Background: an optimization exercise with open tools, aiming at small area. Do not read the settings as production practice. Function was checked by simulation only, so behaviour that the tests miss may differ from the original. The series may have gaps, and a smaller design here may also do less where the tests do not look.

--- design/flow/run.sh ---
#!/bin/bash
# synth_recipe.tcl (not shown) runs the flow's synth.tcl, then flattens the netlist and writes it again
# the make line also repeats each setting of config.mk as NAME=value (left out here)
make -C /OpenROAD-flow-scripts/flow DESIGN_CONFIG=/design/flow/config.mk WORK_HOME=/design/flow/orfs CLKGATE_MAP_FILE= SYNTH_SCRIPT=/design/flow/synth_recipe.tcl finish
--- design/flow/design.v ---
module delay_unit #(parameter DATA_WIDTH=32 )
(
input clk,
input reset,
input  [DATA_WIDTH-1:0] in_data,
output reg  [DATA_WIDTH-1:0] out_data
);
always @ (posedge clk, negedge reset )begin
  if(!reset) begin
    out_data<='b0;
  end
  else begin
    out_data<= in_data;
  end
end
endmodule
module Memory_Shifter 
#(parameter MEMORY_DEPTH=8 ,DATA_WIDTH=16)
 (input    [DATA_WIDTH-1:0]    data_in_r, data_in_i,
 input      clk,
 input      rst,
 output   [DATA_WIDTH-1:0] data_out_r, data_out_i
);
    genvar i ;
wire [DATA_WIDTH-1:0] out_data_r [0:MEMORY_DEPTH-1];
wire [DATA_WIDTH-1:0] out_data_i [0:MEMORY_DEPTH-1];
    generate 
        for(i=0;i<(MEMORY_DEPTH);i=i+1)begin :for_loop
            if(i==0) begin
               delay_unit #(.DATA_WIDTH(DATA_WIDTH)) u0_r   (.clk(clk),.reset(rst), .in_data(data_in_r), .out_data(out_data_r[i]) );
               delay_unit #(.DATA_WIDTH(DATA_WIDTH)) u0_i   (.clk(clk),.reset(rst), .in_data(data_in_i), .out_data(out_data_i[i]) );
            end
            else  begin
                delay_unit #(.DATA_WIDTH(DATA_WIDTH)) u1_r  (.clk(clk),.reset(rst), .in_data(out_data_r[i-1]), .out_data(out_data_r[i]) );
                delay_unit #(.DATA_WIDTH(DATA_WIDTH)) u1_i  (.clk(clk),.reset(rst), .in_data(out_data_i[i-1]), .out_data(out_data_i[i]) );
            end
        end
    endgenerate
    assign data_out_r = out_data_r[MEMORY_DEPTH-1];
    assign data_out_i = out_data_i[MEMORY_DEPTH-1];
endmodule
module Complex_MUX2x1 #(
    parameter DATA_WIDTH = 18
) (
    input       wire                          sel,
    input       wire      [DATA_WIDTH-1:0]    in0_r, in0_i,
    input       wire      [DATA_WIDTH-1:0]    in1_r, in1_i,
    output      wire      [DATA_WIDTH-1:0]    out_r, out_i
);
assign out_r = sel?in1_r:in0_r;
assign out_i = sel?in1_i:in0_i;
endmodule
module Butterfly #(
    parameter   DATA_WIDTH = 18
) (
    input   wire                                          en,  
    input   wire    signed        [DATA_WIDTH-1:0]        in1_r, in1_i,
    input   wire    signed        [DATA_WIDTH-1:0]        in2_r, in2_i,
    output  wire    signed        [DATA_WIDTH-1:0]        sum_out_r, sum_out_i,
    output  wire    signed        [DATA_WIDTH-1:0]        diff_out_r, diff_out_i
);
    assign sum_out_r = en? in1_r + in2_r:'b0;
    assign sum_out_i = en? in1_i + in2_i:'b0;
    assign diff_out_r = en? in1_r - in2_r:'b0;
    assign diff_out_i = en? in1_i - in2_i:'b0;
endmodule
module Multiplier #(
    parameter DATA_WIDTH = 16
) (
    input wire signed [DATA_WIDTH-1:0] in1, in2,
    output wire signed [2*DATA_WIDTH-1:0] out
);
  assign out = in1*in2;
endmodule
module Complex_Multiplier_fft #(
    parameter INTEGER_SIZE = 8,
                FRACT_SIZE = 8
) (
    input   wire                                             clk, rst,
    input   wire    signed  [INTEGER_SIZE+FRACT_SIZE-1:0]    in1_r,in1_i,
    input   wire    signed  [INTEGER_SIZE+FRACT_SIZE-1:0]    in2_r,in2_i,
    output  wire    signed  [INTEGER_SIZE+FRACT_SIZE-1:0]    out_r,out_i
);
localparam DATA_WIDTH = INTEGER_SIZE+FRACT_SIZE ;
wire signed [2*DATA_WIDTH-1:0] prod1, prod2, prod3, prod4;
wire signed [2*DATA_WIDTH-1:0] prod1_seq, prod2_seq, prod3_seq, prod4_seq;
wire signed [DATA_WIDTH-1:0]   temp1, temp2,temp3,temp4;
assign temp1=prod1_seq>>FRACT_SIZE;
assign temp2=prod2_seq>>FRACT_SIZE;
assign temp3=prod3_seq>>FRACT_SIZE;
assign temp4=prod4_seq>>FRACT_SIZE;
assign out_r = (temp1 - temp2);
assign out_i = (temp3 + temp4);
Multiplier #(.DATA_WIDTH(DATA_WIDTH)) M0 (.in1(in1_r), .in2(in2_r), .out(prod1));
Multiplier #(.DATA_WIDTH(DATA_WIDTH)) M1 (.in1(in1_i), .in2(in2_i), .out(prod2));
Multiplier #(.DATA_WIDTH(DATA_WIDTH)) M2 (.in1(in1_r), .in2(in2_i), .out(prod3));
Multiplier #(.DATA_WIDTH(DATA_WIDTH)) M3 (.in1(in2_r), .in2(in1_i), .out(prod4));
delay_unit #(.DATA_WIDTH(2*DATA_WIDTH)) D1 (.clk(clk), .reset(rst), .in_data(prod1), .out_data(prod1_seq));
delay_unit #(.DATA_WIDTH(2*DATA_WIDTH)) D2 (.clk(clk), .reset(rst), .in_data(prod2), .out_data(prod2_seq));
delay_unit #(.DATA_WIDTH(2*DATA_WIDTH)) D3 (.clk(clk), .reset(rst), .in_data(prod3), .out_data(prod3_seq));
delay_unit #(.DATA_WIDTH(2*DATA_WIDTH)) D4 (.clk(clk), .reset(rst), .in_data(prod4), .out_data(prod4_seq));
endmodule
module Constant_Multiplier_fft #(
    parameter INTEGER_SIZE = 6,
                FRACT_SIZE = 12,
                NFFT=64
) (
    input   wire            [5:0]               address,
    input   wire                                             clk, rst,
    input   wire    signed  [INTEGER_SIZE+FRACT_SIZE-1:0]    in1_r,in1_i,
    output  wire    signed  [INTEGER_SIZE+FRACT_SIZE-1:0]    out_r,out_i
);
localparam DATA_WIDTH = INTEGER_SIZE+FRACT_SIZE ;
reg signed  [INTEGER_SIZE+FRACT_SIZE-1:0]    in2_r,in2_i;
wire signed [2*DATA_WIDTH-1:0]               prod1, prod2, prod3, prod4;
wire signed [2*DATA_WIDTH-1:0]               prod1_seq, prod2_seq, prod3_seq, prod4_seq;
always @(*) begin
	case (address) 
	'd0 : begin
	in2_r= 'b000010000000000; 
	in2_i= 'b000000000000000;
	end
	'd1 : begin
	in2_r= 'b000001011010100; 
	in2_i= 'b111110100101100;
	end
	'd2 : begin
	in2_r= 'b000000000000000;
	in2_i= 'b111110000000000;
	end
	'd3 : begin
	in2_r= 'b111110100101100;
	in2_i= 'b111110100101100;
	end
	default:begin
	in2_r='b0;
	in2_i='b0;
	end
	endcase
end
wire signed [DATA_WIDTH-1:0]   temp1, temp2,temp3,temp4;
assign temp1=prod1_seq>>FRACT_SIZE;
assign temp2=prod2_seq>>FRACT_SIZE;
assign temp3=prod3_seq>>FRACT_SIZE;
assign temp4=prod4_seq>>FRACT_SIZE;
assign out_r = (temp1 - temp2);
assign out_i = (temp3 + temp4);
Multiplier #(.DATA_WIDTH(DATA_WIDTH)) M0 (.in1(in1_r), .in2(in2_r), .out(prod1));
Multiplier #(.DATA_WIDTH(DATA_WIDTH)) M1 (.in1(in1_i), .in2(in2_i), .out(prod2));
Multiplier #(.DATA_WIDTH(DATA_WIDTH)) M2 (.in1(in1_r), .in2(in2_i), .out(prod3));
Multiplier #(.DATA_WIDTH(DATA_WIDTH)) M3 (.in1(in2_r), .in2(in1_i), .out(prod4));
delay_unit #(.DATA_WIDTH(2*DATA_WIDTH)) D1 (.clk(clk), .reset(rst), .in_data(prod1), .out_data(prod1_seq));
delay_unit #(.DATA_WIDTH(2*DATA_WIDTH)) D2 (.clk(clk), .reset(rst), .in_data(prod2), .out_data(prod2_seq));
delay_unit #(.DATA_WIDTH(2*DATA_WIDTH)) D3 (.clk(clk), .reset(rst), .in_data(prod3), .out_data(prod3_seq));
delay_unit #(.DATA_WIDTH(2*DATA_WIDTH)) D4 (.clk(clk), .reset(rst), .in_data(prod4), .out_data(prod4_seq));
endmodule
module Trivial_multiplier_fft #( parameter INTEGER_SIZE = 6,FRACT_SIZE = 12, NFFT=64 )
(
    input   wire            [5:0]               address,
    input   wire                                             clk, rst,
    input   wire    signed  [INTEGER_SIZE+FRACT_SIZE-1:0]    in1_r,in1_i,
    output  wire    signed  [INTEGER_SIZE+FRACT_SIZE-1:0]    out_r,out_i
);
localparam DATA_WIDTH = INTEGER_SIZE+FRACT_SIZE ;
wire signed [DATA_WIDTH-1:0]   out_r_comb, out_i_comb;
assign out_r_comb = !address ? in1_r : in1_i;
assign out_i_comb = !address ? in1_i : -in1_r;
delay_unit #(.DATA_WIDTH(DATA_WIDTH)) D5_r (.clk(clk), .reset(rst), .in_data(out_r_comb), .out_data(out_r));
delay_unit #(.DATA_WIDTH(DATA_WIDTH)) D5_i (.clk(clk), .reset(rst), .in_data(out_i_comb), .out_data(out_i));
endmodule
module Twiddle_Factor_fft_3rd_stage # (parameter NFFT = 64, DATA_WIDTH = 18 )
(
    input   wire            [5:0]        address,
    output  reg    signed   [DATA_WIDTH-1:0  ]        data_real, data_imag 
);
reg signed  [DATA_WIDTH-1:0]    ROM_imag    [(NFFT/4) - 1:0];
reg signed  [DATA_WIDTH-1:0]    ROM_real    [(NFFT/4) - 1:0];
integer i;
always @(*) begin
    for ( i = 0 ; i < 16 ; i = i + 1 ) begin
        ROM_real [i] = 'b0;
        ROM_imag [i] = 'b0;
    end
		ROM_real[0]  =	 'b000010000000000;  
		ROM_real[1]  =	 'b000001111111011;  
		ROM_real[2]  =	 'b000001111101100;    
		ROM_real[3]  =	 'b000001111010011;    
		ROM_real[4]  =	 'b000001110110010;    
		ROM_real[5]  =	 'b000001110000111;    
		ROM_real[6]  =	 'b000001101010011;    
		ROM_real[7]  =	 'b000001100010111;    
		ROM_real[8]  =	 'b000001011010100;    
		ROM_real[9]  =	 'b000001010001001;    
		ROM_real[10]  =	 'b000001000111000;    
		ROM_real[11]  =	 'b000000111100010;    
		ROM_real[12]  =	 'b000000110000111;    
		ROM_real[13]  =	 'b000000100101001;    
		ROM_real[14]  =	 'b000000011000111;    
		ROM_real[15]  =	 'b000000001100100;    
		ROM_imag[0]      =  'b000000000000000;
		ROM_imag[1]	     =  'b111111110011011;	 
		ROM_imag[2]	     =  'b111111100111000; 		
		ROM_imag[3]	     =  'b111111011010110; 		
		ROM_imag[4]      =  'b111111001111000; 		
		ROM_imag[5]      =	'b111111000011101; 		
		ROM_imag[6]	     =  'b111110111000111; 		
		ROM_imag[7]	     =  'b111110101110110; 		
		ROM_imag[8]	     =	'b111110100101011; 		
		ROM_imag[9]	     =  'b111110011101000; 		
		ROM_imag[10]	 =	'b111110010101100; 		
		ROM_imag[11]	 =	'b111110001111000; 		
		ROM_imag[12]	 =	'b111110001001101; 		
		ROM_imag[13]     =  'b111110000101100; 		
		ROM_imag[14]	 =	'b111110000010011; 		
		ROM_imag[15]	 =	'b111110000000100; 	
	case(address)
        'd9,'d36,'d18: begin
		data_real = ROM_real[4];
		data_imag = ROM_imag[4];
		end 
        'd10,'d20: begin
		data_real = ROM_real[8];
		data_imag = ROM_imag[8];
		end
        'd11,'d22,'d26,'d52: begin
		data_real = ROM_real[12];
		data_imag = ROM_imag[12];
		end
        'd12: begin
		data_real = ROM_imag[0];
		data_imag = -ROM_real[0]; 
	      end
        'd13,'d44: begin
		data_real = ROM_imag[4];
		data_imag = -ROM_real[4];
		end
        'd14,'d28: begin
		data_real = ROM_imag[8];
		data_imag = -ROM_real[8];
		end
        'd15,'d60: begin
		data_real = ROM_imag[12];
		data_imag = -ROM_real[12];
		end
        'd17 , 'd34 : begin
		data_real = ROM_real[2];
		data_imag = ROM_imag[2];
		end
        'd19,'d38,'d25,'d50: begin
		data_real = ROM_real[6];
		data_imag = ROM_imag[6];
		end
        'd21,'d42: begin
		data_real = ROM_real[10];
		data_imag = ROM_imag[10];
		end
        'd23,'d58: begin
		data_real = ROM_real[14];
		data_imag = ROM_imag[14];
		end
        'd27 ,'d54: begin
		data_real = ROM_imag[2];
		data_imag = -ROM_real[2];
		end
        'd29,'d46: begin
		data_real = ROM_imag[14];
		data_imag = -ROM_real[14];
		end
        'd30: begin
		data_real = -ROM_real[4];   
		data_imag = -ROM_imag[4];
		end
        'd31,'d62: begin
		data_real = -ROM_real[10];  
		data_imag = -ROM_imag[10];
		end
        'd33: begin
		data_real = ROM_real[1];
		data_imag = ROM_imag[1];
		end
        'd35,'d49: begin
		data_real = ROM_real[3];
		data_imag = ROM_imag[3];
		end
        'd37,'d41: begin
		data_real = ROM_real[5];
		data_imag = ROM_imag[5];
		end
        'd39,'d57: begin
		data_real = ROM_real[7];
		data_imag = ROM_imag[7];
		end
        'd43,'d53: begin
		data_real = ROM_real[15];
		data_imag = ROM_imag[15];
		end
        'd45: begin
		data_real = ROM_imag[9];
		data_imag = -ROM_real[9];
		end
        'd47,'d61: begin
		data_real = -ROM_real[3];  
		data_imag = -ROM_imag[3];
		end
        'd51: begin
		data_real = ROM_real[9];
		data_imag = ROM_imag[9];
		end
        'd55,'d59:begin
		data_real =  ROM_imag[5];
		data_imag = -ROM_real[5];
		end
        'd63: begin
		data_real = -ROM_imag[1];
		data_imag =  ROM_real[1];
	      end
        default: begin
		data_real = ROM_real[0];
		data_imag = ROM_imag[0];
		end
      endcase
end
endmodule
module Address_gen_1st_fft #( parameter   STAGE_NO = 1,NFFT = 64 )
(
    input       wire                        clk, rst,
    input       wire                        Twiddle_active,
    output      reg [5:0]      Twiddle_address  
);
localparam  IDLE = 0,
            ADDRESS_GEN = 1;
reg [5:0] counter, counter_seq;
reg                  current_state, next_state;
always @(posedge clk or negedge rst) begin
    if(!rst) begin
        counter_seq <= 'b0;
        current_state <= IDLE;
    end
    else begin
        counter_seq <= counter;
        current_state <= next_state;
    end
end
always @(*) begin
       next_state = IDLE;
       Twiddle_address = 'b0;
       counter = 'b0;
       case (current_state)
           IDLE:begin
                Twiddle_address = 'b0;
                counter = 'b0;
                    if(Twiddle_active == 1'b1) begin
                        next_state = ADDRESS_GEN;
                    end
                    else begin
                        next_state = IDLE;
                    end
                end
           ADDRESS_GEN:begin
                    counter = counter_seq + 1'b1;
		            Twiddle_address=counter_seq[4]*counter_seq[5];  
                    if(counter_seq == NFFT-1)begin  
                    next_state = IDLE;
                    end
                    else begin
                    next_state = ADDRESS_GEN;
                    end
                        end
        endcase
end
endmodule
module Address_gen_2nd_fft #( parameter   STAGE_NO = 2,NFFT = 64 )
(
    input       wire                        clk, rst,
    input       wire                        Twiddle_active,
    output      reg  [5:0]     Twiddle_address  
);
localparam  IDLE = 0,
            ADDRESS_GEN = 1;
reg [5:0] counter, counter_seq     ;
reg                  current_state, next_state;
always @(posedge clk or negedge rst) begin
    if(!rst) begin
        counter_seq <= 'b0;
        current_state <= IDLE;
    end
    else begin
        counter_seq <= counter;
        current_state <= next_state;
    end
end
always @(*) begin
       next_state = IDLE;
       Twiddle_address = 'b0;
       counter = 'b0;
       case (current_state)
          IDLE:begin
                   Twiddle_address = 'b0;
                    counter = 'b0;
                    if(Twiddle_active == 1'b1) begin
                        next_state = ADDRESS_GEN;
                    end
                    else begin
                        next_state = IDLE;
                    end
                end
            ADDRESS_GEN:begin
                counter = counter_seq + 1'b1;
        		       Twiddle_address=counter_seq[3]*{counter_seq[4],counter_seq[5]};  
                        if(counter_seq == NFFT-1)begin  
                            next_state = IDLE;
                            end
                        else begin
                            next_state = ADDRESS_GEN;
                            end
                        end
        endcase
end
endmodule
module Address_gen_3rd_fft #( parameter  STAGE_NO = 3, NFFT = 64 )
(
    input       wire                        clk, rst,
    input       wire                        Twiddle_active,
    output      reg  [5:0]     Twiddle_address  
);
localparam  IDLE = 0,
            ADDRESS_GEN = 1;
reg [5:0] counter, counter_seq     ;
reg                    current_state, next_state;
always @(posedge clk or negedge rst) begin
    if(!rst) begin
        counter_seq <= 'b0;
        current_state <= IDLE;
    end
    else begin
        counter_seq <= counter;
        current_state <= next_state;
    end
end
always @(*) begin
    next_state = IDLE;
    Twiddle_address = 'b0;
    counter = 'b0;
    case (current_state)
        IDLE:begin
            Twiddle_address = 'b0;
            counter = 'b0;
            if(Twiddle_active == 1'b1) begin
                next_state = ADDRESS_GEN;
            end
            else begin
                next_state = IDLE;
            end
        end
        ADDRESS_GEN: begin
            counter = counter_seq + 1'b1;
            Twiddle_address = counter_seq;
            if(counter_seq == NFFT-1)begin  
                next_state = IDLE;
                end
            else begin
                next_state = ADDRESS_GEN;
                end
            end
    endcase
end
endmodule
module Address_gen_4th_fft #(parameter   STAGE_NO = 4, NFFT = 64 )
(
    input       wire                        clk, rst,
    input       wire                        Twiddle_active,
    output      reg  [5:0]     Twiddle_address   
);
localparam  IDLE = 0,
            ADDRESS_GEN = 1;
reg [5:0] counter, counter_seq     ;
reg                    current_state, next_state;
always @(posedge clk or negedge rst) begin
    if(!rst) begin
        counter_seq <= 'b0;
        current_state <= IDLE;
    end
    else begin
        counter_seq <= counter;
        current_state <= next_state;
    end
end
always @(*) begin
       next_state = IDLE;
       Twiddle_address = 'b0;
       counter = 'b0;
       case (current_state)
         IDLE:begin
            Twiddle_address = 'b0;
            counter = 'b0;
            if(Twiddle_active == 1'b1) begin
                next_state = ADDRESS_GEN;
            end
            else begin
                next_state = IDLE;
            end
        end
         ADDRESS_GEN:begin
                counter = counter_seq + 1'b1;
                Twiddle_address=counter_seq[1]*counter_seq[2];  
                if(counter_seq == NFFT-1)begin  
                    next_state = IDLE;
                    end
                else  begin
                      next_state = ADDRESS_GEN;
                      end
                    end
       endcase
end
endmodule
module Address_gen_5th_fft #(parameter   STAGE_NO = 5, NFFT = 64 )
(
    input       wire                        clk, rst,
    input       wire                        Twiddle_active,
    output      reg  [5:0]                  Twiddle_address
);
localparam  IDLE = 0,
            ADDRESS_GEN = 1;
reg [5:0] counter, counter_seq     ;
reg                    current_state, next_state;
always @(posedge clk or negedge rst) begin
    if(!rst) begin
        counter_seq <= 'b0;
        current_state <= IDLE;
    end
    else begin
        counter_seq <= counter;
        current_state <= next_state;
    end
end
always @(*) begin
       next_state = IDLE;
       Twiddle_address = 'b0;
       counter = 'b0;
       case (current_state)
            IDLE:begin
                Twiddle_address = 'b0;
                counter = 'b0;
                if(Twiddle_active == 1'b1) begin
                    next_state = ADDRESS_GEN;
                end
                else begin
                    next_state = IDLE;
                     end
                end
            ADDRESS_GEN: begin
                counter = counter_seq + 1'b1;
                Twiddle_address=counter_seq[0]*{counter_seq[1],counter_seq[2]};  
                if(counter_seq == NFFT-1)  
                    next_state = IDLE;
                else
                    next_state = ADDRESS_GEN;
            end
    endcase
end
endmodule
module MUX1_Control_unit #(parameter   NFFT = 64, STAGE_NO = 1 )
 (
    input   wire    clk, rst,
    input   wire    start_conv,
    output  reg     sel1   
);                
localparam  IDLE    = 0,
            INACTIVE = 1,
            ACTIVE = 2;
reg [$clog2(NFFT)-STAGE_NO:0] counter, counter_seq;      
reg [STAGE_NO:0]  end_control_counter;                   
reg [STAGE_NO:0]  end_control_counter_seq; 
reg end_control;                                         
reg [1:0] current_state, next_state;                    
always@(posedge clk or negedge rst) begin
    if(!rst) begin
        current_state <= 'b0;
        counter_seq <= 'b0;
        end_control_counter_seq <='b0;
    end
    else begin
        current_state <= next_state;
        counter_seq <= counter;
        end_control_counter_seq <= end_control_counter;
    end
end
always @(*) begin
    sel1         = 1'b0;
    end_control = 1'b1;
    counter     = 'b0;
    end_control_counter = 'b0;
    next_state  = IDLE;
    case (current_state)
        IDLE: begin
            sel1         = 1'b0;
            end_control = 1'b1;
            counter     = 'b0;
            end_control_counter = 'b0;
            if(start_conv) begin
                next_state = INACTIVE;
                end_control_counter = end_control_counter_seq + 1'b1;
                counter     = 'b0;
            end
            else begin
                next_state = IDLE;
                end_control_counter = end_control_counter_seq;
            end
        end
        INACTIVE: begin
            sel1         = 1'b0;
            end_control = 1'b0;
            if(counter_seq == 2**($clog2(NFFT)-STAGE_NO)-1) begin
                if(end_control_counter_seq == 2**(STAGE_NO-1)+1) begin
                    next_state = IDLE;
                    counter = 'b0;
                    end_control_counter = 'b0;
                end
                else begin
                    next_state  = ACTIVE;
                    sel1         = 1'b1;
                    counter = 'b0;
                    end_control_counter = end_control_counter_seq;
                end
            end
            else begin
                counter     = counter_seq + 1'b1;
                next_state  = INACTIVE;
                end_control_counter = end_control_counter_seq;
            end
        end
        ACTIVE: begin
            sel1         = 1'b1;
            end_control = 1'b0;
            if(counter_seq == 2**($clog2(NFFT)-STAGE_NO)-1) begin
                counter = 'b0;
                next_state = INACTIVE;
                sel1         = 1'b0;
                end_control_counter = end_control_counter_seq + 1'b1;
            end
            else begin
                counter     = counter_seq + 1'b1;
                next_state = ACTIVE;
                end_control_counter = end_control_counter_seq;
            end
        end
        default: begin
            sel1         = 1'b0;
            end_control = 1'b1;
            counter     = 'b0;
            end_control_counter = 'b0;
            next_state  = IDLE;
        end
    endcase
end
endmodule
module FFT_1st_stage #(
    parameter   INTEGER_SIZE = 6,
                FRACT_SIZE = 12,
                STAGE_NO = 1,
                NFFT = 64
) (
    input       wire                                             clk, rst,
    input       wire                                             start_conv,
    input       wire    signed  [INTEGER_SIZE+FRACT_SIZE-1:0]    serial_in_r, serial_in_i,
    output      wire    signed  [INTEGER_SIZE+FRACT_SIZE-1:0]    serial_out_r, serial_out_i
);
localparam DATA_WIDTH = INTEGER_SIZE+FRACT_SIZE ;
wire signed [DATA_WIDTH-1:0]        BUF_in_r, BUF_in_i;      
wire signed [DATA_WIDTH-1:0]        BUF_out_r, BUF_out_i;    
wire signed [DATA_WIDTH-1:0]        BFLY_out1_r, BFLY_out1_i;    
wire signed [DATA_WIDTH-1:0]        BFLY_out2_r, BFLY_out2_i;    
wire signed [DATA_WIDTH-1:0]        MUL_r_buf_in, MUL_r_buf_out;
wire signed [DATA_WIDTH-1:0]        MUL_i_buf_in, MUL_i_buf_out;
wire signed [DATA_WIDTH-1:0]        TF_r_buf_out, TF_i_buf_out;
wire signed [DATA_WIDTH-1:0]        MUX2_in0_r, MUX2_in0_i;
wire signed [DATA_WIDTH-1:0]        MUX2_in1_r, MUX2_in1_i;
wire                                sel1, sel2                 ;
wire        [5:0]      Twiddle_address;
Complex_MUX2x1 #(.DATA_WIDTH(DATA_WIDTH)) MUX1 (
    .sel(sel1),
    .in0_r(serial_in_r), 
    .in0_i(serial_in_i),
    .in1_r(BFLY_out2_r),
    .in1_i(BFLY_out2_i),
    .out_r(BUF_in_r),
    .out_i(BUF_in_i)
    );
Memory_Shifter #(   .DATA_WIDTH(DATA_WIDTH), 
                    .MEMORY_DEPTH(2**($clog2(NFFT)-STAGE_NO))) MS1 (  
    .clk(clk),
    .rst(rst),
    .data_in_r(BUF_in_r),
    .data_in_i(BUF_in_i),
    .data_out_r(BUF_out_r),
    .data_out_i(BUF_out_i)
);
Butterfly #(.DATA_WIDTH(DATA_WIDTH)) BF1 (
    .en(sel1),
    .in1_r(BUF_out_r),
    .in1_i(BUF_out_i),
    .in2_r(serial_in_r),
    .in2_i(serial_in_i),
    .sum_out_r(BFLY_out1_r),
    .sum_out_i(BFLY_out1_i),
    .diff_out_r(BFLY_out2_r),
    .diff_out_i(BFLY_out2_i)
);
delay_unit #(.DATA_WIDTH(1)) DU_SEL1_MUX2 (
    .clk(clk),
    .reset(rst),
    .in_data(sel1),
    .out_data(sel2)
);
Complex_MUX2x1 #(.DATA_WIDTH(DATA_WIDTH)) MUX2 (
    .sel(sel2),
    .in0_r(MUX2_in0_r),
    .in0_i(MUX2_in0_i),
    .in1_r(MUX2_in1_r),
    .in1_i(MUX2_in1_i),
    .out_r(MUL_r_buf_in),
    .out_i(MUL_i_buf_in)
);
delay_unit #(.DATA_WIDTH(DATA_WIDTH)) DU_MUX2_MUL_r (
    .clk(clk),
    .reset(rst),
    .in_data(MUL_r_buf_in),
    .out_data(MUL_r_buf_out)
);
delay_unit #(.DATA_WIDTH(DATA_WIDTH)) DU_MUX2_MUL_i (
    .clk(clk),
    .reset(rst),
    .in_data(MUL_i_buf_in),
    .out_data(MUL_i_buf_out)
);
MUX1_Control_unit #(.NFFT(NFFT), .STAGE_NO(STAGE_NO)) CU1 (
    .clk(clk),
    .rst(rst),
    .start_conv(start_conv),
    .sel1(sel1)
);
Address_gen_1st_fft #(.STAGE_NO(STAGE_NO), .NFFT(NFFT)) CU4 (
    .clk(clk),
    .rst(rst),
    .Twiddle_active(sel2),
    .Twiddle_address(Twiddle_address)
);
Trivial_multiplier_fft #(.INTEGER_SIZE(INTEGER_SIZE), .FRACT_SIZE(FRACT_SIZE)) MUL1 (
    .clk(clk),
    .rst(rst),
    .address(Twiddle_address),
    .in1_r(MUL_r_buf_out),
    .in1_i(MUL_i_buf_out),
    .out_r(serial_out_r),
    .out_i(serial_out_i)
);
delay_unit #(.DATA_WIDTH(DATA_WIDTH)) DU1_MS_r (
    .clk(clk),
    .reset(rst),
    .in_data(BUF_out_r),
    .out_data(MUX2_in0_r)
);
delay_unit #(.DATA_WIDTH(DATA_WIDTH)) DU1_MS_i (
    .clk(clk),
    .reset(rst),
    .in_data(BUF_out_i),
    .out_data(MUX2_in0_i)
);
delay_unit #(.DATA_WIDTH(DATA_WIDTH)) DU1_BF_r (
    .clk(clk),
    .reset(rst),
    .in_data(BFLY_out1_r),
    .out_data(MUX2_in1_r)
);
delay_unit #(.DATA_WIDTH(DATA_WIDTH)) DU1_BF_i (
    .clk(clk),
    .reset(rst),
    .in_data(BFLY_out1_i),
    .out_data(MUX2_in1_i)
);
endmodule
module FFT_2nd_stage #(
    parameter   INTEGER_SIZE = 6,
                FRACT_SIZE = 12,
                STAGE_NO = 1,
                NFFT = 64
) (
    input       wire                                             clk, rst,
    input       wire                                             start_conv,
    input       wire    signed  [INTEGER_SIZE+FRACT_SIZE-1:0]    serial_in_r, serial_in_i,
    output      wire    signed  [INTEGER_SIZE+FRACT_SIZE-1:0]    serial_out_r, serial_out_i
);
localparam DATA_WIDTH = INTEGER_SIZE+FRACT_SIZE ;
wire signed [DATA_WIDTH-1:0]        BUF_in_r, BUF_in_i;      
wire signed [DATA_WIDTH-1:0]        BUF_out_r, BUF_out_i;    
wire signed [DATA_WIDTH-1:0]        BFLY_out1_r, BFLY_out1_i;    
wire signed [DATA_WIDTH-1:0]        BFLY_out2_r, BFLY_out2_i;    
wire signed [DATA_WIDTH-1:0]        MUL_r_buf_in, MUL_r_buf_out;
wire signed [DATA_WIDTH-1:0]        MUL_i_buf_in, MUL_i_buf_out;
wire signed [DATA_WIDTH-1:0]        TF_r_buf_out, TF_i_buf_out;
wire signed [DATA_WIDTH-1:0]        MUX2_in0_r, MUX2_in0_i;
wire signed [DATA_WIDTH-1:0]        MUX2_in1_r, MUX2_in1_i;
wire                                sel1, sel2  ;
wire        [5:0]      Twiddle_address;
Complex_MUX2x1 #(.DATA_WIDTH(DATA_WIDTH)) MUX1 (
    .sel(sel1),
    .in0_r(serial_in_r), 
    .in0_i(serial_in_i),
    .in1_r(BFLY_out2_r),
    .in1_i(BFLY_out2_i),
    .out_r(BUF_in_r),
    .out_i(BUF_in_i)
    );
Memory_Shifter #(   .DATA_WIDTH(DATA_WIDTH), 
                    .MEMORY_DEPTH(2**($clog2(NFFT)-STAGE_NO))) MS1 (  
    .clk(clk),
    .rst(rst),
    .data_in_r(BUF_in_r),
    .data_in_i(BUF_in_i),
    .data_out_r(BUF_out_r),
    .data_out_i(BUF_out_i)
);
Butterfly #(.DATA_WIDTH(DATA_WIDTH)) BF1 (
    .en(sel1),
    .in1_r(BUF_out_r),
    .in1_i(BUF_out_i),
    .in2_r(serial_in_r),
    .in2_i(serial_in_i),
    .sum_out_r(BFLY_out1_r),
    .sum_out_i(BFLY_out1_i),
    .diff_out_r(BFLY_out2_r),
    .diff_out_i(BFLY_out2_i)
);
delay_unit #(.DATA_WIDTH(1)) DU_SEL1_MUX2 (
    .clk(clk),
    .reset(rst),
    .in_data(sel1),
    .out_data(sel2)
);
Complex_MUX2x1 #(.DATA_WIDTH(DATA_WIDTH)) MUX2 (
    .sel(sel2),
    .in0_r(MUX2_in0_r),
    .in0_i(MUX2_in0_i),
    .in1_r(MUX2_in1_r),
    .in1_i(MUX2_in1_i),
    .out_r(MUL_r_buf_in),
    .out_i(MUL_i_buf_in)
);
delay_unit #(.DATA_WIDTH(DATA_WIDTH)) DU_MUX2_MUL_r (
    .clk(clk),
    .reset(rst),
    .in_data(MUL_r_buf_in),
    .out_data(MUL_r_buf_out)
);
delay_unit #(.DATA_WIDTH(DATA_WIDTH)) DU_MUX2_MUL_i (
    .clk(clk),
    .reset(rst),
    .in_data(MUL_i_buf_in),
    .out_data(MUL_i_buf_out)
);
MUX1_Control_unit #(.NFFT(NFFT), .STAGE_NO(STAGE_NO)) CU1 (
    .clk(clk),
    .rst(rst),
    .start_conv(start_conv),
    .sel1(sel1)
);
Address_gen_2nd_fft #(.STAGE_NO(STAGE_NO), .NFFT(NFFT)) CU4 (
    .clk(clk),
    .rst(rst),
    .Twiddle_active(sel2),
    .Twiddle_address(Twiddle_address)
);
Constant_Multiplier_fft #(.INTEGER_SIZE(INTEGER_SIZE), .FRACT_SIZE(FRACT_SIZE)) MUL1 (
    .clk(clk),
    .rst(rst),
    .address(Twiddle_address),
    .in1_r(MUL_r_buf_out),
    .in1_i(MUL_i_buf_out),
    .out_r(serial_out_r),
    .out_i(serial_out_i)
);
delay_unit #(.DATA_WIDTH(DATA_WIDTH)) DU1_MS_r (
    .clk(clk),
    .reset(rst),
    .in_data(BUF_out_r),
    .out_data(MUX2_in0_r)
);
delay_unit #(.DATA_WIDTH(DATA_WIDTH)) DU1_MS_i (
    .clk(clk),
    .reset(rst),
    .in_data(BUF_out_i),
    .out_data(MUX2_in0_i)
);
delay_unit #(.DATA_WIDTH(DATA_WIDTH)) DU1_BF_r (
    .clk(clk),
    .reset(rst),
    .in_data(BFLY_out1_r),
    .out_data(MUX2_in1_r)
);
delay_unit #(.DATA_WIDTH(DATA_WIDTH)) DU1_BF_i (
    .clk(clk),
    .reset(rst),
    .in_data(BFLY_out1_i),
    .out_data(MUX2_in1_i)
);
endmodule
module FFT_3rd_stage #(
    parameter   INTEGER_SIZE = 6,
                FRACT_SIZE = 12,
                STAGE_NO = 1,
                NFFT = 64
) (
    input       wire                                             clk, rst,
    input       wire                                             start_conv,
    input       wire    signed  [INTEGER_SIZE+FRACT_SIZE-1:0]    serial_in_r, serial_in_i,
    output      wire    signed  [INTEGER_SIZE+FRACT_SIZE-1:0]    serial_out_r, serial_out_i
);
localparam DATA_WIDTH = INTEGER_SIZE+FRACT_SIZE ;
wire signed [DATA_WIDTH-1:0]        BUF_in_r, BUF_in_i;      
wire signed [DATA_WIDTH-1:0]        BUF_out_r, BUF_out_i;    
wire signed [DATA_WIDTH-1:0]        BFLY_out1_r, BFLY_out1_i;    
wire signed [DATA_WIDTH-1:0]        BFLY_out2_r, BFLY_out2_i;    
wire signed [DATA_WIDTH-1:0]        MUL_r_buf_in, MUL_r_buf_out;
wire signed [DATA_WIDTH-1:0]        MUL_i_buf_in, MUL_i_buf_out;
wire signed [DATA_WIDTH-1:0]        TF_r_buf_out, TF_i_buf_out;
wire signed [DATA_WIDTH-1:0]        MUX2_in0_r, MUX2_in0_i;
wire signed [DATA_WIDTH-1:0]        MUX2_in1_r, MUX2_in1_i;
wire                                sel1, sel2                  ;
wire        [5:0]      Twiddle_address;
Complex_MUX2x1 #(.DATA_WIDTH(DATA_WIDTH)) MUX1 (
    .sel(sel1),
    .in0_r(serial_in_r), 
    .in0_i(serial_in_i),
    .in1_r(BFLY_out2_r),
    .in1_i(BFLY_out2_i),
    .out_r(BUF_in_r),
    .out_i(BUF_in_i)
    );
Memory_Shifter #(   .DATA_WIDTH(DATA_WIDTH), 
                    .MEMORY_DEPTH(2**($clog2(NFFT)-STAGE_NO))) MS1 (  
    .clk(clk),
    .rst(rst),
    .data_in_r(BUF_in_r),
    .data_in_i(BUF_in_i),
    .data_out_r(BUF_out_r),
    .data_out_i(BUF_out_i)
);
Butterfly #(.DATA_WIDTH(DATA_WIDTH)) BF1 (
    .en(sel1),
    .in1_r(BUF_out_r),
    .in1_i(BUF_out_i),
    .in2_r(serial_in_r),
    .in2_i(serial_in_i),
    .sum_out_r(BFLY_out1_r),
    .sum_out_i(BFLY_out1_i),
    .diff_out_r(BFLY_out2_r),
    .diff_out_i(BFLY_out2_i)
);
delay_unit #(.DATA_WIDTH(1)) DU_SEL1_MUX2 (
    .clk(clk),
    .reset(rst),
    .in_data(sel1),
    .out_data(sel2)
);
Complex_MUX2x1 #(.DATA_WIDTH(DATA_WIDTH)) MUX2 (
    .sel(sel2),
    .in0_r(MUX2_in0_r),
    .in0_i(MUX2_in0_i),
    .in1_r(MUX2_in1_r),
    .in1_i(MUX2_in1_i),
    .out_r(MUL_r_buf_in),
    .out_i(MUL_i_buf_in)
);
delay_unit #(.DATA_WIDTH(DATA_WIDTH)) DU_MUX2_MUL_r (
    .clk(clk),
    .reset(rst),
    .in_data(MUL_r_buf_in),
    .out_data(MUL_r_buf_out)
);
delay_unit #(.DATA_WIDTH(DATA_WIDTH)) DU_MUX2_MUL_i (
    .clk(clk),
    .reset(rst),
    .in_data(MUL_i_buf_in),
    .out_data(MUL_i_buf_out)
);
MUX1_Control_unit #(.NFFT(NFFT), .STAGE_NO(STAGE_NO)) CU1 (
    .clk(clk),
    .rst(rst),
    .start_conv(start_conv),
    .sel1(sel1)
);
Address_gen_3rd_fft #(.STAGE_NO(STAGE_NO), .NFFT(NFFT)) CU4 (
    .clk(clk),
    .rst(rst),
    .Twiddle_active(sel2),
    .Twiddle_address(Twiddle_address)
);
Twiddle_Factor_fft_3rd_stage #(.NFFT(NFFT), .DATA_WIDTH(DATA_WIDTH)) TF1 (
    .address(Twiddle_address),
    .data_real(TF_r_buf_out),
    .data_imag(TF_i_buf_out)
);
Complex_Multiplier_fft #(.INTEGER_SIZE(INTEGER_SIZE), .FRACT_SIZE(FRACT_SIZE)) MUL1 (
    .clk(clk),
    .rst(rst),
    .in1_r(MUL_r_buf_out),
    .in1_i(MUL_i_buf_out),
    .in2_r(TF_r_buf_out),
    .in2_i(TF_i_buf_out),
    .out_r(serial_out_r),
    .out_i(serial_out_i)
);
delay_unit #(.DATA_WIDTH(DATA_WIDTH)) DU1_MS_r (
    .clk(clk),
    .reset(rst),
    .in_data(BUF_out_r),
    .out_data(MUX2_in0_r)
);
delay_unit #(.DATA_WIDTH(DATA_WIDTH)) DU1_MS_i (
    .clk(clk),
    .reset(rst),
    .in_data(BUF_out_i),
    .out_data(MUX2_in0_i)
);
delay_unit #(.DATA_WIDTH(DATA_WIDTH)) DU1_BF_r (
    .clk(clk),
    .reset(rst),
    .in_data(BFLY_out1_r),
    .out_data(MUX2_in1_r)
);
delay_unit #(.DATA_WIDTH(DATA_WIDTH)) DU1_BF_i (
    .clk(clk),
    .reset(rst),
    .in_data(BFLY_out1_i),
    .out_data(MUX2_in1_i)
);
endmodule
module FFT_4th_stage #(
    parameter   INTEGER_SIZE = 6,
                FRACT_SIZE = 12,
                STAGE_NO = 1,
                NFFT = 64
) (
    input       wire                                             clk, rst,
    input       wire                                             start_conv,
    input       wire    signed  [INTEGER_SIZE+FRACT_SIZE-1:0]    serial_in_r, serial_in_i,
    output      wire    signed  [INTEGER_SIZE+FRACT_SIZE-1:0]    serial_out_r, serial_out_i
);
localparam DATA_WIDTH = INTEGER_SIZE+FRACT_SIZE ;
wire signed [DATA_WIDTH-1:0]        BUF_in_r, BUF_in_i;      
wire signed [DATA_WIDTH-1:0]        BUF_out_r, BUF_out_i;    
wire signed [DATA_WIDTH-1:0]        BFLY_out1_r, BFLY_out1_i;    
wire signed [DATA_WIDTH-1:0]        BFLY_out2_r, BFLY_out2_i;    
wire signed [DATA_WIDTH-1:0]        MUL_r_buf_in, MUL_r_buf_out;
wire signed [DATA_WIDTH-1:0]        MUL_i_buf_in, MUL_i_buf_out;
wire signed [DATA_WIDTH-1:0]        TF_r_buf_out, TF_i_buf_out;
wire signed [DATA_WIDTH-1:0]        MUX2_in0_r, MUX2_in0_i;
wire signed [DATA_WIDTH-1:0]        MUX2_in1_r, MUX2_in1_i;
wire                                sel1, sel2  ;
wire        [5:0]      Twiddle_address;
Complex_MUX2x1 #(.DATA_WIDTH(DATA_WIDTH)) MUX1 (
    .sel(sel1),
    .in0_r(serial_in_r), 
    .in0_i(serial_in_i),
    .in1_r(BFLY_out2_r),
    .in1_i(BFLY_out2_i),
    .out_r(BUF_in_r),
    .out_i(BUF_in_i)
    );
Memory_Shifter #(   .DATA_WIDTH(DATA_WIDTH), 
                    .MEMORY_DEPTH(2**($clog2(NFFT)-STAGE_NO))) MS1 (  
    .clk(clk),
    .rst(rst),
    .data_in_r(BUF_in_r),
    .data_in_i(BUF_in_i),
    .data_out_r(BUF_out_r),
    .data_out_i(BUF_out_i)
);
Butterfly #(.DATA_WIDTH(DATA_WIDTH)) BF1 (
    .en(sel1),
    .in1_r(BUF_out_r),
    .in1_i(BUF_out_i),
    .in2_r(serial_in_r),
    .in2_i(serial_in_i),
    .sum_out_r(BFLY_out1_r),
    .sum_out_i(BFLY_out1_i),
    .diff_out_r(BFLY_out2_r),
    .diff_out_i(BFLY_out2_i)
);
delay_unit #(.DATA_WIDTH(1)) DU_SEL1_MUX2 (
    .clk(clk),
    .reset(rst),
    .in_data(sel1),
    .out_data(sel2)
);
Complex_MUX2x1 #(.DATA_WIDTH(DATA_WIDTH)) MUX2 (
    .sel(sel2),
    .in0_r(MUX2_in0_r),
    .in0_i(MUX2_in0_i),
    .in1_r(MUX2_in1_r),
    .in1_i(MUX2_in1_i),
    .out_r(MUL_r_buf_in),
    .out_i(MUL_i_buf_in)
);
delay_unit #(.DATA_WIDTH(DATA_WIDTH)) DU_MUX2_MUL_r (
    .clk(clk),
    .reset(rst),
    .in_data(MUL_r_buf_in),
    .out_data(MUL_r_buf_out)
);
delay_unit #(.DATA_WIDTH(DATA_WIDTH)) DU_MUX2_MUL_i (
    .clk(clk),
    .reset(rst),
    .in_data(MUL_i_buf_in),
    .out_data(MUL_i_buf_out)
);
MUX1_Control_unit #(.NFFT(NFFT), .STAGE_NO(STAGE_NO)) CU1 (
    .clk(clk),
    .rst(rst),
    .start_conv(start_conv),
    .sel1(sel1)
);
Address_gen_4th_fft #(.STAGE_NO(STAGE_NO), .NFFT(NFFT)) CU4 (
    .clk(clk),
    .rst(rst),
    .Twiddle_active(sel2),
    .Twiddle_address(Twiddle_address)
);
Trivial_multiplier_fft #(.INTEGER_SIZE(INTEGER_SIZE), .FRACT_SIZE(FRACT_SIZE)) MUL1 (
    .clk(clk),
    .rst(rst),
    .address(Twiddle_address),
    .in1_r(MUL_r_buf_out),
    .in1_i(MUL_i_buf_out),
    .out_r(serial_out_r),
    .out_i(serial_out_i)
);
delay_unit #(.DATA_WIDTH(DATA_WIDTH)) DU1_MS_r (
    .clk(clk),
    .reset(rst),
    .in_data(BUF_out_r),
    .out_data(MUX2_in0_r)
);
delay_unit #(.DATA_WIDTH(DATA_WIDTH)) DU1_MS_i (
    .clk(clk),
    .reset(rst),
    .in_data(BUF_out_i),
    .out_data(MUX2_in0_i)
);
delay_unit #(.DATA_WIDTH(DATA_WIDTH)) DU1_BF_r (
    .clk(clk),
    .reset(rst),
    .in_data(BFLY_out1_r),
    .out_data(MUX2_in1_r)
);
delay_unit #(.DATA_WIDTH(DATA_WIDTH)) DU1_BF_i (
    .clk(clk),
    .reset(rst),
    .in_data(BFLY_out1_i),
    .out_data(MUX2_in1_i)
);
endmodule
module FFT_5th_stage #(
    parameter   INTEGER_SIZE = 6,
                FRACT_SIZE = 12,
                STAGE_NO = 1,
                NFFT = 64
) (
    input       wire                                             clk, rst,
    input       wire                                             start_conv,
    input       wire    signed  [INTEGER_SIZE+FRACT_SIZE-1:0]    serial_in_r, serial_in_i,
    output      wire    signed  [INTEGER_SIZE+FRACT_SIZE-1:0]    serial_out_r, serial_out_i
);
localparam DATA_WIDTH = INTEGER_SIZE+FRACT_SIZE ;
wire signed [DATA_WIDTH-1:0]        BUF_in_r, BUF_in_i;      
wire signed [DATA_WIDTH-1:0]        BUF_out_r, BUF_out_i;    
wire signed [DATA_WIDTH-1:0]        BFLY_out1_r, BFLY_out1_i;    
wire signed [DATA_WIDTH-1:0]        BFLY_out2_r, BFLY_out2_i;    
wire signed [DATA_WIDTH-1:0]        MUL_r_buf_in, MUL_r_buf_out;
wire signed [DATA_WIDTH-1:0]        MUL_i_buf_in, MUL_i_buf_out;
wire signed [DATA_WIDTH-1:0]        TF_r_buf_out, TF_i_buf_out;
wire signed [DATA_WIDTH-1:0]        MUX2_in0_r, MUX2_in0_i;
wire signed [DATA_WIDTH-1:0]        MUX2_in1_r, MUX2_in1_i;
wire                                sel1, sel2  ;
wire        [5:0]      Twiddle_address;
Complex_MUX2x1 #(.DATA_WIDTH(DATA_WIDTH)) MUX1 (
    .sel(sel1),
    .in0_r(serial_in_r), 
    .in0_i(serial_in_i),
    .in1_r(BFLY_out2_r),
    .in1_i(BFLY_out2_i),
    .out_r(BUF_in_r),
    .out_i(BUF_in_i)
    );
Memory_Shifter #(   .DATA_WIDTH(DATA_WIDTH), 
                    .MEMORY_DEPTH(2**($clog2(NFFT)-STAGE_NO))) MS1 (  
    .clk(clk),
    .rst(rst),
    .data_in_r(BUF_in_r),
    .data_in_i(BUF_in_i),
    .data_out_r(BUF_out_r),
    .data_out_i(BUF_out_i)
);
Butterfly #(.DATA_WIDTH(DATA_WIDTH)) BF1 (
    .en(sel1),
    .in1_r(BUF_out_r),
    .in1_i(BUF_out_i),
    .in2_r(serial_in_r),
    .in2_i(serial_in_i),
    .sum_out_r(BFLY_out1_r),
    .sum_out_i(BFLY_out1_i),
    .diff_out_r(BFLY_out2_r),
    .diff_out_i(BFLY_out2_i)
);
delay_unit #(.DATA_WIDTH(1)) DU_SEL1_MUX2 (
    .clk(clk),
    .reset(rst),
    .in_data(sel1),
    .out_data(sel2)
);
Complex_MUX2x1 #(.DATA_WIDTH(DATA_WIDTH)) MUX2 (
    .sel(sel2),
    .in0_r(MUX2_in0_r),
    .in0_i(MUX2_in0_i),
    .in1_r(MUX2_in1_r),
    .in1_i(MUX2_in1_i),
    .out_r(MUL_r_buf_in),
    .out_i(MUL_i_buf_in)
);
delay_unit #(.DATA_WIDTH(DATA_WIDTH)) DU_MUX2_MUL_r (
    .clk(clk),
    .reset(rst),
    .in_data(MUL_r_buf_in),
    .out_data(MUL_r_buf_out)
);
delay_unit #(.DATA_WIDTH(DATA_WIDTH)) DU_MUX2_MUL_i (
    .clk(clk),
    .reset(rst),
    .in_data(MUL_i_buf_in),
    .out_data(MUL_i_buf_out)
);
MUX1_Control_unit #(.NFFT(NFFT), .STAGE_NO(STAGE_NO)) CU1 (
    .clk(clk),
    .rst(rst),
    .start_conv(start_conv),
    .sel1(sel1)
);
Address_gen_5th_fft #(.STAGE_NO(STAGE_NO), .NFFT(NFFT)) CU4 (
    .clk(clk),
    .rst(rst),
    .Twiddle_active(sel2),
    .Twiddle_address(Twiddle_address)
);
Constant_Multiplier_fft #(.INTEGER_SIZE(INTEGER_SIZE), .FRACT_SIZE(FRACT_SIZE)) MUL1 (
    .clk(clk),
    .rst(rst),
    .address(Twiddle_address),
    .in1_r(MUL_r_buf_out),
    .in1_i(MUL_i_buf_out),
    .out_r(serial_out_r),
    .out_i(serial_out_i)
);
delay_unit #(.DATA_WIDTH(DATA_WIDTH)) DU1_MS_r (
    .clk(clk),
    .reset(rst),
    .in_data(BUF_out_r),
    .out_data(MUX2_in0_r)
);
delay_unit #(.DATA_WIDTH(DATA_WIDTH)) DU1_MS_i (
    .clk(clk),
    .reset(rst),
    .in_data(BUF_out_i),
    .out_data(MUX2_in0_i)
);
delay_unit #(.DATA_WIDTH(DATA_WIDTH)) DU1_BF_r (
    .clk(clk),
    .reset(rst),
    .in_data(BFLY_out1_r),
    .out_data(MUX2_in1_r)
);
delay_unit #(.DATA_WIDTH(DATA_WIDTH)) DU1_BF_i (
    .clk(clk),
    .reset(rst),
    .in_data(BFLY_out1_i),
    .out_data(MUX2_in1_i)
);
endmodule
module FFT_6th_stage #(
    parameter   INTEGER_SIZE = 6,
                FRACT_SIZE = 12,
                STAGE_NO = 1,
                NFFT = 64
) (
    input       wire                                             clk, rst,
    input       wire                                             start_conv,
    input       wire    signed  [INTEGER_SIZE+FRACT_SIZE-1:0]    serial_in_r, serial_in_i,
    output      wire    signed  [INTEGER_SIZE+FRACT_SIZE-1:0]    serial_out_r, serial_out_i
);
localparam DATA_WIDTH = INTEGER_SIZE+FRACT_SIZE ;
wire signed [DATA_WIDTH-1:0]        BUF_in_r, BUF_in_i;      
wire signed [DATA_WIDTH-1:0]        BUF_out_r, BUF_out_i;    
wire signed [DATA_WIDTH-1:0]        BFLY_out1_r, BFLY_out1_i;    
wire signed [DATA_WIDTH-1:0]        BFLY_out2_r, BFLY_out2_i;    
wire signed [DATA_WIDTH-1:0]        MUL_r_buf_in, MUL_r_buf_out;
wire signed [DATA_WIDTH-1:0]        MUL_i_buf_in, MUL_i_buf_out;
wire signed [DATA_WIDTH-1:0]        TF_r_buf_out, TF_i_buf_out;
wire signed [DATA_WIDTH-1:0]        MUX2_in0_r, MUX2_in0_i;
wire signed [DATA_WIDTH-1:0]        MUX2_in1_r, MUX2_in1_i;
wire                                sel1, sel2               ;
Complex_MUX2x1 #(.DATA_WIDTH(DATA_WIDTH)) MUX1 (
    .sel(sel1),
    .in0_r(serial_in_r), 
    .in0_i(serial_in_i),
    .in1_r(BFLY_out2_r),
    .in1_i(BFLY_out2_i),
    .out_r(BUF_in_r),
    .out_i(BUF_in_i)
    );
Memory_Shifter #(   .DATA_WIDTH(DATA_WIDTH), 
                    .MEMORY_DEPTH(2**($clog2(NFFT)-STAGE_NO))) MS1 ( 
    .clk(clk),
    .rst(rst),
    .data_in_r(BUF_in_r),
    .data_in_i(BUF_in_i),
    .data_out_r(BUF_out_r),
    .data_out_i(BUF_out_i)
);
Butterfly #(.DATA_WIDTH(DATA_WIDTH)) BF1 (
    .en(sel1),
    .in1_r(BUF_out_r),
    .in1_i(BUF_out_i),
    .in2_r(serial_in_r), 
    .in2_i(serial_in_i), 
    .sum_out_r(BFLY_out1_r),
    .sum_out_i(BFLY_out1_i),
    .diff_out_r(BFLY_out2_r),
    .diff_out_i(BFLY_out2_i)
);
delay_unit #(.DATA_WIDTH(1)) DU_SEL1_MUX2 (
    .clk(clk),
    .reset(rst),
    .in_data(sel1),
    .out_data(sel2)
);
Complex_MUX2x1 #(.DATA_WIDTH(DATA_WIDTH)) MUX2 (
    .sel(sel2),
    .in0_r(MUX2_in0_r),
    .in0_i(MUX2_in0_i),
    .in1_r(MUX2_in1_r),
    .in1_i(MUX2_in1_i),
    .out_r(MUL_r_buf_in),
    .out_i(MUL_i_buf_in)
);
delay_unit #(.DATA_WIDTH(DATA_WIDTH)) DU_MUX2_MUL_r (
    .clk(clk),
    .reset(rst),
    .in_data(MUL_r_buf_in),
    .out_data(MUL_r_buf_out)  
);
delay_unit #(.DATA_WIDTH(DATA_WIDTH)) DU_MUX2_MUL_i (
    .clk(clk),
    .reset(rst),
    .in_data(MUL_i_buf_in),
    .out_data(MUL_i_buf_out)  
);
delay_unit #(.DATA_WIDTH(DATA_WIDTH)) last_delay_r (
    .clk(clk),
    .reset(rst),
    .in_data(MUL_r_buf_out),
    .out_data(serial_out_r)  
);
delay_unit #(.DATA_WIDTH(DATA_WIDTH)) last_delay_i (
    .clk(clk),
    .reset(rst),
    .in_data(MUL_i_buf_out),
    .out_data(serial_out_i)  
);
MUX1_Control_unit #(.NFFT(NFFT), .STAGE_NO(STAGE_NO)) CU1 (
    .clk(clk),
    .rst(rst),
    .start_conv(start_conv),
    .sel1(sel1)
);
delay_unit #(.DATA_WIDTH(DATA_WIDTH)) DU1_MS_r (
    .clk(clk),
    .reset(rst),
    .in_data(BUF_out_r),
    .out_data(MUX2_in0_r)
);
delay_unit #(.DATA_WIDTH(DATA_WIDTH)) DU1_MS_i (
    .clk(clk),
    .reset(rst),
    .in_data(BUF_out_i),
    .out_data(MUX2_in0_i)
);
delay_unit #(.DATA_WIDTH(DATA_WIDTH)) DU1_BF_r (
    .clk(clk),
    .reset(rst),
    .in_data(BFLY_out1_r),
    .out_data(MUX2_in1_r)
);
delay_unit #(.DATA_WIDTH(DATA_WIDTH)) DU1_BF_i (
    .clk(clk),
    .reset(rst),
    .in_data(BFLY_out1_i),
    .out_data(MUX2_in1_i)
);
endmodule
module Top_controller_fft #( parameter   NFFT = 64 )
(
    input   wire                    clk, rst,
    input   wire                    start_FFT,
    output  reg  [$clog2(NFFT)-1:0] start_stage,
    output  reg                     end_FFT, data_valid
);
    localparam  IDLE = 0,
                STAGE_OPERATION = 1,
                DATA_VALID = 3;
reg [$clog2(NFFT)-1:0] counter1, counter1_seq;   
reg [$clog2(NFFT)-1:0] counter_limit, counter_limit_seq;  
reg [$clog2(NFFT)-1:0] start_stage_seq;
reg [1:0]              current_state, next_state;
always @(posedge clk or negedge rst) begin
    if(!rst) begin
        counter1_seq <= 'b0;
        counter_limit_seq <= 'b0;
        current_state <= 2'b0;
        start_stage_seq <= 'b0;
    end
    else begin
        counter1_seq <= counter1;
        counter_limit_seq <= counter_limit;
        current_state <= next_state;
        start_stage_seq <= start_stage;
    end
end
always @(*) begin
    counter1 = 'b0;
    counter_limit = 'b0;
    next_state = IDLE;
    start_stage = 'b0;
    end_FFT = 1'b0;
    data_valid = 1'b0;
    case (current_state)
        IDLE: begin
            if(start_FFT) begin
                next_state = STAGE_OPERATION;
                start_stage = 'b1;
                counter1 = 'b0;
                counter_limit = NFFT>>1;
            end
            else begin
                next_state = IDLE;
                start_stage = 'b0;
                counter1 = 'b0;
                counter_limit = 'b0;
            end
        end 
        STAGE_OPERATION: begin
            counter_limit = counter_limit_seq;
            start_stage = start_stage_seq;
            if(counter1_seq == counter_limit_seq+2) begin
                if(start_stage[$clog2(NFFT)-1] == 1) begin  
                    next_state = DATA_VALID;
                    start_stage = 'b0;
                    counter1 = 'b0;
                    counter_limit = NFFT-1;
                    end_FFT = 1'b1;
                    data_valid = 1'b1;
                end
                else begin  
                    next_state = STAGE_OPERATION;
                    start_stage = start_stage_seq<<1;
                    counter1 = 'b0;
                    counter_limit = counter_limit_seq>>1;
                    end_FFT = 1'b0;
                end
            end
            else begin
                next_state = STAGE_OPERATION;
                counter1 = counter1_seq + 1'b1;
            end
        end
        DATA_VALID: begin
            counter_limit = counter_limit_seq;
            data_valid = 1'b1;
            if(counter1_seq == counter_limit_seq) begin  
                next_state = IDLE;
                counter1 = 'b0;
                data_valid = 1'b0;
            end
            else begin  
                next_state = DATA_VALID;
                counter1 = counter1_seq +1'b1;
            end
        end
    endcase
end
endmodule
module Top_FFT #(
    parameter   INTEGER_SIZE = 5,
                FRACT_SIZE = 10,
                NFFT = 64
) (
    input       wire                                             clk, rst,
    input       wire                                             start_FFT,
    input       wire    signed  [INTEGER_SIZE+FRACT_SIZE-1:0]    serial_in_r, serial_in_i,
    output      wire    signed  [INTEGER_SIZE+FRACT_SIZE-1:0]    serial_out_r, serial_out_i,
    output      wire                                             end_FFT, data_valid_FFT
);
localparam DATA_WIDTH = INTEGER_SIZE+FRACT_SIZE ;
wire    [$clog2(NFFT)-1:0]        start_stages;
wire    [DATA_WIDTH-1:0]        stage2_in_r, stage2_in_i;
wire    [DATA_WIDTH-1:0]        stage3_in_r, stage3_in_i;
wire    [DATA_WIDTH-1:0]        stage4_in_r, stage4_in_i;
wire    [DATA_WIDTH-1:0]        stage5_in_r, stage5_in_i;
wire    [DATA_WIDTH-1:0]        stage6_in_r, stage6_in_i;
wire    [DATA_WIDTH-1:0]        stage7_in_r, stage7_in_i;
FFT_1st_stage #(.INTEGER_SIZE(INTEGER_SIZE), .FRACT_SIZE(FRACT_SIZE), .STAGE_NO(1), .NFFT(NFFT)) ST1 (
    .clk(clk),
    .rst(rst),
    .start_conv(start_stages[0]),
    .serial_in_r(serial_in_r),
    .serial_in_i(serial_in_i),
    .serial_out_r(stage2_in_r),
    .serial_out_i(stage2_in_i)
);
FFT_2nd_stage #(.INTEGER_SIZE(INTEGER_SIZE), .FRACT_SIZE(FRACT_SIZE), .STAGE_NO(2), .NFFT(NFFT)) ST2 (
    .clk(clk),
    .rst(rst),
    .start_conv(start_stages[1]),
    .serial_in_r(stage2_in_r),
    .serial_in_i(stage2_in_i),
    .serial_out_r(stage3_in_r),
    .serial_out_i(stage3_in_i)
);
FFT_3rd_stage #(.INTEGER_SIZE(INTEGER_SIZE), .FRACT_SIZE(FRACT_SIZE), .STAGE_NO(3), .NFFT(NFFT)) ST3 (
    .clk(clk),
    .rst(rst),
    .start_conv(start_stages[2]),
    .serial_in_r(stage3_in_r),
    .serial_in_i(stage3_in_i),
    .serial_out_r(stage4_in_r),
    .serial_out_i(stage4_in_i)
);
FFT_4th_stage #(.INTEGER_SIZE(INTEGER_SIZE), .FRACT_SIZE(FRACT_SIZE), .STAGE_NO(4), .NFFT(NFFT)) ST4 (
    .clk(clk),
    .rst(rst),
    .start_conv(start_stages[3]),
    .serial_in_r(stage4_in_r),
    .serial_in_i(stage4_in_i),
    .serial_out_r(stage5_in_r),
    .serial_out_i(stage5_in_i)
);
FFT_5th_stage #(.INTEGER_SIZE(INTEGER_SIZE), .FRACT_SIZE(FRACT_SIZE), .STAGE_NO(5), .NFFT(NFFT)) ST5 (
    .clk(clk),
    .rst(rst),
    .start_conv(start_stages[4]),
    .serial_in_r(stage5_in_r),
    .serial_in_i(stage5_in_i),
    .serial_out_r(stage6_in_r),
    .serial_out_i(stage6_in_i)
);
FFT_6th_stage #(.INTEGER_SIZE(INTEGER_SIZE), .FRACT_SIZE(FRACT_SIZE), .STAGE_NO(6), .NFFT(NFFT)) ST6 (
    .clk(clk),
    .rst(rst),
    .start_conv(start_stages[5]),
    .serial_in_r(stage6_in_r),
    .serial_in_i(stage6_in_i),
    .serial_out_r(serial_out_r),
    .serial_out_i(serial_out_i)
);
Top_controller_fft #(.NFFT(NFFT)) TOP_CONT1 (
    .clk(clk),
    .rst(rst),
    .start_FFT(start_FFT),
    .start_stage(start_stages),
    .end_FFT(end_FFT),
    .data_valid(data_valid_FFT)
);
endmodule
--- design/flow/constraint.sdc ---
create_clock -name core_clock -period 12.0 [get_ports {clk}]
set_input_delay 2.4000 -clock core_clock [delete_from_list [all_inputs] [get_ports {clk}]]
set_output_delay 2.4000 -clock core_clock [all_outputs]
set_load 0.01 [all_outputs]
--- design/flow/config.mk ---
export PLATFORM = sky130hd
export DESIGN_NAME = Top_FFT
export DESIGN_NICKNAME = Top_FFT
export VERILOG_FILES = /design/flow/design.v
export SDC_FILE = /design/flow/constraint.sdc
export NUM_CORES = 4
export LEC_CHECK = 0
export CAP_MARGIN = 20
export CORE_MARGIN = 2
export CORE_UTILIZATION = 40
export SLEW_MARGIN = 20
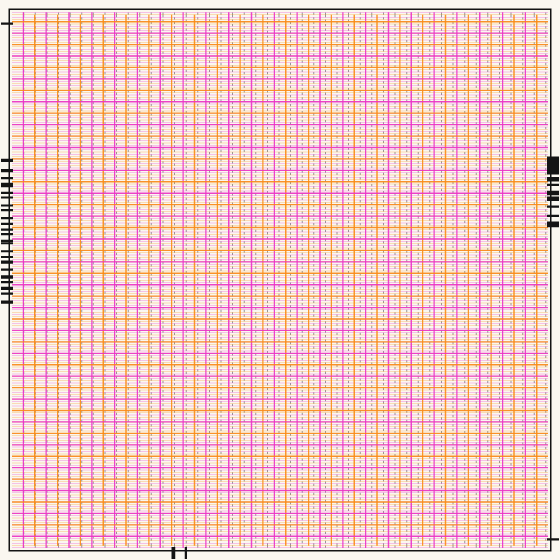
(run_1/power_grid.png)
Pins as bars on the die edge. Tap cells in gray.
Key: VSS = magenta; VDD = orange
46 straps on met4. 46 straps on met5. 235 met1 rails follow the rows.

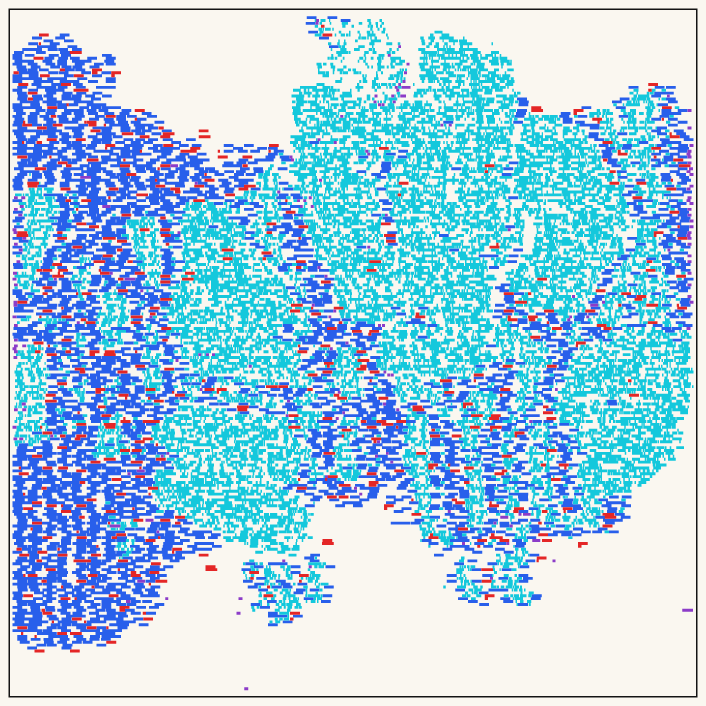
(run_1/placement_by_type.png)
Key: other buffers and delay cells = purple [cells 181, share of their area 0.99%]; clock drivers and dummy loads = red [cells 533, share of their area 5.9%]; flops = blue [cells 2820, share of their area 41%]; combinational and other logic = cyan [cells 10687, share of their area 52%]

==> notes.md, run 1 <==
share of the final layout cell area in multi-input gates 0.450; routability-driven placement congestion ratio 0.860; final core occ 0.445; synth unique cells just over 100; dominant kind of cell multi-input gates; number of enable flip-flop cells after synthesis 0; area of combinational cells with multiple inputs approximately 0.081 mm2; pin slew with the least headroom to its limit around 1100 ps; row count between 200 and 250; Placed Area between 0.15 and 0.2 mm2; final WL around 330 mm; tap cell instance count ~5400; Final Max Tran Viols 0; Setup Total Neg Slack 0 ps; non-clock buffer share of cell area 0.00949; Antenna Diode Count 7; crit path max fanout 40; area fraction in and, or, nand and nor cells after synthesis 0.0853; main flop type after synthesis dfrtp_1; die span in y roughly 640 um; number of clock sinks approximately 2800; post-synthesis async set-or-reset flop share 1.00; leading cell types in the layout, fill and taps excluded dfrtp_1, inv_1, fa_1; initial core utilization 0.402; biggest area consumer among synthesized cells dfrtp_1; Achievable Freq around 110 MHz; slowest stage cell, crit path dfrtp_1; number of max-capacitance violations reported 0; nets@finish 17000; min setup slack post-route 3170 ps; synthesized-area fraction occupied by xor and xnor cells 0.0374; layout overhead on the synthesized area 10.8%; fin crit share 0.736; setup repair after global routing missed its margin no; post-synthesis instance area approximately 0.16 mm2; number of failing setup endpoints in the final timing report 0; Filler cells about 37000; number of buffers added for setup after CTS 0; vias in the first global route about 100000; crit path capture type register; biggest area contributors in the synthesized netlist dfrtp_1, fa_1, ha_1; clock network share of area 0.0572; buffers plus inverters on the worst setup path 7; pre-CTS setup slack between 3000 and 4000 ps; number of antenna violations at the first check in global routing 8; CTS Buffer Depth 4; mean area per synthesized cell about 12 um2; class of the worst hold path register to register; Worst Hold Margin slightly above 300 ps; count of non-CTS inverters in the layout 2605; post-synthesis sequential area ratio 0.433; number of gates resized after CTS 0; startpoint types register; clock root buffer master clkbuf_16; Post-Route Skew between 60 and 70 ps; Routed wire per std cell ~17 um; count of buffers not belonging to the clock network in the layout 181; highest cell delay on the worst timing path approximately 890 ps; data arrival at the endpoint of the critical path approximately 9600 ps; Die W around 640 um; share of layout cells above drive strength 1 0.0657; number of DRC markers after the initial detailed-route iteration about 4600; wire length of the first global-routing pass 546 mm; overall via count from detail_route between 90000 and 100k; library cell appearing most often on the critical path fa_1; instance count after placement with tap cells included 19100; hpwl dp roughly 250 mm; count of input and output buffers 64; number of clock buffers inserted by TritonCTS approximately 300; number of combinational gates with multiple inputs 8082; mux share of post-synthesis cell area 0.0170; Gate Count Post-Synth about 14000; area fraction in compound gates after synthesis 0.0524; critical path data required time 12760 ps; clk slew on worst S/H paths ~60 ps; clock tree from TritonCTS built; Layout Cells excl Fill about 20000; sequential cells between 2000 and 3000; Layout Cell Area excl Fill between 0.15 and 0.2 mm2; Die ar. 0.412 mm2; most frequent standard cell in the layout excluding fill and tap cells dfrtp_1; Post-route DRC 0; total congestion overflow after global routing 0; time the worst path needs with I/O delays and setup 8830 ps; Largest delay share family, worst path adder cells; count of hold buffers inserted by post-cts repair 0; post-synthesis adder-cell area fraction 0.306; core region area a little over 0.4 mm2; startpoint-to-endpoint class of the critical path register to register; TritonRoute pass-1 iters 5; post-route ant nets 0; worst max-slew margin expressed relative to the limit 0.280; Top-Level Pins between 60 and 70; synthesis warning total 25; via density per instance about 4.7; worst skew pair latency 950 ps; outcome timing/DRC/antenna clean; sequential standard cell area 0.0706 mm2; area fraction of the dominant cell type after synthesis 0.433; main combinational cell family by area after synthesis adder cells; # H-tree levels 5; Seq area share 0.391; Overall Global Routing Usage 0.166; number of clock-tree buffers in the layout 400; flip-flop and latch count after synthesis 2820; Hold Violations, Final 0; largest net degree at the start of global routing 200
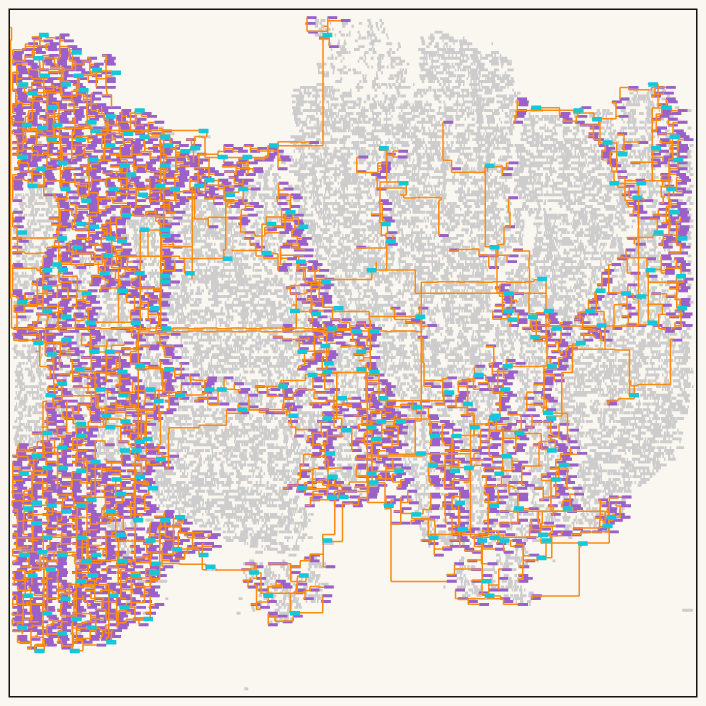
(run_1/clk_routes.png)
Key: clock drivers = cyan [count 297]; clock wires = orange [length 34.6 mm]; flip-flops = purple [count 2820]
Position of the flops: spread over the die.

run 1: cell usage after synthesis, drive strengths merged (62+ instances only):
| cell | n |
|---|---|
| a21oi | 364 |
| mux2 | 228 |
| nand2b | 132 |
| dfrtp | 2820 |
| or3 | 62 |
| o21bai | 86 |
| xor2 | 196 |
| o21a | 71 |
| clkbuf | 275 |
| nand3 | 89 |
| nor3 | 172 |
| ha | 1392 |
| xnor2 | 499 |
| nor2b | 274 |
| a21o | 96 |
| and2 | 430 |
| inv | 2603 |
| fa | 1624 |
| nand2 | 823 |
| nor2 | 552 |
| o21ai | 346 |
run 1: worst paths after layout:
check                                                                         endpoint  depth (start not counted)  slack, ps                                              startpoint
worst max-delay path                                ST3.MUL1.D2.out_data[24]$_DFF_PN0_                         30       3170                        ST3.CU4.counter_seq[3]$_DFF_PN0_
worst min-delay path            ST2.MS1.for_loop[3].genblk1.u1_i.out_data[0]$_DFF_PN0_                          0        300  ST2.MS1.for_loop[2].genblk1.u1_i.out_data[0]$_DFF_PN0_
worst max register to register                      ST3.MUL1.D2.out_data[24]$_DFF_PN0_                         30       3170                        ST3.CU4.counter_seq[3]$_DFF_PN0_
worst min register to register  ST2.MS1.for_loop[3].genblk1.u1_i.out_data[0]$_DFF_PN0_                          0        300  ST2.MS1.for_loop[2].genblk1.u1_i.out_data[0]$_DFF_PN0_
max in group asynchronous       ST2.MS1.for_loop[4].genblk1.u1_r.out_data[7]$_DFF_PN0_                          3       8240                                                     rst
min in group asynchronous               ST5.CU1.end_control_counter_seq[3]$_DFFE_PN0P_                          1       1420                                                     rst
run 1: sequential cells by signal (all words and copies together) (netlist names), 45 cells and up:
name and count:
ST3.MS1.for_loop.genblk1.u1_r.out_data 105, ST4.MS1.for_loop.genblk1.u1_r.out_data 45, ST3.MS1.for_loop.genblk1.u1_i.out_data 105, ST1.MS1.for_loop.genblk1.u1_i.out_data 465, ST4.MS1.for_loop.genblk1.u1_i.out_data 45, ST1.MS1.for_loop.genblk1.u1_r.out_data 465, ST2.MS1.for_loop.genblk1.u1_r.out_data 225, ST2.MS1.for_loop.genblk1.u1_i.out_data 225
run 1: layer usage:
metal,routed length [um],vias to the layer above,share of wire,GRT usage
li1,-,43300,-,-
met1,142000,46300,0.43,0.213
met2,167000,1279,0.50,0.293
met3,9540,536,0.029,0.0169
met4,12400,0,0.038,0.0556
met5,0,-,0,0
## Run 2: files that changed since run 1, shown whole
==> design/flow/design.v <==
module delay_unit #(parameter W = 30, N = 1) (
    input  wire         clk,
    input  wire [W-1:0] d,
    output wire [W-1:0] q
);
generate
    if (N == 0) begin : g_wire
        assign q = d;
    end else begin : g_reg
        reg [W*N-1:0] sr;
        always @(posedge clk) begin
            if (N == 1) sr <= d;
            else        sr <= {sr, d};
        end
        assign q = sr[W*N-1 -: W];
    end
endgenerate
endmodule
module Butterfly #(parameter D = 32) (
    input  wire        clk,
    input  wire        sel,
    input  wire [14:0] in_r, in_i,
    output wire [14:0] out_r, out_i
);
reg  [30*D-1:0] sr;
wire [14:0] f_r = sr[30*D-1 -: 15];
wire [14:0] f_i = sr[30*D-16 -: 15];
wire [14:0] sum_r, sum_i, diff_r, diff_i;
rca #(.W(15)) A_SR (.a(f_r), .b(in_r),  .ci(1'b0), .s(sum_r),  .co());
rca #(.W(15)) A_SI (.a(f_i), .b(in_i),  .ci(1'b0), .s(sum_i),  .co());
rca #(.W(15)) A_DR (.a(f_r), .b(~in_r), .ci(1'b1), .s(diff_r), .co());
rca #(.W(15)) A_DI (.a(f_i), .b(~in_i), .ci(1'b1), .s(diff_i), .co());
wire [29:0] fin = sel ? {diff_r, diff_i} : {in_r, in_i};
always @(posedge clk) begin
    if (D == 1) sr <= fin;
    else        sr <= {sr, fin};
end
assign out_r = sel ? sum_r : f_r;
assign out_i = sel ? sum_i : f_i;
endmodule
module rca #(parameter W = 15) (
    input  wire [W-1:0] a, b,
    input  wire         ci,
    output wire [W-1:0] s,
    output wire         co
);
wire [W:0] c;
assign c[0] = ci;
genvar k;
generate
    for (k = 0; k < W; k = k + 1) begin : g_bit
        assign s[k]   = a[k] ^ b[k] ^ c[k];
        assign c[k+1] = (a[k] & b[k]) | (a[k] & c[k]) | (b[k] & c[k]);
    end
endgenerate
assign co = c[W];
endmodule
module rinc #(parameter W = 15) (
    input  wire [W-1:0] a,
    input  wire         ci,
    output wire [W-1:0] s
);
wire [W:0] c;
assign c[0] = ci;
genvar k;
generate
    for (k = 0; k < W; k = k + 1) begin : g_bit
        assign s[k]   = a[k] ^ c[k];
        assign c[k+1] = a[k] & c[k];
    end
endgenerate
endmodule
module Complex_Multiplier_fft (
    input  wire [11:0] cr, ci,
    input  wire [14:0] in_r, in_i,
    output wire [14:0] out_r, out_i
);
wire cr_n0 = cr[1];
wire cr_o0 = cr[0] ^ 1'b0;
wire cr_t0 = (cr[1] & ~cr[0] & ~1'b0) | (~cr[1] & cr[0] & 1'b0);
wire cr_n1 = cr[3];
wire cr_o1 = cr[2] ^ cr[1];
wire cr_t1 = (cr[3] & ~cr[2] & ~cr[1]) | (~cr[3] & cr[2] & cr[1]);
wire cr_n2 = cr[5];
wire cr_o2 = cr[4] ^ cr[3];
wire cr_t2 = (cr[5] & ~cr[4] & ~cr[3]) | (~cr[5] & cr[4] & cr[3]);
wire cr_n3 = cr[7];
wire cr_o3 = cr[6] ^ cr[5];
wire cr_t3 = (cr[7] & ~cr[6] & ~cr[5]) | (~cr[7] & cr[6] & cr[5]);
wire cr_n4 = cr[9];
wire cr_o4 = cr[8] ^ cr[7];
wire cr_t4 = (cr[9] & ~cr[8] & ~cr[7]) | (~cr[9] & cr[8] & cr[7]);
wire cr_n5 = cr[11];
wire cr_o5 = cr[10] ^ cr[9];
wire cr_t5 = (cr[11] & ~cr[10] & ~cr[9]) | (~cr[11] & cr[10] & cr[9]);
wire ci_n0 = ci[1];
wire ci_o0 = ci[0] ^ 1'b0;
wire ci_t0 = (ci[1] & ~ci[0] & ~1'b0) | (~ci[1] & ci[0] & 1'b0);
wire ci_n1 = ci[3];
wire ci_o1 = ci[2] ^ ci[1];
wire ci_t1 = (ci[3] & ~ci[2] & ~ci[1]) | (~ci[3] & ci[2] & ci[1]);
wire ci_n2 = ci[5];
wire ci_o2 = ci[4] ^ ci[3];
wire ci_t2 = (ci[5] & ~ci[4] & ~ci[3]) | (~ci[5] & ci[4] & ci[3]);
wire ci_n3 = ci[7];
wire ci_o3 = ci[6] ^ ci[5];
wire ci_t3 = (ci[7] & ~ci[6] & ~ci[5]) | (~ci[7] & ci[6] & ci[5]);
wire ci_n4 = ci[9];
wire ci_o4 = ci[8] ^ ci[7];
wire ci_t4 = (ci[9] & ~ci[8] & ~ci[7]) | (~ci[9] & ci[8] & ci[7]);
wire ci_n5 = ci[11];
wire ci_o5 = ci[10] ^ ci[9];
wire ci_t5 = (ci[11] & ~ci[10] & ~ci[9]) | (~ci[11] & ci[10] & ci[9]);
wire v1 = (cr_o0 & in_r[0]) ^ cr_n0;
wire v2 = ((cr_o0 & in_r[1]) | (cr_t0 & in_r[0])) ^ cr_n0;
wire v3 = ((cr_o0 & in_r[2]) | (cr_t0 & in_r[1])) ^ cr_n0;
wire v4 = ((cr_o0 & in_r[3]) | (cr_t0 & in_r[2])) ^ cr_n0;
wire v5 = ((cr_o0 & in_r[4]) | (cr_t0 & in_r[3])) ^ cr_n0;
wire v6 = ((cr_o0 & in_r[5]) | (cr_t0 & in_r[4])) ^ cr_n0;
wire v7 = ((cr_o0 & in_r[6]) | (cr_t0 & in_r[5])) ^ cr_n0;
wire v8 = ((cr_o0 & in_r[7]) | (cr_t0 & in_r[6])) ^ cr_n0;
wire v9 = ((cr_o0 & in_r[8]) | (cr_t0 & in_r[7])) ^ cr_n0;
wire v10 = ((cr_o0 & in_r[9]) | (cr_t0 & in_r[8])) ^ cr_n0;
wire v11 = ((cr_o0 & in_r[10]) | (cr_t0 & in_r[9])) ^ cr_n0;
wire v12 = ((cr_o0 & in_r[11]) | (cr_t0 & in_r[10])) ^ cr_n0;
wire v13 = ((cr_o0 & in_r[12]) | (cr_t0 & in_r[11])) ^ cr_n0;
wire v14 = ((cr_o0 & in_r[13]) | (cr_t0 & in_r[12])) ^ cr_n0;
wire v15 = ((cr_o0 & in_r[14]) | (cr_t0 & in_r[13])) ^ cr_n0;
wire v16 = ~(((cr_o0 & in_r[14]) | (cr_t0 & in_r[14])) ^ cr_n0);
wire v17 = (cr_o1 & in_r[0]) ^ cr_n1;
wire v18 = ((cr_o1 & in_r[1]) | (cr_t1 & in_r[0])) ^ cr_n1;
wire v19 = ((cr_o1 & in_r[2]) | (cr_t1 & in_r[1])) ^ cr_n1;
wire v20 = ((cr_o1 & in_r[3]) | (cr_t1 & in_r[2])) ^ cr_n1;
wire v21 = ((cr_o1 & in_r[4]) | (cr_t1 & in_r[3])) ^ cr_n1;
wire v22 = ((cr_o1 & in_r[5]) | (cr_t1 & in_r[4])) ^ cr_n1;
wire v23 = ((cr_o1 & in_r[6]) | (cr_t1 & in_r[5])) ^ cr_n1;
wire v24 = ((cr_o1 & in_r[7]) | (cr_t1 & in_r[6])) ^ cr_n1;
wire v25 = ((cr_o1 & in_r[8]) | (cr_t1 & in_r[7])) ^ cr_n1;
wire v26 = ((cr_o1 & in_r[9]) | (cr_t1 & in_r[8])) ^ cr_n1;
wire v27 = ((cr_o1 & in_r[10]) | (cr_t1 & in_r[9])) ^ cr_n1;
wire v28 = ((cr_o1 & in_r[11]) | (cr_t1 & in_r[10])) ^ cr_n1;
wire v29 = ((cr_o1 & in_r[12]) | (cr_t1 & in_r[11])) ^ cr_n1;
wire v30 = ((cr_o1 & in_r[13]) | (cr_t1 & in_r[12])) ^ cr_n1;
wire v31 = ((cr_o1 & in_r[14]) | (cr_t1 & in_r[13])) ^ cr_n1;
wire v32 = ~(((cr_o1 & in_r[14]) | (cr_t1 & in_r[14])) ^ cr_n1);
wire v33 = (cr_o2 & in_r[0]) ^ cr_n2;
wire v34 = ((cr_o2 & in_r[1]) | (cr_t2 & in_r[0])) ^ cr_n2;
wire v35 = ((cr_o2 & in_r[2]) | (cr_t2 & in_r[1])) ^ cr_n2;
wire v36 = ((cr_o2 & in_r[3]) | (cr_t2 & in_r[2])) ^ cr_n2;
wire v37 = ((cr_o2 & in_r[4]) | (cr_t2 & in_r[3])) ^ cr_n2;
wire v38 = ((cr_o2 & in_r[5]) | (cr_t2 & in_r[4])) ^ cr_n2;
wire v39 = ((cr_o2 & in_r[6]) | (cr_t2 & in_r[5])) ^ cr_n2;
wire v40 = ((cr_o2 & in_r[7]) | (cr_t2 & in_r[6])) ^ cr_n2;
wire v41 = ((cr_o2 & in_r[8]) | (cr_t2 & in_r[7])) ^ cr_n2;
wire v42 = ((cr_o2 & in_r[9]) | (cr_t2 & in_r[8])) ^ cr_n2;
wire v43 = ((cr_o2 & in_r[10]) | (cr_t2 & in_r[9])) ^ cr_n2;
wire v44 = ((cr_o2 & in_r[11]) | (cr_t2 & in_r[10])) ^ cr_n2;
wire v45 = ((cr_o2 & in_r[12]) | (cr_t2 & in_r[11])) ^ cr_n2;
wire v46 = ((cr_o2 & in_r[13]) | (cr_t2 & in_r[12])) ^ cr_n2;
wire v47 = ((cr_o2 & in_r[14]) | (cr_t2 & in_r[13])) ^ cr_n2;
wire v48 = ~(((cr_o2 & in_r[14]) | (cr_t2 & in_r[14])) ^ cr_n2);
wire v49 = (cr_o3 & in_r[0]) ^ cr_n3;
wire v50 = ((cr_o3 & in_r[1]) | (cr_t3 & in_r[0])) ^ cr_n3;
wire v51 = ((cr_o3 & in_r[2]) | (cr_t3 & in_r[1])) ^ cr_n3;
wire v52 = ((cr_o3 & in_r[3]) | (cr_t3 & in_r[2])) ^ cr_n3;
wire v53 = ((cr_o3 & in_r[4]) | (cr_t3 & in_r[3])) ^ cr_n3;
wire v54 = ((cr_o3 & in_r[5]) | (cr_t3 & in_r[4])) ^ cr_n3;
wire v55 = ((cr_o3 & in_r[6]) | (cr_t3 & in_r[5])) ^ cr_n3;
wire v56 = ((cr_o3 & in_r[7]) | (cr_t3 & in_r[6])) ^ cr_n3;
wire v57 = ((cr_o3 & in_r[8]) | (cr_t3 & in_r[7])) ^ cr_n3;
wire v58 = ((cr_o3 & in_r[9]) | (cr_t3 & in_r[8])) ^ cr_n3;
wire v59 = ((cr_o3 & in_r[10]) | (cr_t3 & in_r[9])) ^ cr_n3;
wire v60 = ((cr_o3 & in_r[11]) | (cr_t3 & in_r[10])) ^ cr_n3;
wire v61 = ((cr_o3 & in_r[12]) | (cr_t3 & in_r[11])) ^ cr_n3;
wire v62 = ((cr_o3 & in_r[13]) | (cr_t3 & in_r[12])) ^ cr_n3;
wire v63 = ((cr_o3 & in_r[14]) | (cr_t3 & in_r[13])) ^ cr_n3;
wire v64 = ~(((cr_o3 & in_r[14]) | (cr_t3 & in_r[14])) ^ cr_n3);
wire v65 = (cr_o4 & in_r[0]) ^ cr_n4;
wire v66 = ((cr_o4 & in_r[1]) | (cr_t4 & in_r[0])) ^ cr_n4;
wire v67 = ((cr_o4 & in_r[2]) | (cr_t4 & in_r[1])) ^ cr_n4;
wire v68 = ((cr_o4 & in_r[3]) | (cr_t4 & in_r[2])) ^ cr_n4;
wire v69 = ((cr_o4 & in_r[4]) | (cr_t4 & in_r[3])) ^ cr_n4;
wire v70 = ((cr_o4 & in_r[5]) | (cr_t4 & in_r[4])) ^ cr_n4;
wire v71 = ((cr_o4 & in_r[6]) | (cr_t4 & in_r[5])) ^ cr_n4;
wire v72 = ((cr_o4 & in_r[7]) | (cr_t4 & in_r[6])) ^ cr_n4;
wire v73 = ((cr_o4 & in_r[8]) | (cr_t4 & in_r[7])) ^ cr_n4;
wire v74 = ((cr_o4 & in_r[9]) | (cr_t4 & in_r[8])) ^ cr_n4;
wire v75 = ((cr_o4 & in_r[10]) | (cr_t4 & in_r[9])) ^ cr_n4;
wire v76 = ((cr_o4 & in_r[11]) | (cr_t4 & in_r[10])) ^ cr_n4;
wire v77 = ((cr_o4 & in_r[12]) | (cr_t4 & in_r[11])) ^ cr_n4;
wire v78 = ((cr_o4 & in_r[13]) | (cr_t4 & in_r[12])) ^ cr_n4;
wire v79 = ((cr_o4 & in_r[14]) | (cr_t4 & in_r[13])) ^ cr_n4;
wire v80 = ~(((cr_o4 & in_r[14]) | (cr_t4 & in_r[14])) ^ cr_n4);
wire v81 = (cr_o5 & in_r[0]) ^ cr_n5;
wire v82 = ((cr_o5 & in_r[1]) | (cr_t5 & in_r[0])) ^ cr_n5;
wire v83 = ((cr_o5 & in_r[2]) | (cr_t5 & in_r[1])) ^ cr_n5;
wire v84 = ((cr_o5 & in_r[3]) | (cr_t5 & in_r[2])) ^ cr_n5;
wire v85 = ((cr_o5 & in_r[4]) | (cr_t5 & in_r[3])) ^ cr_n5;
wire v86 = ((cr_o5 & in_r[5]) | (cr_t5 & in_r[4])) ^ cr_n5;
wire v87 = ((cr_o5 & in_r[6]) | (cr_t5 & in_r[5])) ^ cr_n5;
wire v88 = ((cr_o5 & in_r[7]) | (cr_t5 & in_r[6])) ^ cr_n5;
wire v89 = ((cr_o5 & in_r[8]) | (cr_t5 & in_r[7])) ^ cr_n5;
wire v90 = ((cr_o5 & in_r[9]) | (cr_t5 & in_r[8])) ^ cr_n5;
wire v91 = ((cr_o5 & in_r[10]) | (cr_t5 & in_r[9])) ^ cr_n5;
wire v92 = ((cr_o5 & in_r[11]) | (cr_t5 & in_r[10])) ^ cr_n5;
wire v93 = ((cr_o5 & in_r[12]) | (cr_t5 & in_r[11])) ^ cr_n5;
wire v94 = ((cr_o5 & in_r[13]) | (cr_t5 & in_r[12])) ^ cr_n5;
wire v95 = ((cr_o5 & in_r[14]) | (cr_t5 & in_r[13])) ^ cr_n5;
wire t96s = cr_n1 ^ v17 ^ v3;
wire t96c = (cr_n1 & v17) | (cr_n1 & v3) | (v17 & v3);
wire h97s = v18 ^ v4;
wire h97c = v18 & v4;
wire t98s = cr_n2 ^ v19 ^ v33;
wire t98c = (cr_n2 & v19) | (cr_n2 & v33) | (v19 & v33);
wire t99s = v20 ^ v34 ^ v6;
wire t99c = (v20 & v34) | (v20 & v6) | (v34 & v6);
wire t100s = cr_n3 ^ v21 ^ v35;
wire t100c = (cr_n3 & v21) | (cr_n3 & v35) | (v21 & v35);
wire h101s = v49 ^ v7;
wire h101c = v49 & v7;
wire t102s = v22 ^ v36 ^ v50;
wire t102c = (v22 & v36) | (v22 & v50) | (v36 & v50);
wire t103s = cr_n4 ^ v23 ^ v37;
wire t103c = (cr_n4 & v23) | (cr_n4 & v37) | (v23 & v37);
wire t104s = v51 ^ v65 ^ v9;
wire t104c = (v51 & v65) | (v51 & v9) | (v65 & v9);
wire t105s = v10 ^ v24 ^ v38;
wire t105c = (v10 & v24) | (v10 & v38) | (v24 & v38);
wire h106s = v52 ^ v66;
wire h106c = v52 & v66;
wire t107s = v5 ^ h97c ^ t98s;
wire t107c = (v5 & h97c) | (v5 & t98s) | (h97c & t98s);
wire h108s = t98c ^ t99s;
wire h108c = t98c & t99s;
wire t109s = h101s ^ t100s ^ t99c;
wire t109c = (h101s & t100s) | (h101s & t99c) | (t100s & t99c);
wire t110s = v8 ^ h101c ^ t100c;
wire t110c = (v8 & h101c) | (v8 & t100c) | (h101c & t100c);
wire t111s = t102c ^ t103s ^ t104s;
wire t111c = (t102c & t103s) | (t102c & t104s) | (t103s & t104s);
wire t112s = h106s ^ t103c ^ t104c;
wire t112c = (h106s & t103c) | (h106s & t104c) | (t103c & t104c);
wire t113s = t102s ^ t109c ^ t110s;
wire t113c = (t102s & t109c) | (t102s & t110s) | (t109c & t110s);
wire h114s = t110c ^ t111s;
wire h114c = t110c & t111s;
wire t115s = t105s ^ t111c ^ t112s;
wire t115c = (t105s & t111c) | (t105s & t112s) | (t111c & t112s);
wire g116 = cr_n0 & v1;
wire p117 = cr_n0 | v1;
wire g118 = h97s & t96c;
wire p119 = h97s | t96c;
wire g120 = h108s & t107c;
wire p121 = h108s | t107c;
wire g122 = h108c & t109s;
wire p123 = h108c | t109s;
wire g124 = t113c & h114s;
wire p125 = t113c | h114s;
wire g126 = h114c & t115s;
wire p127 = h114c | t115s;
wire g128 = 1'b0 | (v2 & g116);
wire p129 = v2 & p117;
wire g130 = g118 | (p119 & 1'b0);
wire p131 = p119 & t96s;
wire g132 = g120 | (p121 & 1'b0);
wire p133 = p121 & t107s;
wire g134 = 1'b0 | (t113s & g122);
wire p135 = t113s & p123;
wire g136 = g126 | (p127 & g124);
wire p137 = p127 & p125;
wire g138 = g130 | (p131 & g128);
wire p139 = p131 & p129;
wire g140 = g134 | (p135 & g132);
wire p141 = p135 & p133;
wire g142 = g140 | (p141 & g138);
wire p143 = p141 & p139;
wire g144 = g136 | (p137 & g142);
wire p145 = p137 & p143;
wire v146 = (ci_o0 & in_i[0]) ^ ci_n0;
wire v147 = ((ci_o0 & in_i[1]) | (ci_t0 & in_i[0])) ^ ci_n0;
wire v148 = ((ci_o0 & in_i[2]) | (ci_t0 & in_i[1])) ^ ci_n0;
wire v149 = ((ci_o0 & in_i[3]) | (ci_t0 & in_i[2])) ^ ci_n0;
wire v150 = ((ci_o0 & in_i[4]) | (ci_t0 & in_i[3])) ^ ci_n0;
wire v151 = ((ci_o0 & in_i[5]) | (ci_t0 & in_i[4])) ^ ci_n0;
wire v152 = ((ci_o0 & in_i[6]) | (ci_t0 & in_i[5])) ^ ci_n0;
wire v153 = ((ci_o0 & in_i[7]) | (ci_t0 & in_i[6])) ^ ci_n0;
wire v154 = ((ci_o0 & in_i[8]) | (ci_t0 & in_i[7])) ^ ci_n0;
wire v155 = ((ci_o0 & in_i[9]) | (ci_t0 & in_i[8])) ^ ci_n0;
wire v156 = ((ci_o0 & in_i[10]) | (ci_t0 & in_i[9])) ^ ci_n0;
wire v157 = ((ci_o0 & in_i[11]) | (ci_t0 & in_i[10])) ^ ci_n0;
wire v158 = ((ci_o0 & in_i[12]) | (ci_t0 & in_i[11])) ^ ci_n0;
wire v159 = ((ci_o0 & in_i[13]) | (ci_t0 & in_i[12])) ^ ci_n0;
wire v160 = ((ci_o0 & in_i[14]) | (ci_t0 & in_i[13])) ^ ci_n0;
wire v161 = ~(((ci_o0 & in_i[14]) | (ci_t0 & in_i[14])) ^ ci_n0);
wire v162 = (ci_o1 & in_i[0]) ^ ci_n1;
wire v163 = ((ci_o1 & in_i[1]) | (ci_t1 & in_i[0])) ^ ci_n1;
wire v164 = ((ci_o1 & in_i[2]) | (ci_t1 & in_i[1])) ^ ci_n1;
wire v165 = ((ci_o1 & in_i[3]) | (ci_t1 & in_i[2])) ^ ci_n1;
wire v166 = ((ci_o1 & in_i[4]) | (ci_t1 & in_i[3])) ^ ci_n1;
wire v167 = ((ci_o1 & in_i[5]) | (ci_t1 & in_i[4])) ^ ci_n1;
wire v168 = ((ci_o1 & in_i[6]) | (ci_t1 & in_i[5])) ^ ci_n1;
wire v169 = ((ci_o1 & in_i[7]) | (ci_t1 & in_i[6])) ^ ci_n1;
wire v170 = ((ci_o1 & in_i[8]) | (ci_t1 & in_i[7])) ^ ci_n1;
wire v171 = ((ci_o1 & in_i[9]) | (ci_t1 & in_i[8])) ^ ci_n1;
wire v172 = ((ci_o1 & in_i[10]) | (ci_t1 & in_i[9])) ^ ci_n1;
wire v173 = ((ci_o1 & in_i[11]) | (ci_t1 & in_i[10])) ^ ci_n1;
wire v174 = ((ci_o1 & in_i[12]) | (ci_t1 & in_i[11])) ^ ci_n1;
wire v175 = ((ci_o1 & in_i[13]) | (ci_t1 & in_i[12])) ^ ci_n1;
wire v176 = ((ci_o1 & in_i[14]) | (ci_t1 & in_i[13])) ^ ci_n1;
wire v177 = ~(((ci_o1 & in_i[14]) | (ci_t1 & in_i[14])) ^ ci_n1);
wire v178 = (ci_o2 & in_i[0]) ^ ci_n2;
wire v179 = ((ci_o2 & in_i[1]) | (ci_t2 & in_i[0])) ^ ci_n2;
wire v180 = ((ci_o2 & in_i[2]) | (ci_t2 & in_i[1])) ^ ci_n2;
wire v181 = ((ci_o2 & in_i[3]) | (ci_t2 & in_i[2])) ^ ci_n2;
wire v182 = ((ci_o2 & in_i[4]) | (ci_t2 & in_i[3])) ^ ci_n2;
wire v183 = ((ci_o2 & in_i[5]) | (ci_t2 & in_i[4])) ^ ci_n2;
wire v184 = ((ci_o2 & in_i[6]) | (ci_t2 & in_i[5])) ^ ci_n2;
wire v185 = ((ci_o2 & in_i[7]) | (ci_t2 & in_i[6])) ^ ci_n2;
wire v186 = ((ci_o2 & in_i[8]) | (ci_t2 & in_i[7])) ^ ci_n2;
wire v187 = ((ci_o2 & in_i[9]) | (ci_t2 & in_i[8])) ^ ci_n2;
wire v188 = ((ci_o2 & in_i[10]) | (ci_t2 & in_i[9])) ^ ci_n2;
wire v189 = ((ci_o2 & in_i[11]) | (ci_t2 & in_i[10])) ^ ci_n2;
wire v190 = ((ci_o2 & in_i[12]) | (ci_t2 & in_i[11])) ^ ci_n2;
wire v191 = ((ci_o2 & in_i[13]) | (ci_t2 & in_i[12])) ^ ci_n2;
wire v192 = ((ci_o2 & in_i[14]) | (ci_t2 & in_i[13])) ^ ci_n2;
wire v193 = ~(((ci_o2 & in_i[14]) | (ci_t2 & in_i[14])) ^ ci_n2);
wire v194 = (ci_o3 & in_i[0]) ^ ci_n3;
wire v195 = ((ci_o3 & in_i[1]) | (ci_t3 & in_i[0])) ^ ci_n3;
wire v196 = ((ci_o3 & in_i[2]) | (ci_t3 & in_i[1])) ^ ci_n3;
wire v197 = ((ci_o3 & in_i[3]) | (ci_t3 & in_i[2])) ^ ci_n3;
wire v198 = ((ci_o3 & in_i[4]) | (ci_t3 & in_i[3])) ^ ci_n3;
wire v199 = ((ci_o3 & in_i[5]) | (ci_t3 & in_i[4])) ^ ci_n3;
wire v200 = ((ci_o3 & in_i[6]) | (ci_t3 & in_i[5])) ^ ci_n3;
wire v201 = ((ci_o3 & in_i[7]) | (ci_t3 & in_i[6])) ^ ci_n3;
wire v202 = ((ci_o3 & in_i[8]) | (ci_t3 & in_i[7])) ^ ci_n3;
wire v203 = ((ci_o3 & in_i[9]) | (ci_t3 & in_i[8])) ^ ci_n3;
wire v204 = ((ci_o3 & in_i[10]) | (ci_t3 & in_i[9])) ^ ci_n3;
wire v205 = ((ci_o3 & in_i[11]) | (ci_t3 & in_i[10])) ^ ci_n3;
wire v206 = ((ci_o3 & in_i[12]) | (ci_t3 & in_i[11])) ^ ci_n3;
wire v207 = ((ci_o3 & in_i[13]) | (ci_t3 & in_i[12])) ^ ci_n3;
wire v208 = ((ci_o3 & in_i[14]) | (ci_t3 & in_i[13])) ^ ci_n3;
wire v209 = ~(((ci_o3 & in_i[14]) | (ci_t3 & in_i[14])) ^ ci_n3);
wire v210 = (ci_o4 & in_i[0]) ^ ci_n4;
wire v211 = ((ci_o4 & in_i[1]) | (ci_t4 & in_i[0])) ^ ci_n4;
wire v212 = ((ci_o4 & in_i[2]) | (ci_t4 & in_i[1])) ^ ci_n4;
wire v213 = ((ci_o4 & in_i[3]) | (ci_t4 & in_i[2])) ^ ci_n4;
wire v214 = ((ci_o4 & in_i[4]) | (ci_t4 & in_i[3])) ^ ci_n4;
wire v215 = ((ci_o4 & in_i[5]) | (ci_t4 & in_i[4])) ^ ci_n4;
wire v216 = ((ci_o4 & in_i[6]) | (ci_t4 & in_i[5])) ^ ci_n4;
wire v217 = ((ci_o4 & in_i[7]) | (ci_t4 & in_i[6])) ^ ci_n4;
wire v218 = ((ci_o4 & in_i[8]) | (ci_t4 & in_i[7])) ^ ci_n4;
wire v219 = ((ci_o4 & in_i[9]) | (ci_t4 & in_i[8])) ^ ci_n4;
wire v220 = ((ci_o4 & in_i[10]) | (ci_t4 & in_i[9])) ^ ci_n4;
wire v221 = ((ci_o4 & in_i[11]) | (ci_t4 & in_i[10])) ^ ci_n4;
wire v222 = ((ci_o4 & in_i[12]) | (ci_t4 & in_i[11])) ^ ci_n4;
wire v223 = ((ci_o4 & in_i[13]) | (ci_t4 & in_i[12])) ^ ci_n4;
wire v224 = ((ci_o4 & in_i[14]) | (ci_t4 & in_i[13])) ^ ci_n4;
wire v225 = ~(((ci_o4 & in_i[14]) | (ci_t4 & in_i[14])) ^ ci_n4);
wire v226 = (ci_o5 & in_i[0]) ^ ci_n5;
wire v227 = ((ci_o5 & in_i[1]) | (ci_t5 & in_i[0])) ^ ci_n5;
wire v228 = ((ci_o5 & in_i[2]) | (ci_t5 & in_i[1])) ^ ci_n5;
wire v229 = ((ci_o5 & in_i[3]) | (ci_t5 & in_i[2])) ^ ci_n5;
wire v230 = ((ci_o5 & in_i[4]) | (ci_t5 & in_i[3])) ^ ci_n5;
wire v231 = ((ci_o5 & in_i[5]) | (ci_t5 & in_i[4])) ^ ci_n5;
wire v232 = ((ci_o5 & in_i[6]) | (ci_t5 & in_i[5])) ^ ci_n5;
wire v233 = ((ci_o5 & in_i[7]) | (ci_t5 & in_i[6])) ^ ci_n5;
wire v234 = ((ci_o5 & in_i[8]) | (ci_t5 & in_i[7])) ^ ci_n5;
wire v235 = ((ci_o5 & in_i[9]) | (ci_t5 & in_i[8])) ^ ci_n5;
wire v236 = ((ci_o5 & in_i[10]) | (ci_t5 & in_i[9])) ^ ci_n5;
wire v237 = ((ci_o5 & in_i[11]) | (ci_t5 & in_i[10])) ^ ci_n5;
wire v238 = ((ci_o5 & in_i[12]) | (ci_t5 & in_i[11])) ^ ci_n5;
wire v239 = ((ci_o5 & in_i[13]) | (ci_t5 & in_i[12])) ^ ci_n5;
wire v240 = ((ci_o5 & in_i[14]) | (ci_t5 & in_i[13])) ^ ci_n5;
wire t241s = ci_n1 ^ v148 ^ v162;
wire t241c = (ci_n1 & v148) | (ci_n1 & v162) | (v148 & v162);
wire h242s = v149 ^ v163;
wire h242c = v149 & v163;
wire t243s = ci_n2 ^ v150 ^ v164;
wire t243c = (ci_n2 & v150) | (ci_n2 & v164) | (v150 & v164);
wire t244s = v151 ^ v165 ^ v179;
wire t244c = (v151 & v165) | (v151 & v179) | (v165 & v179);
wire t245s = ci_n3 ^ v152 ^ v166;
wire t245c = (ci_n3 & v152) | (ci_n3 & v166) | (v152 & v166);
wire h246s = v180 ^ v194;
wire h246c = v180 & v194;
wire t247s = v153 ^ v167 ^ v181;
wire t247c = (v153 & v167) | (v153 & v181) | (v167 & v181);
wire t248s = ci_n4 ^ v154 ^ v168;
wire t248c = (ci_n4 & v154) | (ci_n4 & v168) | (v154 & v168);
wire t249s = v182 ^ v196 ^ v210;
wire t249c = (v182 & v196) | (v182 & v210) | (v196 & v210);
wire t250s = v155 ^ v169 ^ v183;
wire t250c = (v155 & v169) | (v155 & v183) | (v169 & v183);
wire h251s = v197 ^ v211;
wire h251c = v197 & v211;
wire t252s = v178 ^ h242c ^ t243s;
wire t252c = (v178 & h242c) | (v178 & t243s) | (h242c & t243s);
wire h253s = t243c ^ t244s;
wire h253c = t243c & t244s;
wire t254s = h246s ^ t244c ^ t245s;
wire t254c = (h246s & t244c) | (h246s & t245s) | (t244c & t245s);
wire t255s = v195 ^ h246c ^ t245c;
wire t255c = (v195 & h246c) | (v195 & t245c) | (h246c & t245c);
wire t256s = t247c ^ t248s ^ t249s;
wire t256c = (t247c & t248s) | (t247c & t249s) | (t248s & t249s);
wire t257s = h251s ^ t248c ^ t249c;
wire t257c = (h251s & t248c) | (h251s & t249c) | (t248c & t249c);
wire t258s = t247s ^ t254c ^ t255s;
wire t258c = (t247s & t254c) | (t247s & t255s) | (t254c & t255s);
wire h259s = t255c ^ t256s;
wire h259c = t255c & t256s;
wire t260s = t250s ^ t256c ^ t257s;
wire t260c = (t250s & t256c) | (t250s & t257s) | (t256c & t257s);
wire g261 = ci_n0 & v146;
wire p262 = ci_n0 | v146;
wire g263 = h242s & t241c;
wire p264 = h242s | t241c;
wire g265 = h253s & t252c;
wire p266 = h253s | t252c;
wire g267 = h253c & t254s;
wire p268 = h253c | t254s;
wire g269 = t258c & h259s;
wire p270 = t258c | h259s;
wire g271 = h259c & t260s;
wire p272 = h259c | t260s;
wire g273 = 1'b0 | (v147 & g261);
wire p274 = v147 & p262;
wire g275 = g263 | (p264 & 1'b0);
wire p276 = p264 & t241s;
wire g277 = g265 | (p266 & 1'b0);
wire p278 = p266 & t252s;
wire g279 = 1'b0 | (t258s & g267);
wire p280 = t258s & p268;
wire g281 = g271 | (p272 & g269);
wire p282 = p272 & p270;
wire g283 = g275 | (p276 & g273);
wire p284 = p276 & p274;
wire g285 = g279 | (p280 & g277);
wire p286 = p280 & p278;
wire g287 = g285 | (p286 & g283);
wire p288 = p286 & p284;
wire g289 = g281 | (p282 & g287);
wire p290 = p282 & p288;
wire m291 = ~v156;
wire m292 = ~v170;
wire m293 = ~v184;
wire m294 = ~v198;
wire m295 = ~v212;
wire m296 = ~v226;
wire m297 = ~ci_n5;
wire m298 = ~t260c;
wire m299 = ~h251c;
wire m300 = ~t250c;
wire m301 = ~t257c;
wire m302 = ~g289;
wire m303 = ~v157;
wire m304 = ~v171;
wire m305 = ~v185;
wire m306 = ~v199;
wire m307 = ~v213;
wire m308 = ~v227;
wire m309 = ~v158;
wire m310 = ~v172;
wire m311 = ~v186;
wire m312 = ~v200;
wire m313 = ~v214;
wire m314 = ~v228;
wire m315 = ~v159;
wire m316 = ~v173;
wire m317 = ~v187;
wire m318 = ~v201;
wire m319 = ~v215;
wire m320 = ~v229;
wire m321 = ~v160;
wire m322 = ~v174;
wire m323 = ~v188;
wire m324 = ~v202;
wire m325 = ~v216;
wire m326 = ~v230;
wire m327 = ~v161;
wire m328 = ~v175;
wire m329 = ~v189;
wire m330 = ~v203;
wire m331 = ~v217;
wire m332 = ~v231;
wire m333 = ~v176;
wire m334 = ~v190;
wire m335 = ~v204;
wire m336 = ~v218;
wire m337 = ~v232;
wire m338 = ~v177;
wire m339 = ~v191;
wire m340 = ~v205;
wire m341 = ~v219;
wire m342 = ~v233;
wire m343 = ~v192;
wire m344 = ~v206;
wire m345 = ~v220;
wire m346 = ~v234;
wire m347 = ~v193;
wire m348 = ~v207;
wire m349 = ~v221;
wire m350 = ~v235;
wire m351 = ~v208;
wire m352 = ~v222;
wire m353 = ~v236;
wire m354 = ~v209;
wire m355 = ~v223;
wire m356 = ~v237;
wire m357 = ~v224;
wire m358 = ~v238;
wire m359 = ~v225;
wire m360 = ~v239;
wire m361 = ~v240;
wire t362s = cr_n5 ^ v11 ^ v25;
wire t362c = (cr_n5 & v11) | (cr_n5 & v25) | (v11 & v25);
wire t363s = v39 ^ v53 ^ v67;
wire t363c = (v39 & v53) | (v39 & v67) | (v53 & v67);
wire t364s = v12 ^ v26 ^ v40;
wire t364c = (v12 & v26) | (v12 & v40) | (v26 & v40);
wire t365s = v54 ^ v68 ^ v82;
wire t365c = (v54 & v68) | (v54 & v82) | (v68 & v82);
wire t366s = v13 ^ v27 ^ v41;
wire t366c = (v13 & v27) | (v13 & v41) | (v27 & v41);
wire t367s = v55 ^ v69 ^ v83;
wire t367c = (v55 & v69) | (v55 & v83) | (v69 & v83);
wire t368s = v14 ^ v28 ^ v42;
wire t368c = (v14 & v28) | (v14 & v42) | (v28 & v42);
wire t369s = v56 ^ v70 ^ v84;
wire t369c = (v56 & v70) | (v56 & v84) | (v70 & v84);
wire t370s = v15 ^ v29 ^ v43;
wire t370c = (v15 & v29) | (v15 & v43) | (v29 & v43);
wire t371s = v57 ^ v71 ^ v85;
wire t371c = (v57 & v71) | (v57 & v85) | (v71 & v85);
wire t372s = v16 ^ v30 ^ v44;
wire t372c = (v16 & v30) | (v16 & v44) | (v30 & v44);
wire t373s = v58 ^ v72 ^ v86;
wire t373c = (v58 & v72) | (v58 & v86) | (v72 & v86);
wire t374s = 1'b1 ^ v31 ^ v45;
wire t374c = (1'b1 & v31) | (1'b1 & v45) | (v31 & v45);
wire t375s = v59 ^ v73 ^ v87;
wire t375c = (v59 & v73) | (v59 & v87) | (v73 & v87);
wire t376s = 1'b1 ^ v32 ^ v46;
wire t376c = (1'b1 & v32) | (1'b1 & v46) | (v32 & v46);
wire t377s = v60 ^ v74 ^ v88;
wire t377c = (v60 & v74) | (v60 & v88) | (v74 & v88);
wire t378s = v47 ^ v61 ^ v75;
wire t378c = (v47 & v61) | (v47 & v75) | (v61 & v75);
wire t379s = 1'b1 ^ v48 ^ v62;
wire t379c = (1'b1 & v48) | (1'b1 & v62) | (v48 & v62);
wire h380s = v76 ^ v90;
wire h380c = v76 & v90;
wire t381s = v63 ^ v77 ^ v91;
wire t381c = (v63 & v77) | (v63 & v91) | (v77 & v91);
wire t382s = 1'b1 ^ v64 ^ v78;
wire t382c = (1'b1 & v64) | (1'b1 & v78) | (v64 & v78);
wire h383s = v79 ^ v93;
wire h383c = v79 & v93;
wire t384s = 1'b1 ^ v80 ^ v94;
wire t384c = (1'b1 & v80) | (1'b1 & v94) | (v80 & v94);
wire t385s = v81 ^ m291 ^ m292;
wire t385c = (v81 & m291) | (v81 & m292) | (m291 & m292);
wire t386s = m293 ^ m294 ^ m295;
wire t386c = (m293 & m294) | (m293 & m295) | (m294 & m295);
wire t387s = m296 ^ m297 ^ h106c;
wire t387c = (m296 & m297) | (m296 & h106c) | (m297 & h106c);
wire t388s = t105c ^ t362s ^ t363s;
wire t388c = (t105c & t362s) | (t105c & t363s) | (t362s & t363s);
wire t389s = m303 ^ m304 ^ m305;
wire t389c = (m303 & m304) | (m303 & m305) | (m304 & m305);
wire t390s = m306 ^ m307 ^ m308;
wire t390c = (m306 & m307) | (m306 & m308) | (m307 & m308);
wire t391s = t362c ^ t363c ^ t364s;
wire t391c = (t362c & t363c) | (t362c & t364s) | (t363c & t364s);
wire t392s = m309 ^ m310 ^ m311;
wire t392c = (m309 & m310) | (m309 & m311) | (m310 & m311);
wire t393s = m312 ^ m313 ^ m314;
wire t393c = (m312 & m313) | (m312 & m314) | (m313 & m314);
wire t394s = t364c ^ t365c ^ t366s;
wire t394c = (t364c & t365c) | (t364c & t366s) | (t365c & t366s);
wire t395s = m315 ^ m316 ^ m317;
wire t395c = (m315 & m316) | (m315 & m317) | (m316 & m317);
wire t396s = m318 ^ m319 ^ m320;
wire t396c = (m318 & m319) | (m318 & m320) | (m319 & m320);
wire t397s = t366c ^ t367c ^ t368s;
wire t397c = (t366c & t367c) | (t366c & t368s) | (t367c & t368s);
wire t398s = m321 ^ m322 ^ m323;
wire t398c = (m321 & m322) | (m321 & m323) | (m322 & m323);
wire t399s = m324 ^ m325 ^ m326;
wire t399c = (m324 & m325) | (m324 & m326) | (m325 & m326);
wire t400s = t368c ^ t369c ^ t370s;
wire t400c = (t368c & t369c) | (t368c & t370s) | (t369c & t370s);
wire t401s = m327 ^ m328 ^ m329;
wire t401c = (m327 & m328) | (m327 & m329) | (m328 & m329);
wire t402s = m330 ^ m331 ^ m332;
wire t402c = (m330 & m331) | (m330 & m332) | (m331 & m332);
wire t403s = t370c ^ t371c ^ t372s;
wire t403c = (t370c & t371c) | (t370c & t372s) | (t371c & t372s);
wire t404s = m333 ^ m334 ^ m335;
wire t404c = (m333 & m334) | (m333 & m335) | (m334 & m335);
wire t405s = m336 ^ m337 ^ t372c;
wire t405c = (m336 & m337) | (m336 & t372c) | (m337 & t372c);
wire t406s = t373c ^ t374s ^ t375s;
wire t406c = (t373c & t374s) | (t373c & t375s) | (t374s & t375s);
wire t407s = m338 ^ m339 ^ m340;
wire t407c = (m338 & m339) | (m338 & m340) | (m339 & m340);
wire t408s = m341 ^ m342 ^ t374c;
wire t408c = (m341 & m342) | (m341 & t374c) | (m342 & t374c);
wire t409s = t375c ^ t376s ^ t377s;
wire t409c = (t375c & t376s) | (t375c & t377s) | (t376s & t377s);
wire t410s = v89 ^ m343 ^ m344;
wire t410c = (v89 & m343) | (v89 & m344) | (m343 & m344);
wire t411s = m345 ^ m346 ^ t376c;
wire t411c = (m345 & m346) | (m345 & t376c) | (m346 & t376c);
wire h412s = t377c ^ t378s;
wire h412c = t377c & t378s;
wire t413s = m347 ^ m348 ^ m349;
wire t413c = (m347 & m348) | (m347 & m349) | (m348 & m349);
wire t414s = m350 ^ h380s ^ t378c;
wire t414c = (m350 & h380s) | (m350 & t378c) | (h380s & t378c);
wire t415s = m351 ^ m352 ^ m353;
wire t415c = (m351 & m352) | (m351 & m353) | (m352 & m353);
wire t416s = h380c ^ t379c ^ t381s;
wire t416c = (h380c & t379c) | (h380c & t381s) | (t379c & t381s);
wire t417s = v92 ^ m354 ^ m355;
wire t417c = (v92 & m354) | (v92 & m355) | (m354 & m355);
wire t418s = m356 ^ t381c ^ t382s;
wire t418c = (m356 & t381c) | (m356 & t382s) | (t381c & t382s);
wire t419s = m357 ^ m358 ^ h383s;
wire t419c = (m357 & m358) | (m357 & h383s) | (m358 & h383s);
wire t420s = m359 ^ m360 ^ h383c;
wire t420c = (m359 & m360) | (m359 & h383c) | (m360 & h383c);
wire t421s = v95 ^ m361 ^ t384c;
wire t421c = (v95 & m361) | (v95 & t384c) | (m361 & t384c);
wire t422s = m299 ^ m300 ^ t112c;
wire t422c = (m299 & m300) | (m299 & t112c) | (m300 & t112c);
wire t423s = t385s ^ t386s ^ t387s;
wire t423c = (t385s & t386s) | (t385s & t387s) | (t386s & t387s);
wire t424s = t365s ^ t385c ^ t386c;
wire t424c = (t365s & t385c) | (t365s & t386c) | (t385c & t386c);
wire t425s = t387c ^ t388c ^ t389s;
wire t425c = (t387c & t388c) | (t387c & t389s) | (t388c & t389s);
wire h426s = t390s ^ t391s;
wire h426c = t390s & t391s;
wire t427s = t367s ^ t389c ^ t390c;
wire t427c = (t367s & t389c) | (t367s & t390c) | (t389c & t390c);
wire t428s = t391c ^ t392s ^ t393s;
wire t428c = (t391c & t392s) | (t391c & t393s) | (t392s & t393s);
wire t429s = t369s ^ t392c ^ t393c;
wire t429c = (t369s & t392c) | (t369s & t393c) | (t392c & t393c);
wire t430s = t394c ^ t395s ^ t396s;
wire t430c = (t394c & t395s) | (t394c & t396s) | (t395s & t396s);
wire t431s = t371s ^ t395c ^ t396c;
wire t431c = (t371s & t395c) | (t371s & t396c) | (t395c & t396c);
wire t432s = t397c ^ t398s ^ t399s;
wire t432c = (t397c & t398s) | (t397c & t399s) | (t398s & t399s);
wire t433s = t373s ^ t398c ^ t399c;
wire t433c = (t373s & t398c) | (t373s & t399c) | (t398c & t399c);
wire t434s = t400c ^ t401s ^ t402s;
wire t434c = (t400c & t401s) | (t400c & t402s) | (t401s & t402s);
wire t435s = t401c ^ t402c ^ t403c;
wire t435c = (t401c & t402c) | (t401c & t403c) | (t402c & t403c);
wire t436s = t404s ^ t405s ^ t406s;
wire t436c = (t404s & t405s) | (t404s & t406s) | (t405s & t406s);
wire t437s = t404c ^ t405c ^ t406c;
wire t437c = (t404c & t405c) | (t404c & t406c) | (t405c & t406c);
wire t438s = t407s ^ t408s ^ t409s;
wire t438c = (t407s & t408s) | (t407s & t409s) | (t408s & t409s);
wire t439s = h412s ^ t407c ^ t408c;
wire t439c = (h412s & t407c) | (h412s & t408c) | (t407c & t408c);
wire t440s = t409c ^ t410s ^ t411s;
wire t440c = (t409c & t410s) | (t409c & t411s) | (t410s & t411s);
wire t441s = t379s ^ h412c ^ t410c;
wire t441c = (t379s & h412c) | (t379s & t410c) | (h412c & t410c);
wire t442s = t411c ^ t413s ^ t414s;
wire t442c = (t411c & t413s) | (t411c & t414s) | (t413s & t414s);
wire t443s = t413c ^ t414c ^ t415s;
wire t443c = (t413c & t414c) | (t413c & t415s) | (t414c & t415s);
wire t444s = t415c ^ t416c ^ t417s;
wire t444c = (t415c & t416c) | (t415c & t417s) | (t416c & t417s);
wire t445s = t382c ^ t417c ^ t418c;
wire t445c = (t382c & t417c) | (t382c & t418c) | (t417c & t418c);
wire t446s = t384s ^ t419c ^ t420s;
wire t446c = (t384s & t419c) | (t384s & t420s) | (t419c & t420s);
wire h447s = t420c ^ t421s;
wire h447c = t420c & t421s;
wire t448s = t388s ^ m301 ^ t115c;
wire t448c = (t388s & m301) | (t388s & t115c) | (m301 & t115c);
wire h449s = t422s ^ t423s;
wire h449c = t422s & t423s;
wire t450s = h426s ^ t422c ^ t423c;
wire t450c = (h426s & t422c) | (h426s & t423c) | (t422c & t423c);
wire h451s = t424s ^ t425s;
wire h451c = t424s & t425s;
wire t452s = t394s ^ h426c ^ t424c;
wire t452c = (t394s & h426c) | (t394s & t424c) | (h426c & t424c);
wire t453s = t425c ^ t427s ^ t428s;
wire t453c = (t425c & t427s) | (t425c & t428s) | (t427s & t428s);
wire t454s = t397s ^ t427c ^ t428c;
wire t454c = (t397s & t427c) | (t397s & t428c) | (t427c & t428c);
wire h455s = t429s ^ t430s;
wire h455c = t429s & t430s;
wire t456s = t400s ^ t429c ^ t430c;
wire t456c = (t400s & t429c) | (t400s & t430c) | (t429c & t430c);
wire h457s = t431s ^ t432s;
wire h457c = t431s & t432s;
wire t458s = t403s ^ t431c ^ t432c;
wire t458c = (t403s & t431c) | (t403s & t432c) | (t431c & t432c);
wire h459s = t433s ^ t434s;
wire h459c = t433s & t434s;
wire t460s = t433c ^ t434c ^ t435s;
wire t460c = (t433c & t434c) | (t433c & t435s) | (t434c & t435s);
wire t461s = t435c ^ t436c ^ t437s;
wire t461c = (t435c & t436c) | (t435c & t437s) | (t436c & t437s);
wire t462s = t437c ^ t438c ^ t439s;
wire t462c = (t437c & t438c) | (t437c & t439s) | (t438c & t439s);
wire t463s = t439c ^ t440c ^ t441s;
wire t463c = (t439c & t440c) | (t439c & t441s) | (t440c & t441s);
wire t464s = t416s ^ t441c ^ t442c;
wire t464c = (t416s & t441c) | (t416s & t442c) | (t441c & t442c);
wire t465s = t418s ^ t443c ^ t444s;
wire t465c = (t418s & t443c) | (t418s & t444s) | (t443c & t444s);
wire t466s = t419s ^ t444c ^ t445s;
wire t466c = (t419s & t444c) | (t419s & t445s) | (t444c & t445s);
wire h467s = t445c ^ t446s;
wire h467c = t445c & t446s;
wire h468s = h447s ^ t446c;
wire h468c = h447s & t446c;
wire t469s = m298 ^ h449s ^ t448s;
wire t469c = (m298 & h449s) | (m298 & t448s) | (h449s & t448s);
wire t470s = h449c ^ h451s ^ t448c;
wire t470c = (h449c & h451s) | (h449c & t448c) | (h451s & t448c);
wire t471s = h451c ^ t450c ^ t452s;
wire t471c = (h451c & t450c) | (h451c & t452s) | (t450c & t452s);
wire t472s = h455s ^ t452c ^ t453c;
wire t472c = (h455s & t452c) | (h455s & t453c) | (t452c & t453c);
wire t473s = h455c ^ h457s ^ t454c;
wire t473c = (h455c & h457s) | (h455c & t454c) | (h457s & t454c);
wire t474s = h457c ^ h459s ^ t456c;
wire t474c = (h457c & h459s) | (h457c & t456c) | (h459s & t456c);
wire t475s = t436s ^ h459c ^ t458c;
wire t475c = (t436s & h459c) | (t436s & t458c) | (h459c & t458c);
wire t476s = t438s ^ t460c ^ t461s;
wire t476c = (t438s & t460c) | (t438s & t461s) | (t460c & t461s);
wire t477s = t440s ^ t461c ^ t462s;
wire t477c = (t440s & t461c) | (t440s & t462s) | (t461c & t462s);
wire t478s = t442s ^ t462c ^ t463s;
wire t478c = (t442s & t462c) | (t442s & t463s) | (t462c & t463s);
wire t479s = t443s ^ t463c ^ t464s;
wire t479c = (t443s & t463c) | (t443s & t464s) | (t463c & t464s);
wire h480s = t464c ^ t465s;
wire h480c = t464c & t465s;
wire h481s = t465c ^ t466s;
wire h481c = t465c & t466s;
wire h482s = h467s ^ t466c;
wire h482c = h467s & t466c;
wire h483s = h467c ^ h468s;
wire h483c = h467c & h468s;
wire t484s = t450s ^ t469c ^ t470s;
wire t484c = (t450s & t469c) | (t450s & t470s) | (t469c & t470s);
wire t485s = t453s ^ t470c ^ t471s;
wire t485c = (t453s & t470c) | (t453s & t471s) | (t470c & t471s);
wire t486s = t454s ^ t471c ^ t472s;
wire t486c = (t454s & t471c) | (t454s & t472s) | (t471c & t472s);
wire t487s = t456s ^ t472c ^ t473s;
wire t487c = (t456s & t472c) | (t456s & t473s) | (t472c & t473s);
wire t488s = t458s ^ t473c ^ t474s;
wire t488c = (t458s & t473c) | (t458s & t474s) | (t473c & t474s);
wire t489s = t460s ^ t474c ^ t475s;
wire t489c = (t460s & t474c) | (t460s & t475s) | (t474c & t475s);
wire h490s = t475c ^ t476s;
wire h490c = t475c & t476s;
wire h491s = t476c ^ t477s;
wire h491c = t476c & t477s;
wire h492s = t477c ^ t478s;
wire h492c = t477c & t478s;
wire h493s = t478c ^ t479s;
wire h493c = t478c & t479s;
wire h494s = h480s ^ t479c;
wire h494c = h480s & t479c;
wire h495s = h480c ^ h481s;
wire h495c = h480c & h481s;
wire h496s = h481c ^ h482s;
wire h496c = h481c & h482s;
wire h497s = h482c ^ h483s;
wire h497c = h482c & h483s;
wire t498s = t469s ^ g144 ^ m302;
wire t498c = (t469s & g144) | (t469s & m302) | (g144 & m302);
wire [14:0] out_r_x = {h496c, h495c, h494c, h493c, h492c, h491c, h490c, h490s, t488c, t487c, t486c, t485c, t484c, t498c, t498s};
wire [14:0] out_r_y = {h497s, h496s, h495s, h494s, h493s, h492s, h491s, t489c, t489s, t488s, t487s, t486s, t485s, t484s, 1'b0};
assign out_r = out_r_x + out_r_y;
wire v499 = (ci_o0 & in_r[0]) ^ ci_n0;
wire v500 = ((ci_o0 & in_r[1]) | (ci_t0 & in_r[0])) ^ ci_n0;
wire v501 = ((ci_o0 & in_r[2]) | (ci_t0 & in_r[1])) ^ ci_n0;
wire v502 = ((ci_o0 & in_r[3]) | (ci_t0 & in_r[2])) ^ ci_n0;
wire v503 = ((ci_o0 & in_r[4]) | (ci_t0 & in_r[3])) ^ ci_n0;
wire v504 = ((ci_o0 & in_r[5]) | (ci_t0 & in_r[4])) ^ ci_n0;
wire v505 = ((ci_o0 & in_r[6]) | (ci_t0 & in_r[5])) ^ ci_n0;
wire v506 = ((ci_o0 & in_r[7]) | (ci_t0 & in_r[6])) ^ ci_n0;
wire v507 = ((ci_o0 & in_r[8]) | (ci_t0 & in_r[7])) ^ ci_n0;
wire v508 = ((ci_o0 & in_r[9]) | (ci_t0 & in_r[8])) ^ ci_n0;
wire v509 = ((ci_o0 & in_r[10]) | (ci_t0 & in_r[9])) ^ ci_n0;
wire v510 = ((ci_o0 & in_r[11]) | (ci_t0 & in_r[10])) ^ ci_n0;
wire v511 = ((ci_o0 & in_r[12]) | (ci_t0 & in_r[11])) ^ ci_n0;
wire v512 = ((ci_o0 & in_r[13]) | (ci_t0 & in_r[12])) ^ ci_n0;
wire v513 = ((ci_o0 & in_r[14]) | (ci_t0 & in_r[13])) ^ ci_n0;
wire v514 = ~(((ci_o0 & in_r[14]) | (ci_t0 & in_r[14])) ^ ci_n0);
wire v515 = (ci_o1 & in_r[0]) ^ ci_n1;
wire v516 = ((ci_o1 & in_r[1]) | (ci_t1 & in_r[0])) ^ ci_n1;
wire v517 = ((ci_o1 & in_r[2]) | (ci_t1 & in_r[1])) ^ ci_n1;
wire v518 = ((ci_o1 & in_r[3]) | (ci_t1 & in_r[2])) ^ ci_n1;
wire v519 = ((ci_o1 & in_r[4]) | (ci_t1 & in_r[3])) ^ ci_n1;
wire v520 = ((ci_o1 & in_r[5]) | (ci_t1 & in_r[4])) ^ ci_n1;
wire v521 = ((ci_o1 & in_r[6]) | (ci_t1 & in_r[5])) ^ ci_n1;
wire v522 = ((ci_o1 & in_r[7]) | (ci_t1 & in_r[6])) ^ ci_n1;
wire v523 = ((ci_o1 & in_r[8]) | (ci_t1 & in_r[7])) ^ ci_n1;
wire v524 = ((ci_o1 & in_r[9]) | (ci_t1 & in_r[8])) ^ ci_n1;
wire v525 = ((ci_o1 & in_r[10]) | (ci_t1 & in_r[9])) ^ ci_n1;
wire v526 = ((ci_o1 & in_r[11]) | (ci_t1 & in_r[10])) ^ ci_n1;
wire v527 = ((ci_o1 & in_r[12]) | (ci_t1 & in_r[11])) ^ ci_n1;
wire v528 = ((ci_o1 & in_r[13]) | (ci_t1 & in_r[12])) ^ ci_n1;
wire v529 = ((ci_o1 & in_r[14]) | (ci_t1 & in_r[13])) ^ ci_n1;
wire v530 = ~(((ci_o1 & in_r[14]) | (ci_t1 & in_r[14])) ^ ci_n1);
wire v531 = (ci_o2 & in_r[0]) ^ ci_n2;
wire v532 = ((ci_o2 & in_r[1]) | (ci_t2 & in_r[0])) ^ ci_n2;
wire v533 = ((ci_o2 & in_r[2]) | (ci_t2 & in_r[1])) ^ ci_n2;
wire v534 = ((ci_o2 & in_r[3]) | (ci_t2 & in_r[2])) ^ ci_n2;
wire v535 = ((ci_o2 & in_r[4]) | (ci_t2 & in_r[3])) ^ ci_n2;
wire v536 = ((ci_o2 & in_r[5]) | (ci_t2 & in_r[4])) ^ ci_n2;
wire v537 = ((ci_o2 & in_r[6]) | (ci_t2 & in_r[5])) ^ ci_n2;
wire v538 = ((ci_o2 & in_r[7]) | (ci_t2 & in_r[6])) ^ ci_n2;
wire v539 = ((ci_o2 & in_r[8]) | (ci_t2 & in_r[7])) ^ ci_n2;
wire v540 = ((ci_o2 & in_r[9]) | (ci_t2 & in_r[8])) ^ ci_n2;
wire v541 = ((ci_o2 & in_r[10]) | (ci_t2 & in_r[9])) ^ ci_n2;
wire v542 = ((ci_o2 & in_r[11]) | (ci_t2 & in_r[10])) ^ ci_n2;
wire v543 = ((ci_o2 & in_r[12]) | (ci_t2 & in_r[11])) ^ ci_n2;
wire v544 = ((ci_o2 & in_r[13]) | (ci_t2 & in_r[12])) ^ ci_n2;
wire v545 = ((ci_o2 & in_r[14]) | (ci_t2 & in_r[13])) ^ ci_n2;
wire v546 = ~(((ci_o2 & in_r[14]) | (ci_t2 & in_r[14])) ^ ci_n2);
wire v547 = (ci_o3 & in_r[0]) ^ ci_n3;
wire v548 = ((ci_o3 & in_r[1]) | (ci_t3 & in_r[0])) ^ ci_n3;
wire v549 = ((ci_o3 & in_r[2]) | (ci_t3 & in_r[1])) ^ ci_n3;
wire v550 = ((ci_o3 & in_r[3]) | (ci_t3 & in_r[2])) ^ ci_n3;
wire v551 = ((ci_o3 & in_r[4]) | (ci_t3 & in_r[3])) ^ ci_n3;
wire v552 = ((ci_o3 & in_r[5]) | (ci_t3 & in_r[4])) ^ ci_n3;
wire v553 = ((ci_o3 & in_r[6]) | (ci_t3 & in_r[5])) ^ ci_n3;
wire v554 = ((ci_o3 & in_r[7]) | (ci_t3 & in_r[6])) ^ ci_n3;
wire v555 = ((ci_o3 & in_r[8]) | (ci_t3 & in_r[7])) ^ ci_n3;
wire v556 = ((ci_o3 & in_r[9]) | (ci_t3 & in_r[8])) ^ ci_n3;
wire v557 = ((ci_o3 & in_r[10]) | (ci_t3 & in_r[9])) ^ ci_n3;
wire v558 = ((ci_o3 & in_r[11]) | (ci_t3 & in_r[10])) ^ ci_n3;
wire v559 = ((ci_o3 & in_r[12]) | (ci_t3 & in_r[11])) ^ ci_n3;
wire v560 = ((ci_o3 & in_r[13]) | (ci_t3 & in_r[12])) ^ ci_n3;
wire v561 = ((ci_o3 & in_r[14]) | (ci_t3 & in_r[13])) ^ ci_n3;
wire v562 = ~(((ci_o3 & in_r[14]) | (ci_t3 & in_r[14])) ^ ci_n3);
wire v563 = (ci_o4 & in_r[0]) ^ ci_n4;
wire v564 = ((ci_o4 & in_r[1]) | (ci_t4 & in_r[0])) ^ ci_n4;
wire v565 = ((ci_o4 & in_r[2]) | (ci_t4 & in_r[1])) ^ ci_n4;
wire v566 = ((ci_o4 & in_r[3]) | (ci_t4 & in_r[2])) ^ ci_n4;
wire v567 = ((ci_o4 & in_r[4]) | (ci_t4 & in_r[3])) ^ ci_n4;
wire v568 = ((ci_o4 & in_r[5]) | (ci_t4 & in_r[4])) ^ ci_n4;
wire v569 = ((ci_o4 & in_r[6]) | (ci_t4 & in_r[5])) ^ ci_n4;
wire v570 = ((ci_o4 & in_r[7]) | (ci_t4 & in_r[6])) ^ ci_n4;
wire v571 = ((ci_o4 & in_r[8]) | (ci_t4 & in_r[7])) ^ ci_n4;
wire v572 = ((ci_o4 & in_r[9]) | (ci_t4 & in_r[8])) ^ ci_n4;
wire v573 = ((ci_o4 & in_r[10]) | (ci_t4 & in_r[9])) ^ ci_n4;
wire v574 = ((ci_o4 & in_r[11]) | (ci_t4 & in_r[10])) ^ ci_n4;
wire v575 = ((ci_o4 & in_r[12]) | (ci_t4 & in_r[11])) ^ ci_n4;
wire v576 = ((ci_o4 & in_r[13]) | (ci_t4 & in_r[12])) ^ ci_n4;
wire v577 = ((ci_o4 & in_r[14]) | (ci_t4 & in_r[13])) ^ ci_n4;
wire v578 = ~(((ci_o4 & in_r[14]) | (ci_t4 & in_r[14])) ^ ci_n4);
wire v579 = (ci_o5 & in_r[0]) ^ ci_n5;
wire v580 = ((ci_o5 & in_r[1]) | (ci_t5 & in_r[0])) ^ ci_n5;
wire v581 = ((ci_o5 & in_r[2]) | (ci_t5 & in_r[1])) ^ ci_n5;
wire v582 = ((ci_o5 & in_r[3]) | (ci_t5 & in_r[2])) ^ ci_n5;
wire v583 = ((ci_o5 & in_r[4]) | (ci_t5 & in_r[3])) ^ ci_n5;
wire v584 = ((ci_o5 & in_r[5]) | (ci_t5 & in_r[4])) ^ ci_n5;
wire v585 = ((ci_o5 & in_r[6]) | (ci_t5 & in_r[5])) ^ ci_n5;
wire v586 = ((ci_o5 & in_r[7]) | (ci_t5 & in_r[6])) ^ ci_n5;
wire v587 = ((ci_o5 & in_r[8]) | (ci_t5 & in_r[7])) ^ ci_n5;
wire v588 = ((ci_o5 & in_r[9]) | (ci_t5 & in_r[8])) ^ ci_n5;
wire v589 = ((ci_o5 & in_r[10]) | (ci_t5 & in_r[9])) ^ ci_n5;
wire v590 = ((ci_o5 & in_r[11]) | (ci_t5 & in_r[10])) ^ ci_n5;
wire v591 = ((ci_o5 & in_r[12]) | (ci_t5 & in_r[11])) ^ ci_n5;
wire v592 = ((ci_o5 & in_r[13]) | (ci_t5 & in_r[12])) ^ ci_n5;
wire v593 = ((ci_o5 & in_r[14]) | (ci_t5 & in_r[13])) ^ ci_n5;
wire t594s = ci_n1 ^ v501 ^ v515;
wire t594c = (ci_n1 & v501) | (ci_n1 & v515) | (v501 & v515);
wire h595s = v502 ^ v516;
wire h595c = v502 & v516;
wire t596s = ci_n2 ^ v503 ^ v517;
wire t596c = (ci_n2 & v503) | (ci_n2 & v517) | (v503 & v517);
wire t597s = v504 ^ v518 ^ v532;
wire t597c = (v504 & v518) | (v504 & v532) | (v518 & v532);
wire t598s = ci_n3 ^ v505 ^ v519;
wire t598c = (ci_n3 & v505) | (ci_n3 & v519) | (v505 & v519);
wire h599s = v533 ^ v547;
wire h599c = v533 & v547;
wire t600s = v506 ^ v520 ^ v534;
wire t600c = (v506 & v520) | (v506 & v534) | (v520 & v534);
wire t601s = ci_n4 ^ v507 ^ v521;
wire t601c = (ci_n4 & v507) | (ci_n4 & v521) | (v507 & v521);
wire t602s = v535 ^ v549 ^ v563;
wire t602c = (v535 & v549) | (v535 & v563) | (v549 & v563);
wire t603s = v508 ^ v522 ^ v536;
wire t603c = (v508 & v522) | (v508 & v536) | (v522 & v536);
wire h604s = v550 ^ v564;
wire h604c = v550 & v564;
wire t605s = v531 ^ h595c ^ t596s;
wire t605c = (v531 & h595c) | (v531 & t596s) | (h595c & t596s);
wire h606s = t596c ^ t597s;
wire h606c = t596c & t597s;
wire t607s = h599s ^ t597c ^ t598s;
wire t607c = (h599s & t597c) | (h599s & t598s) | (t597c & t598s);
wire t608s = v548 ^ h599c ^ t598c;
wire t608c = (v548 & h599c) | (v548 & t598c) | (h599c & t598c);
wire t609s = t600c ^ t601s ^ t602s;
wire t609c = (t600c & t601s) | (t600c & t602s) | (t601s & t602s);
wire t610s = h604s ^ t601c ^ t602c;
wire t610c = (h604s & t601c) | (h604s & t602c) | (t601c & t602c);
wire t611s = t600s ^ t607c ^ t608s;
wire t611c = (t600s & t607c) | (t600s & t608s) | (t607c & t608s);
wire h612s = t608c ^ t609s;
wire h612c = t608c & t609s;
wire t613s = t603s ^ t609c ^ t610s;
wire t613c = (t603s & t609c) | (t603s & t610s) | (t609c & t610s);
wire g614 = ci_n0 & v499;
wire p615 = ci_n0 | v499;
wire g616 = h595s & t594c;
wire p617 = h595s | t594c;
wire g618 = h606s & t605c;
wire p619 = h606s | t605c;
wire g620 = h606c & t607s;
wire p621 = h606c | t607s;
wire g622 = t611c & h612s;
wire p623 = t611c | h612s;
wire g624 = h612c & t613s;
wire p625 = h612c | t613s;
wire g626 = 1'b0 | (v500 & g614);
wire p627 = v500 & p615;
wire g628 = g616 | (p617 & 1'b0);
wire p629 = p617 & t594s;
wire g630 = g618 | (p619 & 1'b0);
wire p631 = p619 & t605s;
wire g632 = 1'b0 | (t611s & g620);
wire p633 = t611s & p621;
wire g634 = g624 | (p625 & g622);
wire p635 = p625 & p623;
wire g636 = g628 | (p629 & g626);
wire p637 = p629 & p627;
wire g638 = g632 | (p633 & g630);
wire p639 = p633 & p631;
wire g640 = g638 | (p639 & g636);
wire p641 = p639 & p637;
wire g642 = g634 | (p635 & g640);
wire p643 = p635 & p641;
wire v644 = (cr_o0 & in_i[0]) ^ cr_n0;
wire v645 = ((cr_o0 & in_i[1]) | (cr_t0 & in_i[0])) ^ cr_n0;
wire v646 = ((cr_o0 & in_i[2]) | (cr_t0 & in_i[1])) ^ cr_n0;
wire v647 = ((cr_o0 & in_i[3]) | (cr_t0 & in_i[2])) ^ cr_n0;
wire v648 = ((cr_o0 & in_i[4]) | (cr_t0 & in_i[3])) ^ cr_n0;
wire v649 = ((cr_o0 & in_i[5]) | (cr_t0 & in_i[4])) ^ cr_n0;
wire v650 = ((cr_o0 & in_i[6]) | (cr_t0 & in_i[5])) ^ cr_n0;
wire v651 = ((cr_o0 & in_i[7]) | (cr_t0 & in_i[6])) ^ cr_n0;
wire v652 = ((cr_o0 & in_i[8]) | (cr_t0 & in_i[7])) ^ cr_n0;
wire v653 = ((cr_o0 & in_i[9]) | (cr_t0 & in_i[8])) ^ cr_n0;
wire v654 = ((cr_o0 & in_i[10]) | (cr_t0 & in_i[9])) ^ cr_n0;
wire v655 = ((cr_o0 & in_i[11]) | (cr_t0 & in_i[10])) ^ cr_n0;
wire v656 = ((cr_o0 & in_i[12]) | (cr_t0 & in_i[11])) ^ cr_n0;
wire v657 = ((cr_o0 & in_i[13]) | (cr_t0 & in_i[12])) ^ cr_n0;
wire v658 = ((cr_o0 & in_i[14]) | (cr_t0 & in_i[13])) ^ cr_n0;
wire v659 = ~(((cr_o0 & in_i[14]) | (cr_t0 & in_i[14])) ^ cr_n0);
wire v660 = (cr_o1 & in_i[0]) ^ cr_n1;
wire v661 = ((cr_o1 & in_i[1]) | (cr_t1 & in_i[0])) ^ cr_n1;
wire v662 = ((cr_o1 & in_i[2]) | (cr_t1 & in_i[1])) ^ cr_n1;
wire v663 = ((cr_o1 & in_i[3]) | (cr_t1 & in_i[2])) ^ cr_n1;
wire v664 = ((cr_o1 & in_i[4]) | (cr_t1 & in_i[3])) ^ cr_n1;
wire v665 = ((cr_o1 & in_i[5]) | (cr_t1 & in_i[4])) ^ cr_n1;
wire v666 = ((cr_o1 & in_i[6]) | (cr_t1 & in_i[5])) ^ cr_n1;
wire v667 = ((cr_o1 & in_i[7]) | (cr_t1 & in_i[6])) ^ cr_n1;
wire v668 = ((cr_o1 & in_i[8]) | (cr_t1 & in_i[7])) ^ cr_n1;
wire v669 = ((cr_o1 & in_i[9]) | (cr_t1 & in_i[8])) ^ cr_n1;
wire v670 = ((cr_o1 & in_i[10]) | (cr_t1 & in_i[9])) ^ cr_n1;
wire v671 = ((cr_o1 & in_i[11]) | (cr_t1 & in_i[10])) ^ cr_n1;
wire v672 = ((cr_o1 & in_i[12]) | (cr_t1 & in_i[11])) ^ cr_n1;
wire v673 = ((cr_o1 & in_i[13]) | (cr_t1 & in_i[12])) ^ cr_n1;
wire v674 = ((cr_o1 & in_i[14]) | (cr_t1 & in_i[13])) ^ cr_n1;
wire v675 = ~(((cr_o1 & in_i[14]) | (cr_t1 & in_i[14])) ^ cr_n1);
wire v676 = (cr_o2 & in_i[0]) ^ cr_n2;
wire v677 = ((cr_o2 & in_i[1]) | (cr_t2 & in_i[0])) ^ cr_n2;
wire v678 = ((cr_o2 & in_i[2]) | (cr_t2 & in_i[1])) ^ cr_n2;
wire v679 = ((cr_o2 & in_i[3]) | (cr_t2 & in_i[2])) ^ cr_n2;
wire v680 = ((cr_o2 & in_i[4]) | (cr_t2 & in_i[3])) ^ cr_n2;
wire v681 = ((cr_o2 & in_i[5]) | (cr_t2 & in_i[4])) ^ cr_n2;
wire v682 = ((cr_o2 & in_i[6]) | (cr_t2 & in_i[5])) ^ cr_n2;
wire v683 = ((cr_o2 & in_i[7]) | (cr_t2 & in_i[6])) ^ cr_n2;
wire v684 = ((cr_o2 & in_i[8]) | (cr_t2 & in_i[7])) ^ cr_n2;
wire v685 = ((cr_o2 & in_i[9]) | (cr_t2 & in_i[8])) ^ cr_n2;
wire v686 = ((cr_o2 & in_i[10]) | (cr_t2 & in_i[9])) ^ cr_n2;
wire v687 = ((cr_o2 & in_i[11]) | (cr_t2 & in_i[10])) ^ cr_n2;
wire v688 = ((cr_o2 & in_i[12]) | (cr_t2 & in_i[11])) ^ cr_n2;
wire v689 = ((cr_o2 & in_i[13]) | (cr_t2 & in_i[12])) ^ cr_n2;
wire v690 = ((cr_o2 & in_i[14]) | (cr_t2 & in_i[13])) ^ cr_n2;
wire v691 = ~(((cr_o2 & in_i[14]) | (cr_t2 & in_i[14])) ^ cr_n2);
wire v692 = (cr_o3 & in_i[0]) ^ cr_n3;
wire v693 = ((cr_o3 & in_i[1]) | (cr_t3 & in_i[0])) ^ cr_n3;
wire v694 = ((cr_o3 & in_i[2]) | (cr_t3 & in_i[1])) ^ cr_n3;
wire v695 = ((cr_o3 & in_i[3]) | (cr_t3 & in_i[2])) ^ cr_n3;
wire v696 = ((cr_o3 & in_i[4]) | (cr_t3 & in_i[3])) ^ cr_n3;
wire v697 = ((cr_o3 & in_i[5]) | (cr_t3 & in_i[4])) ^ cr_n3;
wire v698 = ((cr_o3 & in_i[6]) | (cr_t3 & in_i[5])) ^ cr_n3;
wire v699 = ((cr_o3 & in_i[7]) | (cr_t3 & in_i[6])) ^ cr_n3;
wire v700 = ((cr_o3 & in_i[8]) | (cr_t3 & in_i[7])) ^ cr_n3;
wire v701 = ((cr_o3 & in_i[9]) | (cr_t3 & in_i[8])) ^ cr_n3;
wire v702 = ((cr_o3 & in_i[10]) | (cr_t3 & in_i[9])) ^ cr_n3;
wire v703 = ((cr_o3 & in_i[11]) | (cr_t3 & in_i[10])) ^ cr_n3;
wire v704 = ((cr_o3 & in_i[12]) | (cr_t3 & in_i[11])) ^ cr_n3;
wire v705 = ((cr_o3 & in_i[13]) | (cr_t3 & in_i[12])) ^ cr_n3;
wire v706 = ((cr_o3 & in_i[14]) | (cr_t3 & in_i[13])) ^ cr_n3;
wire v707 = ~(((cr_o3 & in_i[14]) | (cr_t3 & in_i[14])) ^ cr_n3);
wire v708 = (cr_o4 & in_i[0]) ^ cr_n4;
wire v709 = ((cr_o4 & in_i[1]) | (cr_t4 & in_i[0])) ^ cr_n4;
wire v710 = ((cr_o4 & in_i[2]) | (cr_t4 & in_i[1])) ^ cr_n4;
wire v711 = ((cr_o4 & in_i[3]) | (cr_t4 & in_i[2])) ^ cr_n4;
wire v712 = ((cr_o4 & in_i[4]) | (cr_t4 & in_i[3])) ^ cr_n4;
wire v713 = ((cr_o4 & in_i[5]) | (cr_t4 & in_i[4])) ^ cr_n4;
wire v714 = ((cr_o4 & in_i[6]) | (cr_t4 & in_i[5])) ^ cr_n4;
wire v715 = ((cr_o4 & in_i[7]) | (cr_t4 & in_i[6])) ^ cr_n4;
wire v716 = ((cr_o4 & in_i[8]) | (cr_t4 & in_i[7])) ^ cr_n4;
wire v717 = ((cr_o4 & in_i[9]) | (cr_t4 & in_i[8])) ^ cr_n4;
wire v718 = ((cr_o4 & in_i[10]) | (cr_t4 & in_i[9])) ^ cr_n4;
wire v719 = ((cr_o4 & in_i[11]) | (cr_t4 & in_i[10])) ^ cr_n4;
wire v720 = ((cr_o4 & in_i[12]) | (cr_t4 & in_i[11])) ^ cr_n4;
wire v721 = ((cr_o4 & in_i[13]) | (cr_t4 & in_i[12])) ^ cr_n4;
wire v722 = ((cr_o4 & in_i[14]) | (cr_t4 & in_i[13])) ^ cr_n4;
wire v723 = ~(((cr_o4 & in_i[14]) | (cr_t4 & in_i[14])) ^ cr_n4);
wire v724 = (cr_o5 & in_i[0]) ^ cr_n5;
wire v725 = ((cr_o5 & in_i[1]) | (cr_t5 & in_i[0])) ^ cr_n5;
wire v726 = ((cr_o5 & in_i[2]) | (cr_t5 & in_i[1])) ^ cr_n5;
wire v727 = ((cr_o5 & in_i[3]) | (cr_t5 & in_i[2])) ^ cr_n5;
wire v728 = ((cr_o5 & in_i[4]) | (cr_t5 & in_i[3])) ^ cr_n5;
wire v729 = ((cr_o5 & in_i[5]) | (cr_t5 & in_i[4])) ^ cr_n5;
wire v730 = ((cr_o5 & in_i[6]) | (cr_t5 & in_i[5])) ^ cr_n5;
wire v731 = ((cr_o5 & in_i[7]) | (cr_t5 & in_i[6])) ^ cr_n5;
wire v732 = ((cr_o5 & in_i[8]) | (cr_t5 & in_i[7])) ^ cr_n5;
wire v733 = ((cr_o5 & in_i[9]) | (cr_t5 & in_i[8])) ^ cr_n5;
wire v734 = ((cr_o5 & in_i[10]) | (cr_t5 & in_i[9])) ^ cr_n5;
wire v735 = ((cr_o5 & in_i[11]) | (cr_t5 & in_i[10])) ^ cr_n5;
wire v736 = ((cr_o5 & in_i[12]) | (cr_t5 & in_i[11])) ^ cr_n5;
wire v737 = ((cr_o5 & in_i[13]) | (cr_t5 & in_i[12])) ^ cr_n5;
wire v738 = ((cr_o5 & in_i[14]) | (cr_t5 & in_i[13])) ^ cr_n5;
wire t739s = cr_n1 ^ v646 ^ v660;
wire t739c = (cr_n1 & v646) | (cr_n1 & v660) | (v646 & v660);
wire h740s = v647 ^ v661;
wire h740c = v647 & v661;
wire t741s = cr_n2 ^ v648 ^ v662;
wire t741c = (cr_n2 & v648) | (cr_n2 & v662) | (v648 & v662);
wire t742s = v649 ^ v663 ^ v677;
wire t742c = (v649 & v663) | (v649 & v677) | (v663 & v677);
wire t743s = cr_n3 ^ v650 ^ v664;
wire t743c = (cr_n3 & v650) | (cr_n3 & v664) | (v650 & v664);
wire h744s = v678 ^ v692;
wire h744c = v678 & v692;
wire t745s = v651 ^ v665 ^ v679;
wire t745c = (v651 & v665) | (v651 & v679) | (v665 & v679);
wire t746s = cr_n4 ^ v652 ^ v666;
wire t746c = (cr_n4 & v652) | (cr_n4 & v666) | (v652 & v666);
wire t747s = v680 ^ v694 ^ v708;
wire t747c = (v680 & v694) | (v680 & v708) | (v694 & v708);
wire t748s = v653 ^ v667 ^ v681;
wire t748c = (v653 & v667) | (v653 & v681) | (v667 & v681);
wire h749s = v695 ^ v709;
wire h749c = v695 & v709;
wire t750s = v676 ^ h740c ^ t741s;
wire t750c = (v676 & h740c) | (v676 & t741s) | (h740c & t741s);
wire h751s = t741c ^ t742s;
wire h751c = t741c & t742s;
wire t752s = h744s ^ t742c ^ t743s;
wire t752c = (h744s & t742c) | (h744s & t743s) | (t742c & t743s);
wire t753s = v693 ^ h744c ^ t743c;
wire t753c = (v693 & h744c) | (v693 & t743c) | (h744c & t743c);
wire t754s = t745c ^ t746s ^ t747s;
wire t754c = (t745c & t746s) | (t745c & t747s) | (t746s & t747s);
wire t755s = h749s ^ t746c ^ t747c;
wire t755c = (h749s & t746c) | (h749s & t747c) | (t746c & t747c);
wire t756s = t745s ^ t752c ^ t753s;
wire t756c = (t745s & t752c) | (t745s & t753s) | (t752c & t753s);
wire h757s = t753c ^ t754s;
wire h757c = t753c & t754s;
wire t758s = t748s ^ t754c ^ t755s;
wire t758c = (t748s & t754c) | (t748s & t755s) | (t754c & t755s);
wire g759 = cr_n0 & v644;
wire p760 = cr_n0 | v644;
wire g761 = h740s & t739c;
wire p762 = h740s | t739c;
wire g763 = h751s & t750c;
wire p764 = h751s | t750c;
wire g765 = h751c & t752s;
wire p766 = h751c | t752s;
wire g767 = t756c & h757s;
wire p768 = t756c | h757s;
wire g769 = h757c & t758s;
wire p770 = h757c | t758s;
wire g771 = 1'b0 | (v645 & g759);
wire p772 = v645 & p760;
wire g773 = g761 | (p762 & 1'b0);
wire p774 = p762 & t739s;
wire g775 = g763 | (p764 & 1'b0);
wire p776 = p764 & t750s;
wire g777 = 1'b0 | (t756s & g765);
wire p778 = t756s & p766;
wire g779 = g769 | (p770 & g767);
wire p780 = p770 & p768;
wire g781 = g773 | (p774 & g771);
wire p782 = p774 & p772;
wire g783 = g777 | (p778 & g775);
wire p784 = p778 & p776;
wire g785 = g783 | (p784 & g781);
wire p786 = p784 & p782;
wire g787 = g779 | (p780 & g785);
wire p788 = p780 & p786;
wire t789s = ci_n5 ^ cr_n5 ^ v509;
wire t789c = (ci_n5 & cr_n5) | (ci_n5 & v509) | (cr_n5 & v509);
wire t790s = v523 ^ v537 ^ v551;
wire t790c = (v523 & v537) | (v523 & v551) | (v537 & v551);
wire t791s = v565 ^ v579 ^ v654;
wire t791c = (v565 & v579) | (v565 & v654) | (v579 & v654);
wire t792s = v668 ^ v682 ^ v696;
wire t792c = (v668 & v682) | (v668 & v696) | (v682 & v696);
wire h793s = v710 ^ v724;
wire h793c = v710 & v724;
wire t794s = v510 ^ v524 ^ v538;
wire t794c = (v510 & v524) | (v510 & v538) | (v524 & v538);
wire t795s = v552 ^ v566 ^ v580;
wire t795c = (v552 & v566) | (v552 & v580) | (v566 & v580);
wire t796s = v655 ^ v669 ^ v683;
wire t796c = (v655 & v669) | (v655 & v683) | (v669 & v683);
wire t797s = v697 ^ v711 ^ v725;
wire t797c = (v697 & v711) | (v697 & v725) | (v711 & v725);
wire t798s = v511 ^ v525 ^ v539;
wire t798c = (v511 & v525) | (v511 & v539) | (v525 & v539);
wire t799s = v553 ^ v567 ^ v581;
wire t799c = (v553 & v567) | (v553 & v581) | (v567 & v581);
wire t800s = v656 ^ v670 ^ v684;
wire t800c = (v656 & v670) | (v656 & v684) | (v670 & v684);
wire t801s = v698 ^ v712 ^ v726;
wire t801c = (v698 & v712) | (v698 & v726) | (v712 & v726);
wire t802s = v512 ^ v526 ^ v540;
wire t802c = (v512 & v526) | (v512 & v540) | (v526 & v540);
wire t803s = v554 ^ v568 ^ v582;
wire t803c = (v554 & v568) | (v554 & v582) | (v568 & v582);
wire t804s = v657 ^ v671 ^ v685;
wire t804c = (v657 & v671) | (v657 & v685) | (v671 & v685);
wire t805s = v699 ^ v713 ^ v727;
wire t805c = (v699 & v713) | (v699 & v727) | (v713 & v727);
wire t806s = v513 ^ v527 ^ v541;
wire t806c = (v513 & v527) | (v513 & v541) | (v527 & v541);
wire t807s = v555 ^ v569 ^ v583;
wire t807c = (v555 & v569) | (v555 & v583) | (v569 & v583);
wire t808s = v658 ^ v672 ^ v686;
wire t808c = (v658 & v672) | (v658 & v686) | (v672 & v686);
wire t809s = v700 ^ v714 ^ v728;
wire t809c = (v700 & v714) | (v700 & v728) | (v714 & v728);
wire t810s = v514 ^ v528 ^ v542;
wire t810c = (v514 & v528) | (v514 & v542) | (v528 & v542);
wire t811s = v556 ^ v570 ^ v584;
wire t811c = (v556 & v570) | (v556 & v584) | (v570 & v584);
wire t812s = v659 ^ v673 ^ v687;
wire t812c = (v659 & v673) | (v659 & v687) | (v673 & v687);
wire t813s = v701 ^ v715 ^ v729;
wire t813c = (v701 & v715) | (v701 & v729) | (v715 & v729);
wire t814s = 1'b1 ^ v529 ^ v543;
wire t814c = (1'b1 & v529) | (1'b1 & v543) | (v529 & v543);
wire t815s = v557 ^ v571 ^ v585;
wire t815c = (v557 & v571) | (v557 & v585) | (v571 & v585);
wire t816s = v674 ^ v688 ^ v702;
wire t816c = (v674 & v688) | (v674 & v702) | (v688 & v702);
wire h817s = v716 ^ v730;
wire h817c = v716 & v730;
wire t818s = 1'b1 ^ v530 ^ v544;
wire t818c = (1'b1 & v530) | (1'b1 & v544) | (v530 & v544);
wire t819s = v558 ^ v572 ^ v586;
wire t819c = (v558 & v572) | (v558 & v586) | (v572 & v586);
wire t820s = v675 ^ v689 ^ v703;
wire t820c = (v675 & v689) | (v675 & v703) | (v689 & v703);
wire h821s = v717 ^ v731;
wire h821c = v717 & v731;
wire t822s = v545 ^ v559 ^ v573;
wire t822c = (v545 & v559) | (v545 & v573) | (v559 & v573);
wire t823s = v587 ^ v690 ^ v704;
wire t823c = (v587 & v690) | (v587 & v704) | (v690 & v704);
wire h824s = v718 ^ v732;
wire h824c = v718 & v732;
wire t825s = 1'b1 ^ v546 ^ v560;
wire t825c = (1'b1 & v546) | (1'b1 & v560) | (v546 & v560);
wire t826s = v574 ^ v588 ^ v691;
wire t826c = (v574 & v588) | (v574 & v691) | (v588 & v691);
wire t827s = v705 ^ v719 ^ v733;
wire t827c = (v705 & v719) | (v705 & v733) | (v719 & v733);
wire t828s = v561 ^ v575 ^ v589;
wire t828c = (v561 & v575) | (v561 & v589) | (v575 & v589);
wire t829s = v706 ^ v720 ^ v734;
wire t829c = (v706 & v720) | (v706 & v734) | (v720 & v734);
wire t830s = 1'b1 ^ v562 ^ v576;
wire t830c = (1'b1 & v562) | (1'b1 & v576) | (v562 & v576);
wire t831s = v590 ^ v707 ^ v721;
wire t831c = (v590 & v707) | (v590 & v721) | (v707 & v721);
wire t832s = v577 ^ v591 ^ v722;
wire t832c = (v577 & v591) | (v577 & v722) | (v591 & v722);
wire t833s = 1'b1 ^ v578 ^ v592;
wire t833c = (1'b1 & v578) | (1'b1 & v592) | (v578 & v592);
wire h834s = v723 ^ v737;
wire h834c = v723 & v737;
wire h835s = v593 ^ v738;
wire h835c = v593 & v738;
wire t836s = h604c ^ h749c ^ h793s;
wire t836c = (h604c & h749c) | (h604c & h793s) | (h749c & h793s);
wire t837s = t603c ^ t748c ^ t789s;
wire t837c = (t603c & t748c) | (t603c & t789s) | (t748c & t789s);
wire t838s = t790s ^ t791s ^ t792s;
wire t838c = (t790s & t791s) | (t790s & t792s) | (t791s & t792s);
wire t839s = h793c ^ t789c ^ t790c;
wire t839c = (h793c & t789c) | (h793c & t790c) | (t789c & t790c);
wire t840s = t791c ^ t792c ^ t794s;
wire t840c = (t791c & t792c) | (t791c & t794s) | (t792c & t794s);
wire t841s = t795s ^ t796s ^ t797s;
wire t841c = (t795s & t796s) | (t795s & t797s) | (t796s & t797s);
wire t842s = t794c ^ t795c ^ t796c;
wire t842c = (t794c & t795c) | (t794c & t796c) | (t795c & t796c);
wire t843s = t797c ^ t798s ^ t799s;
wire t843c = (t797c & t798s) | (t797c & t799s) | (t798s & t799s);
wire h844s = t800s ^ t801s;
wire h844c = t800s & t801s;
wire t845s = t798c ^ t799c ^ t800c;
wire t845c = (t798c & t799c) | (t798c & t800c) | (t799c & t800c);
wire t846s = t801c ^ t802s ^ t803s;
wire t846c = (t801c & t802s) | (t801c & t803s) | (t802s & t803s);
wire h847s = t804s ^ t805s;
wire h847c = t804s & t805s;
wire t848s = t802c ^ t803c ^ t804c;
wire t848c = (t802c & t803c) | (t802c & t804c) | (t803c & t804c);
wire t849s = t805c ^ t806s ^ t807s;
wire t849c = (t805c & t806s) | (t805c & t807s) | (t806s & t807s);
wire h850s = t808s ^ t809s;
wire h850c = t808s & t809s;
wire t851s = t806c ^ t807c ^ t808c;
wire t851c = (t806c & t807c) | (t806c & t808c) | (t807c & t808c);
wire t852s = t809c ^ t810s ^ t811s;
wire t852c = (t809c & t810s) | (t809c & t811s) | (t810s & t811s);
wire h853s = t812s ^ t813s;
wire h853c = t812s & t813s;
wire t854s = h817s ^ t810c ^ t811c;
wire t854c = (h817s & t810c) | (h817s & t811c) | (t810c & t811c);
wire t855s = t812c ^ t813c ^ t814s;
wire t855c = (t812c & t813c) | (t812c & t814s) | (t813c & t814s);
wire h856s = t815s ^ t816s;
wire h856c = t815s & t816s;
wire t857s = h817c ^ h821s ^ t814c;
wire t857c = (h817c & h821s) | (h817c & t814c) | (h821s & t814c);
wire t858s = t815c ^ t816c ^ t818s;
wire t858c = (t815c & t816c) | (t815c & t818s) | (t816c & t818s);
wire h859s = t819s ^ t820s;
wire h859c = t819s & t820s;
wire t860s = h821c ^ h824s ^ t818c;
wire t860c = (h821c & h824s) | (h821c & t818c) | (h824s & t818c);
wire t861s = t819c ^ t820c ^ t822s;
wire t861c = (t819c & t820c) | (t819c & t822s) | (t820c & t822s);
wire t862s = h824c ^ t822c ^ t823c;
wire t862c = (h824c & t822c) | (h824c & t823c) | (t822c & t823c);
wire t863s = t825s ^ t826s ^ t827s;
wire t863c = (t825s & t826s) | (t825s & t827s) | (t826s & t827s);
wire t864s = t825c ^ t826c ^ t827c;
wire t864c = (t825c & t826c) | (t825c & t827c) | (t826c & t827c);
wire h865s = t828s ^ t829s;
wire h865c = t828s & t829s;
wire t866s = v735 ^ t828c ^ t829c;
wire t866c = (v735 & t828c) | (v735 & t829c) | (t828c & t829c);
wire h867s = t830s ^ t831s;
wire h867c = t830s & t831s;
wire t868s = v736 ^ t830c ^ t831c;
wire t868c = (v736 & t830c) | (v736 & t831c) | (t830c & t831c);
wire t869s = h834s ^ t832c ^ t833s;
wire t869c = (h834s & t832c) | (h834s & t833s) | (t832c & t833s);
wire t870s = h834c ^ h835s ^ t833c;
wire t870c = (h834c & h835s) | (h834c & t833c) | (h835s & t833c);
wire t871s = t610c ^ t755c ^ t836s;
wire t871c = (t610c & t755c) | (t610c & t836s) | (t755c & t836s);
wire h872s = t837s ^ t838s;
wire h872c = t837s & t838s;
wire t873s = t836c ^ t837c ^ t838c;
wire t873c = (t836c & t837c) | (t836c & t838c) | (t837c & t838c);
wire t874s = t839s ^ t840s ^ t841s;
wire t874c = (t839s & t840s) | (t839s & t841s) | (t840s & t841s);
wire t875s = h844s ^ t839c ^ t840c;
wire t875c = (h844s & t839c) | (h844s & t840c) | (t839c & t840c);
wire t876s = t841c ^ t842s ^ t843s;
wire t876c = (t841c & t842s) | (t841c & t843s) | (t842s & t843s);
wire t877s = h844c ^ h847s ^ t842c;
wire t877c = (h844c & h847s) | (h844c & t842c) | (h847s & t842c);
wire t878s = t843c ^ t845s ^ t846s;
wire t878c = (t843c & t845s) | (t843c & t846s) | (t845s & t846s);
wire t879s = h847c ^ h850s ^ t845c;
wire t879c = (h847c & h850s) | (h847c & t845c) | (h850s & t845c);
wire t880s = t846c ^ t848s ^ t849s;
wire t880c = (t846c & t848s) | (t846c & t849s) | (t848s & t849s);
wire t881s = h850c ^ h853s ^ t848c;
wire t881c = (h850c & h853s) | (h850c & t848c) | (h853s & t848c);
wire t882s = t849c ^ t851s ^ t852s;
wire t882c = (t849c & t851s) | (t849c & t852s) | (t851s & t852s);
wire t883s = h853c ^ h856s ^ t851c;
wire t883c = (h853c & h856s) | (h853c & t851c) | (h856s & t851c);
wire t884s = t852c ^ t854s ^ t855s;
wire t884c = (t852c & t854s) | (t852c & t855s) | (t854s & t855s);
wire t885s = h856c ^ h859s ^ t854c;
wire t885c = (h856c & h859s) | (h856c & t854c) | (h859s & t854c);
wire t886s = t855c ^ t857s ^ t858s;
wire t886c = (t855c & t857s) | (t855c & t858s) | (t857s & t858s);
wire t887s = t823s ^ h859c ^ t857c;
wire t887c = (t823s & h859c) | (t823s & t857c) | (h859c & t857c);
wire t888s = t858c ^ t860s ^ t861s;
wire t888c = (t858c & t860s) | (t858c & t861s) | (t860s & t861s);
wire t889s = t860c ^ t861c ^ t862s;
wire t889c = (t860c & t861c) | (t860c & t862s) | (t861c & t862s);
wire t890s = h865s ^ t862c ^ t863c;
wire t890c = (h865s & t862c) | (h865s & t863c) | (t862c & t863c);
wire t891s = h865c ^ h867s ^ t864c;
wire t891c = (h865c & h867s) | (h865c & t864c) | (h867s & t864c);
wire t892s = t832s ^ h867c ^ t866c;
wire t892c = (t832s & h867c) | (t832s & t866c) | (h867c & t866c);
wire h893s = t868c ^ t869s;
wire h893c = t868c & t869s;
wire h894s = t869c ^ t870s;
wire h894c = t869c & t870s;
wire t895s = h872s ^ t613c ^ t758c;
wire t895c = (h872s & t613c) | (h872s & t758c) | (t613c & t758c);
wire t896s = h872c ^ t871c ^ t873s;
wire t896c = (h872c & t871c) | (h872c & t873s) | (t871c & t873s);
wire t897s = t873c ^ t874c ^ t875s;
wire t897c = (t873c & t874c) | (t873c & t875s) | (t874c & t875s);
wire t898s = t875c ^ t876c ^ t877s;
wire t898c = (t875c & t876c) | (t875c & t877s) | (t876c & t877s);
wire t899s = t877c ^ t878c ^ t879s;
wire t899c = (t877c & t878c) | (t877c & t879s) | (t878c & t879s);
wire t900s = t879c ^ t880c ^ t881s;
wire t900c = (t879c & t880c) | (t879c & t881s) | (t880c & t881s);
wire t901s = t881c ^ t882c ^ t883s;
wire t901c = (t881c & t882c) | (t881c & t883s) | (t882c & t883s);
wire t902s = t883c ^ t884c ^ t885s;
wire t902c = (t883c & t884c) | (t883c & t885s) | (t884c & t885s);
wire t903s = t885c ^ t886c ^ t887s;
wire t903c = (t885c & t886c) | (t885c & t887s) | (t886c & t887s);
wire t904s = t863s ^ t887c ^ t888c;
wire t904c = (t863s & t887c) | (t863s & t888c) | (t887c & t888c);
wire t905s = t864s ^ t889c ^ t890s;
wire t905c = (t864s & t889c) | (t864s & t890s) | (t889c & t890s);
wire t906s = t866s ^ t890c ^ t891s;
wire t906c = (t866s & t890c) | (t866s & t891s) | (t890c & t891s);
wire t907s = t868s ^ t891c ^ t892s;
wire t907c = (t868s & t891c) | (t868s & t892s) | (t891c & t892s);
wire h908s = h893s ^ t892c;
wire h908c = h893s & t892c;
wire h909s = h893c ^ h894s;
wire h909c = h893c & h894s;
wire h910s = t871s ^ t895s;
wire h910c = t871s & t895s;
wire t911s = t874s ^ t895c ^ t896s;
wire t911c = (t874s & t895c) | (t874s & t896s) | (t895c & t896s);
wire t912s = t876s ^ t896c ^ t897s;
wire t912c = (t876s & t896c) | (t876s & t897s) | (t896c & t897s);
wire t913s = t878s ^ t897c ^ t898s;
wire t913c = (t878s & t897c) | (t878s & t898s) | (t897c & t898s);
wire t914s = t880s ^ t898c ^ t899s;
wire t914c = (t880s & t898c) | (t880s & t899s) | (t898c & t899s);
wire t915s = t882s ^ t899c ^ t900s;
wire t915c = (t882s & t899c) | (t882s & t900s) | (t899c & t900s);
wire t916s = t884s ^ t900c ^ t901s;
wire t916c = (t884s & t900c) | (t884s & t901s) | (t900c & t901s);
wire t917s = t886s ^ t901c ^ t902s;
wire t917c = (t886s & t901c) | (t886s & t902s) | (t901c & t902s);
wire t918s = t888s ^ t902c ^ t903s;
wire t918c = (t888s & t902c) | (t888s & t903s) | (t902c & t903s);
wire t919s = t889s ^ t903c ^ t904s;
wire t919c = (t889s & t903c) | (t889s & t904s) | (t903c & t904s);
wire h920s = t904c ^ t905s;
wire h920c = t904c & t905s;
wire h921s = t905c ^ t906s;
wire h921c = t905c & t906s;
wire h922s = t906c ^ t907s;
wire h922c = t906c & t907s;
wire h923s = h908s ^ t907c;
wire h923c = h908s & t907c;
wire h924s = h908c ^ h909s;
wire h924c = h908c & h909s;
wire t925s = h910s ^ g642 ^ g787;
wire t925c = (h910s & g642) | (h910s & g787) | (g642 & g787);
wire h926s = h910c ^ t911s;
wire h926c = h910c & t911s;
wire h927s = t911c ^ t912s;
wire h927c = t911c & t912s;
wire h928s = t912c ^ t913s;
wire h928c = t912c & t913s;
wire h929s = t913c ^ t914s;
wire h929c = t913c & t914s;
wire h930s = t914c ^ t915s;
wire h930c = t914c & t915s;
wire h931s = t915c ^ t916s;
wire h931c = t915c & t916s;
wire h932s = t916c ^ t917s;
wire h932c = t916c & t917s;
wire h933s = t917c ^ t918s;
wire h933c = t917c & t918s;
wire h934s = t918c ^ t919s;
wire h934c = t918c & t919s;
wire h935s = h920s ^ t919c;
wire h935c = h920s & t919c;
wire h936s = h920c ^ h921s;
wire h936c = h920c & h921s;
wire h937s = h921c ^ h922s;
wire h937c = h921c & h922s;
wire h938s = h922c ^ h923s;
wire h938c = h922c & h923s;
wire h939s = h923c ^ h924s;
wire h939c = h923c & h924s;
wire [14:0] out_i_x = {h938c, h937c, h936c, h935c, h934c, h933c, h932c, h931c, h930c, h929c, h928c, h927c, h926c, t925c, t925s};
wire [14:0] out_i_y = {h939s, h938s, h937s, h936s, h935s, h934s, h933s, h932s, h931s, h930s, h929s, h928s, h927s, h926s, 1'b0};
assign out_i = out_i_x + out_i_y;
endmodule
module Constant_Multiplier_fft (
    input  wire [1:0]  addr,
    input  wire [14:0] in_r, in_i,
    output wire [14:0] out_r, out_i
);
wire [14:0] Pa, Pb, Na;
x181 MA (.x(in_r), .p(Pa));
x181 MB (.x(in_i), .p(Pb));
wire za = ~|in_r[7:0];
wire zb = ~|in_i[7:0];
rinc #(.W(15)) NA (.a(~Pa), .ci(za), .s(Na));
reg  [14:0] xr, yr, xi, yi;
reg         cr, ci;
always @(*) begin
    case (addr)
        2'd0:    begin xr = in_r; yr = 15'd0; cr = 1'b0; xi = in_i;  yi = 15'd0; ci = 1'b0; end
        2'd1:    begin xr = Pa;   yr = Pb;    cr = ~zb;  xi = Na;    yi = Pb;    ci = 1'b0; end
        2'd2:    begin xr = in_i; yr = 15'd0; cr = 1'b0; xi = ~in_r; yi = 15'd0; ci = 1'b1; end
        default: begin xr = Na;   yr = Pb;    cr = ~zb;  xi = Na;    yi = ~Pb;   ci = zb;   end
    endcase
end
rca #(.W(15)) AR (.a(xr), .b(yr), .ci(cr), .s(out_r), .co());
rca #(.W(15)) AI (.a(xi), .b(yi), .ci(ci), .s(out_i), .co());
endmodule
module x181 (
    input  wire [14:0] x,
    output wire [14:0] p
);
wire [18:0] x9;      
wire [20:0] x45;     
wire [22:0] y;       
assign x9[2:0] = x[2:0];
rca #(.W(16)) A1 (.a({x[14], x[14:0]}), .b({{4{x[14]}}, x[14:3]}), .ci(1'b0), .s(x9[18:3]), .co());
assign x45[1:0] = x9[1:0];
rca #(.W(19)) A2 (.a(x9[18:0]), .b({{2{x9[18]}}, x9[18:2]}), .ci(1'b0), .s(x45[20:2]), .co());
assign y[1:0] = x[1:0];
rca #(.W(21)) A3 (.a(x45[20:0]), .b({{8{x[14]}}, x[14:2]}), .ci(1'b0), .s(y[22:2]), .co());
assign p = y[22:8];
endmodule
module Trivial_multiplier_fft (
    input  wire        rot,
    input  wire [14:0] in_r, in_i,
    output wire [14:0] out_r, out_i
);
wire [14:0] neg_r;
rinc #(.W(15)) NEG (.a(~in_r), .ci(1'b1), .s(neg_r));
assign out_r = rot ? in_i : in_r;
assign out_i = rot ? neg_r : in_i;
endmodule
module Twiddle_Factor_fft_3rd_stage (
    input  wire [5:0]  addr,
    output reg  [11:0] tr, ti
);
always @(*) begin
    case (addr)
      6'd0: begin tr = 12'd1024; ti = 12'd0; end
      6'd1: begin tr = 12'd1024; ti = 12'd0; end
      6'd2: begin tr = 12'd1024; ti = 12'd0; end
      6'd3: begin tr = 12'd1024; ti = 12'd0; end
      6'd4: begin tr = 12'd1024; ti = 12'd0; end
      6'd5: begin tr = 12'd1024; ti = 12'd0; end
      6'd6: begin tr = 12'd1024; ti = 12'd0; end
      6'd7: begin tr = 12'd1024; ti = 12'd0; end
      6'd8: begin tr = 12'd1024; ti = 12'd0; end
      6'd9: begin tr = 12'd946; ti = 12'd3704; end
      6'd10: begin tr = 12'd724; ti = 12'd3371; end
      6'd11: begin tr = 12'd391; ti = 12'd3149; end
      6'd12: begin tr = 12'd0; ti = 12'd3072; end
      6'd13: begin tr = 12'd3704; ti = 12'd3150; end
      6'd14: begin tr = 12'd3371; ti = 12'd3372; end
      6'd15: begin tr = 12'd3149; ti = 12'd3705; end
      6'd16: begin tr = 12'd1024; ti = 12'd0; end
      6'd17: begin tr = 12'd1004; ti = 12'd3896; end
      6'd18: begin tr = 12'd946; ti = 12'd3704; end
      6'd19: begin tr = 12'd851; ti = 12'd3527; end
      6'd20: begin tr = 12'd724; ti = 12'd3371; end
      6'd21: begin tr = 12'd568; ti = 12'd3244; end
      6'd22: begin tr = 12'd391; ti = 12'd3149; end
      6'd23: begin tr = 12'd199; ti = 12'd3091; end
      6'd24: begin tr = 12'd1024; ti = 12'd0; end
      6'd25: begin tr = 12'd851; ti = 12'd3527; end
      6'd26: begin tr = 12'd391; ti = 12'd3149; end
      6'd27: begin tr = 12'd3896; ti = 12'd3092; end
      6'd28: begin tr = 12'd3371; ti = 12'd3372; end
      6'd29: begin tr = 12'd3091; ti = 12'd3897; end
      6'd30: begin tr = 12'd3150; ti = 12'd392; end
      6'd31: begin tr = 12'd3528; ti = 12'd852; end
      6'd32: begin tr = 12'd1024; ti = 12'd0; end
      6'd33: begin tr = 12'd1019; ti = 12'd3995; end
      6'd34: begin tr = 12'd1004; ti = 12'd3896; end
      6'd35: begin tr = 12'd979; ti = 12'd3798; end
      6'd36: begin tr = 12'd946; ti = 12'd3704; end
      6'd37: begin tr = 12'd903; ti = 12'd3613; end
      6'd38: begin tr = 12'd851; ti = 12'd3527; end
      6'd39: begin tr = 12'd791; ti = 12'd3446; end
      6'd40: begin tr = 12'd1024; ti = 12'd0; end
      6'd41: begin tr = 12'd903; ti = 12'd3613; end
      6'd42: begin tr = 12'd568; ti = 12'd3244; end
      6'd43: begin tr = 12'd100; ti = 12'd3076; end
      6'd44: begin tr = 12'd3704; ti = 12'd3150; end
      6'd45: begin tr = 12'd3304; ti = 12'd3447; end
      6'd46: begin tr = 12'd3091; ti = 12'd3897; end
      6'd47: begin tr = 12'd3117; ti = 12'd298; end
      6'd48: begin tr = 12'd1024; ti = 12'd0; end
      6'd49: begin tr = 12'd979; ti = 12'd3798; end
      6'd50: begin tr = 12'd851; ti = 12'd3527; end
      6'd51: begin tr = 12'd649; ti = 12'd3304; end
      6'd52: begin tr = 12'd391; ti = 12'd3149; end
      6'd53: begin tr = 12'd100; ti = 12'd3076; end
      6'd54: begin tr = 12'd3896; ti = 12'd3092; end
      6'd55: begin tr = 12'd3613; ti = 12'd3193; end
      6'd56: begin tr = 12'd1024; ti = 12'd0; end
      6'd57: begin tr = 12'd791; ti = 12'd3446; end
      6'd58: begin tr = 12'd199; ti = 12'd3091; end
      6'd59: begin tr = 12'd3613; ti = 12'd3193; end
      6'd60: begin tr = 12'd3149; ti = 12'd3705; end
      6'd61: begin tr = 12'd3117; ti = 12'd298; end
      6'd62: begin tr = 12'd3528; ti = 12'd852; end
      6'd63: begin tr = 12'd101; ti = 12'd1019; end
    endcase
end
endmodule
module Top_controller_fft (
    input  wire       clk, rst,
    input  wire       start_FFT,
    output reg  [7:0] t,
    output wire       end_FFT, data_valid
);
always @(posedge clk or negedge rst) begin
    if (!rst)                  t <= 8'd0;
    else if (t == 8'd0)        t <= {7'd0, start_FFT};
    else if (t == 8'd145)      t <= 8'd0;
    else                       t <= t + 8'd1;
end
assign end_FFT    = (t == 8'd81);
assign data_valid = (t >= 8'd81) && (t <= 8'd144);
endmodule
module Top_FFT #(
    parameter   INTEGER_SIZE = 5,
                FRACT_SIZE = 10,
                NFFT = 64
) (
    input       wire                                             clk, rst,
    input       wire                                             start_FFT,
    input       wire    signed  [INTEGER_SIZE+FRACT_SIZE-1:0]    serial_in_r, serial_in_i,
    output      wire    signed  [INTEGER_SIZE+FRACT_SIZE-1:0]    serial_out_r, serial_out_i,
    output      wire                                             end_FFT, data_valid_FFT
);
wire [7:0] t;
Top_controller_fft CTRL (.clk(clk), .rst(rst), .start_FFT(start_FFT), .t(t),
                         .end_FFT(end_FFT), .data_valid(data_valid_FFT));
wire [7:0] q2 = t - 8'd34;
wire [7:0] q3 = t - 8'd52;
wire [7:0] q4 = t - 8'd63;
wire [7:0] q5 = t - 8'd69;
wire [7:0] q6 = t - 8'd73;
wire [7:0] p1 = t - 8'd33;
wire [7:0] p2 = t - 8'd51;
wire [7:0] p4 = t - 8'd68;
wire [7:0] p5 = t - 8'd72;
wire [14:0] s1o_r, s1o_i, s2i_r, s2i_i, s2o_r, s2o_i, s3i_r, s3i_i, s3o_r, s3o_i;
wire [14:0] s4i_r, s4i_i, s4o_r, s4o_i, s5i_r, s5i_i, s5o_r, s5o_i, s6i_r, s6i_i, s6o_r, s6o_i;
wire [14:0] a_r, a_i, b_r, b_i;
Butterfly #(.D(32)) ST1 (.clk(clk), .sel(t[5]), .in_r(serial_in_r), .in_i(serial_in_i), .out_r(s1o_r), .out_i(s1o_i));
delay_unit #(.W(30), .N(1)) R1A (.clk(clk), .d({s1o_r, s1o_i}), .q({a_r, a_i}));
Trivial_multiplier_fft M1 (.rot(p1[4] & p1[5]), .in_r(a_r), .in_i(a_i), .out_r(b_r), .out_i(b_i));
delay_unit #(.W(30), .N(1)) R1B (.clk(clk), .d({b_r, b_i}), .q({s2i_r, s2i_i}));
wire [14:0] c_r, c_i, d_r, d_i;
Butterfly #(.D(16)) ST2 (.clk(clk), .sel(q2[4]), .in_r(s2i_r), .in_i(s2i_i), .out_r(s2o_r), .out_i(s2o_i));
delay_unit #(.W(30), .N(1)) R2A (.clk(clk), .d({s2o_r, s2o_i}), .q({c_r, c_i}));
Constant_Multiplier_fft M2 (.addr(p2[3] ? {p2[4], p2[5]} : 2'd0), .in_r(c_r), .in_i(c_i), .out_r(d_r), .out_i(d_i));
delay_unit #(.W(30), .N(1)) R2B (.clk(clk), .d({d_r, d_i}), .q({s3i_r, s3i_i}));
wire [14:0] e_r, e_i, g_r, g_i;
Butterfly #(.D(8)) ST3 (.clk(clk), .sel(q3[3]), .in_r(s3i_r), .in_i(s3i_i), .out_r(s3o_r), .out_i(s3o_i));
delay_unit #(.W(30), .N(1)) R3A (.clk(clk), .d({s3o_r, s3o_i}), .q({e_r, e_i}));
wire [7:0]  p3n = t - 8'd60;
wire [11:0] twn_r, twn_i;
reg  [11:0] tw_r, tw_i;
Twiddle_Factor_fft_3rd_stage TW (.addr(p3n[5:0]), .tr(twn_r), .ti(twn_i));
always @(posedge clk) begin
    tw_r <= twn_r;
    tw_i <= twn_i;
end
Complex_Multiplier_fft M3 (.cr(tw_r), .ci(tw_i), .in_r(e_r), .in_i(e_i), .out_r(g_r), .out_i(g_i));
delay_unit #(.W(30), .N(2)) R3B (.clk(clk), .d({g_r, g_i}), .q({s4i_r, s4i_i}));
wire [14:0] h_r, h_i, k_r, k_i;
Butterfly #(.D(4)) ST4 (.clk(clk), .sel(q4[2]), .in_r(s4i_r), .in_i(s4i_i), .out_r(s4o_r), .out_i(s4o_i));
delay_unit #(.W(30), .N(1)) R4A (.clk(clk), .d({s4o_r, s4o_i}), .q({h_r, h_i}));
Trivial_multiplier_fft M4 (.rot(p4[1] & p4[2]), .in_r(h_r), .in_i(h_i), .out_r(k_r), .out_i(k_i));
delay_unit #(.W(30), .N(1)) R4B (.clk(clk), .d({k_r, k_i}), .q({s5i_r, s5i_i}));
wire [14:0] m_r, m_i, n_r, n_i;
Butterfly #(.D(2)) ST5 (.clk(clk), .sel(q5[1]), .in_r(s5i_r), .in_i(s5i_i), .out_r(s5o_r), .out_i(s5o_i));
delay_unit #(.W(30), .N(1)) R5A (.clk(clk), .d({s5o_r, s5o_i}), .q({m_r, m_i}));
Constant_Multiplier_fft M5 (.addr(p5[0] ? {p5[1], p5[2]} : 2'd0), .in_r(m_r), .in_i(m_i), .out_r(n_r), .out_i(n_i));
delay_unit #(.W(30), .N(1)) R5B (.clk(clk), .d({n_r, n_i}), .q({s6i_r, s6i_i}));
Butterfly #(.D(1)) ST6 (.clk(clk), .sel(q6[0]), .in_r(s6i_r), .in_i(s6i_i), .out_r(s6o_r), .out_i(s6o_i));
delay_unit #(.W(30), .N(7)) R6 (.clk(clk), .d({s6o_r, s6o_i}), .q({serial_out_r, serial_out_i}));
endmodule
==> notes.md, run 2 <==
outcome timing/DRC/antenna clean (unchanged); crit path max fanout 5 (was 40); total congestion overflow after global routing 0 (unchanged); Final Max Tran Viols 0 (unchanged); TritonRoute pass-1 iters 7 (was 5); class of the worst hold path register to register (unchanged); post-route ant nets 0 (unchanged); number of clock sinks 2461 (was 2820); # H-tree levels 4 (was 5); nets@finish 9066 (was 17000); initial core utilization 0.402 (about the same); Gate Count Post-Synth 8175 (was 13800); count of input and output buffers 64 (unchanged); leading cell types in the layout, fill and taps excluded dfxtp_1, fa_1, inv_1 (was dfrtp_1, inv_1, fa_1); Overall Global Routing Usage 0.166 (about the same); flip-flop and latch count after synthesis 2461 (was 2820); hpwl dp 136 mm (was 249 mm); Filler cells 21300 (was 37500); largest registers ranked by flip-flop count ST1.sr (960), ST2.sr (480), ST3.sr (240) (was ST1.MS1.for_loop.genblk1.u1_i.out_data (465), ST1.MS1.for_loop.genblk1.u1_r.out_data (465)); dominant cell by count in the synthesized netlist dfxtp_1 (was dfrtp_1); time the worst path needs with I/O delays and setup 10540 ps (was 8830 ps); clk slew on worst S/H paths 70 ps (was 60 ps); synthesis warning total 13 (was 25); count of hold buffers inserted by post-cts repair 0 (unchanged); via density per instance 4.87 (was 4.65); number of gates resized after CTS 0 (unchanged); most used standard cells in the synthesized netlist dfxtp_1, fa_1, inv_1 (was dfrtp_1, inv_1, fa_1); data arrival at the endpoint of the critical path 11280 ps (was 9600 ps); number of buffers added for setup after CTS 0 (unchanged); area fraction of the dominant cell type after synthesis 0.520 (was 0.433); wire length of the first global-routing pass 317 mm (was 546 mm); main combinational cell family by area after synthesis adder cells (unchanged); number of DRC markers after the initial detailed-route iteration 3596 (was 4634); biggest area contributors in the synthesized netlist dfxtp_1, fa_1, inv_1 (was dfrtp_1, fa_1, ha_1); post-synthesis adder-cell area fraction 0.216 (was 0.306); setup repair after global routing missed its margin no (unchanged); Achievable Freq 94.9 MHz (was 113 MHz); Routed wire per std cell 17.4 um (was 16.9 um); crit path capture type register (unchanged); flip-flop count of the largest register after layout 960; post-synthesis async set-or-reset flop share 0.00325 (was 1.00); number of antenna violations at the first check in global routing 3 (was 8); number of max-capacitance violations reported 0 (unchanged); pre-CTS setup slack 1400 ps (was 3220 ps); clock root buffer master clkbuf_16 (unchanged); clock tree from TritonCTS built (unchanged); share of layout cells above drive strength 1 0.0887 (was 0.0657); vias in the first global route 56600 (was 98700); register name with the most flops ST1.sr; pin slew with the least headroom to its limit 1020 ps (was 1080 ps); post-synthesis sequential area ratio 0.523 (was 0.433); main flop type after synthesis dfxtp_1 (was dfrtp_1); Worst Hold Margin 270 ps (was 304 ps); Placed Area 0.0977 mm2 (was 0.170 mm2); post-synthesis instance area 0.0944 mm2 (was 0.163 mm2); number of enable flip-flop cells after synthesis 0 (unchanged); Hold Violations, Final 0 (unchanged); worst max-slew margin expressed relative to the limit 0.317 (was 0.280); area fraction in and, or, nand and nor cells after synthesis 0.0572 (was 0.0853); core region area 0.235 mm2 (was 0.406 mm2); critical path data required time 12740 ps (was 12760 ps); Layout Cells excl Fill 11300 (was 19700); fin crit share 0.878 (was 0.736); number of clock buffers inserted by TritonCTS 213 (was 297); layout overhead on the synthesized area 11.6% (was 10.8%); final core occ 0.448 (was 0.445); Setup Total Neg Slack 0 ps (unchanged); CTS Buffer Depth 3 (was 4); instance count after placement with tap cells included 10900 (was 19100); overall via count from detail_route 55200 (was 91500); routability-driven placement congestion ratio 0.875 (was 0.860); synth unique cells 78 (was 102); synthesized-area fraction occupied by xor and xnor cells 0.0169 (was 0.0374); die span in y 490 um (was 642 um); largest net degree at the start of global routing 103 (was 200); number of failing setup endpoints in the final timing report 0 (unchanged); mean area per synthesized cell 11.5 um2 (was 11.8 um2); startpoint-to-endpoint class of the critical path register to register (unchanged); biggest area consumer among synthesized cells dfxtp_1 (was dfrtp_1); most frequent standard cell in the layout excluding fill and tap cells dfxtp_1 (was dfrtp_1); area fraction in compound gates after synthesis 0.0966 (was 0.0524); Post-route DRC 0 (unchanged); startpoint types register (unchanged); mux share of post-synthesis cell area 0.0347 (was 0.0170); Die W 490 um (was 642 um); min setup slack post-route 1460 ps (was 3170 ps)
## run 2: path summary, 6_finish.rpt
kind	endpoint	slack, ps	cells past startpoint	start
setup / recovery	R5B.g_reg.sr[29]$_DFF_P_	1460	27	R5A.g_reg.sr[15]$_DFF_P_
hold / removal	ST2.sr[244]$_DFF_P_	270	0	ST2.sr[214]$_DFF_P_
setup reg to reg	R5B.g_reg.sr[29]$_DFF_P_	1460	27	R5A.g_reg.sr[15]$_DFF_P_
hold reg to reg	ST2.sr[244]$_DFF_P_	270	0	ST2.sr[214]$_DFF_P_
max in group asynchronous	CTRL.t[5]$_DFF_PN0_	9800	1	rst
min in group asynchronous	CTRL.t[1]$_DFF_PN0_	1880	1	rst
## run 2: cells by family after synthesis
family | after synthesis
adders and majority gates | 1175
xor gates and xnor gates | 179
and+or+nand+nor | 1249
muxes | 291
DFF | 2461
AOI/OAI and AO/OA | 1471
buffers and inverters | 1349
## run 2: worst max-delay path, cell delays in order (launching register included)
cell	delay, ps
dfxtp_1	420
ha_1	220
fa_1	180
inv_1	60
fa_1	440
fa_1	460
fa_1	450
fa_1	460
fa_1	460
fa_1	460
fa_1	460
fa_1	450
fa_1	460
fa_1	460
fa_1	570
fa_1	540
inv_1	60
fa_1	440
fa_1	420
fa_1	420
fa_1	420
fa_1	530
inv_1	50
ha_1	290
mux4_2	480
fa_1	440
xnor2_1	200
xnor2_1	130
## run 2: cell type report
cell class,instances,area [um2],share of cell area
multi-input cells,4365,39900,0.379
diodes,2,5.00,0.0000475
repair buffers,187,1560,0.0148
flip-flops and latches,2461,49300,0.469
clock buffers,284,5990,0.0568
well taps,3150,3940,0.0374
inverters,775,2910,0.0276
clock inverters,111,1670,0.0158
## run 2: layer usage
layer | global-route usage | vias to the layer above | wire (um) | share of wire
met2 | 0.277 | 1534 | 93600 | 0.47
met3 | 0.0252 | 383 | 10600 | 0.053
met5 | 0 | - | 19 | 0.000096
met1 | 0.218 | 27000 | 87600 | 0.44
met4 | 0.0611 | 4 | 5930 | 0.030
li1 | - | 26300 | - | -
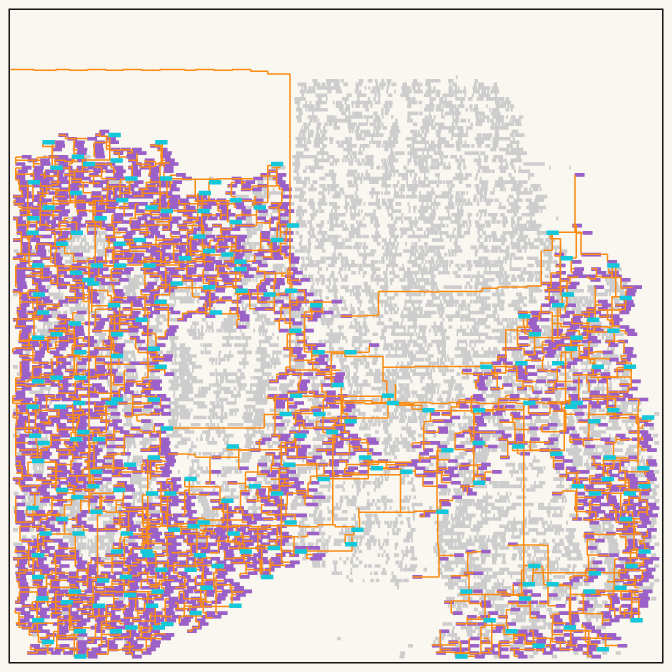
(run_2/clk_routes.png)
Key: clock wires = orange [length 25.0 mm]; flip-flops = purple [count 2461]; clock drivers = cyan [count 213]
There are 214 routed clock nets.
Post-Route Skew: 105 ps
worst skew pair latency: 880 ps

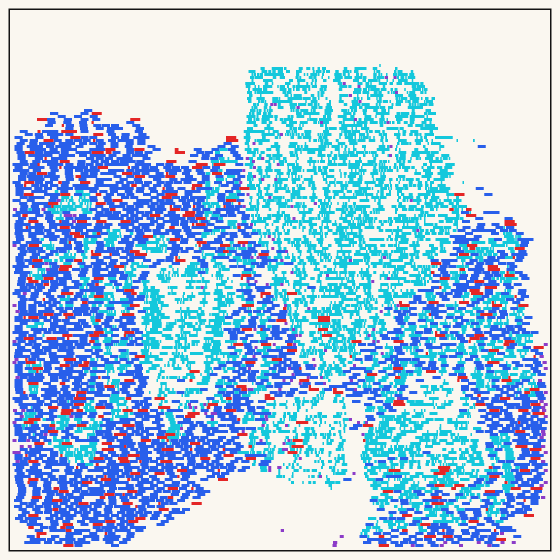
(run_2/placement_by_type.png)
Key: combinational and other logic = cyan [cells 5140, share of their area 42%]; flops = blue [cells 2461, share of their area 49%]; clock drivers and dummy loads = red [cells 395, share of their area 7.5%]; other buffers and delay cells = purple [cells 187, share of their area 1.5%]

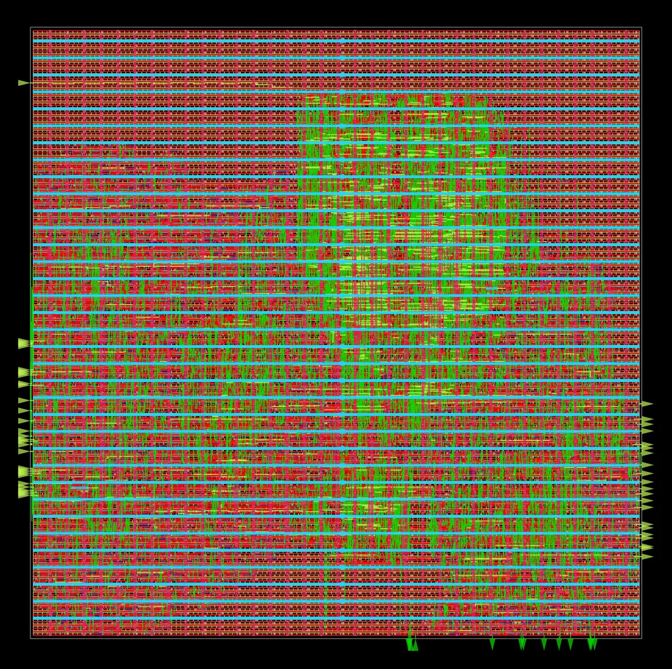
(run_2/layout.png)
Top-Level Pins: 65
final WL: 198 mm
Layout Cell Area excl Fill: 0.105 mm2
row count: 178
Die ar.: 0.240 mm2

==> run 3, diff against run 2 <==
--- a/design/flow/config.mk
+++ b/design/flow/config.mk
@@ -9,3 +9,6 @@
 export CORE_MARGIN = 2
-export CORE_UTILIZATION = 40
+export CORE_UTILIZATION = 60
+export CTS_CLUSTER_DIAMETER = 100
+export CTS_CLUSTER_SIZE = 30
+export PLACE_DENSITY = 0.72
 export SLEW_MARGIN = 20
==> notes.md, run 3 <==
Post-Route Skew 102 ps (was 105 ps); flip-flop and latch count after synthesis 2461 (unchanged); number of antenna violations at the first check in global routing 7 (was 3); HP Start R3B.g_reg.sr[17]$_DFF_P_ (was ST2.sr[214]$_DFF_P_); flop2flop setup slack 1320 ps (was 1460 ps); crit path capture type register (unchanged); biggest area contributors in the synthesized netlist dfxtp_1, fa_1, inv_1 (unchanged); number of clock buffers inserted by TritonCTS 94 (was 213); Final Max Tran Viols 0 (unchanged); area of combinational cells with multiple inputs 0.0399 mm2 (about the same); library cell appearing most often on the critical path fa_1 (unchanged); setup repair after global routing missed its margin no (unchanged); Worst Reg-to-Reg Cells 27 (unchanged); Filler cells 12000 (was 21300); final WL 196 mm (was 198 mm); start of the worst register-to-register path R5A.g_reg.sr[15]$_DFF_P_ (unchanged); most used standard cells in the synthesized netlist dfxtp_1, fa_1, inv_1 (unchanged); buffers plus inverters on the worst setup path 3 (unchanged); pin slew with the least headroom to its limit 1140 ps (was 1020 ps); Reg2Reg Capture Point R5B.g_reg.sr[29]$_DFF_P_ (unchanged); vias in the first global route 55600 (was 56600); hpwl dp 136 mm (about the same); wire length of the first global-routing pass 311 mm (was 317 mm); Gate Count Post-Synth 8175 (unchanged); clock root buffer master clkbuf_16 (unchanged); via density per instance 5.56 (was 4.87); post-synthesis instance area 0.0944 mm2 (unchanged); # H-tree levels 3 (was 4); number of failing setup endpoints in the final timing report 0 (unchanged); post-synthesis async set-or-reset flop share 0.00325 (unchanged); flip-flop count of the largest register after layout 960 (unchanged); startpoint-to-endpoint class of the critical path register to register (unchanged); synth unique cells 78 (unchanged); Overall Global Routing Usage 0.245 (was 0.166); slowest stage cell, crit path fa_1 (unchanged); total number of cells along the worst setup path 27 (unchanged); final core occ 0.633 (was 0.448); Top-Level Pins 65 (unchanged); number of clock sinks 2461 (unchanged); synthesis warning total 13 (unchanged); Largest delay share family, worst path adder cells (unchanged); highest cell delay on the worst timing path 550 ps (was 570 ps); worst max-slew margin expressed relative to the limit 0.235 (was 0.317); largest registers ranked by flip-flop count ST1.sr (960), ST2.sr (480), ST3.sr (240) (unchanged); initial core utilization 0.604 (was 0.402); Post-route DRC 0 (unchanged); time the worst path needs with I/O delays and setup 10680 ps (was 10540 ps); startpoint types register (unchanged); sequential standard cell area 0.0493 mm2 (about the same); register name with the most flops ST1.sr (unchanged); CTS Buffer Depth 3 (unchanged); clock tree from TritonCTS built (unchanged); timing startpoint of the critical path R5A.g_reg.sr[15]$_DFF_P_ (unchanged); Routed wire per std cell 19.7 um (was 17.4 um); post-route ant nets 0 (unchanged); post-synthesis sequential area ratio 0.523 (unchanged); outcome timing/DRC/antenna clean (unchanged); leading cell types in the layout, fill and taps excluded dfxtp_1, fa_1, inv_1 (unchanged); fin crit share 0.890 (was 0.878); data arrival at the endpoint of the critical path 11360 ps (was 11280 ps); routability-driven placement congestion ratio 0.905 (was 0.875); total congestion overflow after global routing 0 (unchanged); Hold Violations, Final 0 (unchanged); count of hold buffers inserted by post-cts repair 0 (unchanged); nets@finish 8932 (was 9066); count of input and output buffers 64 (unchanged); number of gates resized after CTS 0 (unchanged); mean area per synthesized cell 11.5 um2 (unchanged); layout overhead on the synthesized area 4.79% (was 11.6%); area fraction of the dominant cell type after synthesis 0.520 (unchanged); end point of the critical path R5B.g_reg.sr[29]$_DFF_P_ (unchanged); largest net degree at the start of global routing 102 (was 103); dominant cell by count in the synthesized netlist dfxtp_1 (unchanged); main flop type after synthesis dfxtp_1 (unchanged); critical path data required time 12680 ps (was 12740 ps); crit path max fanout 5 (unchanged); TritonRoute pass-1 iters 9 (was 7); Setup Total Neg Slack 0 ps (unchanged); number of enable flip-flop cells after synthesis 0 (unchanged); number of max-capacitance violations reported 0 (unchanged); biggest area consumer among synthesized cells dfxtp_1 (unchanged); class of the worst hold path register to register (unchanged); most frequent standard cell in the layout excluding fill and tap cells dfxtp_1 (unchanged); share of layout cells above drive strength 1 0.0587 (was 0.0887); overall via count from detail_route 55200 (about the same); clk slew on worst S/H paths 120 ps (was 70 ps); number of buffers added for setup after CTS 0 (unchanged); number of DRC markers after the initial detailed-route iteration 4872 (was 3596); Antenna Diode Count 0 (was 2); Achievable Freq 93.6 MHz (was 94.9 MHz)
==> run 3: cell types whose count changed in the layout (fill, tap and decap cells not counted), sizes merged, moves of 7 or more <==
cell      delta
bufinv      -27
inv          -7
buf         -15
clkinv      -56
clkbuf     -187
clkinvlp     -7
==> run 3: worst min path at each step <==
stage | end | slack (ps) | cells past startpoint
after floorplan | R3B.g_reg.sr[30]$_DFF_P_ | 310 | 0
after global routing | R3B.g_reg.sr[47]$_DFF_P_ | 270 | 0
after detailed placement | ST1.sr[127]$_DFF_P_ | 310 | 0
final | R3B.g_reg.sr[47]$_DFF_P_ | 270 | 0
after global placement | R6.g_reg.sr[169]$_DFF_P_ | 310 | 0
after CTS | R3B.g_reg.sr[47]$_DFF_P_ | 250 | 0
==> run 3: worst reg2reg max path: stages, from the launching register on <==
cell and delay (ps):
dfxtp_1 440, ha_1 210, fa_1 180, inv_1 60, fa_1 450, fa_1 460
fa_1 460, fa_1 460, fa_1 460, fa_1 460, fa_1 470, fa_1 470
fa_1 460, fa_1 460, fa_1 470, fa_1 540, fa_1 530, inv_1 60
fa_1 470, fa_1 430, fa_1 550, inv_1 50, ha_1 310, mux4_2 500
fa_1 460, fa_1 400, xnor2_1 190, xnor2_1 130
==> run 3: cell type report <==
class | instances | share of cell area
Sequential cell | 2461 | 0.499
Multi-Input combinational cell | 4365 | 0.403
Inverter | 775 | 0.0294
Tap cell | 2058 | 0.0260
Clock buffer | 97 | 0.0241
Timing Repair Buffer | 172 | 0.0147
Clock inverter | 14 | 0.00321
==> run 3: cell families after synthesis <==
family | count (synthesis) | share of synthesized area
buf+inv | 1349 | 0.0556
xor+xnor | 179 | 0.0169
compound gates | 1471 | 0.0966
flops | 2461 | 0.523
fa+ha+maj | 1175 | 0.216
mux | 291 | 0.0347
simple gates | 1249 | 0.0572
==> run 3: layer usage <==
metal | track usage | wire length, um
met4 | 0.0890 | 7480
met2 | 0.404 | 92300
met3 | 0.0402 | 13800
met1 | 0.328 | 82300
met5 | 0 | 41
==> run 3: stage by stage <==
stage	worst slack, ps	hold slack [ps]	std cells	cell area (um2)
after floorplan	1780	310	8175	94400
after global placement	1450	309	9831	96200
after detailed placement	1310	312	9831	96200
after CTS	1230	254	9942	98900
after global routing	864	266	9942	98900
final	1320	268	9942	98900
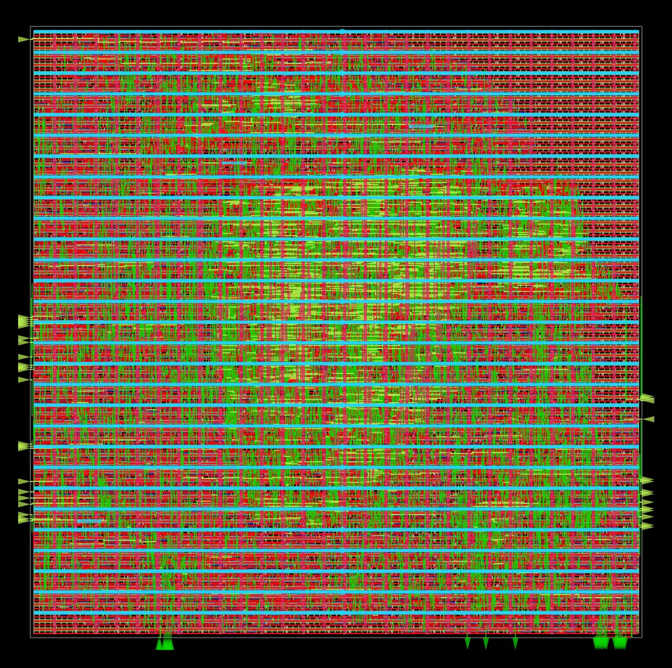
(run_3/layout.png)
row count: 145
Layout Cell Area excl Fill: 0.0989 mm2
Die ar.: 0.160 mm2
Layout Cells excl Fill: 9942

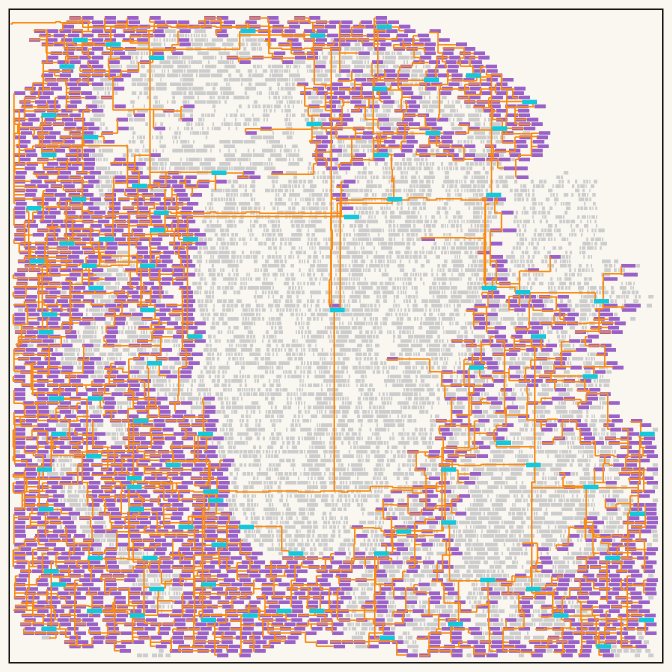
(run_3/clk_routes.png)
worst skew pair latency: 810 ps

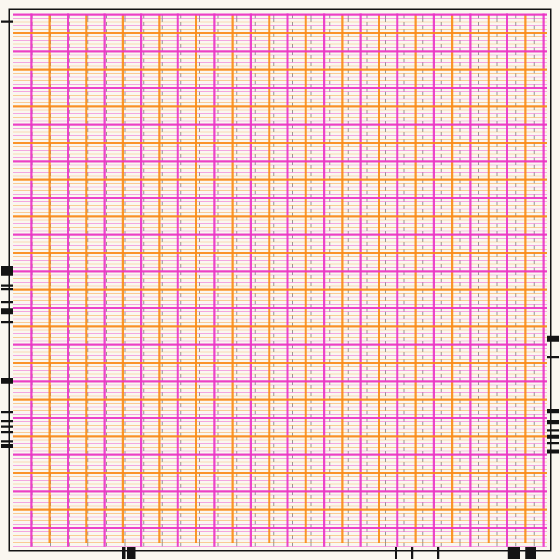
(run_3/power_grid.png)
Pins as bars on the die edge. Tap cells in gray.
Key: VSS = magenta; VDD = orange
29 straps on met5. 2058 tap cells.
core region area: 0.156 mm2
die span in y: 401 um
Die W: 401 um

==> run 4, diff against run 3 <==
--- a/design/flow/design.v
+++ b/design/flow/design.v
@@ -28,4 +28,4 @@
 wire [14:0] sum_r, sum_i, diff_r, diff_i;
-rca #(.W(15)) A_SR (.a(f_r), .b(in_r),  .ci(1'b0), .s(sum_r),  .co());
-rca #(.W(15)) A_SI (.a(f_i), .b(in_i),  .ci(1'b0), .s(sum_i),  .co());
+rca #(.W(15)) A_SR (.a(f_r), .b(in_r & {15{sel}}), .ci(1'b0), .s(sum_r), .co());
+rca #(.W(15)) A_SI (.a(f_i), .b(in_i & {15{sel}}), .ci(1'b0), .s(sum_i), .co());
 rca #(.W(15)) A_DR (.a(f_r), .b(~in_r), .ci(1'b1), .s(diff_r), .co());
@@ -37,4 +37,4 @@
 end
-assign out_r = sel ? sum_r : f_r;
-assign out_i = sel ? sum_i : f_i;
+assign out_r = sum_r;
+assign out_i = sum_i;
 endmodule
--- a/design/flow/config.mk
+++ b/design/flow/config.mk
@@ -7,2 +7,3 @@
 export LEC_CHECK = 0
+export ABC_AREA = 1
 export CAP_MARGIN = 20
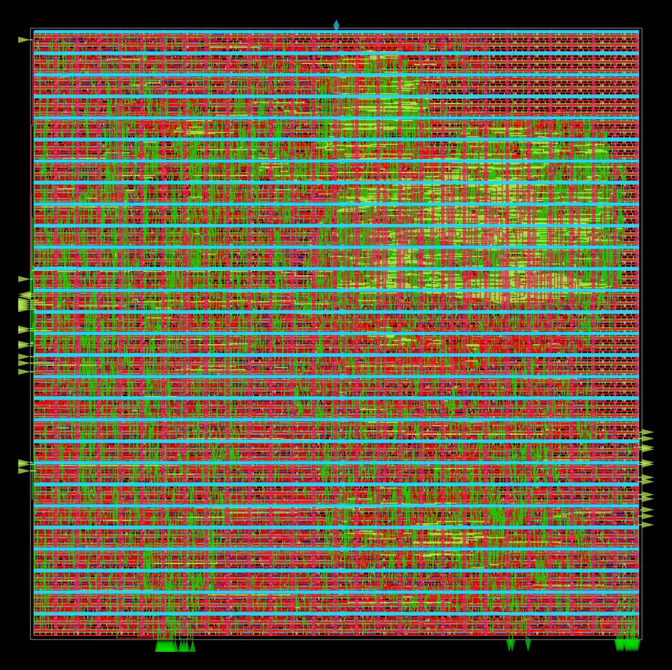
(run_4/layout.png)
Layout Cell Area excl Fill: 0.0924 mm2
die span in y: 386 um
Layout Cells excl Fill: 9285
final WL: 179 mm

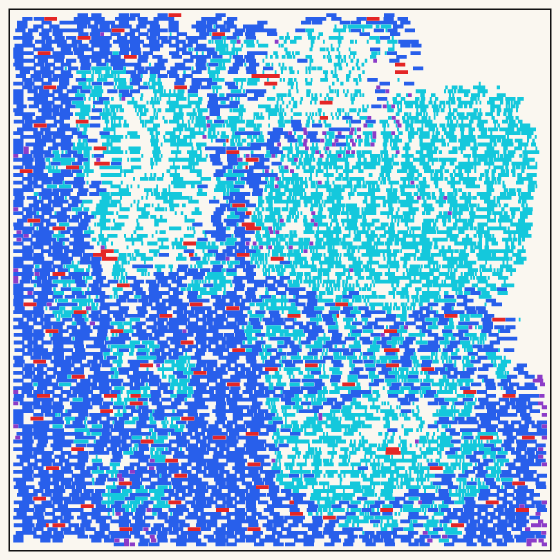
(run_4/placement_by_type.png)
Key: combinational and other logic = cyan [cells 4646, share of their area 41%]; clock drivers and dummy loads = red [cells 109, share of their area 2.9%]; flops = blue [cells 2461, share of their area 55%]; other buffers and delay cells = purple [cells 152, share of their area 1.4%]
row count: 140
Seq area share: 0.534
core region area: 0.145 mm2
final core occ: 0.636

==> notes.md, run 4 <==
data arrival at the endpoint of the critical path 11050 ps (was 11360 ps); crit path max fanout 5 (unchanged); mean area per synthesized cell 11.8 um2 (was 11.5 um2); number of gates resized after CTS 0 (unchanged); Filler cells 11000 (was 12000); highest cell delay on the worst timing path 560 ps (was 550 ps); time the worst path needs with I/O delays and setup 10390 ps (was 10680 ps); routability-driven placement congestion ratio 0.959 (was 0.905); startpoint types register (unchanged); number of buffers added for setup after CTS 0 (unchanged); vias in the first global route 49900 (was 55600); # H-tree levels 3 (unchanged); share of layout cells above drive strength 1 0.0345 (was 0.0587); most used standard cells in the synthesized netlist dfxtp_1, inv_1, fa_1 (was dfxtp_1, fa_1, inv_1); setup repair after global routing missed its margin no (unchanged); hpwl dp 127 mm (was 136 mm); wire length of the first global-routing pass 283 mm (was 311 mm); synth unique cells 55 (was 78); count of hold buffers inserted by post-cts repair 0 (unchanged); largest registers ranked by flip-flop count ST1.sr (960), ST2.sr (480), ST3.sr (240) (unchanged); Overall Global Routing Usage 0.247 (was 0.245); post-synthesis async set-or-reset flop share 0.00325 (unchanged); Worst Hold Margin 269 ps (was 268 ps); Routed wire per std cell 19.3 um (was 19.7 um); Largest delay share family, worst path adder cells (unchanged); fin crit share 0.866 (was 0.890); TritonRoute pass-1 iters 6 (was 9); Gate Count Post-Synth 7410 (was 8175); register name with the most flops ST1.sr (unchanged); area of combinational cells with multiple inputs 0.0327 mm2 (was 0.0399 mm2); initial core utilization 0.602 (was 0.604); Final Max Tran Viols 0 (unchanged); largest net degree at the start of global routing 72 (was 102); number of max-capacitance violations reported 0 (unchanged); crit path capture type register (unchanged); via density per instance 5.20 (was 5.56); flip-flop and latch count after synthesis 2461 (unchanged); biggest area contributors in the synthesized netlist dfxtp_1, fa_1, inv_1 (unchanged); instance count after placement with tap cells included 9176 (was 9831); startpoint-to-endpoint class of the critical path register to register (unchanged); library cell appearing most often on the critical path fa_1 (unchanged); number of failing setup endpoints in the final timing report 0 (unchanged); number of antenna violations at the first check in global routing 3 (was 7); Post-route DRC 0 (unchanged); Achievable Freq 96.2 MHz (was 93.6 MHz); pre-CTS setup slack 1540 ps (was 1310 ps); number of clock buffers inserted by TritonCTS 93 (was 94); number of enable flip-flop cells after synthesis 0 (unchanged); leading cell types in the layout, fill and taps excluded dfxtp_1, inv_1, fa_1 (was dfxtp_1, fa_1, inv_1); number of clock sinks 2461 (unchanged); flip-flop count of the largest register after layout 960 (unchanged); sequential standard cell area 0.0493 mm2 (about the same); slowest stage cell, crit path fa_1 (unchanged); Top-Level Pins 65 (unchanged); Placed Area 0.0898 mm2 (was 0.0962 mm2); number of DRC markers after the initial detailed-route iteration 3546 (was 4872); overall via count from detail_route 48300 (was 55200); clk slew on worst S/H paths 110 ps (was 120 ps); critical path data required time 12650 ps (was 12680 ps); outcome timing/DRC/antenna clean (unchanged); synthesis warning total 13 (unchanged); area fraction of the dominant cell type after synthesis 0.561 (was 0.520); nets@finish 8417 (was 8932); Setup Total Neg Slack 0 ps (unchanged); most frequent standard cell in the layout excluding fill and tap cells dfxtp_1 (unchanged); post-synthesis instance area 0.0875 mm2 (was 0.0944 mm2); worst max-slew margin expressed relative to the limit 0.202 (was 0.235); min setup slack post-route 1610 ps (was 1320 ps); Die W 386 um (was 401 um); class of the worst hold path register to register (unchanged); clock tree from TritonCTS built (unchanged); Antenna Diode Count 0 (unchanged); CTS Buffer Depth 3 (unchanged); buffers plus inverters on the worst setup path 4 (was 3); biggest area consumer among synthesized cells dfxtp_1 (unchanged); pin slew with the least headroom to its limit 1190 ps (was 1140 ps); flop2flop setup slack 1610 ps (was 1320 ps); post-route ant nets 0 (unchanged); Hold Violations, Final 0 (unchanged); post-synthesis sequential area ratio 0.564 (was 0.523); main flop type after synthesis dfxtp_1 (unchanged); total congestion overflow after global routing 0 (unchanged); dominant cell by count in the synthesized netlist dfxtp_1 (unchanged); Die ar. 0.149 mm2 (was 0.160 mm2); clock root buffer master clkbuf_16 (unchanged); count of input and output buffers 64 (unchanged); layout overhead on the synthesized area 5.68% (was 4.79%)
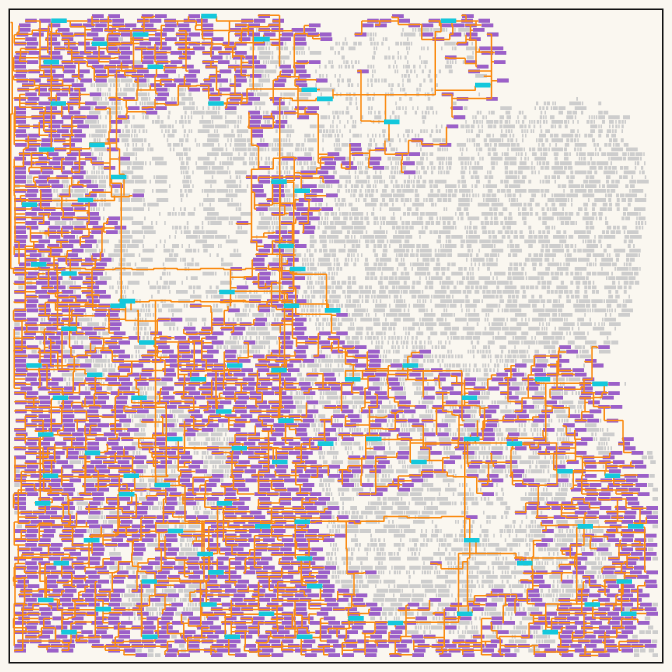
(run_4/clk_routes.png)
worst skew pair latency: 780 ps
Post-Route Skew: 79.0 ps

==> run 4: changes by cell type after synthesis, moves of 132 or more <==
cell | previous run | this run
maj3_1 | 137 | 0
xor2_1 | 67 | 345
a21oi_1 | 432 | 101
inv_1 | 770 | 1057
clkbuf_1 | 368 | 148
nand2_1 | 544 | 738
o22ai_1 | 180 | 312
mux2_2 | 152 | 0
==> run 4: worst paths after layout <==
check / start / end / cells past startpoint
worst min-delay path: ST2.sr[328]$_DFF_P_ / ST2.sr[358]$_DFF_P_ / 0
max in group asynchronous: rst / CTRL.t[0]$_DFF_PN0_ / 1
worst max register to register: R2A.g_reg.sr[18]$_DFF_P_ / R2B.g_reg.sr[29]$_DFF_P_ / 30
min in group asynchronous: rst / CTRL.t[6]$_DFF_PN0_ / 1
worst min register to register: ST2.sr[328]$_DFF_P_ / ST2.sr[358]$_DFF_P_ / 0
worst max-delay path: R2A.g_reg.sr[18]$_DFF_P_ / R2B.g_reg.sr[29]$_DFF_P_ / 30
==> run 4: cells by family (layout without fill, tap and decap cells) <==
kind of cell	Yosys count	in the layout	share of synthesized area
DFF	2461	2461	0.564
buffers and inverters	1387	1345	0.0627
AOI/OAI and AO/OA	947	947	0.0626
adders and majority gates	1030	1030	0.217
and+or+nand+nor	1193	1193	0.0548
xor gates and xnor gates	392	392	0.0393
==> run 4: metal layers <==
metal  vias up  global-route usage  share of wire  wire (um)
li1      22700                   -              -          -
met3       475              0.0387          0.065      11600
met4         0               0.107          0.047       8480
met2      1630               0.391           0.46      82200
met1     23500               0.339           0.43      77100
met5         -                   0              0          0
==> run 4: worst reg2reg max path, delay by kind of cell, from the launching register on <==
kind,cells,cell delay (ps)
adders and majority gates,21,9030
and+or+nand+nor,4,460
DFF,1,430
buffers and inverters,4,230
AOI/OAI and AO/OA,1,150
==> run 4: layout make-up <==
class                   count  share of cell area
clock inverters            14             0.00298
multi-input cells        3562               0.354
well taps                1917              0.0260
inverters                1084              0.0441
flip-flops and latches   2461               0.534
repair buffers            152              0.0141
clock buffers              95              0.0253
==> run_4/wires.png <==
Only two layers are drawn.
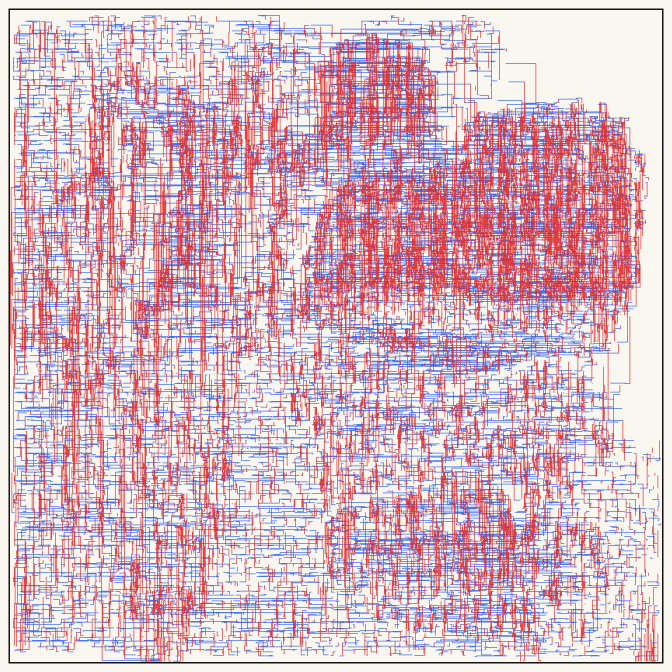

--- run 5: outline of the changes from run 4 ---
design/flow/design.v: 1625 -> 1632 lines; modules unchanged: 9
  Complex_Multiplier_fft: edited, 1355 -> 1365 lines
  Top_FFT: edited, 61 -> 58 lines
==> module Top_FFT as of run 5 <==
module Top_FFT #(
    parameter   INTEGER_SIZE = 5,
                FRACT_SIZE = 10,
                NFFT = 64
) (
    input       wire                                             clk, rst,
    input       wire                                             start_FFT,
    input       wire    signed  [INTEGER_SIZE+FRACT_SIZE-1:0]    serial_in_r, serial_in_i,
    output      wire    signed  [INTEGER_SIZE+FRACT_SIZE-1:0]    serial_out_r, serial_out_i,
    output      wire                                             end_FFT, data_valid_FFT
);
wire [7:0] t;
Top_controller_fft CTRL (.clk(clk), .rst(rst), .start_FFT(start_FFT), .t(t),
                         .end_FFT(end_FFT), .data_valid(data_valid_FFT));
wire [7:0] q2 = t - 8'd34;
wire [7:0] q3 = t - 8'd52;
wire [7:0] q4 = t - 8'd63;
wire [7:0] q5 = t - 8'd69;
wire [7:0] q6 = t - 8'd73;
wire [7:0] p1 = t - 8'd33;
wire [7:0] p2 = t - 8'd51;
wire [7:0] p4 = t - 8'd68;
wire [7:0] p5 = t - 8'd72;
wire [14:0] s1o_r, s1o_i, s2i_r, s2i_i, s2o_r, s2o_i, s3i_r, s3i_i, s3o_r, s3o_i;
wire [14:0] s4i_r, s4i_i, s4o_r, s4o_i, s5i_r, s5i_i, s5o_r, s5o_i, s6i_r, s6i_i, s6o_r, s6o_i;
wire [14:0] a_r, a_i, b_r, b_i;
Butterfly #(.D(32)) ST1 (.clk(clk), .sel(t[5]), .in_r(serial_in_r), .in_i(serial_in_i), .out_r(s1o_r), .out_i(s1o_i));
delay_unit #(.W(30), .N(1)) R1A (.clk(clk), .d({s1o_r, s1o_i}), .q({a_r, a_i}));
Trivial_multiplier_fft M1 (.rot(p1[4] & p1[5]), .in_r(a_r), .in_i(a_i), .out_r(b_r), .out_i(b_i));
delay_unit #(.W(30), .N(1)) R1B (.clk(clk), .d({b_r, b_i}), .q({s2i_r, s2i_i}));
wire [14:0] c_r, c_i, d_r, d_i;
Butterfly #(.D(16)) ST2 (.clk(clk), .sel(q2[4]), .in_r(s2i_r), .in_i(s2i_i), .out_r(s2o_r), .out_i(s2o_i));
delay_unit #(.W(30), .N(1)) R2A (.clk(clk), .d({s2o_r, s2o_i}), .q({c_r, c_i}));
Constant_Multiplier_fft M2 (.addr(p2[3] ? {p2[4], p2[5]} : 2'd0), .in_r(c_r), .in_i(c_i), .out_r(d_r), .out_i(d_i));
delay_unit #(.W(30), .N(1)) R2B (.clk(clk), .d({d_r, d_i}), .q({s3i_r, s3i_i}));
wire [14:0] e_r, e_i, g_r, g_i;
Butterfly #(.D(8)) ST3 (.clk(clk), .sel(q3[3]), .in_r(s3i_r), .in_i(s3i_i), .out_r(s3o_r), .out_i(s3o_i));
delay_unit #(.W(30), .N(1)) R3A (.clk(clk), .d({s3o_r, s3o_i}), .q({e_r, e_i}));
wire [7:0]  p3n = t - 8'd60;
reg  [5:0]  p3;
wire [11:0] tw_r, tw_i;
always @(posedge clk) p3 <= p3n[5:0];
Twiddle_Factor_fft_3rd_stage TW (.addr(p3), .tr(tw_r), .ti(tw_i));
Complex_Multiplier_fft M3 (.cr(tw_r), .ci(tw_i), .in_r(e_r), .in_i(e_i), .out_r(g_r), .out_i(g_i));
delay_unit #(.W(30), .N(2)) R3B (.clk(clk), .d({g_r, g_i}), .q({s4i_r, s4i_i}));
wire [14:0] h_r, h_i, k_r, k_i;
Butterfly #(.D(4)) ST4 (.clk(clk), .sel(q4[2]), .in_r(s4i_r), .in_i(s4i_i), .out_r(s4o_r), .out_i(s4o_i));
delay_unit #(.W(30), .N(1)) R4A (.clk(clk), .d({s4o_r, s4o_i}), .q({h_r, h_i}));
Trivial_multiplier_fft M4 (.rot(p4[1] & p4[2]), .in_r(h_r), .in_i(h_i), .out_r(k_r), .out_i(k_i));
delay_unit #(.W(30), .N(1)) R4B (.clk(clk), .d({k_r, k_i}), .q({s5i_r, s5i_i}));
wire [14:0] m_r, m_i, n_r, n_i;
Butterfly #(.D(2)) ST5 (.clk(clk), .sel(q5[1]), .in_r(s5i_r), .in_i(s5i_i), .out_r(s5o_r), .out_i(s5o_i));
delay_unit #(.W(30), .N(1)) R5A (.clk(clk), .d({s5o_r, s5o_i}), .q({m_r, m_i}));
Constant_Multiplier_fft M5 (.addr(p5[0] ? {p5[1], p5[2]} : 2'd0), .in_r(m_r), .in_i(m_i), .out_r(n_r), .out_i(n_i));
delay_unit #(.W(30), .N(1)) R5B (.clk(clk), .d({n_r, n_i}), .q({s6i_r, s6i_i}));
Butterfly #(.D(1)) ST6 (.clk(clk), .sel(q6[0]), .in_r(s6i_r), .in_i(s6i_i), .out_r(s6o_r), .out_i(s6o_i));
delay_unit #(.W(30), .N(7)) R6 (.clk(clk), .d({s6o_r, s6o_i}), .q({serial_out_r, serial_out_i}));
endmodule
--- a/design/flow/config.mk
+++ b/design/flow/config.mk
@@ -9,7 +9,7 @@
 export CAP_MARGIN = 20
 export CORE_MARGIN = 2
-export CORE_UTILIZATION = 60
+export CORE_UTILIZATION = 68
 export CTS_CLUSTER_DIAMETER = 100
 export CTS_CLUSTER_SIZE = 30
-export PLACE_DENSITY = 0.72
+export PLACE_DENSITY = 0.78
 export SLEW_MARGIN = 20
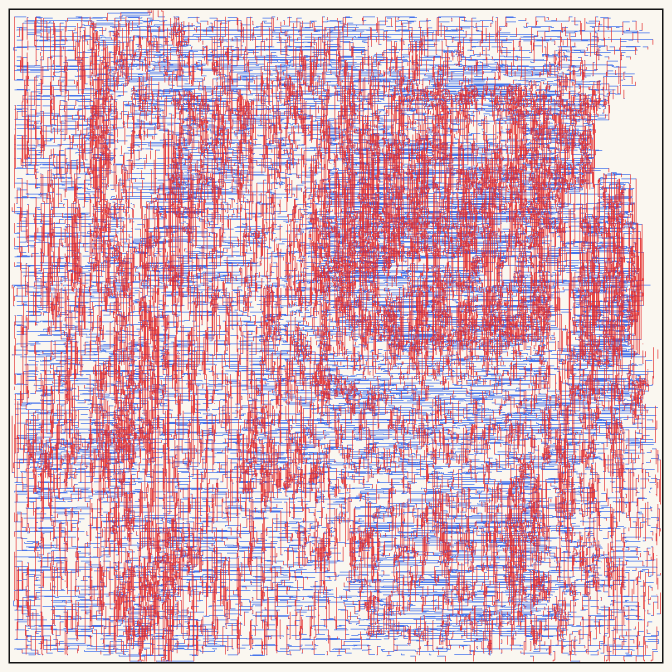
(run_5/wires.png)
Only two layers are drawn.
Key: metal 1 = blue [wire length 78.9 mm]; metal 2 = red [wire length 90.5 mm]
Routed wire per std cell: 21.5 um
overall via count from detail_route: 49900
final WL: 194 mm
Overall Global Routing Usage: 0.305

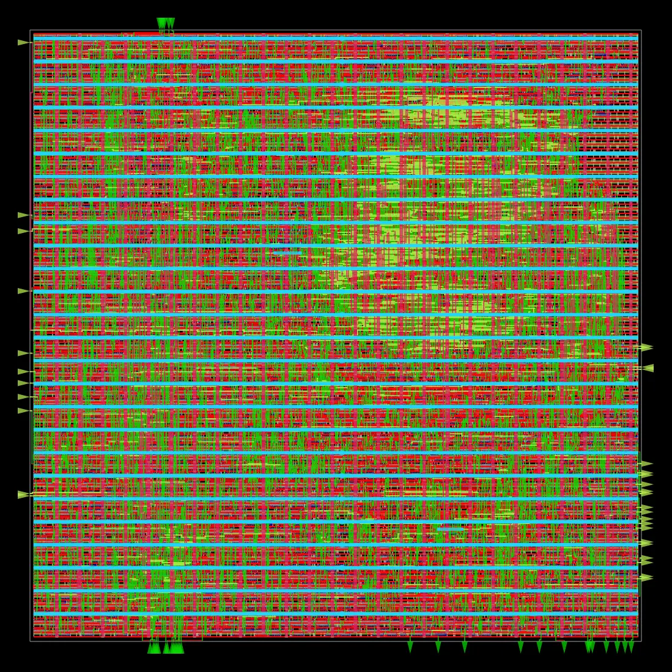
(run_5/layout.png)
Layout Cell Area excl Fill: 0.0915 mm2
Layout Cells excl Fill: 9026

==> notes.md, run 5 <==
TritonRoute pass-1 iters 8 (was 6); number of gates resized after CTS 0 (unchanged); Top-Level Pins 65 (unchanged); most frequent standard cell in the layout excluding fill and tap cells dfxtp_1 (unchanged); main flop type after synthesis dfxtp_1 (unchanged); Largest delay share family, worst path adder cells (unchanged); via density per instance 5.53 (was 5.20); number of clock buffers inserted by TritonCTS 94 (was 93); outcome timing/DRC/antenna clean (unchanged); flip-flop and latch count after synthesis 2461 (unchanged); Hold Violations, Final 0 (unchanged); biggest area consumer among synthesized cells dfxtp_1 (unchanged); critical path data required time 12660 ps (was 12650 ps); pin slew with the least headroom to its limit 1210 ps (was 1190 ps); largest net degree at the start of global routing 83 (was 72); slowest stage cell, crit path fa_1 (unchanged); Final Max Tran Viols 0 (unchanged); number of clock sinks 2461 (unchanged); number of DRC markers after the initial detailed-route iteration 5150 (was 3546); row count 131 (was 140); number of enable flip-flop cells after synthesis 0 (unchanged); register name with the most flops ST1.sr (unchanged); most used standard cells in the synthesized netlist dfxtp_1, inv_1, fa_1, nand2_1, o21ai_0 (was dfxtp_1, inv_1, fa_1); post-synthesis instance area 0.0868 mm2 (was 0.0875 mm2); count of hold buffers inserted by post-cts repair 0 (unchanged); number of max-capacitance violations reported 0 (unchanged); highest cell delay on the worst timing path 550 ps (was 560 ps); worst max-slew margin expressed relative to the limit 0.191 (was 0.202); count of input and output buffers 64 (unchanged); mean area per synthesized cell 11.7 um2 (was 11.8 um2); area fraction of the dominant cell type after synthesis 0.566 (was 0.561); hpwl dp 136 mm (was 127 mm); largest registers ranked by flip-flop count ST1.sr (960), ST2.sr (480), ST3.sr (240) (unchanged); Post-route DRC 0 (unchanged); post-synthesis async set-or-reset flop share 0.00325 (unchanged); number of failing setup endpoints in the final timing report 0 (unchanged); synthesis warning total 13 (unchanged); layout overhead on the synthesized area 5.33% (was 5.68%); worst skew pair latency 800 ps (was 780 ps); die span in y 361 um (was 386 um); number of buffers added for setup after CTS 0 (unchanged); total congestion overflow after global routing 0 (unchanged); Setup Total Neg Slack 0 ps (unchanged); Die W 361 um (was 386 um); setup repair after global routing missed its margin no (unchanged); library cell appearing most often on the critical path fa_1 (unchanged); data arrival at the endpoint of the critical path 11060 ps (was 11050 ps); share of layout cells above drive strength 1 0.0288 (was 0.0345); time the worst path needs with I/O delays and setup 10400 ps (was 10390 ps); post-route ant nets 0 (unchanged); vias in the first global route 52600 (was 49900); wire length of the first global-routing pass 303 mm (was 283 mm); Achievable Freq 96.1 MHz (was 96.2 MHz); initial core utilization 0.683 (was 0.602); startpoint types register (unchanged); dominant cell by count in the synthesized netlist dfxtp_1 (unchanged); startpoint-to-endpoint class of the critical path register to register (unchanged); fin crit share 0.867 (was 0.866); buffers plus inverters on the worst setup path 4 (unchanged); core region area 0.127 mm2 (was 0.145 mm2); crit path capture type register (unchanged); number of antenna violations at the first check in global routing 6 (was 3); Gate Count Post-Synth 7433 (was 7410); class of the worst hold path register to register (unchanged); post-synthesis sequential area ratio 0.568 (was 0.564); Worst Hold Margin 265 ps (was 269 ps); # H-tree levels 3 (unchanged); CTS Buffer Depth 3 (unchanged); flip-flop count of the largest register after layout 960 (unchanged); synth unique cells 48 (was 55); clock root buffer master clkbuf_16 (unchanged); routability-driven placement congestion ratio 0.965 (was 0.959); nets@finish 8441 (was 8417); clock tree from TritonCTS built (unchanged); clk slew on worst S/H paths 110 ps (about the same); Die ar. 0.131 mm2 (was 0.149 mm2); biggest area contributors in the synthesized netlist dfxtp_1, fa_1, inv_1 (unchanged); crit path max fanout 5 (unchanged); leading cell types in the layout, fill and taps excluded dfxtp_1, inv_1, fa_1 (unchanged); Post-Route Skew 99.8 ps (was 79.0 ps)
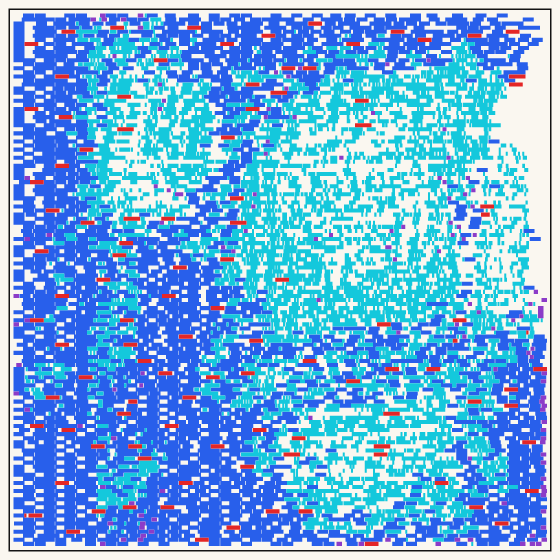
(run_5/placement_by_type.png)
Seq area share: 0.539
final core occ: 0.719

## run 5: cell count changes in the layout (fill, tap and decap cells not counted), sizes merged, moves of 17 or more
cell    previous run  this run
o211ai            21        38
a21oi            101       258
nand2            747       825
a221oi             0        32
inv             1080      1127
nand3            108        53
xor2             346        53
o221ai            39       161
o22ai            312       167
ha               221       245
buf               88        68
## run 5: cell families (layout without fill, tap and decap cells)
family	count (synthesis)	in the layout	share of synthesized area
AOI/OAI and AO/OA	1136	1136	0.0791
xor gates and xnor gates	100	100	0.0101
adders and majority gates	1059	1059	0.223
buffers and inverters	1454	1382	0.0648
DFF	2461	2461	0.568
other	0	3	0
and+or+nand+nor	1223	1223	0.0552
## run 5: final timing paths
check	cells past startpoint	endpoint	slack [ps]	start
setup / recovery	28	R5B.g_reg.sr[29]$_DFF_P_	1600	R5A.g_reg.sr[18]$_DFF_P_
hold / removal	0	ST3.sr[69]$_DFF_P_	260	ST3.sr[39]$_DFF_P_
setup reg to reg	28	R5B.g_reg.sr[29]$_DFF_P_	1600	R5A.g_reg.sr[18]$_DFF_P_
hold reg to reg	0	ST3.sr[69]$_DFF_P_	260	ST3.sr[39]$_DFF_P_
max in group asynchronous	1	CTRL.t[0]$_DFF_PN0_	9780	rst
min in group asynchronous	1	CTRL.t[6]$_DFF_PN0_	1920	rst
## run 5: metrics by stage
stage               cell area [um2]  setup slack, ps  instances  utilization
finish                        91500             1600       9026        0.719
global route                  91500             1090       9024        0.719
CTS                           91500             1570       9023        0.719
detailed placement            88800             1590       8915        0.698
floorplan                     86800             2010       7433            -
global placement              88800             1710       8914        0.698
## run 5: cell type report
type / count / area (um2)
diodes: 3 / 7.51
clock buffers: 96 / 2360
clock inverters: 12 / 312
fillers: 8294 / 35700
inverters: 1142 / 4290
multi-input cells: 3518 / 32000
flip-flops and latches: 2461 / 49300
well taps: 1662 / 2080
repair buffers: 132 / 1150
## run 5: routing by layer
layer	wire (um)	GRT usage
met1	78900	0.403
met2	90500	0.489
met3	14200	0.0620
met4	10500	0.144
met5	28	0
--- run 6: outline of the changes from run 5 ---
design/flow/design.v: 1632 -> 13972 lines; modules unchanged: 0
  Top_FFT: edited, 58 -> 13936 lines
  fa1: new, 24 lines
  ha1: new, 12 lines
  removed: delay_unit, Butterfly, rca, rinc, Complex_Multiplier_fft, Constant_Multiplier_fft, x181, Trivial_multiplier_fft, Twiddle_Factor_fft_3rd_stage, Top_controller_fft
==> module fa1 as of run 6 <==
module fa1(a, b, c, s, co);
  input a;
  wire a;
  input b;
  wire b;
  input c;
  wire c;
  output s;
  wire s;
  output co;
  wire co;
  wire fw_0;
  wire fw_1;
  wire fw_2;
  wire fw_3;
  wire fw_4;
  assign s = fw_4 ^ c;
  assign fw_4 = a ^ b;
  assign co = fw_0 | fw_3;
  assign fw_3 = b & c;
  assign fw_0 = fw_2 | fw_1;
  assign fw_1 = a & c;
  assign fw_2 = a & b;
endmodule
==> module ha1 as of run 6 <==
module ha1(a, b, s, co);
  input a;
  wire a;
  input b;
  wire b;
  output s;
  wire s;
  output co;
  wire co;
  assign co = a & b;
  assign s = a ^ b;
endmodule
--- a/design/flow/config.mk
+++ b/design/flow/config.mk
@@ -9,7 +9,9 @@
 export CAP_MARGIN = 20
 export CORE_MARGIN = 2
-export CORE_UTILIZATION = 68
+export CORE_UTILIZATION = 60
 export CTS_CLUSTER_DIAMETER = 100
 export CTS_CLUSTER_SIZE = 30
-export PLACE_DENSITY = 0.78
+export PLACE_DENSITY = 0.72
 export SLEW_MARGIN = 20
+export SYNTH_HIERARCHICAL = 1
+export SYNTH_MINIMUM_KEEP_SIZE = 0
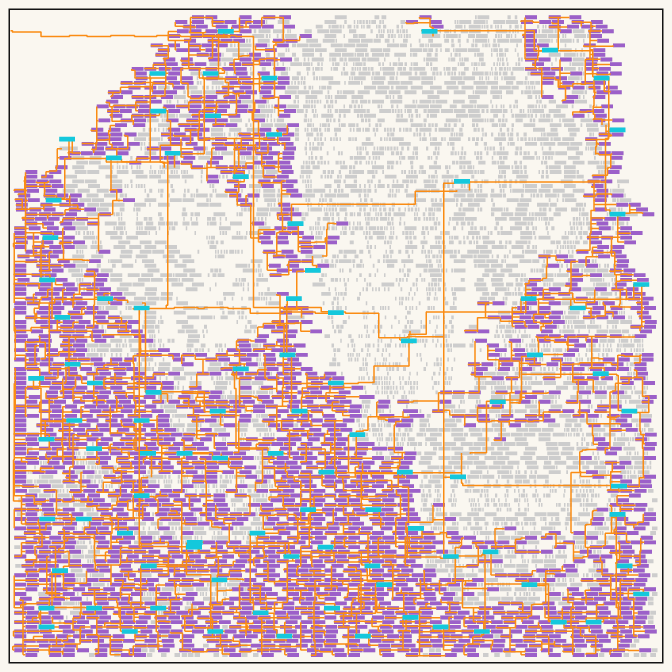
(run_6/clk_routes.png)
Key: clock drivers = cyan [count 95]; flip-flops = purple [count 2444]; clock wires = orange [length 20.5 mm]
There are 96 routed clock nets.
Post-Route Skew: 46.2 ps
worst skew pair latency: 740 ps

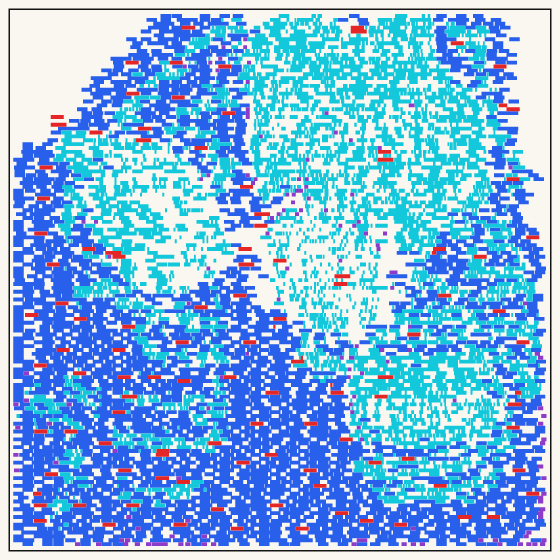
(run_6/placement_by_type.png)
Key: combinational and other logic = cyan [cells 4094, share of their area 39%]; flops = blue [cells 2444, share of their area 56%]; clock drivers and dummy loads = red [cells 113, share of their area 3.2%]; other buffers and delay cells = purple [cells 141, share of their area 1.4%]
final core occ: 0.641
core region area: 0.139 mm2
row count: 137

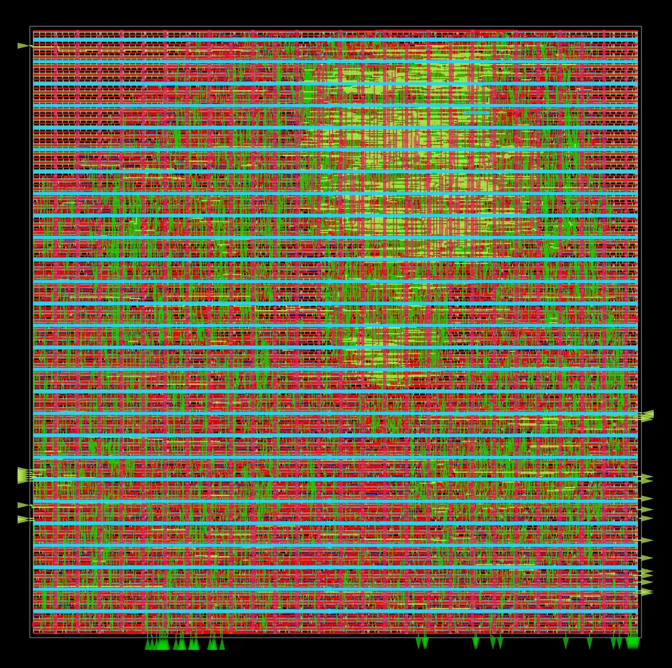
(run_6/layout.png)
final WL: 169 mm
die span in y: 378 um
Die ar.: 0.143 mm2
Layout Cell Area excl Fill: 0.0892 mm2

==> notes.md, run 6 <==
mean area per synthesized cell 12.3 um2 (was 11.7 um2); synthesis warning total 7 (was 13); library cell appearing most often on the critical path fa_1 (unchanged); crit path capture type register (unchanged); CTS Buffer Depth 3 (unchanged); met2 WL post-DR 78.5 mm (was 90.5 mm); buffers plus inverters on the worst setup path 1 (was 4); met3 global-route usage 0.0553 (was 0.0620); flip-flop count of the largest register after layout 960 (unchanged); Highest Signal Layer met5 (unchanged); pin slew with the least headroom to its limit 1150 ps (was 1210 ps); count of hold buffers inserted by post-cts repair 0 (unchanged); Setup Total Neg Slack 0 ps (unchanged); crit path max fanout 6 (was 5); data arrival at the endpoint of the critical path 10670 ps (was 11060 ps); startpoint-to-endpoint class of the critical path register to register (unchanged); Die W 378 um (was 361 um); Post-route DRC 0 (unchanged); number of buffers added for setup after CTS 0 (unchanged); number of gates resized after CTS 0 (unchanged); initial core utilization 0.604 (was 0.683); dominant cell by count in the synthesized netlist dfxtp_1 (unchanged); post-route ant nets 0 (unchanged); biggest area contributors in the synthesized netlist dfxtp_1, fa_1, nand2_1 (was dfxtp_1, fa_1, inv_1); post-synthesis sequential area ratio 0.583 (was 0.568); met3 routed WL 13.2 mm (was 14.2 mm); grt met2 use 0.393 (was 0.489); number of max-capacitance violations reported 0 (unchanged); nets@finish 7864 (was 8441); count of input and output buffers 64 (unchanged); setup repair after global routing missed its margin no (unchanged); class of the worst hold path register to register (unchanged); total congestion overflow after global routing 0 (unchanged); clk slew on worst S/H paths 100 ps (was 110 ps); layout overhead on the synthesized area 6.12% (was 5.33%); post-synthesis instance area 0.0840 mm2 (was 0.0868 mm2); TritonRoute pass-1 iters 7 (was 8); number of antenna violations at the first check in global routing 4 (was 6); slowest stage cell, crit path fa_1 (unchanged); # H-tree levels 3 (unchanged); Worst Hold Margin 302 ps (was 265 ps); outcome timing/DRC/antenna clean (unchanged); Final Max Tran Viols 0 (unchanged); Gate Count Post-Synth 6841 (was 7433); Placed Area 0.0864 mm2 (was 0.0888 mm2); vias in the first global route 47300 (was 52600); number of clock sinks 2444 (was 2461); critical path data required time 12630 ps (was 12660 ps); Top-Level Pins 65 (unchanged); most used standard cells in the synthesized netlist dfxtp_1, fa_1, nand2_1 (was dfxtp_1, inv_1, fa_1, nand2_1, o21ai_0); share of layout cells above drive strength 1 0.0339 (was 0.0288); Achievable Freq 99.6 MHz (was 96.1 MHz); number of enable flip-flop cells after synthesis 0 (unchanged); Routed wire per std cell 19.5 um (was 21.5 um); number of clock buffers inserted by TritonCTS 95 (was 94); biggest area consumer among synthesized cells dfxtp_1 (unchanged); flip-flop and latch count after synthesis 2444 (was 2461); register name with the most flops ST1.sr (unchanged); GR met1 Demand/Resource 0.324 (was 0.403); Filler cells 10400 (was 8294); wire length of the first global-routing pass 267 mm (was 303 mm); leading cell types in the layout, fill and taps excluded dfxtp_1, fa_1, nand2_1 (was dfxtp_1, inv_1, fa_1); largest registers ranked by flip-flop count ST1.sr (960), ST2.sr (480), ST3.sr (240) (unchanged); area fraction of the dominant cell type after synthesis 0.580 (was 0.566); synth unique cells 47 (was 48); grt peak-use layer met2 (unchanged); hpwl dp 122 mm (was 136 mm); via density per instance 5.28 (was 5.53); startpoint types register (unchanged); Hold Violations, Final 0 (unchanged); main flop type after synthesis dfxtp_1 (unchanged); fin crit share 0.836 (was 0.867); worst max-slew margin expressed relative to the limit 0.227 (was 0.191); routed metal-1 wirelength 70.6 mm (was 78.9 mm); post-synthesis async set-or-reset flop share 0.00327 (was 0.00325); number of failing setup endpoints in the final timing report 0 (unchanged); most frequent standard cell in the layout excluding fill and tap cells dfxtp_1 (unchanged)
run 6: worst register-to-register path, stage by stage, from the launching register on:
cell	delay [ps]
dfxtp_1	530
ha_1	350
fa_1	430
fa_1	390
fa_1	400
fa_1	400
fa_1	470
fa_1	590
inv_1	50
ha_1	290
nand2_1	80
o22ai_1	90
a221o_1	320
fa_1	460
fa_1	390
fa_1	410
fa_1	400
fa_1	390
fa_1	380
fa_1	390
fa_1	380
fa_1	380
fa_1	380
fa_1	380
fa_1	390
fa_1	380
fa_1	440
run 6: path summary, 6_finish.rpt:
kind,start,slack (ps),cells past startpoint,endpoint
worst max-delay path,R2A.g_reg.sr[18]$_DFF_P_,1960,26,R2B.g_reg.sr[29]$_DFF_P_
worst min register to register,ST2.sr[429]$_DFF_P_,300,0,ST2.sr[459]$_DFF_P_
max in group asynchronous,rst,9720,1,CTRL.t[5]$_DFF_PN0_
worst max register to register,R2A.g_reg.sr[18]$_DFF_P_,1960,26,R2B.g_reg.sr[29]$_DFF_P_
min in group asynchronous,rst,1950,1,CTRL.t[0]$_DFF_PN0_
worst min-delay path,ST2.sr[429]$_DFF_P_,300,0,ST2.sr[459]$_DFF_P_
run 6: cell families after synthesis:
family	Yosys count	synth area share
and+or+nand+nor	1405	0.0673
muxes	2	0.000268
xor gates and xnor gates	36	0.00375
buffers and inverters	865	0.0406
DFF	2444	0.583
adders and majority gates	1055	0.235
AOI/OAI and AO/OA	1034	0.0706
run 6: Yosys stat by module (local to each module, per instance):
| module | flip-flops and latches | cell area, um2 | cells |
|---|---|---|---|
| ha1 | 0 | 12.5 | 1 |
| fa1 | 0 | 20.0 | 1 |
| Top_FFT | 2444 | 65100 | 5847 |
run 6: stage by stage:
step / setup WS (ps) / instances
2_1_floorplan: 2450 / 6841
3_3_place_gp: 1910 / 8553
3_5_place_dp: 1910 / 8553
4_1_cts: 1900 / 8666
5_1_grt: 1500 / 8668
6_report: 1960 / 8669
run 6: final cells by class:
cell class	count	area (um2)	share of cell area
flip-flops and latches	2444	49000	0.549
multi-input cells	3532	31700	0.356
clock buffers	99	2410	0.0271
well taps	1876	2350	0.0263
inverters	562	2110	0.0237
repair buffers	141	1230	0.0138
clock inverters	14	353	0.00396
diodes	1	2.50	0.0000281
## Run 7: large edit since run 6, in outline
design/flow/design.v: 13972 -> 14346 lines; modules unchanged: 2
  Top_FFT: edited, 13936 -> 14310 lines
==> notes.md, run 7 <==
outcome timing/DRC/antenna clean (unchanged); post-route ant nets 0 (unchanged); post-synthesis instance area 0.0838 mm2 (was 0.0840 mm2); worst hold path depth 0 (unchanged); class of the worst hold path register to register (unchanged); total congestion overflow after global routing 0 (unchanged); number of buffers added for setup after CTS 0 (unchanged); number of DRC markers after the initial detailed-route iteration 4498 (was 4297); Achievable Freq 98.8 MHz (was 99.6 MHz); HP Start ST3.sr[170]$_DFF_P_ (was ST2.sr[429]$_DFF_P_); min setup slack post-route 1880 ps (was 1960 ps); fin crit share 0.843 (was 0.836); post-synthesis adder-cell area fraction 0.241 (was 0.235); largest net degree at the start of global routing 86 (was 77); most used standard cells in the synthesized netlist dfxtp_1, fa_1, nand2_1 (unchanged); clock tree from TritonCTS built (unchanged); setup repair after global routing missed its margin no (unchanged); biggest area contributors in the synthesized netlist dfxtp_1, fa_1, nand2_1 (unchanged); synth unique cells 48 (was 47); startpoint-to-endpoint class of the critical path register to register (unchanged); post-synthesis async set-or-reset flop share 0.00327 (unchanged); time the worst path needs with I/O delays and setup 10120 ps (was 10040 ps); Worst Reg-to-Reg Cells 27 (was 26); timing startpoint of the critical path R2A.g_reg.sr[18]$_DFF_P_ (unchanged); Reg2Reg Capture Point R2B.g_reg.sr[29]$_DFF_P_ (unchanged); worst skew pair latency 770 ps (was 740 ps); post-synthesis sequential area ratio 0.584 (was 0.583); data arrival at the endpoint of the critical path 10770 ps (was 10670 ps); share of layout cells above drive strength 1 0.0348 (was 0.0339); routability-driven placement congestion ratio 0.948 (was 0.997); number of antenna violations at the first check in global routing 7 (was 4); row count 137 (unchanged); Layout Cell Area excl Fill 0.0889 mm2 (was 0.0892 mm2); area fraction of the dominant cell type after synthesis 0.582 (was 0.580); nets@finish 7777 (was 7864); wire length of the first global-routing pass 266 mm (was 267 mm); startpoint types register (unchanged); Top-Level Pins 65 (unchanged); number of clock buffers inserted by TritonCTS 95 (unchanged); flip-flop and latch count after synthesis 2444 (unchanged); CTS Buffer Depth 3 (unchanged); Post-route DRC 0 (unchanged); number of enable flip-flop cells after synthesis 0 (unchanged); Placed Area 0.0861 mm2 (was 0.0864 mm2); flop2flop setup slack 1880 ps (was 1960 ps); Gate Count Post-Synth 6738 (was 6841); area fraction in and, or, nand and nor cells after synthesis 0.0619 (was 0.0673); end point of the critical path R2B.g_reg.sr[29]$_DFF_P_ (unchanged); synthesized-area fraction occupied by xor and xnor cells 0.000627 (was 0.00375); final core occ 0.639 (was 0.641); main combinational cell family by area after synthesis adder cells (unchanged); largest registers ranked by flip-flop count ST1.sr (960), ST2.sr (480), ST3.sr (240) (unchanged); main flop type after synthesis dfxtp_1 (unchanged); mean area per synthesized cell 12.4 um2 (was 12.3 um2); count of hold buffers inserted by post-cts repair 0 (unchanged); Filler cells 10300 (was 10400); layout overhead on the synthesized area 6.04% (was 6.12%); area fraction in compound gates after synthesis 0.0714 (was 0.0706); Final Max Tran Viols 0 (unchanged); start of the worst register-to-register path R2A.g_reg.sr[18]$_DFF_P_ (unchanged); pre-CTS setup slack 1900 ps (was 1910 ps); flip-flop count of the largest register after layout 960 (unchanged); number of clock sinks 2444 (unchanged); clk slew on worst S/H paths 110 ps (was 100 ps); crit path max fanout 6 (unchanged); vias in the first global route 46800 (was 47300); worst max-slew margin expressed relative to the limit 0.212 (was 0.227); via density per instance 5.31 (was 5.28); # H-tree levels 3 (unchanged); Routed wire per std cell 19.8 um (was 19.5 um); number of gates resized after CTS 0 (unchanged); leading cell types in the layout, fill and taps excluded dfxtp_1, fa_1, nand2_1 (unchanged); initial core utilization 0.603 (was 0.604)
[run 7: logic make-up after synthesis]
family,count (synthesis)
muxes,2
buffers and inverters,860
adders and majority gates,1069
and+or+nand+nor,1290
DFF,2444
xor gates and xnor gates,6
AOI/OAI and AO/OA,1067
[run 7: cell type report]
type                            count  area, um2  share of cell area
Antenna cell                        4       10.0            0.000113
Timing Repair Buffer              143       1230              0.0139
Multi-Input combinational cell   3434      31500               0.354
Clock inverter                     15        344             0.00387
Inverter                          557       2090              0.0235
Tap cell                         1876       2350              0.0264
Sequential cell                  2444      49000               0.551
Clock buffer                       97       2380              0.0268
[run 7: critical path: stages, from the launching register on]
cell      delay (ps)
dfxtp_1          410
ha_1             220
fa_1             390
fa_1             390
fa_1             400
fa_1             400
fa_1             400
fa_1             400
fa_1             400
fa_1             390
fa_1             390
fa_1             390
fa_1             390
fa_1             390
fa_1             380
fa_1             390
fa_1             660
fa_1             490
fa_1             460
fa_1             390
fa_1             510
inv_1             60
ha_1             290
nand2_1           90
nor2_1            50
a221oi_1         210
o21ai_0          170
fa_1             500
[run 7: routing by layer]
layer	track usage	vias to the layer above	share of wire
met5	0.00103	-	0.00015
met4	0.103	4	0.050
met3	0.0529	452	0.076
met2	0.382	1738	0.45
met1	0.333	22200	0.42
li1	-	21100	-
[run 7: metrics by stage]
stage	cells	hold WS, ps
after floorplan	6738	310
after global placement	8454	309
after detailed placement	8454	312
after CTS	8566	294
after global routing	8568	287
final	8570	297
[run 7: Yosys stat by module (local to each module, per instance)]
| module | flip-flops and latches | times used | area, um2 |
|---|---|---|---|
| Top_FFT | 2444 | 1 | 64100 |
| ha1 | 0 | 133 | 12.5 |
| fa1 | 0 | 903 | 20.0 |
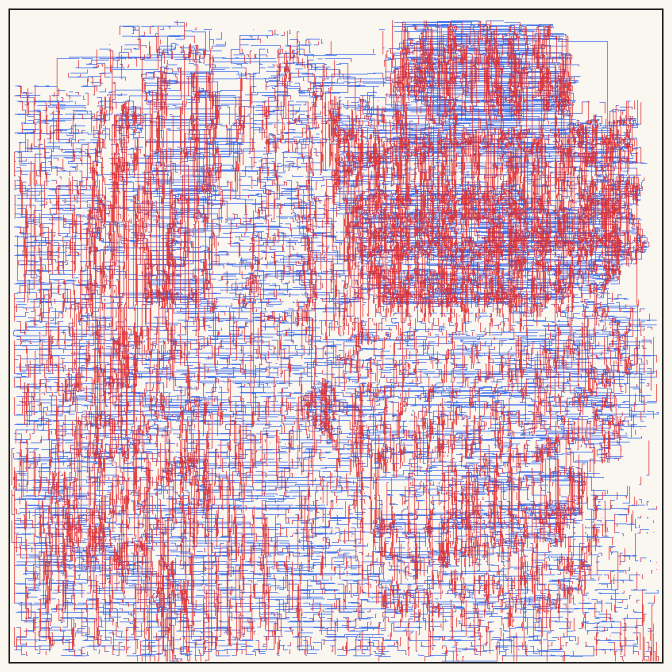
(run_7/wires.png)
Only two layers are drawn.
Key: metal 2 = red [wire length 76.9 mm]; metal 1 = blue [wire length 71.7 mm]
Overall Global Routing Usage: 0.245
overall via count from detail_route: 45500
final WL: 170 mm

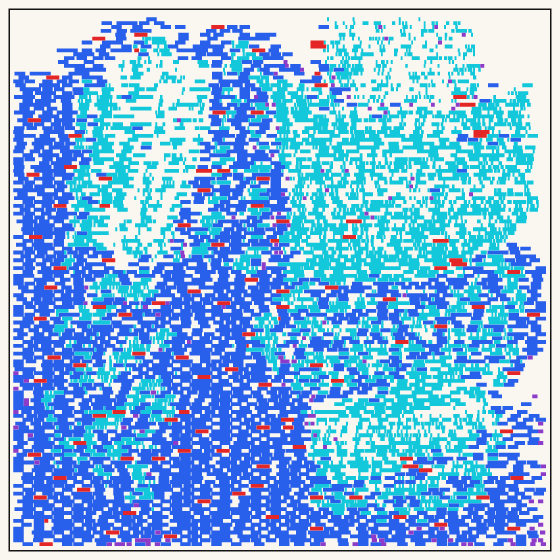
(run_7/placement_by_type.png)
Key: clock drivers and dummy loads = red [cells 112, share of their area 3.2%]; flops = blue [cells 2444, share of their area 57%]; other buffers and delay cells = purple [cells 143, share of their area 1.4%]; combinational and other logic = cyan [cells 3991, share of their area 39%]

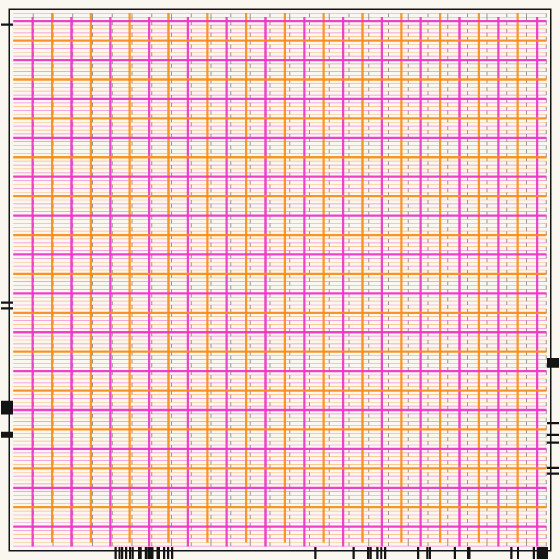
(run_7/power_grid.png)
Pins as bars on the die edge. Tap cells in gray.
Key: VDD = orange; VSS = magenta
1876 tap cells. 27 straps on met4.
Die W: 378 um
die span in y: 378 um

afterwards: timing with drivers on the ports:
No port has a modelled driver above. Below, the same layouts with a new extraction and two added sets of constraints.
Step 1, drivers: a clkbuf_16 drives clk and a buf_2 each remaining input, both assumed.
Step 2 adds t to the input delays and takes it off the output delays; t is the mean of the earliest and latest rising clock arrival at the registers after step 1. Input paths then give back, and output paths get back, about the clock's delay inside the block.
a / b / c = ideal / step 1 / step 2; a / b = the first two.
run | t, ns | setup slack, ns | worst hold slack (ns)
run 1 | 1.018 | 3.167 / 3.167 / 3.167 | 0.304 / 0.304 / 0.304
run 2 | 0.912 | 1.462 / 1.462 / 1.462 | 0.270 / 0.270 / 0.270
run 3 | 0.835 | 1.321 / 1.321 / 1.321 | 0.268 / 0.268 / 0.268
run 4 | 0.819 | 1.606 / 1.606 / 1.606 | 0.269 / 0.269 / 0.269
run 5 | 0.821 | 1.598 / 1.598 / 1.598 | 0.265 / 0.265 / 0.265
run 6 | 0.806 | 1.964 / 1.964 / 1.964 | 0.302 / 0.302 / 0.302
run 7 | 0.797 | 1.882 / 1.882 / 1.882 | 0.297 / 0.297 / 0.297
After both steps setup and hold are still met in every run listed.
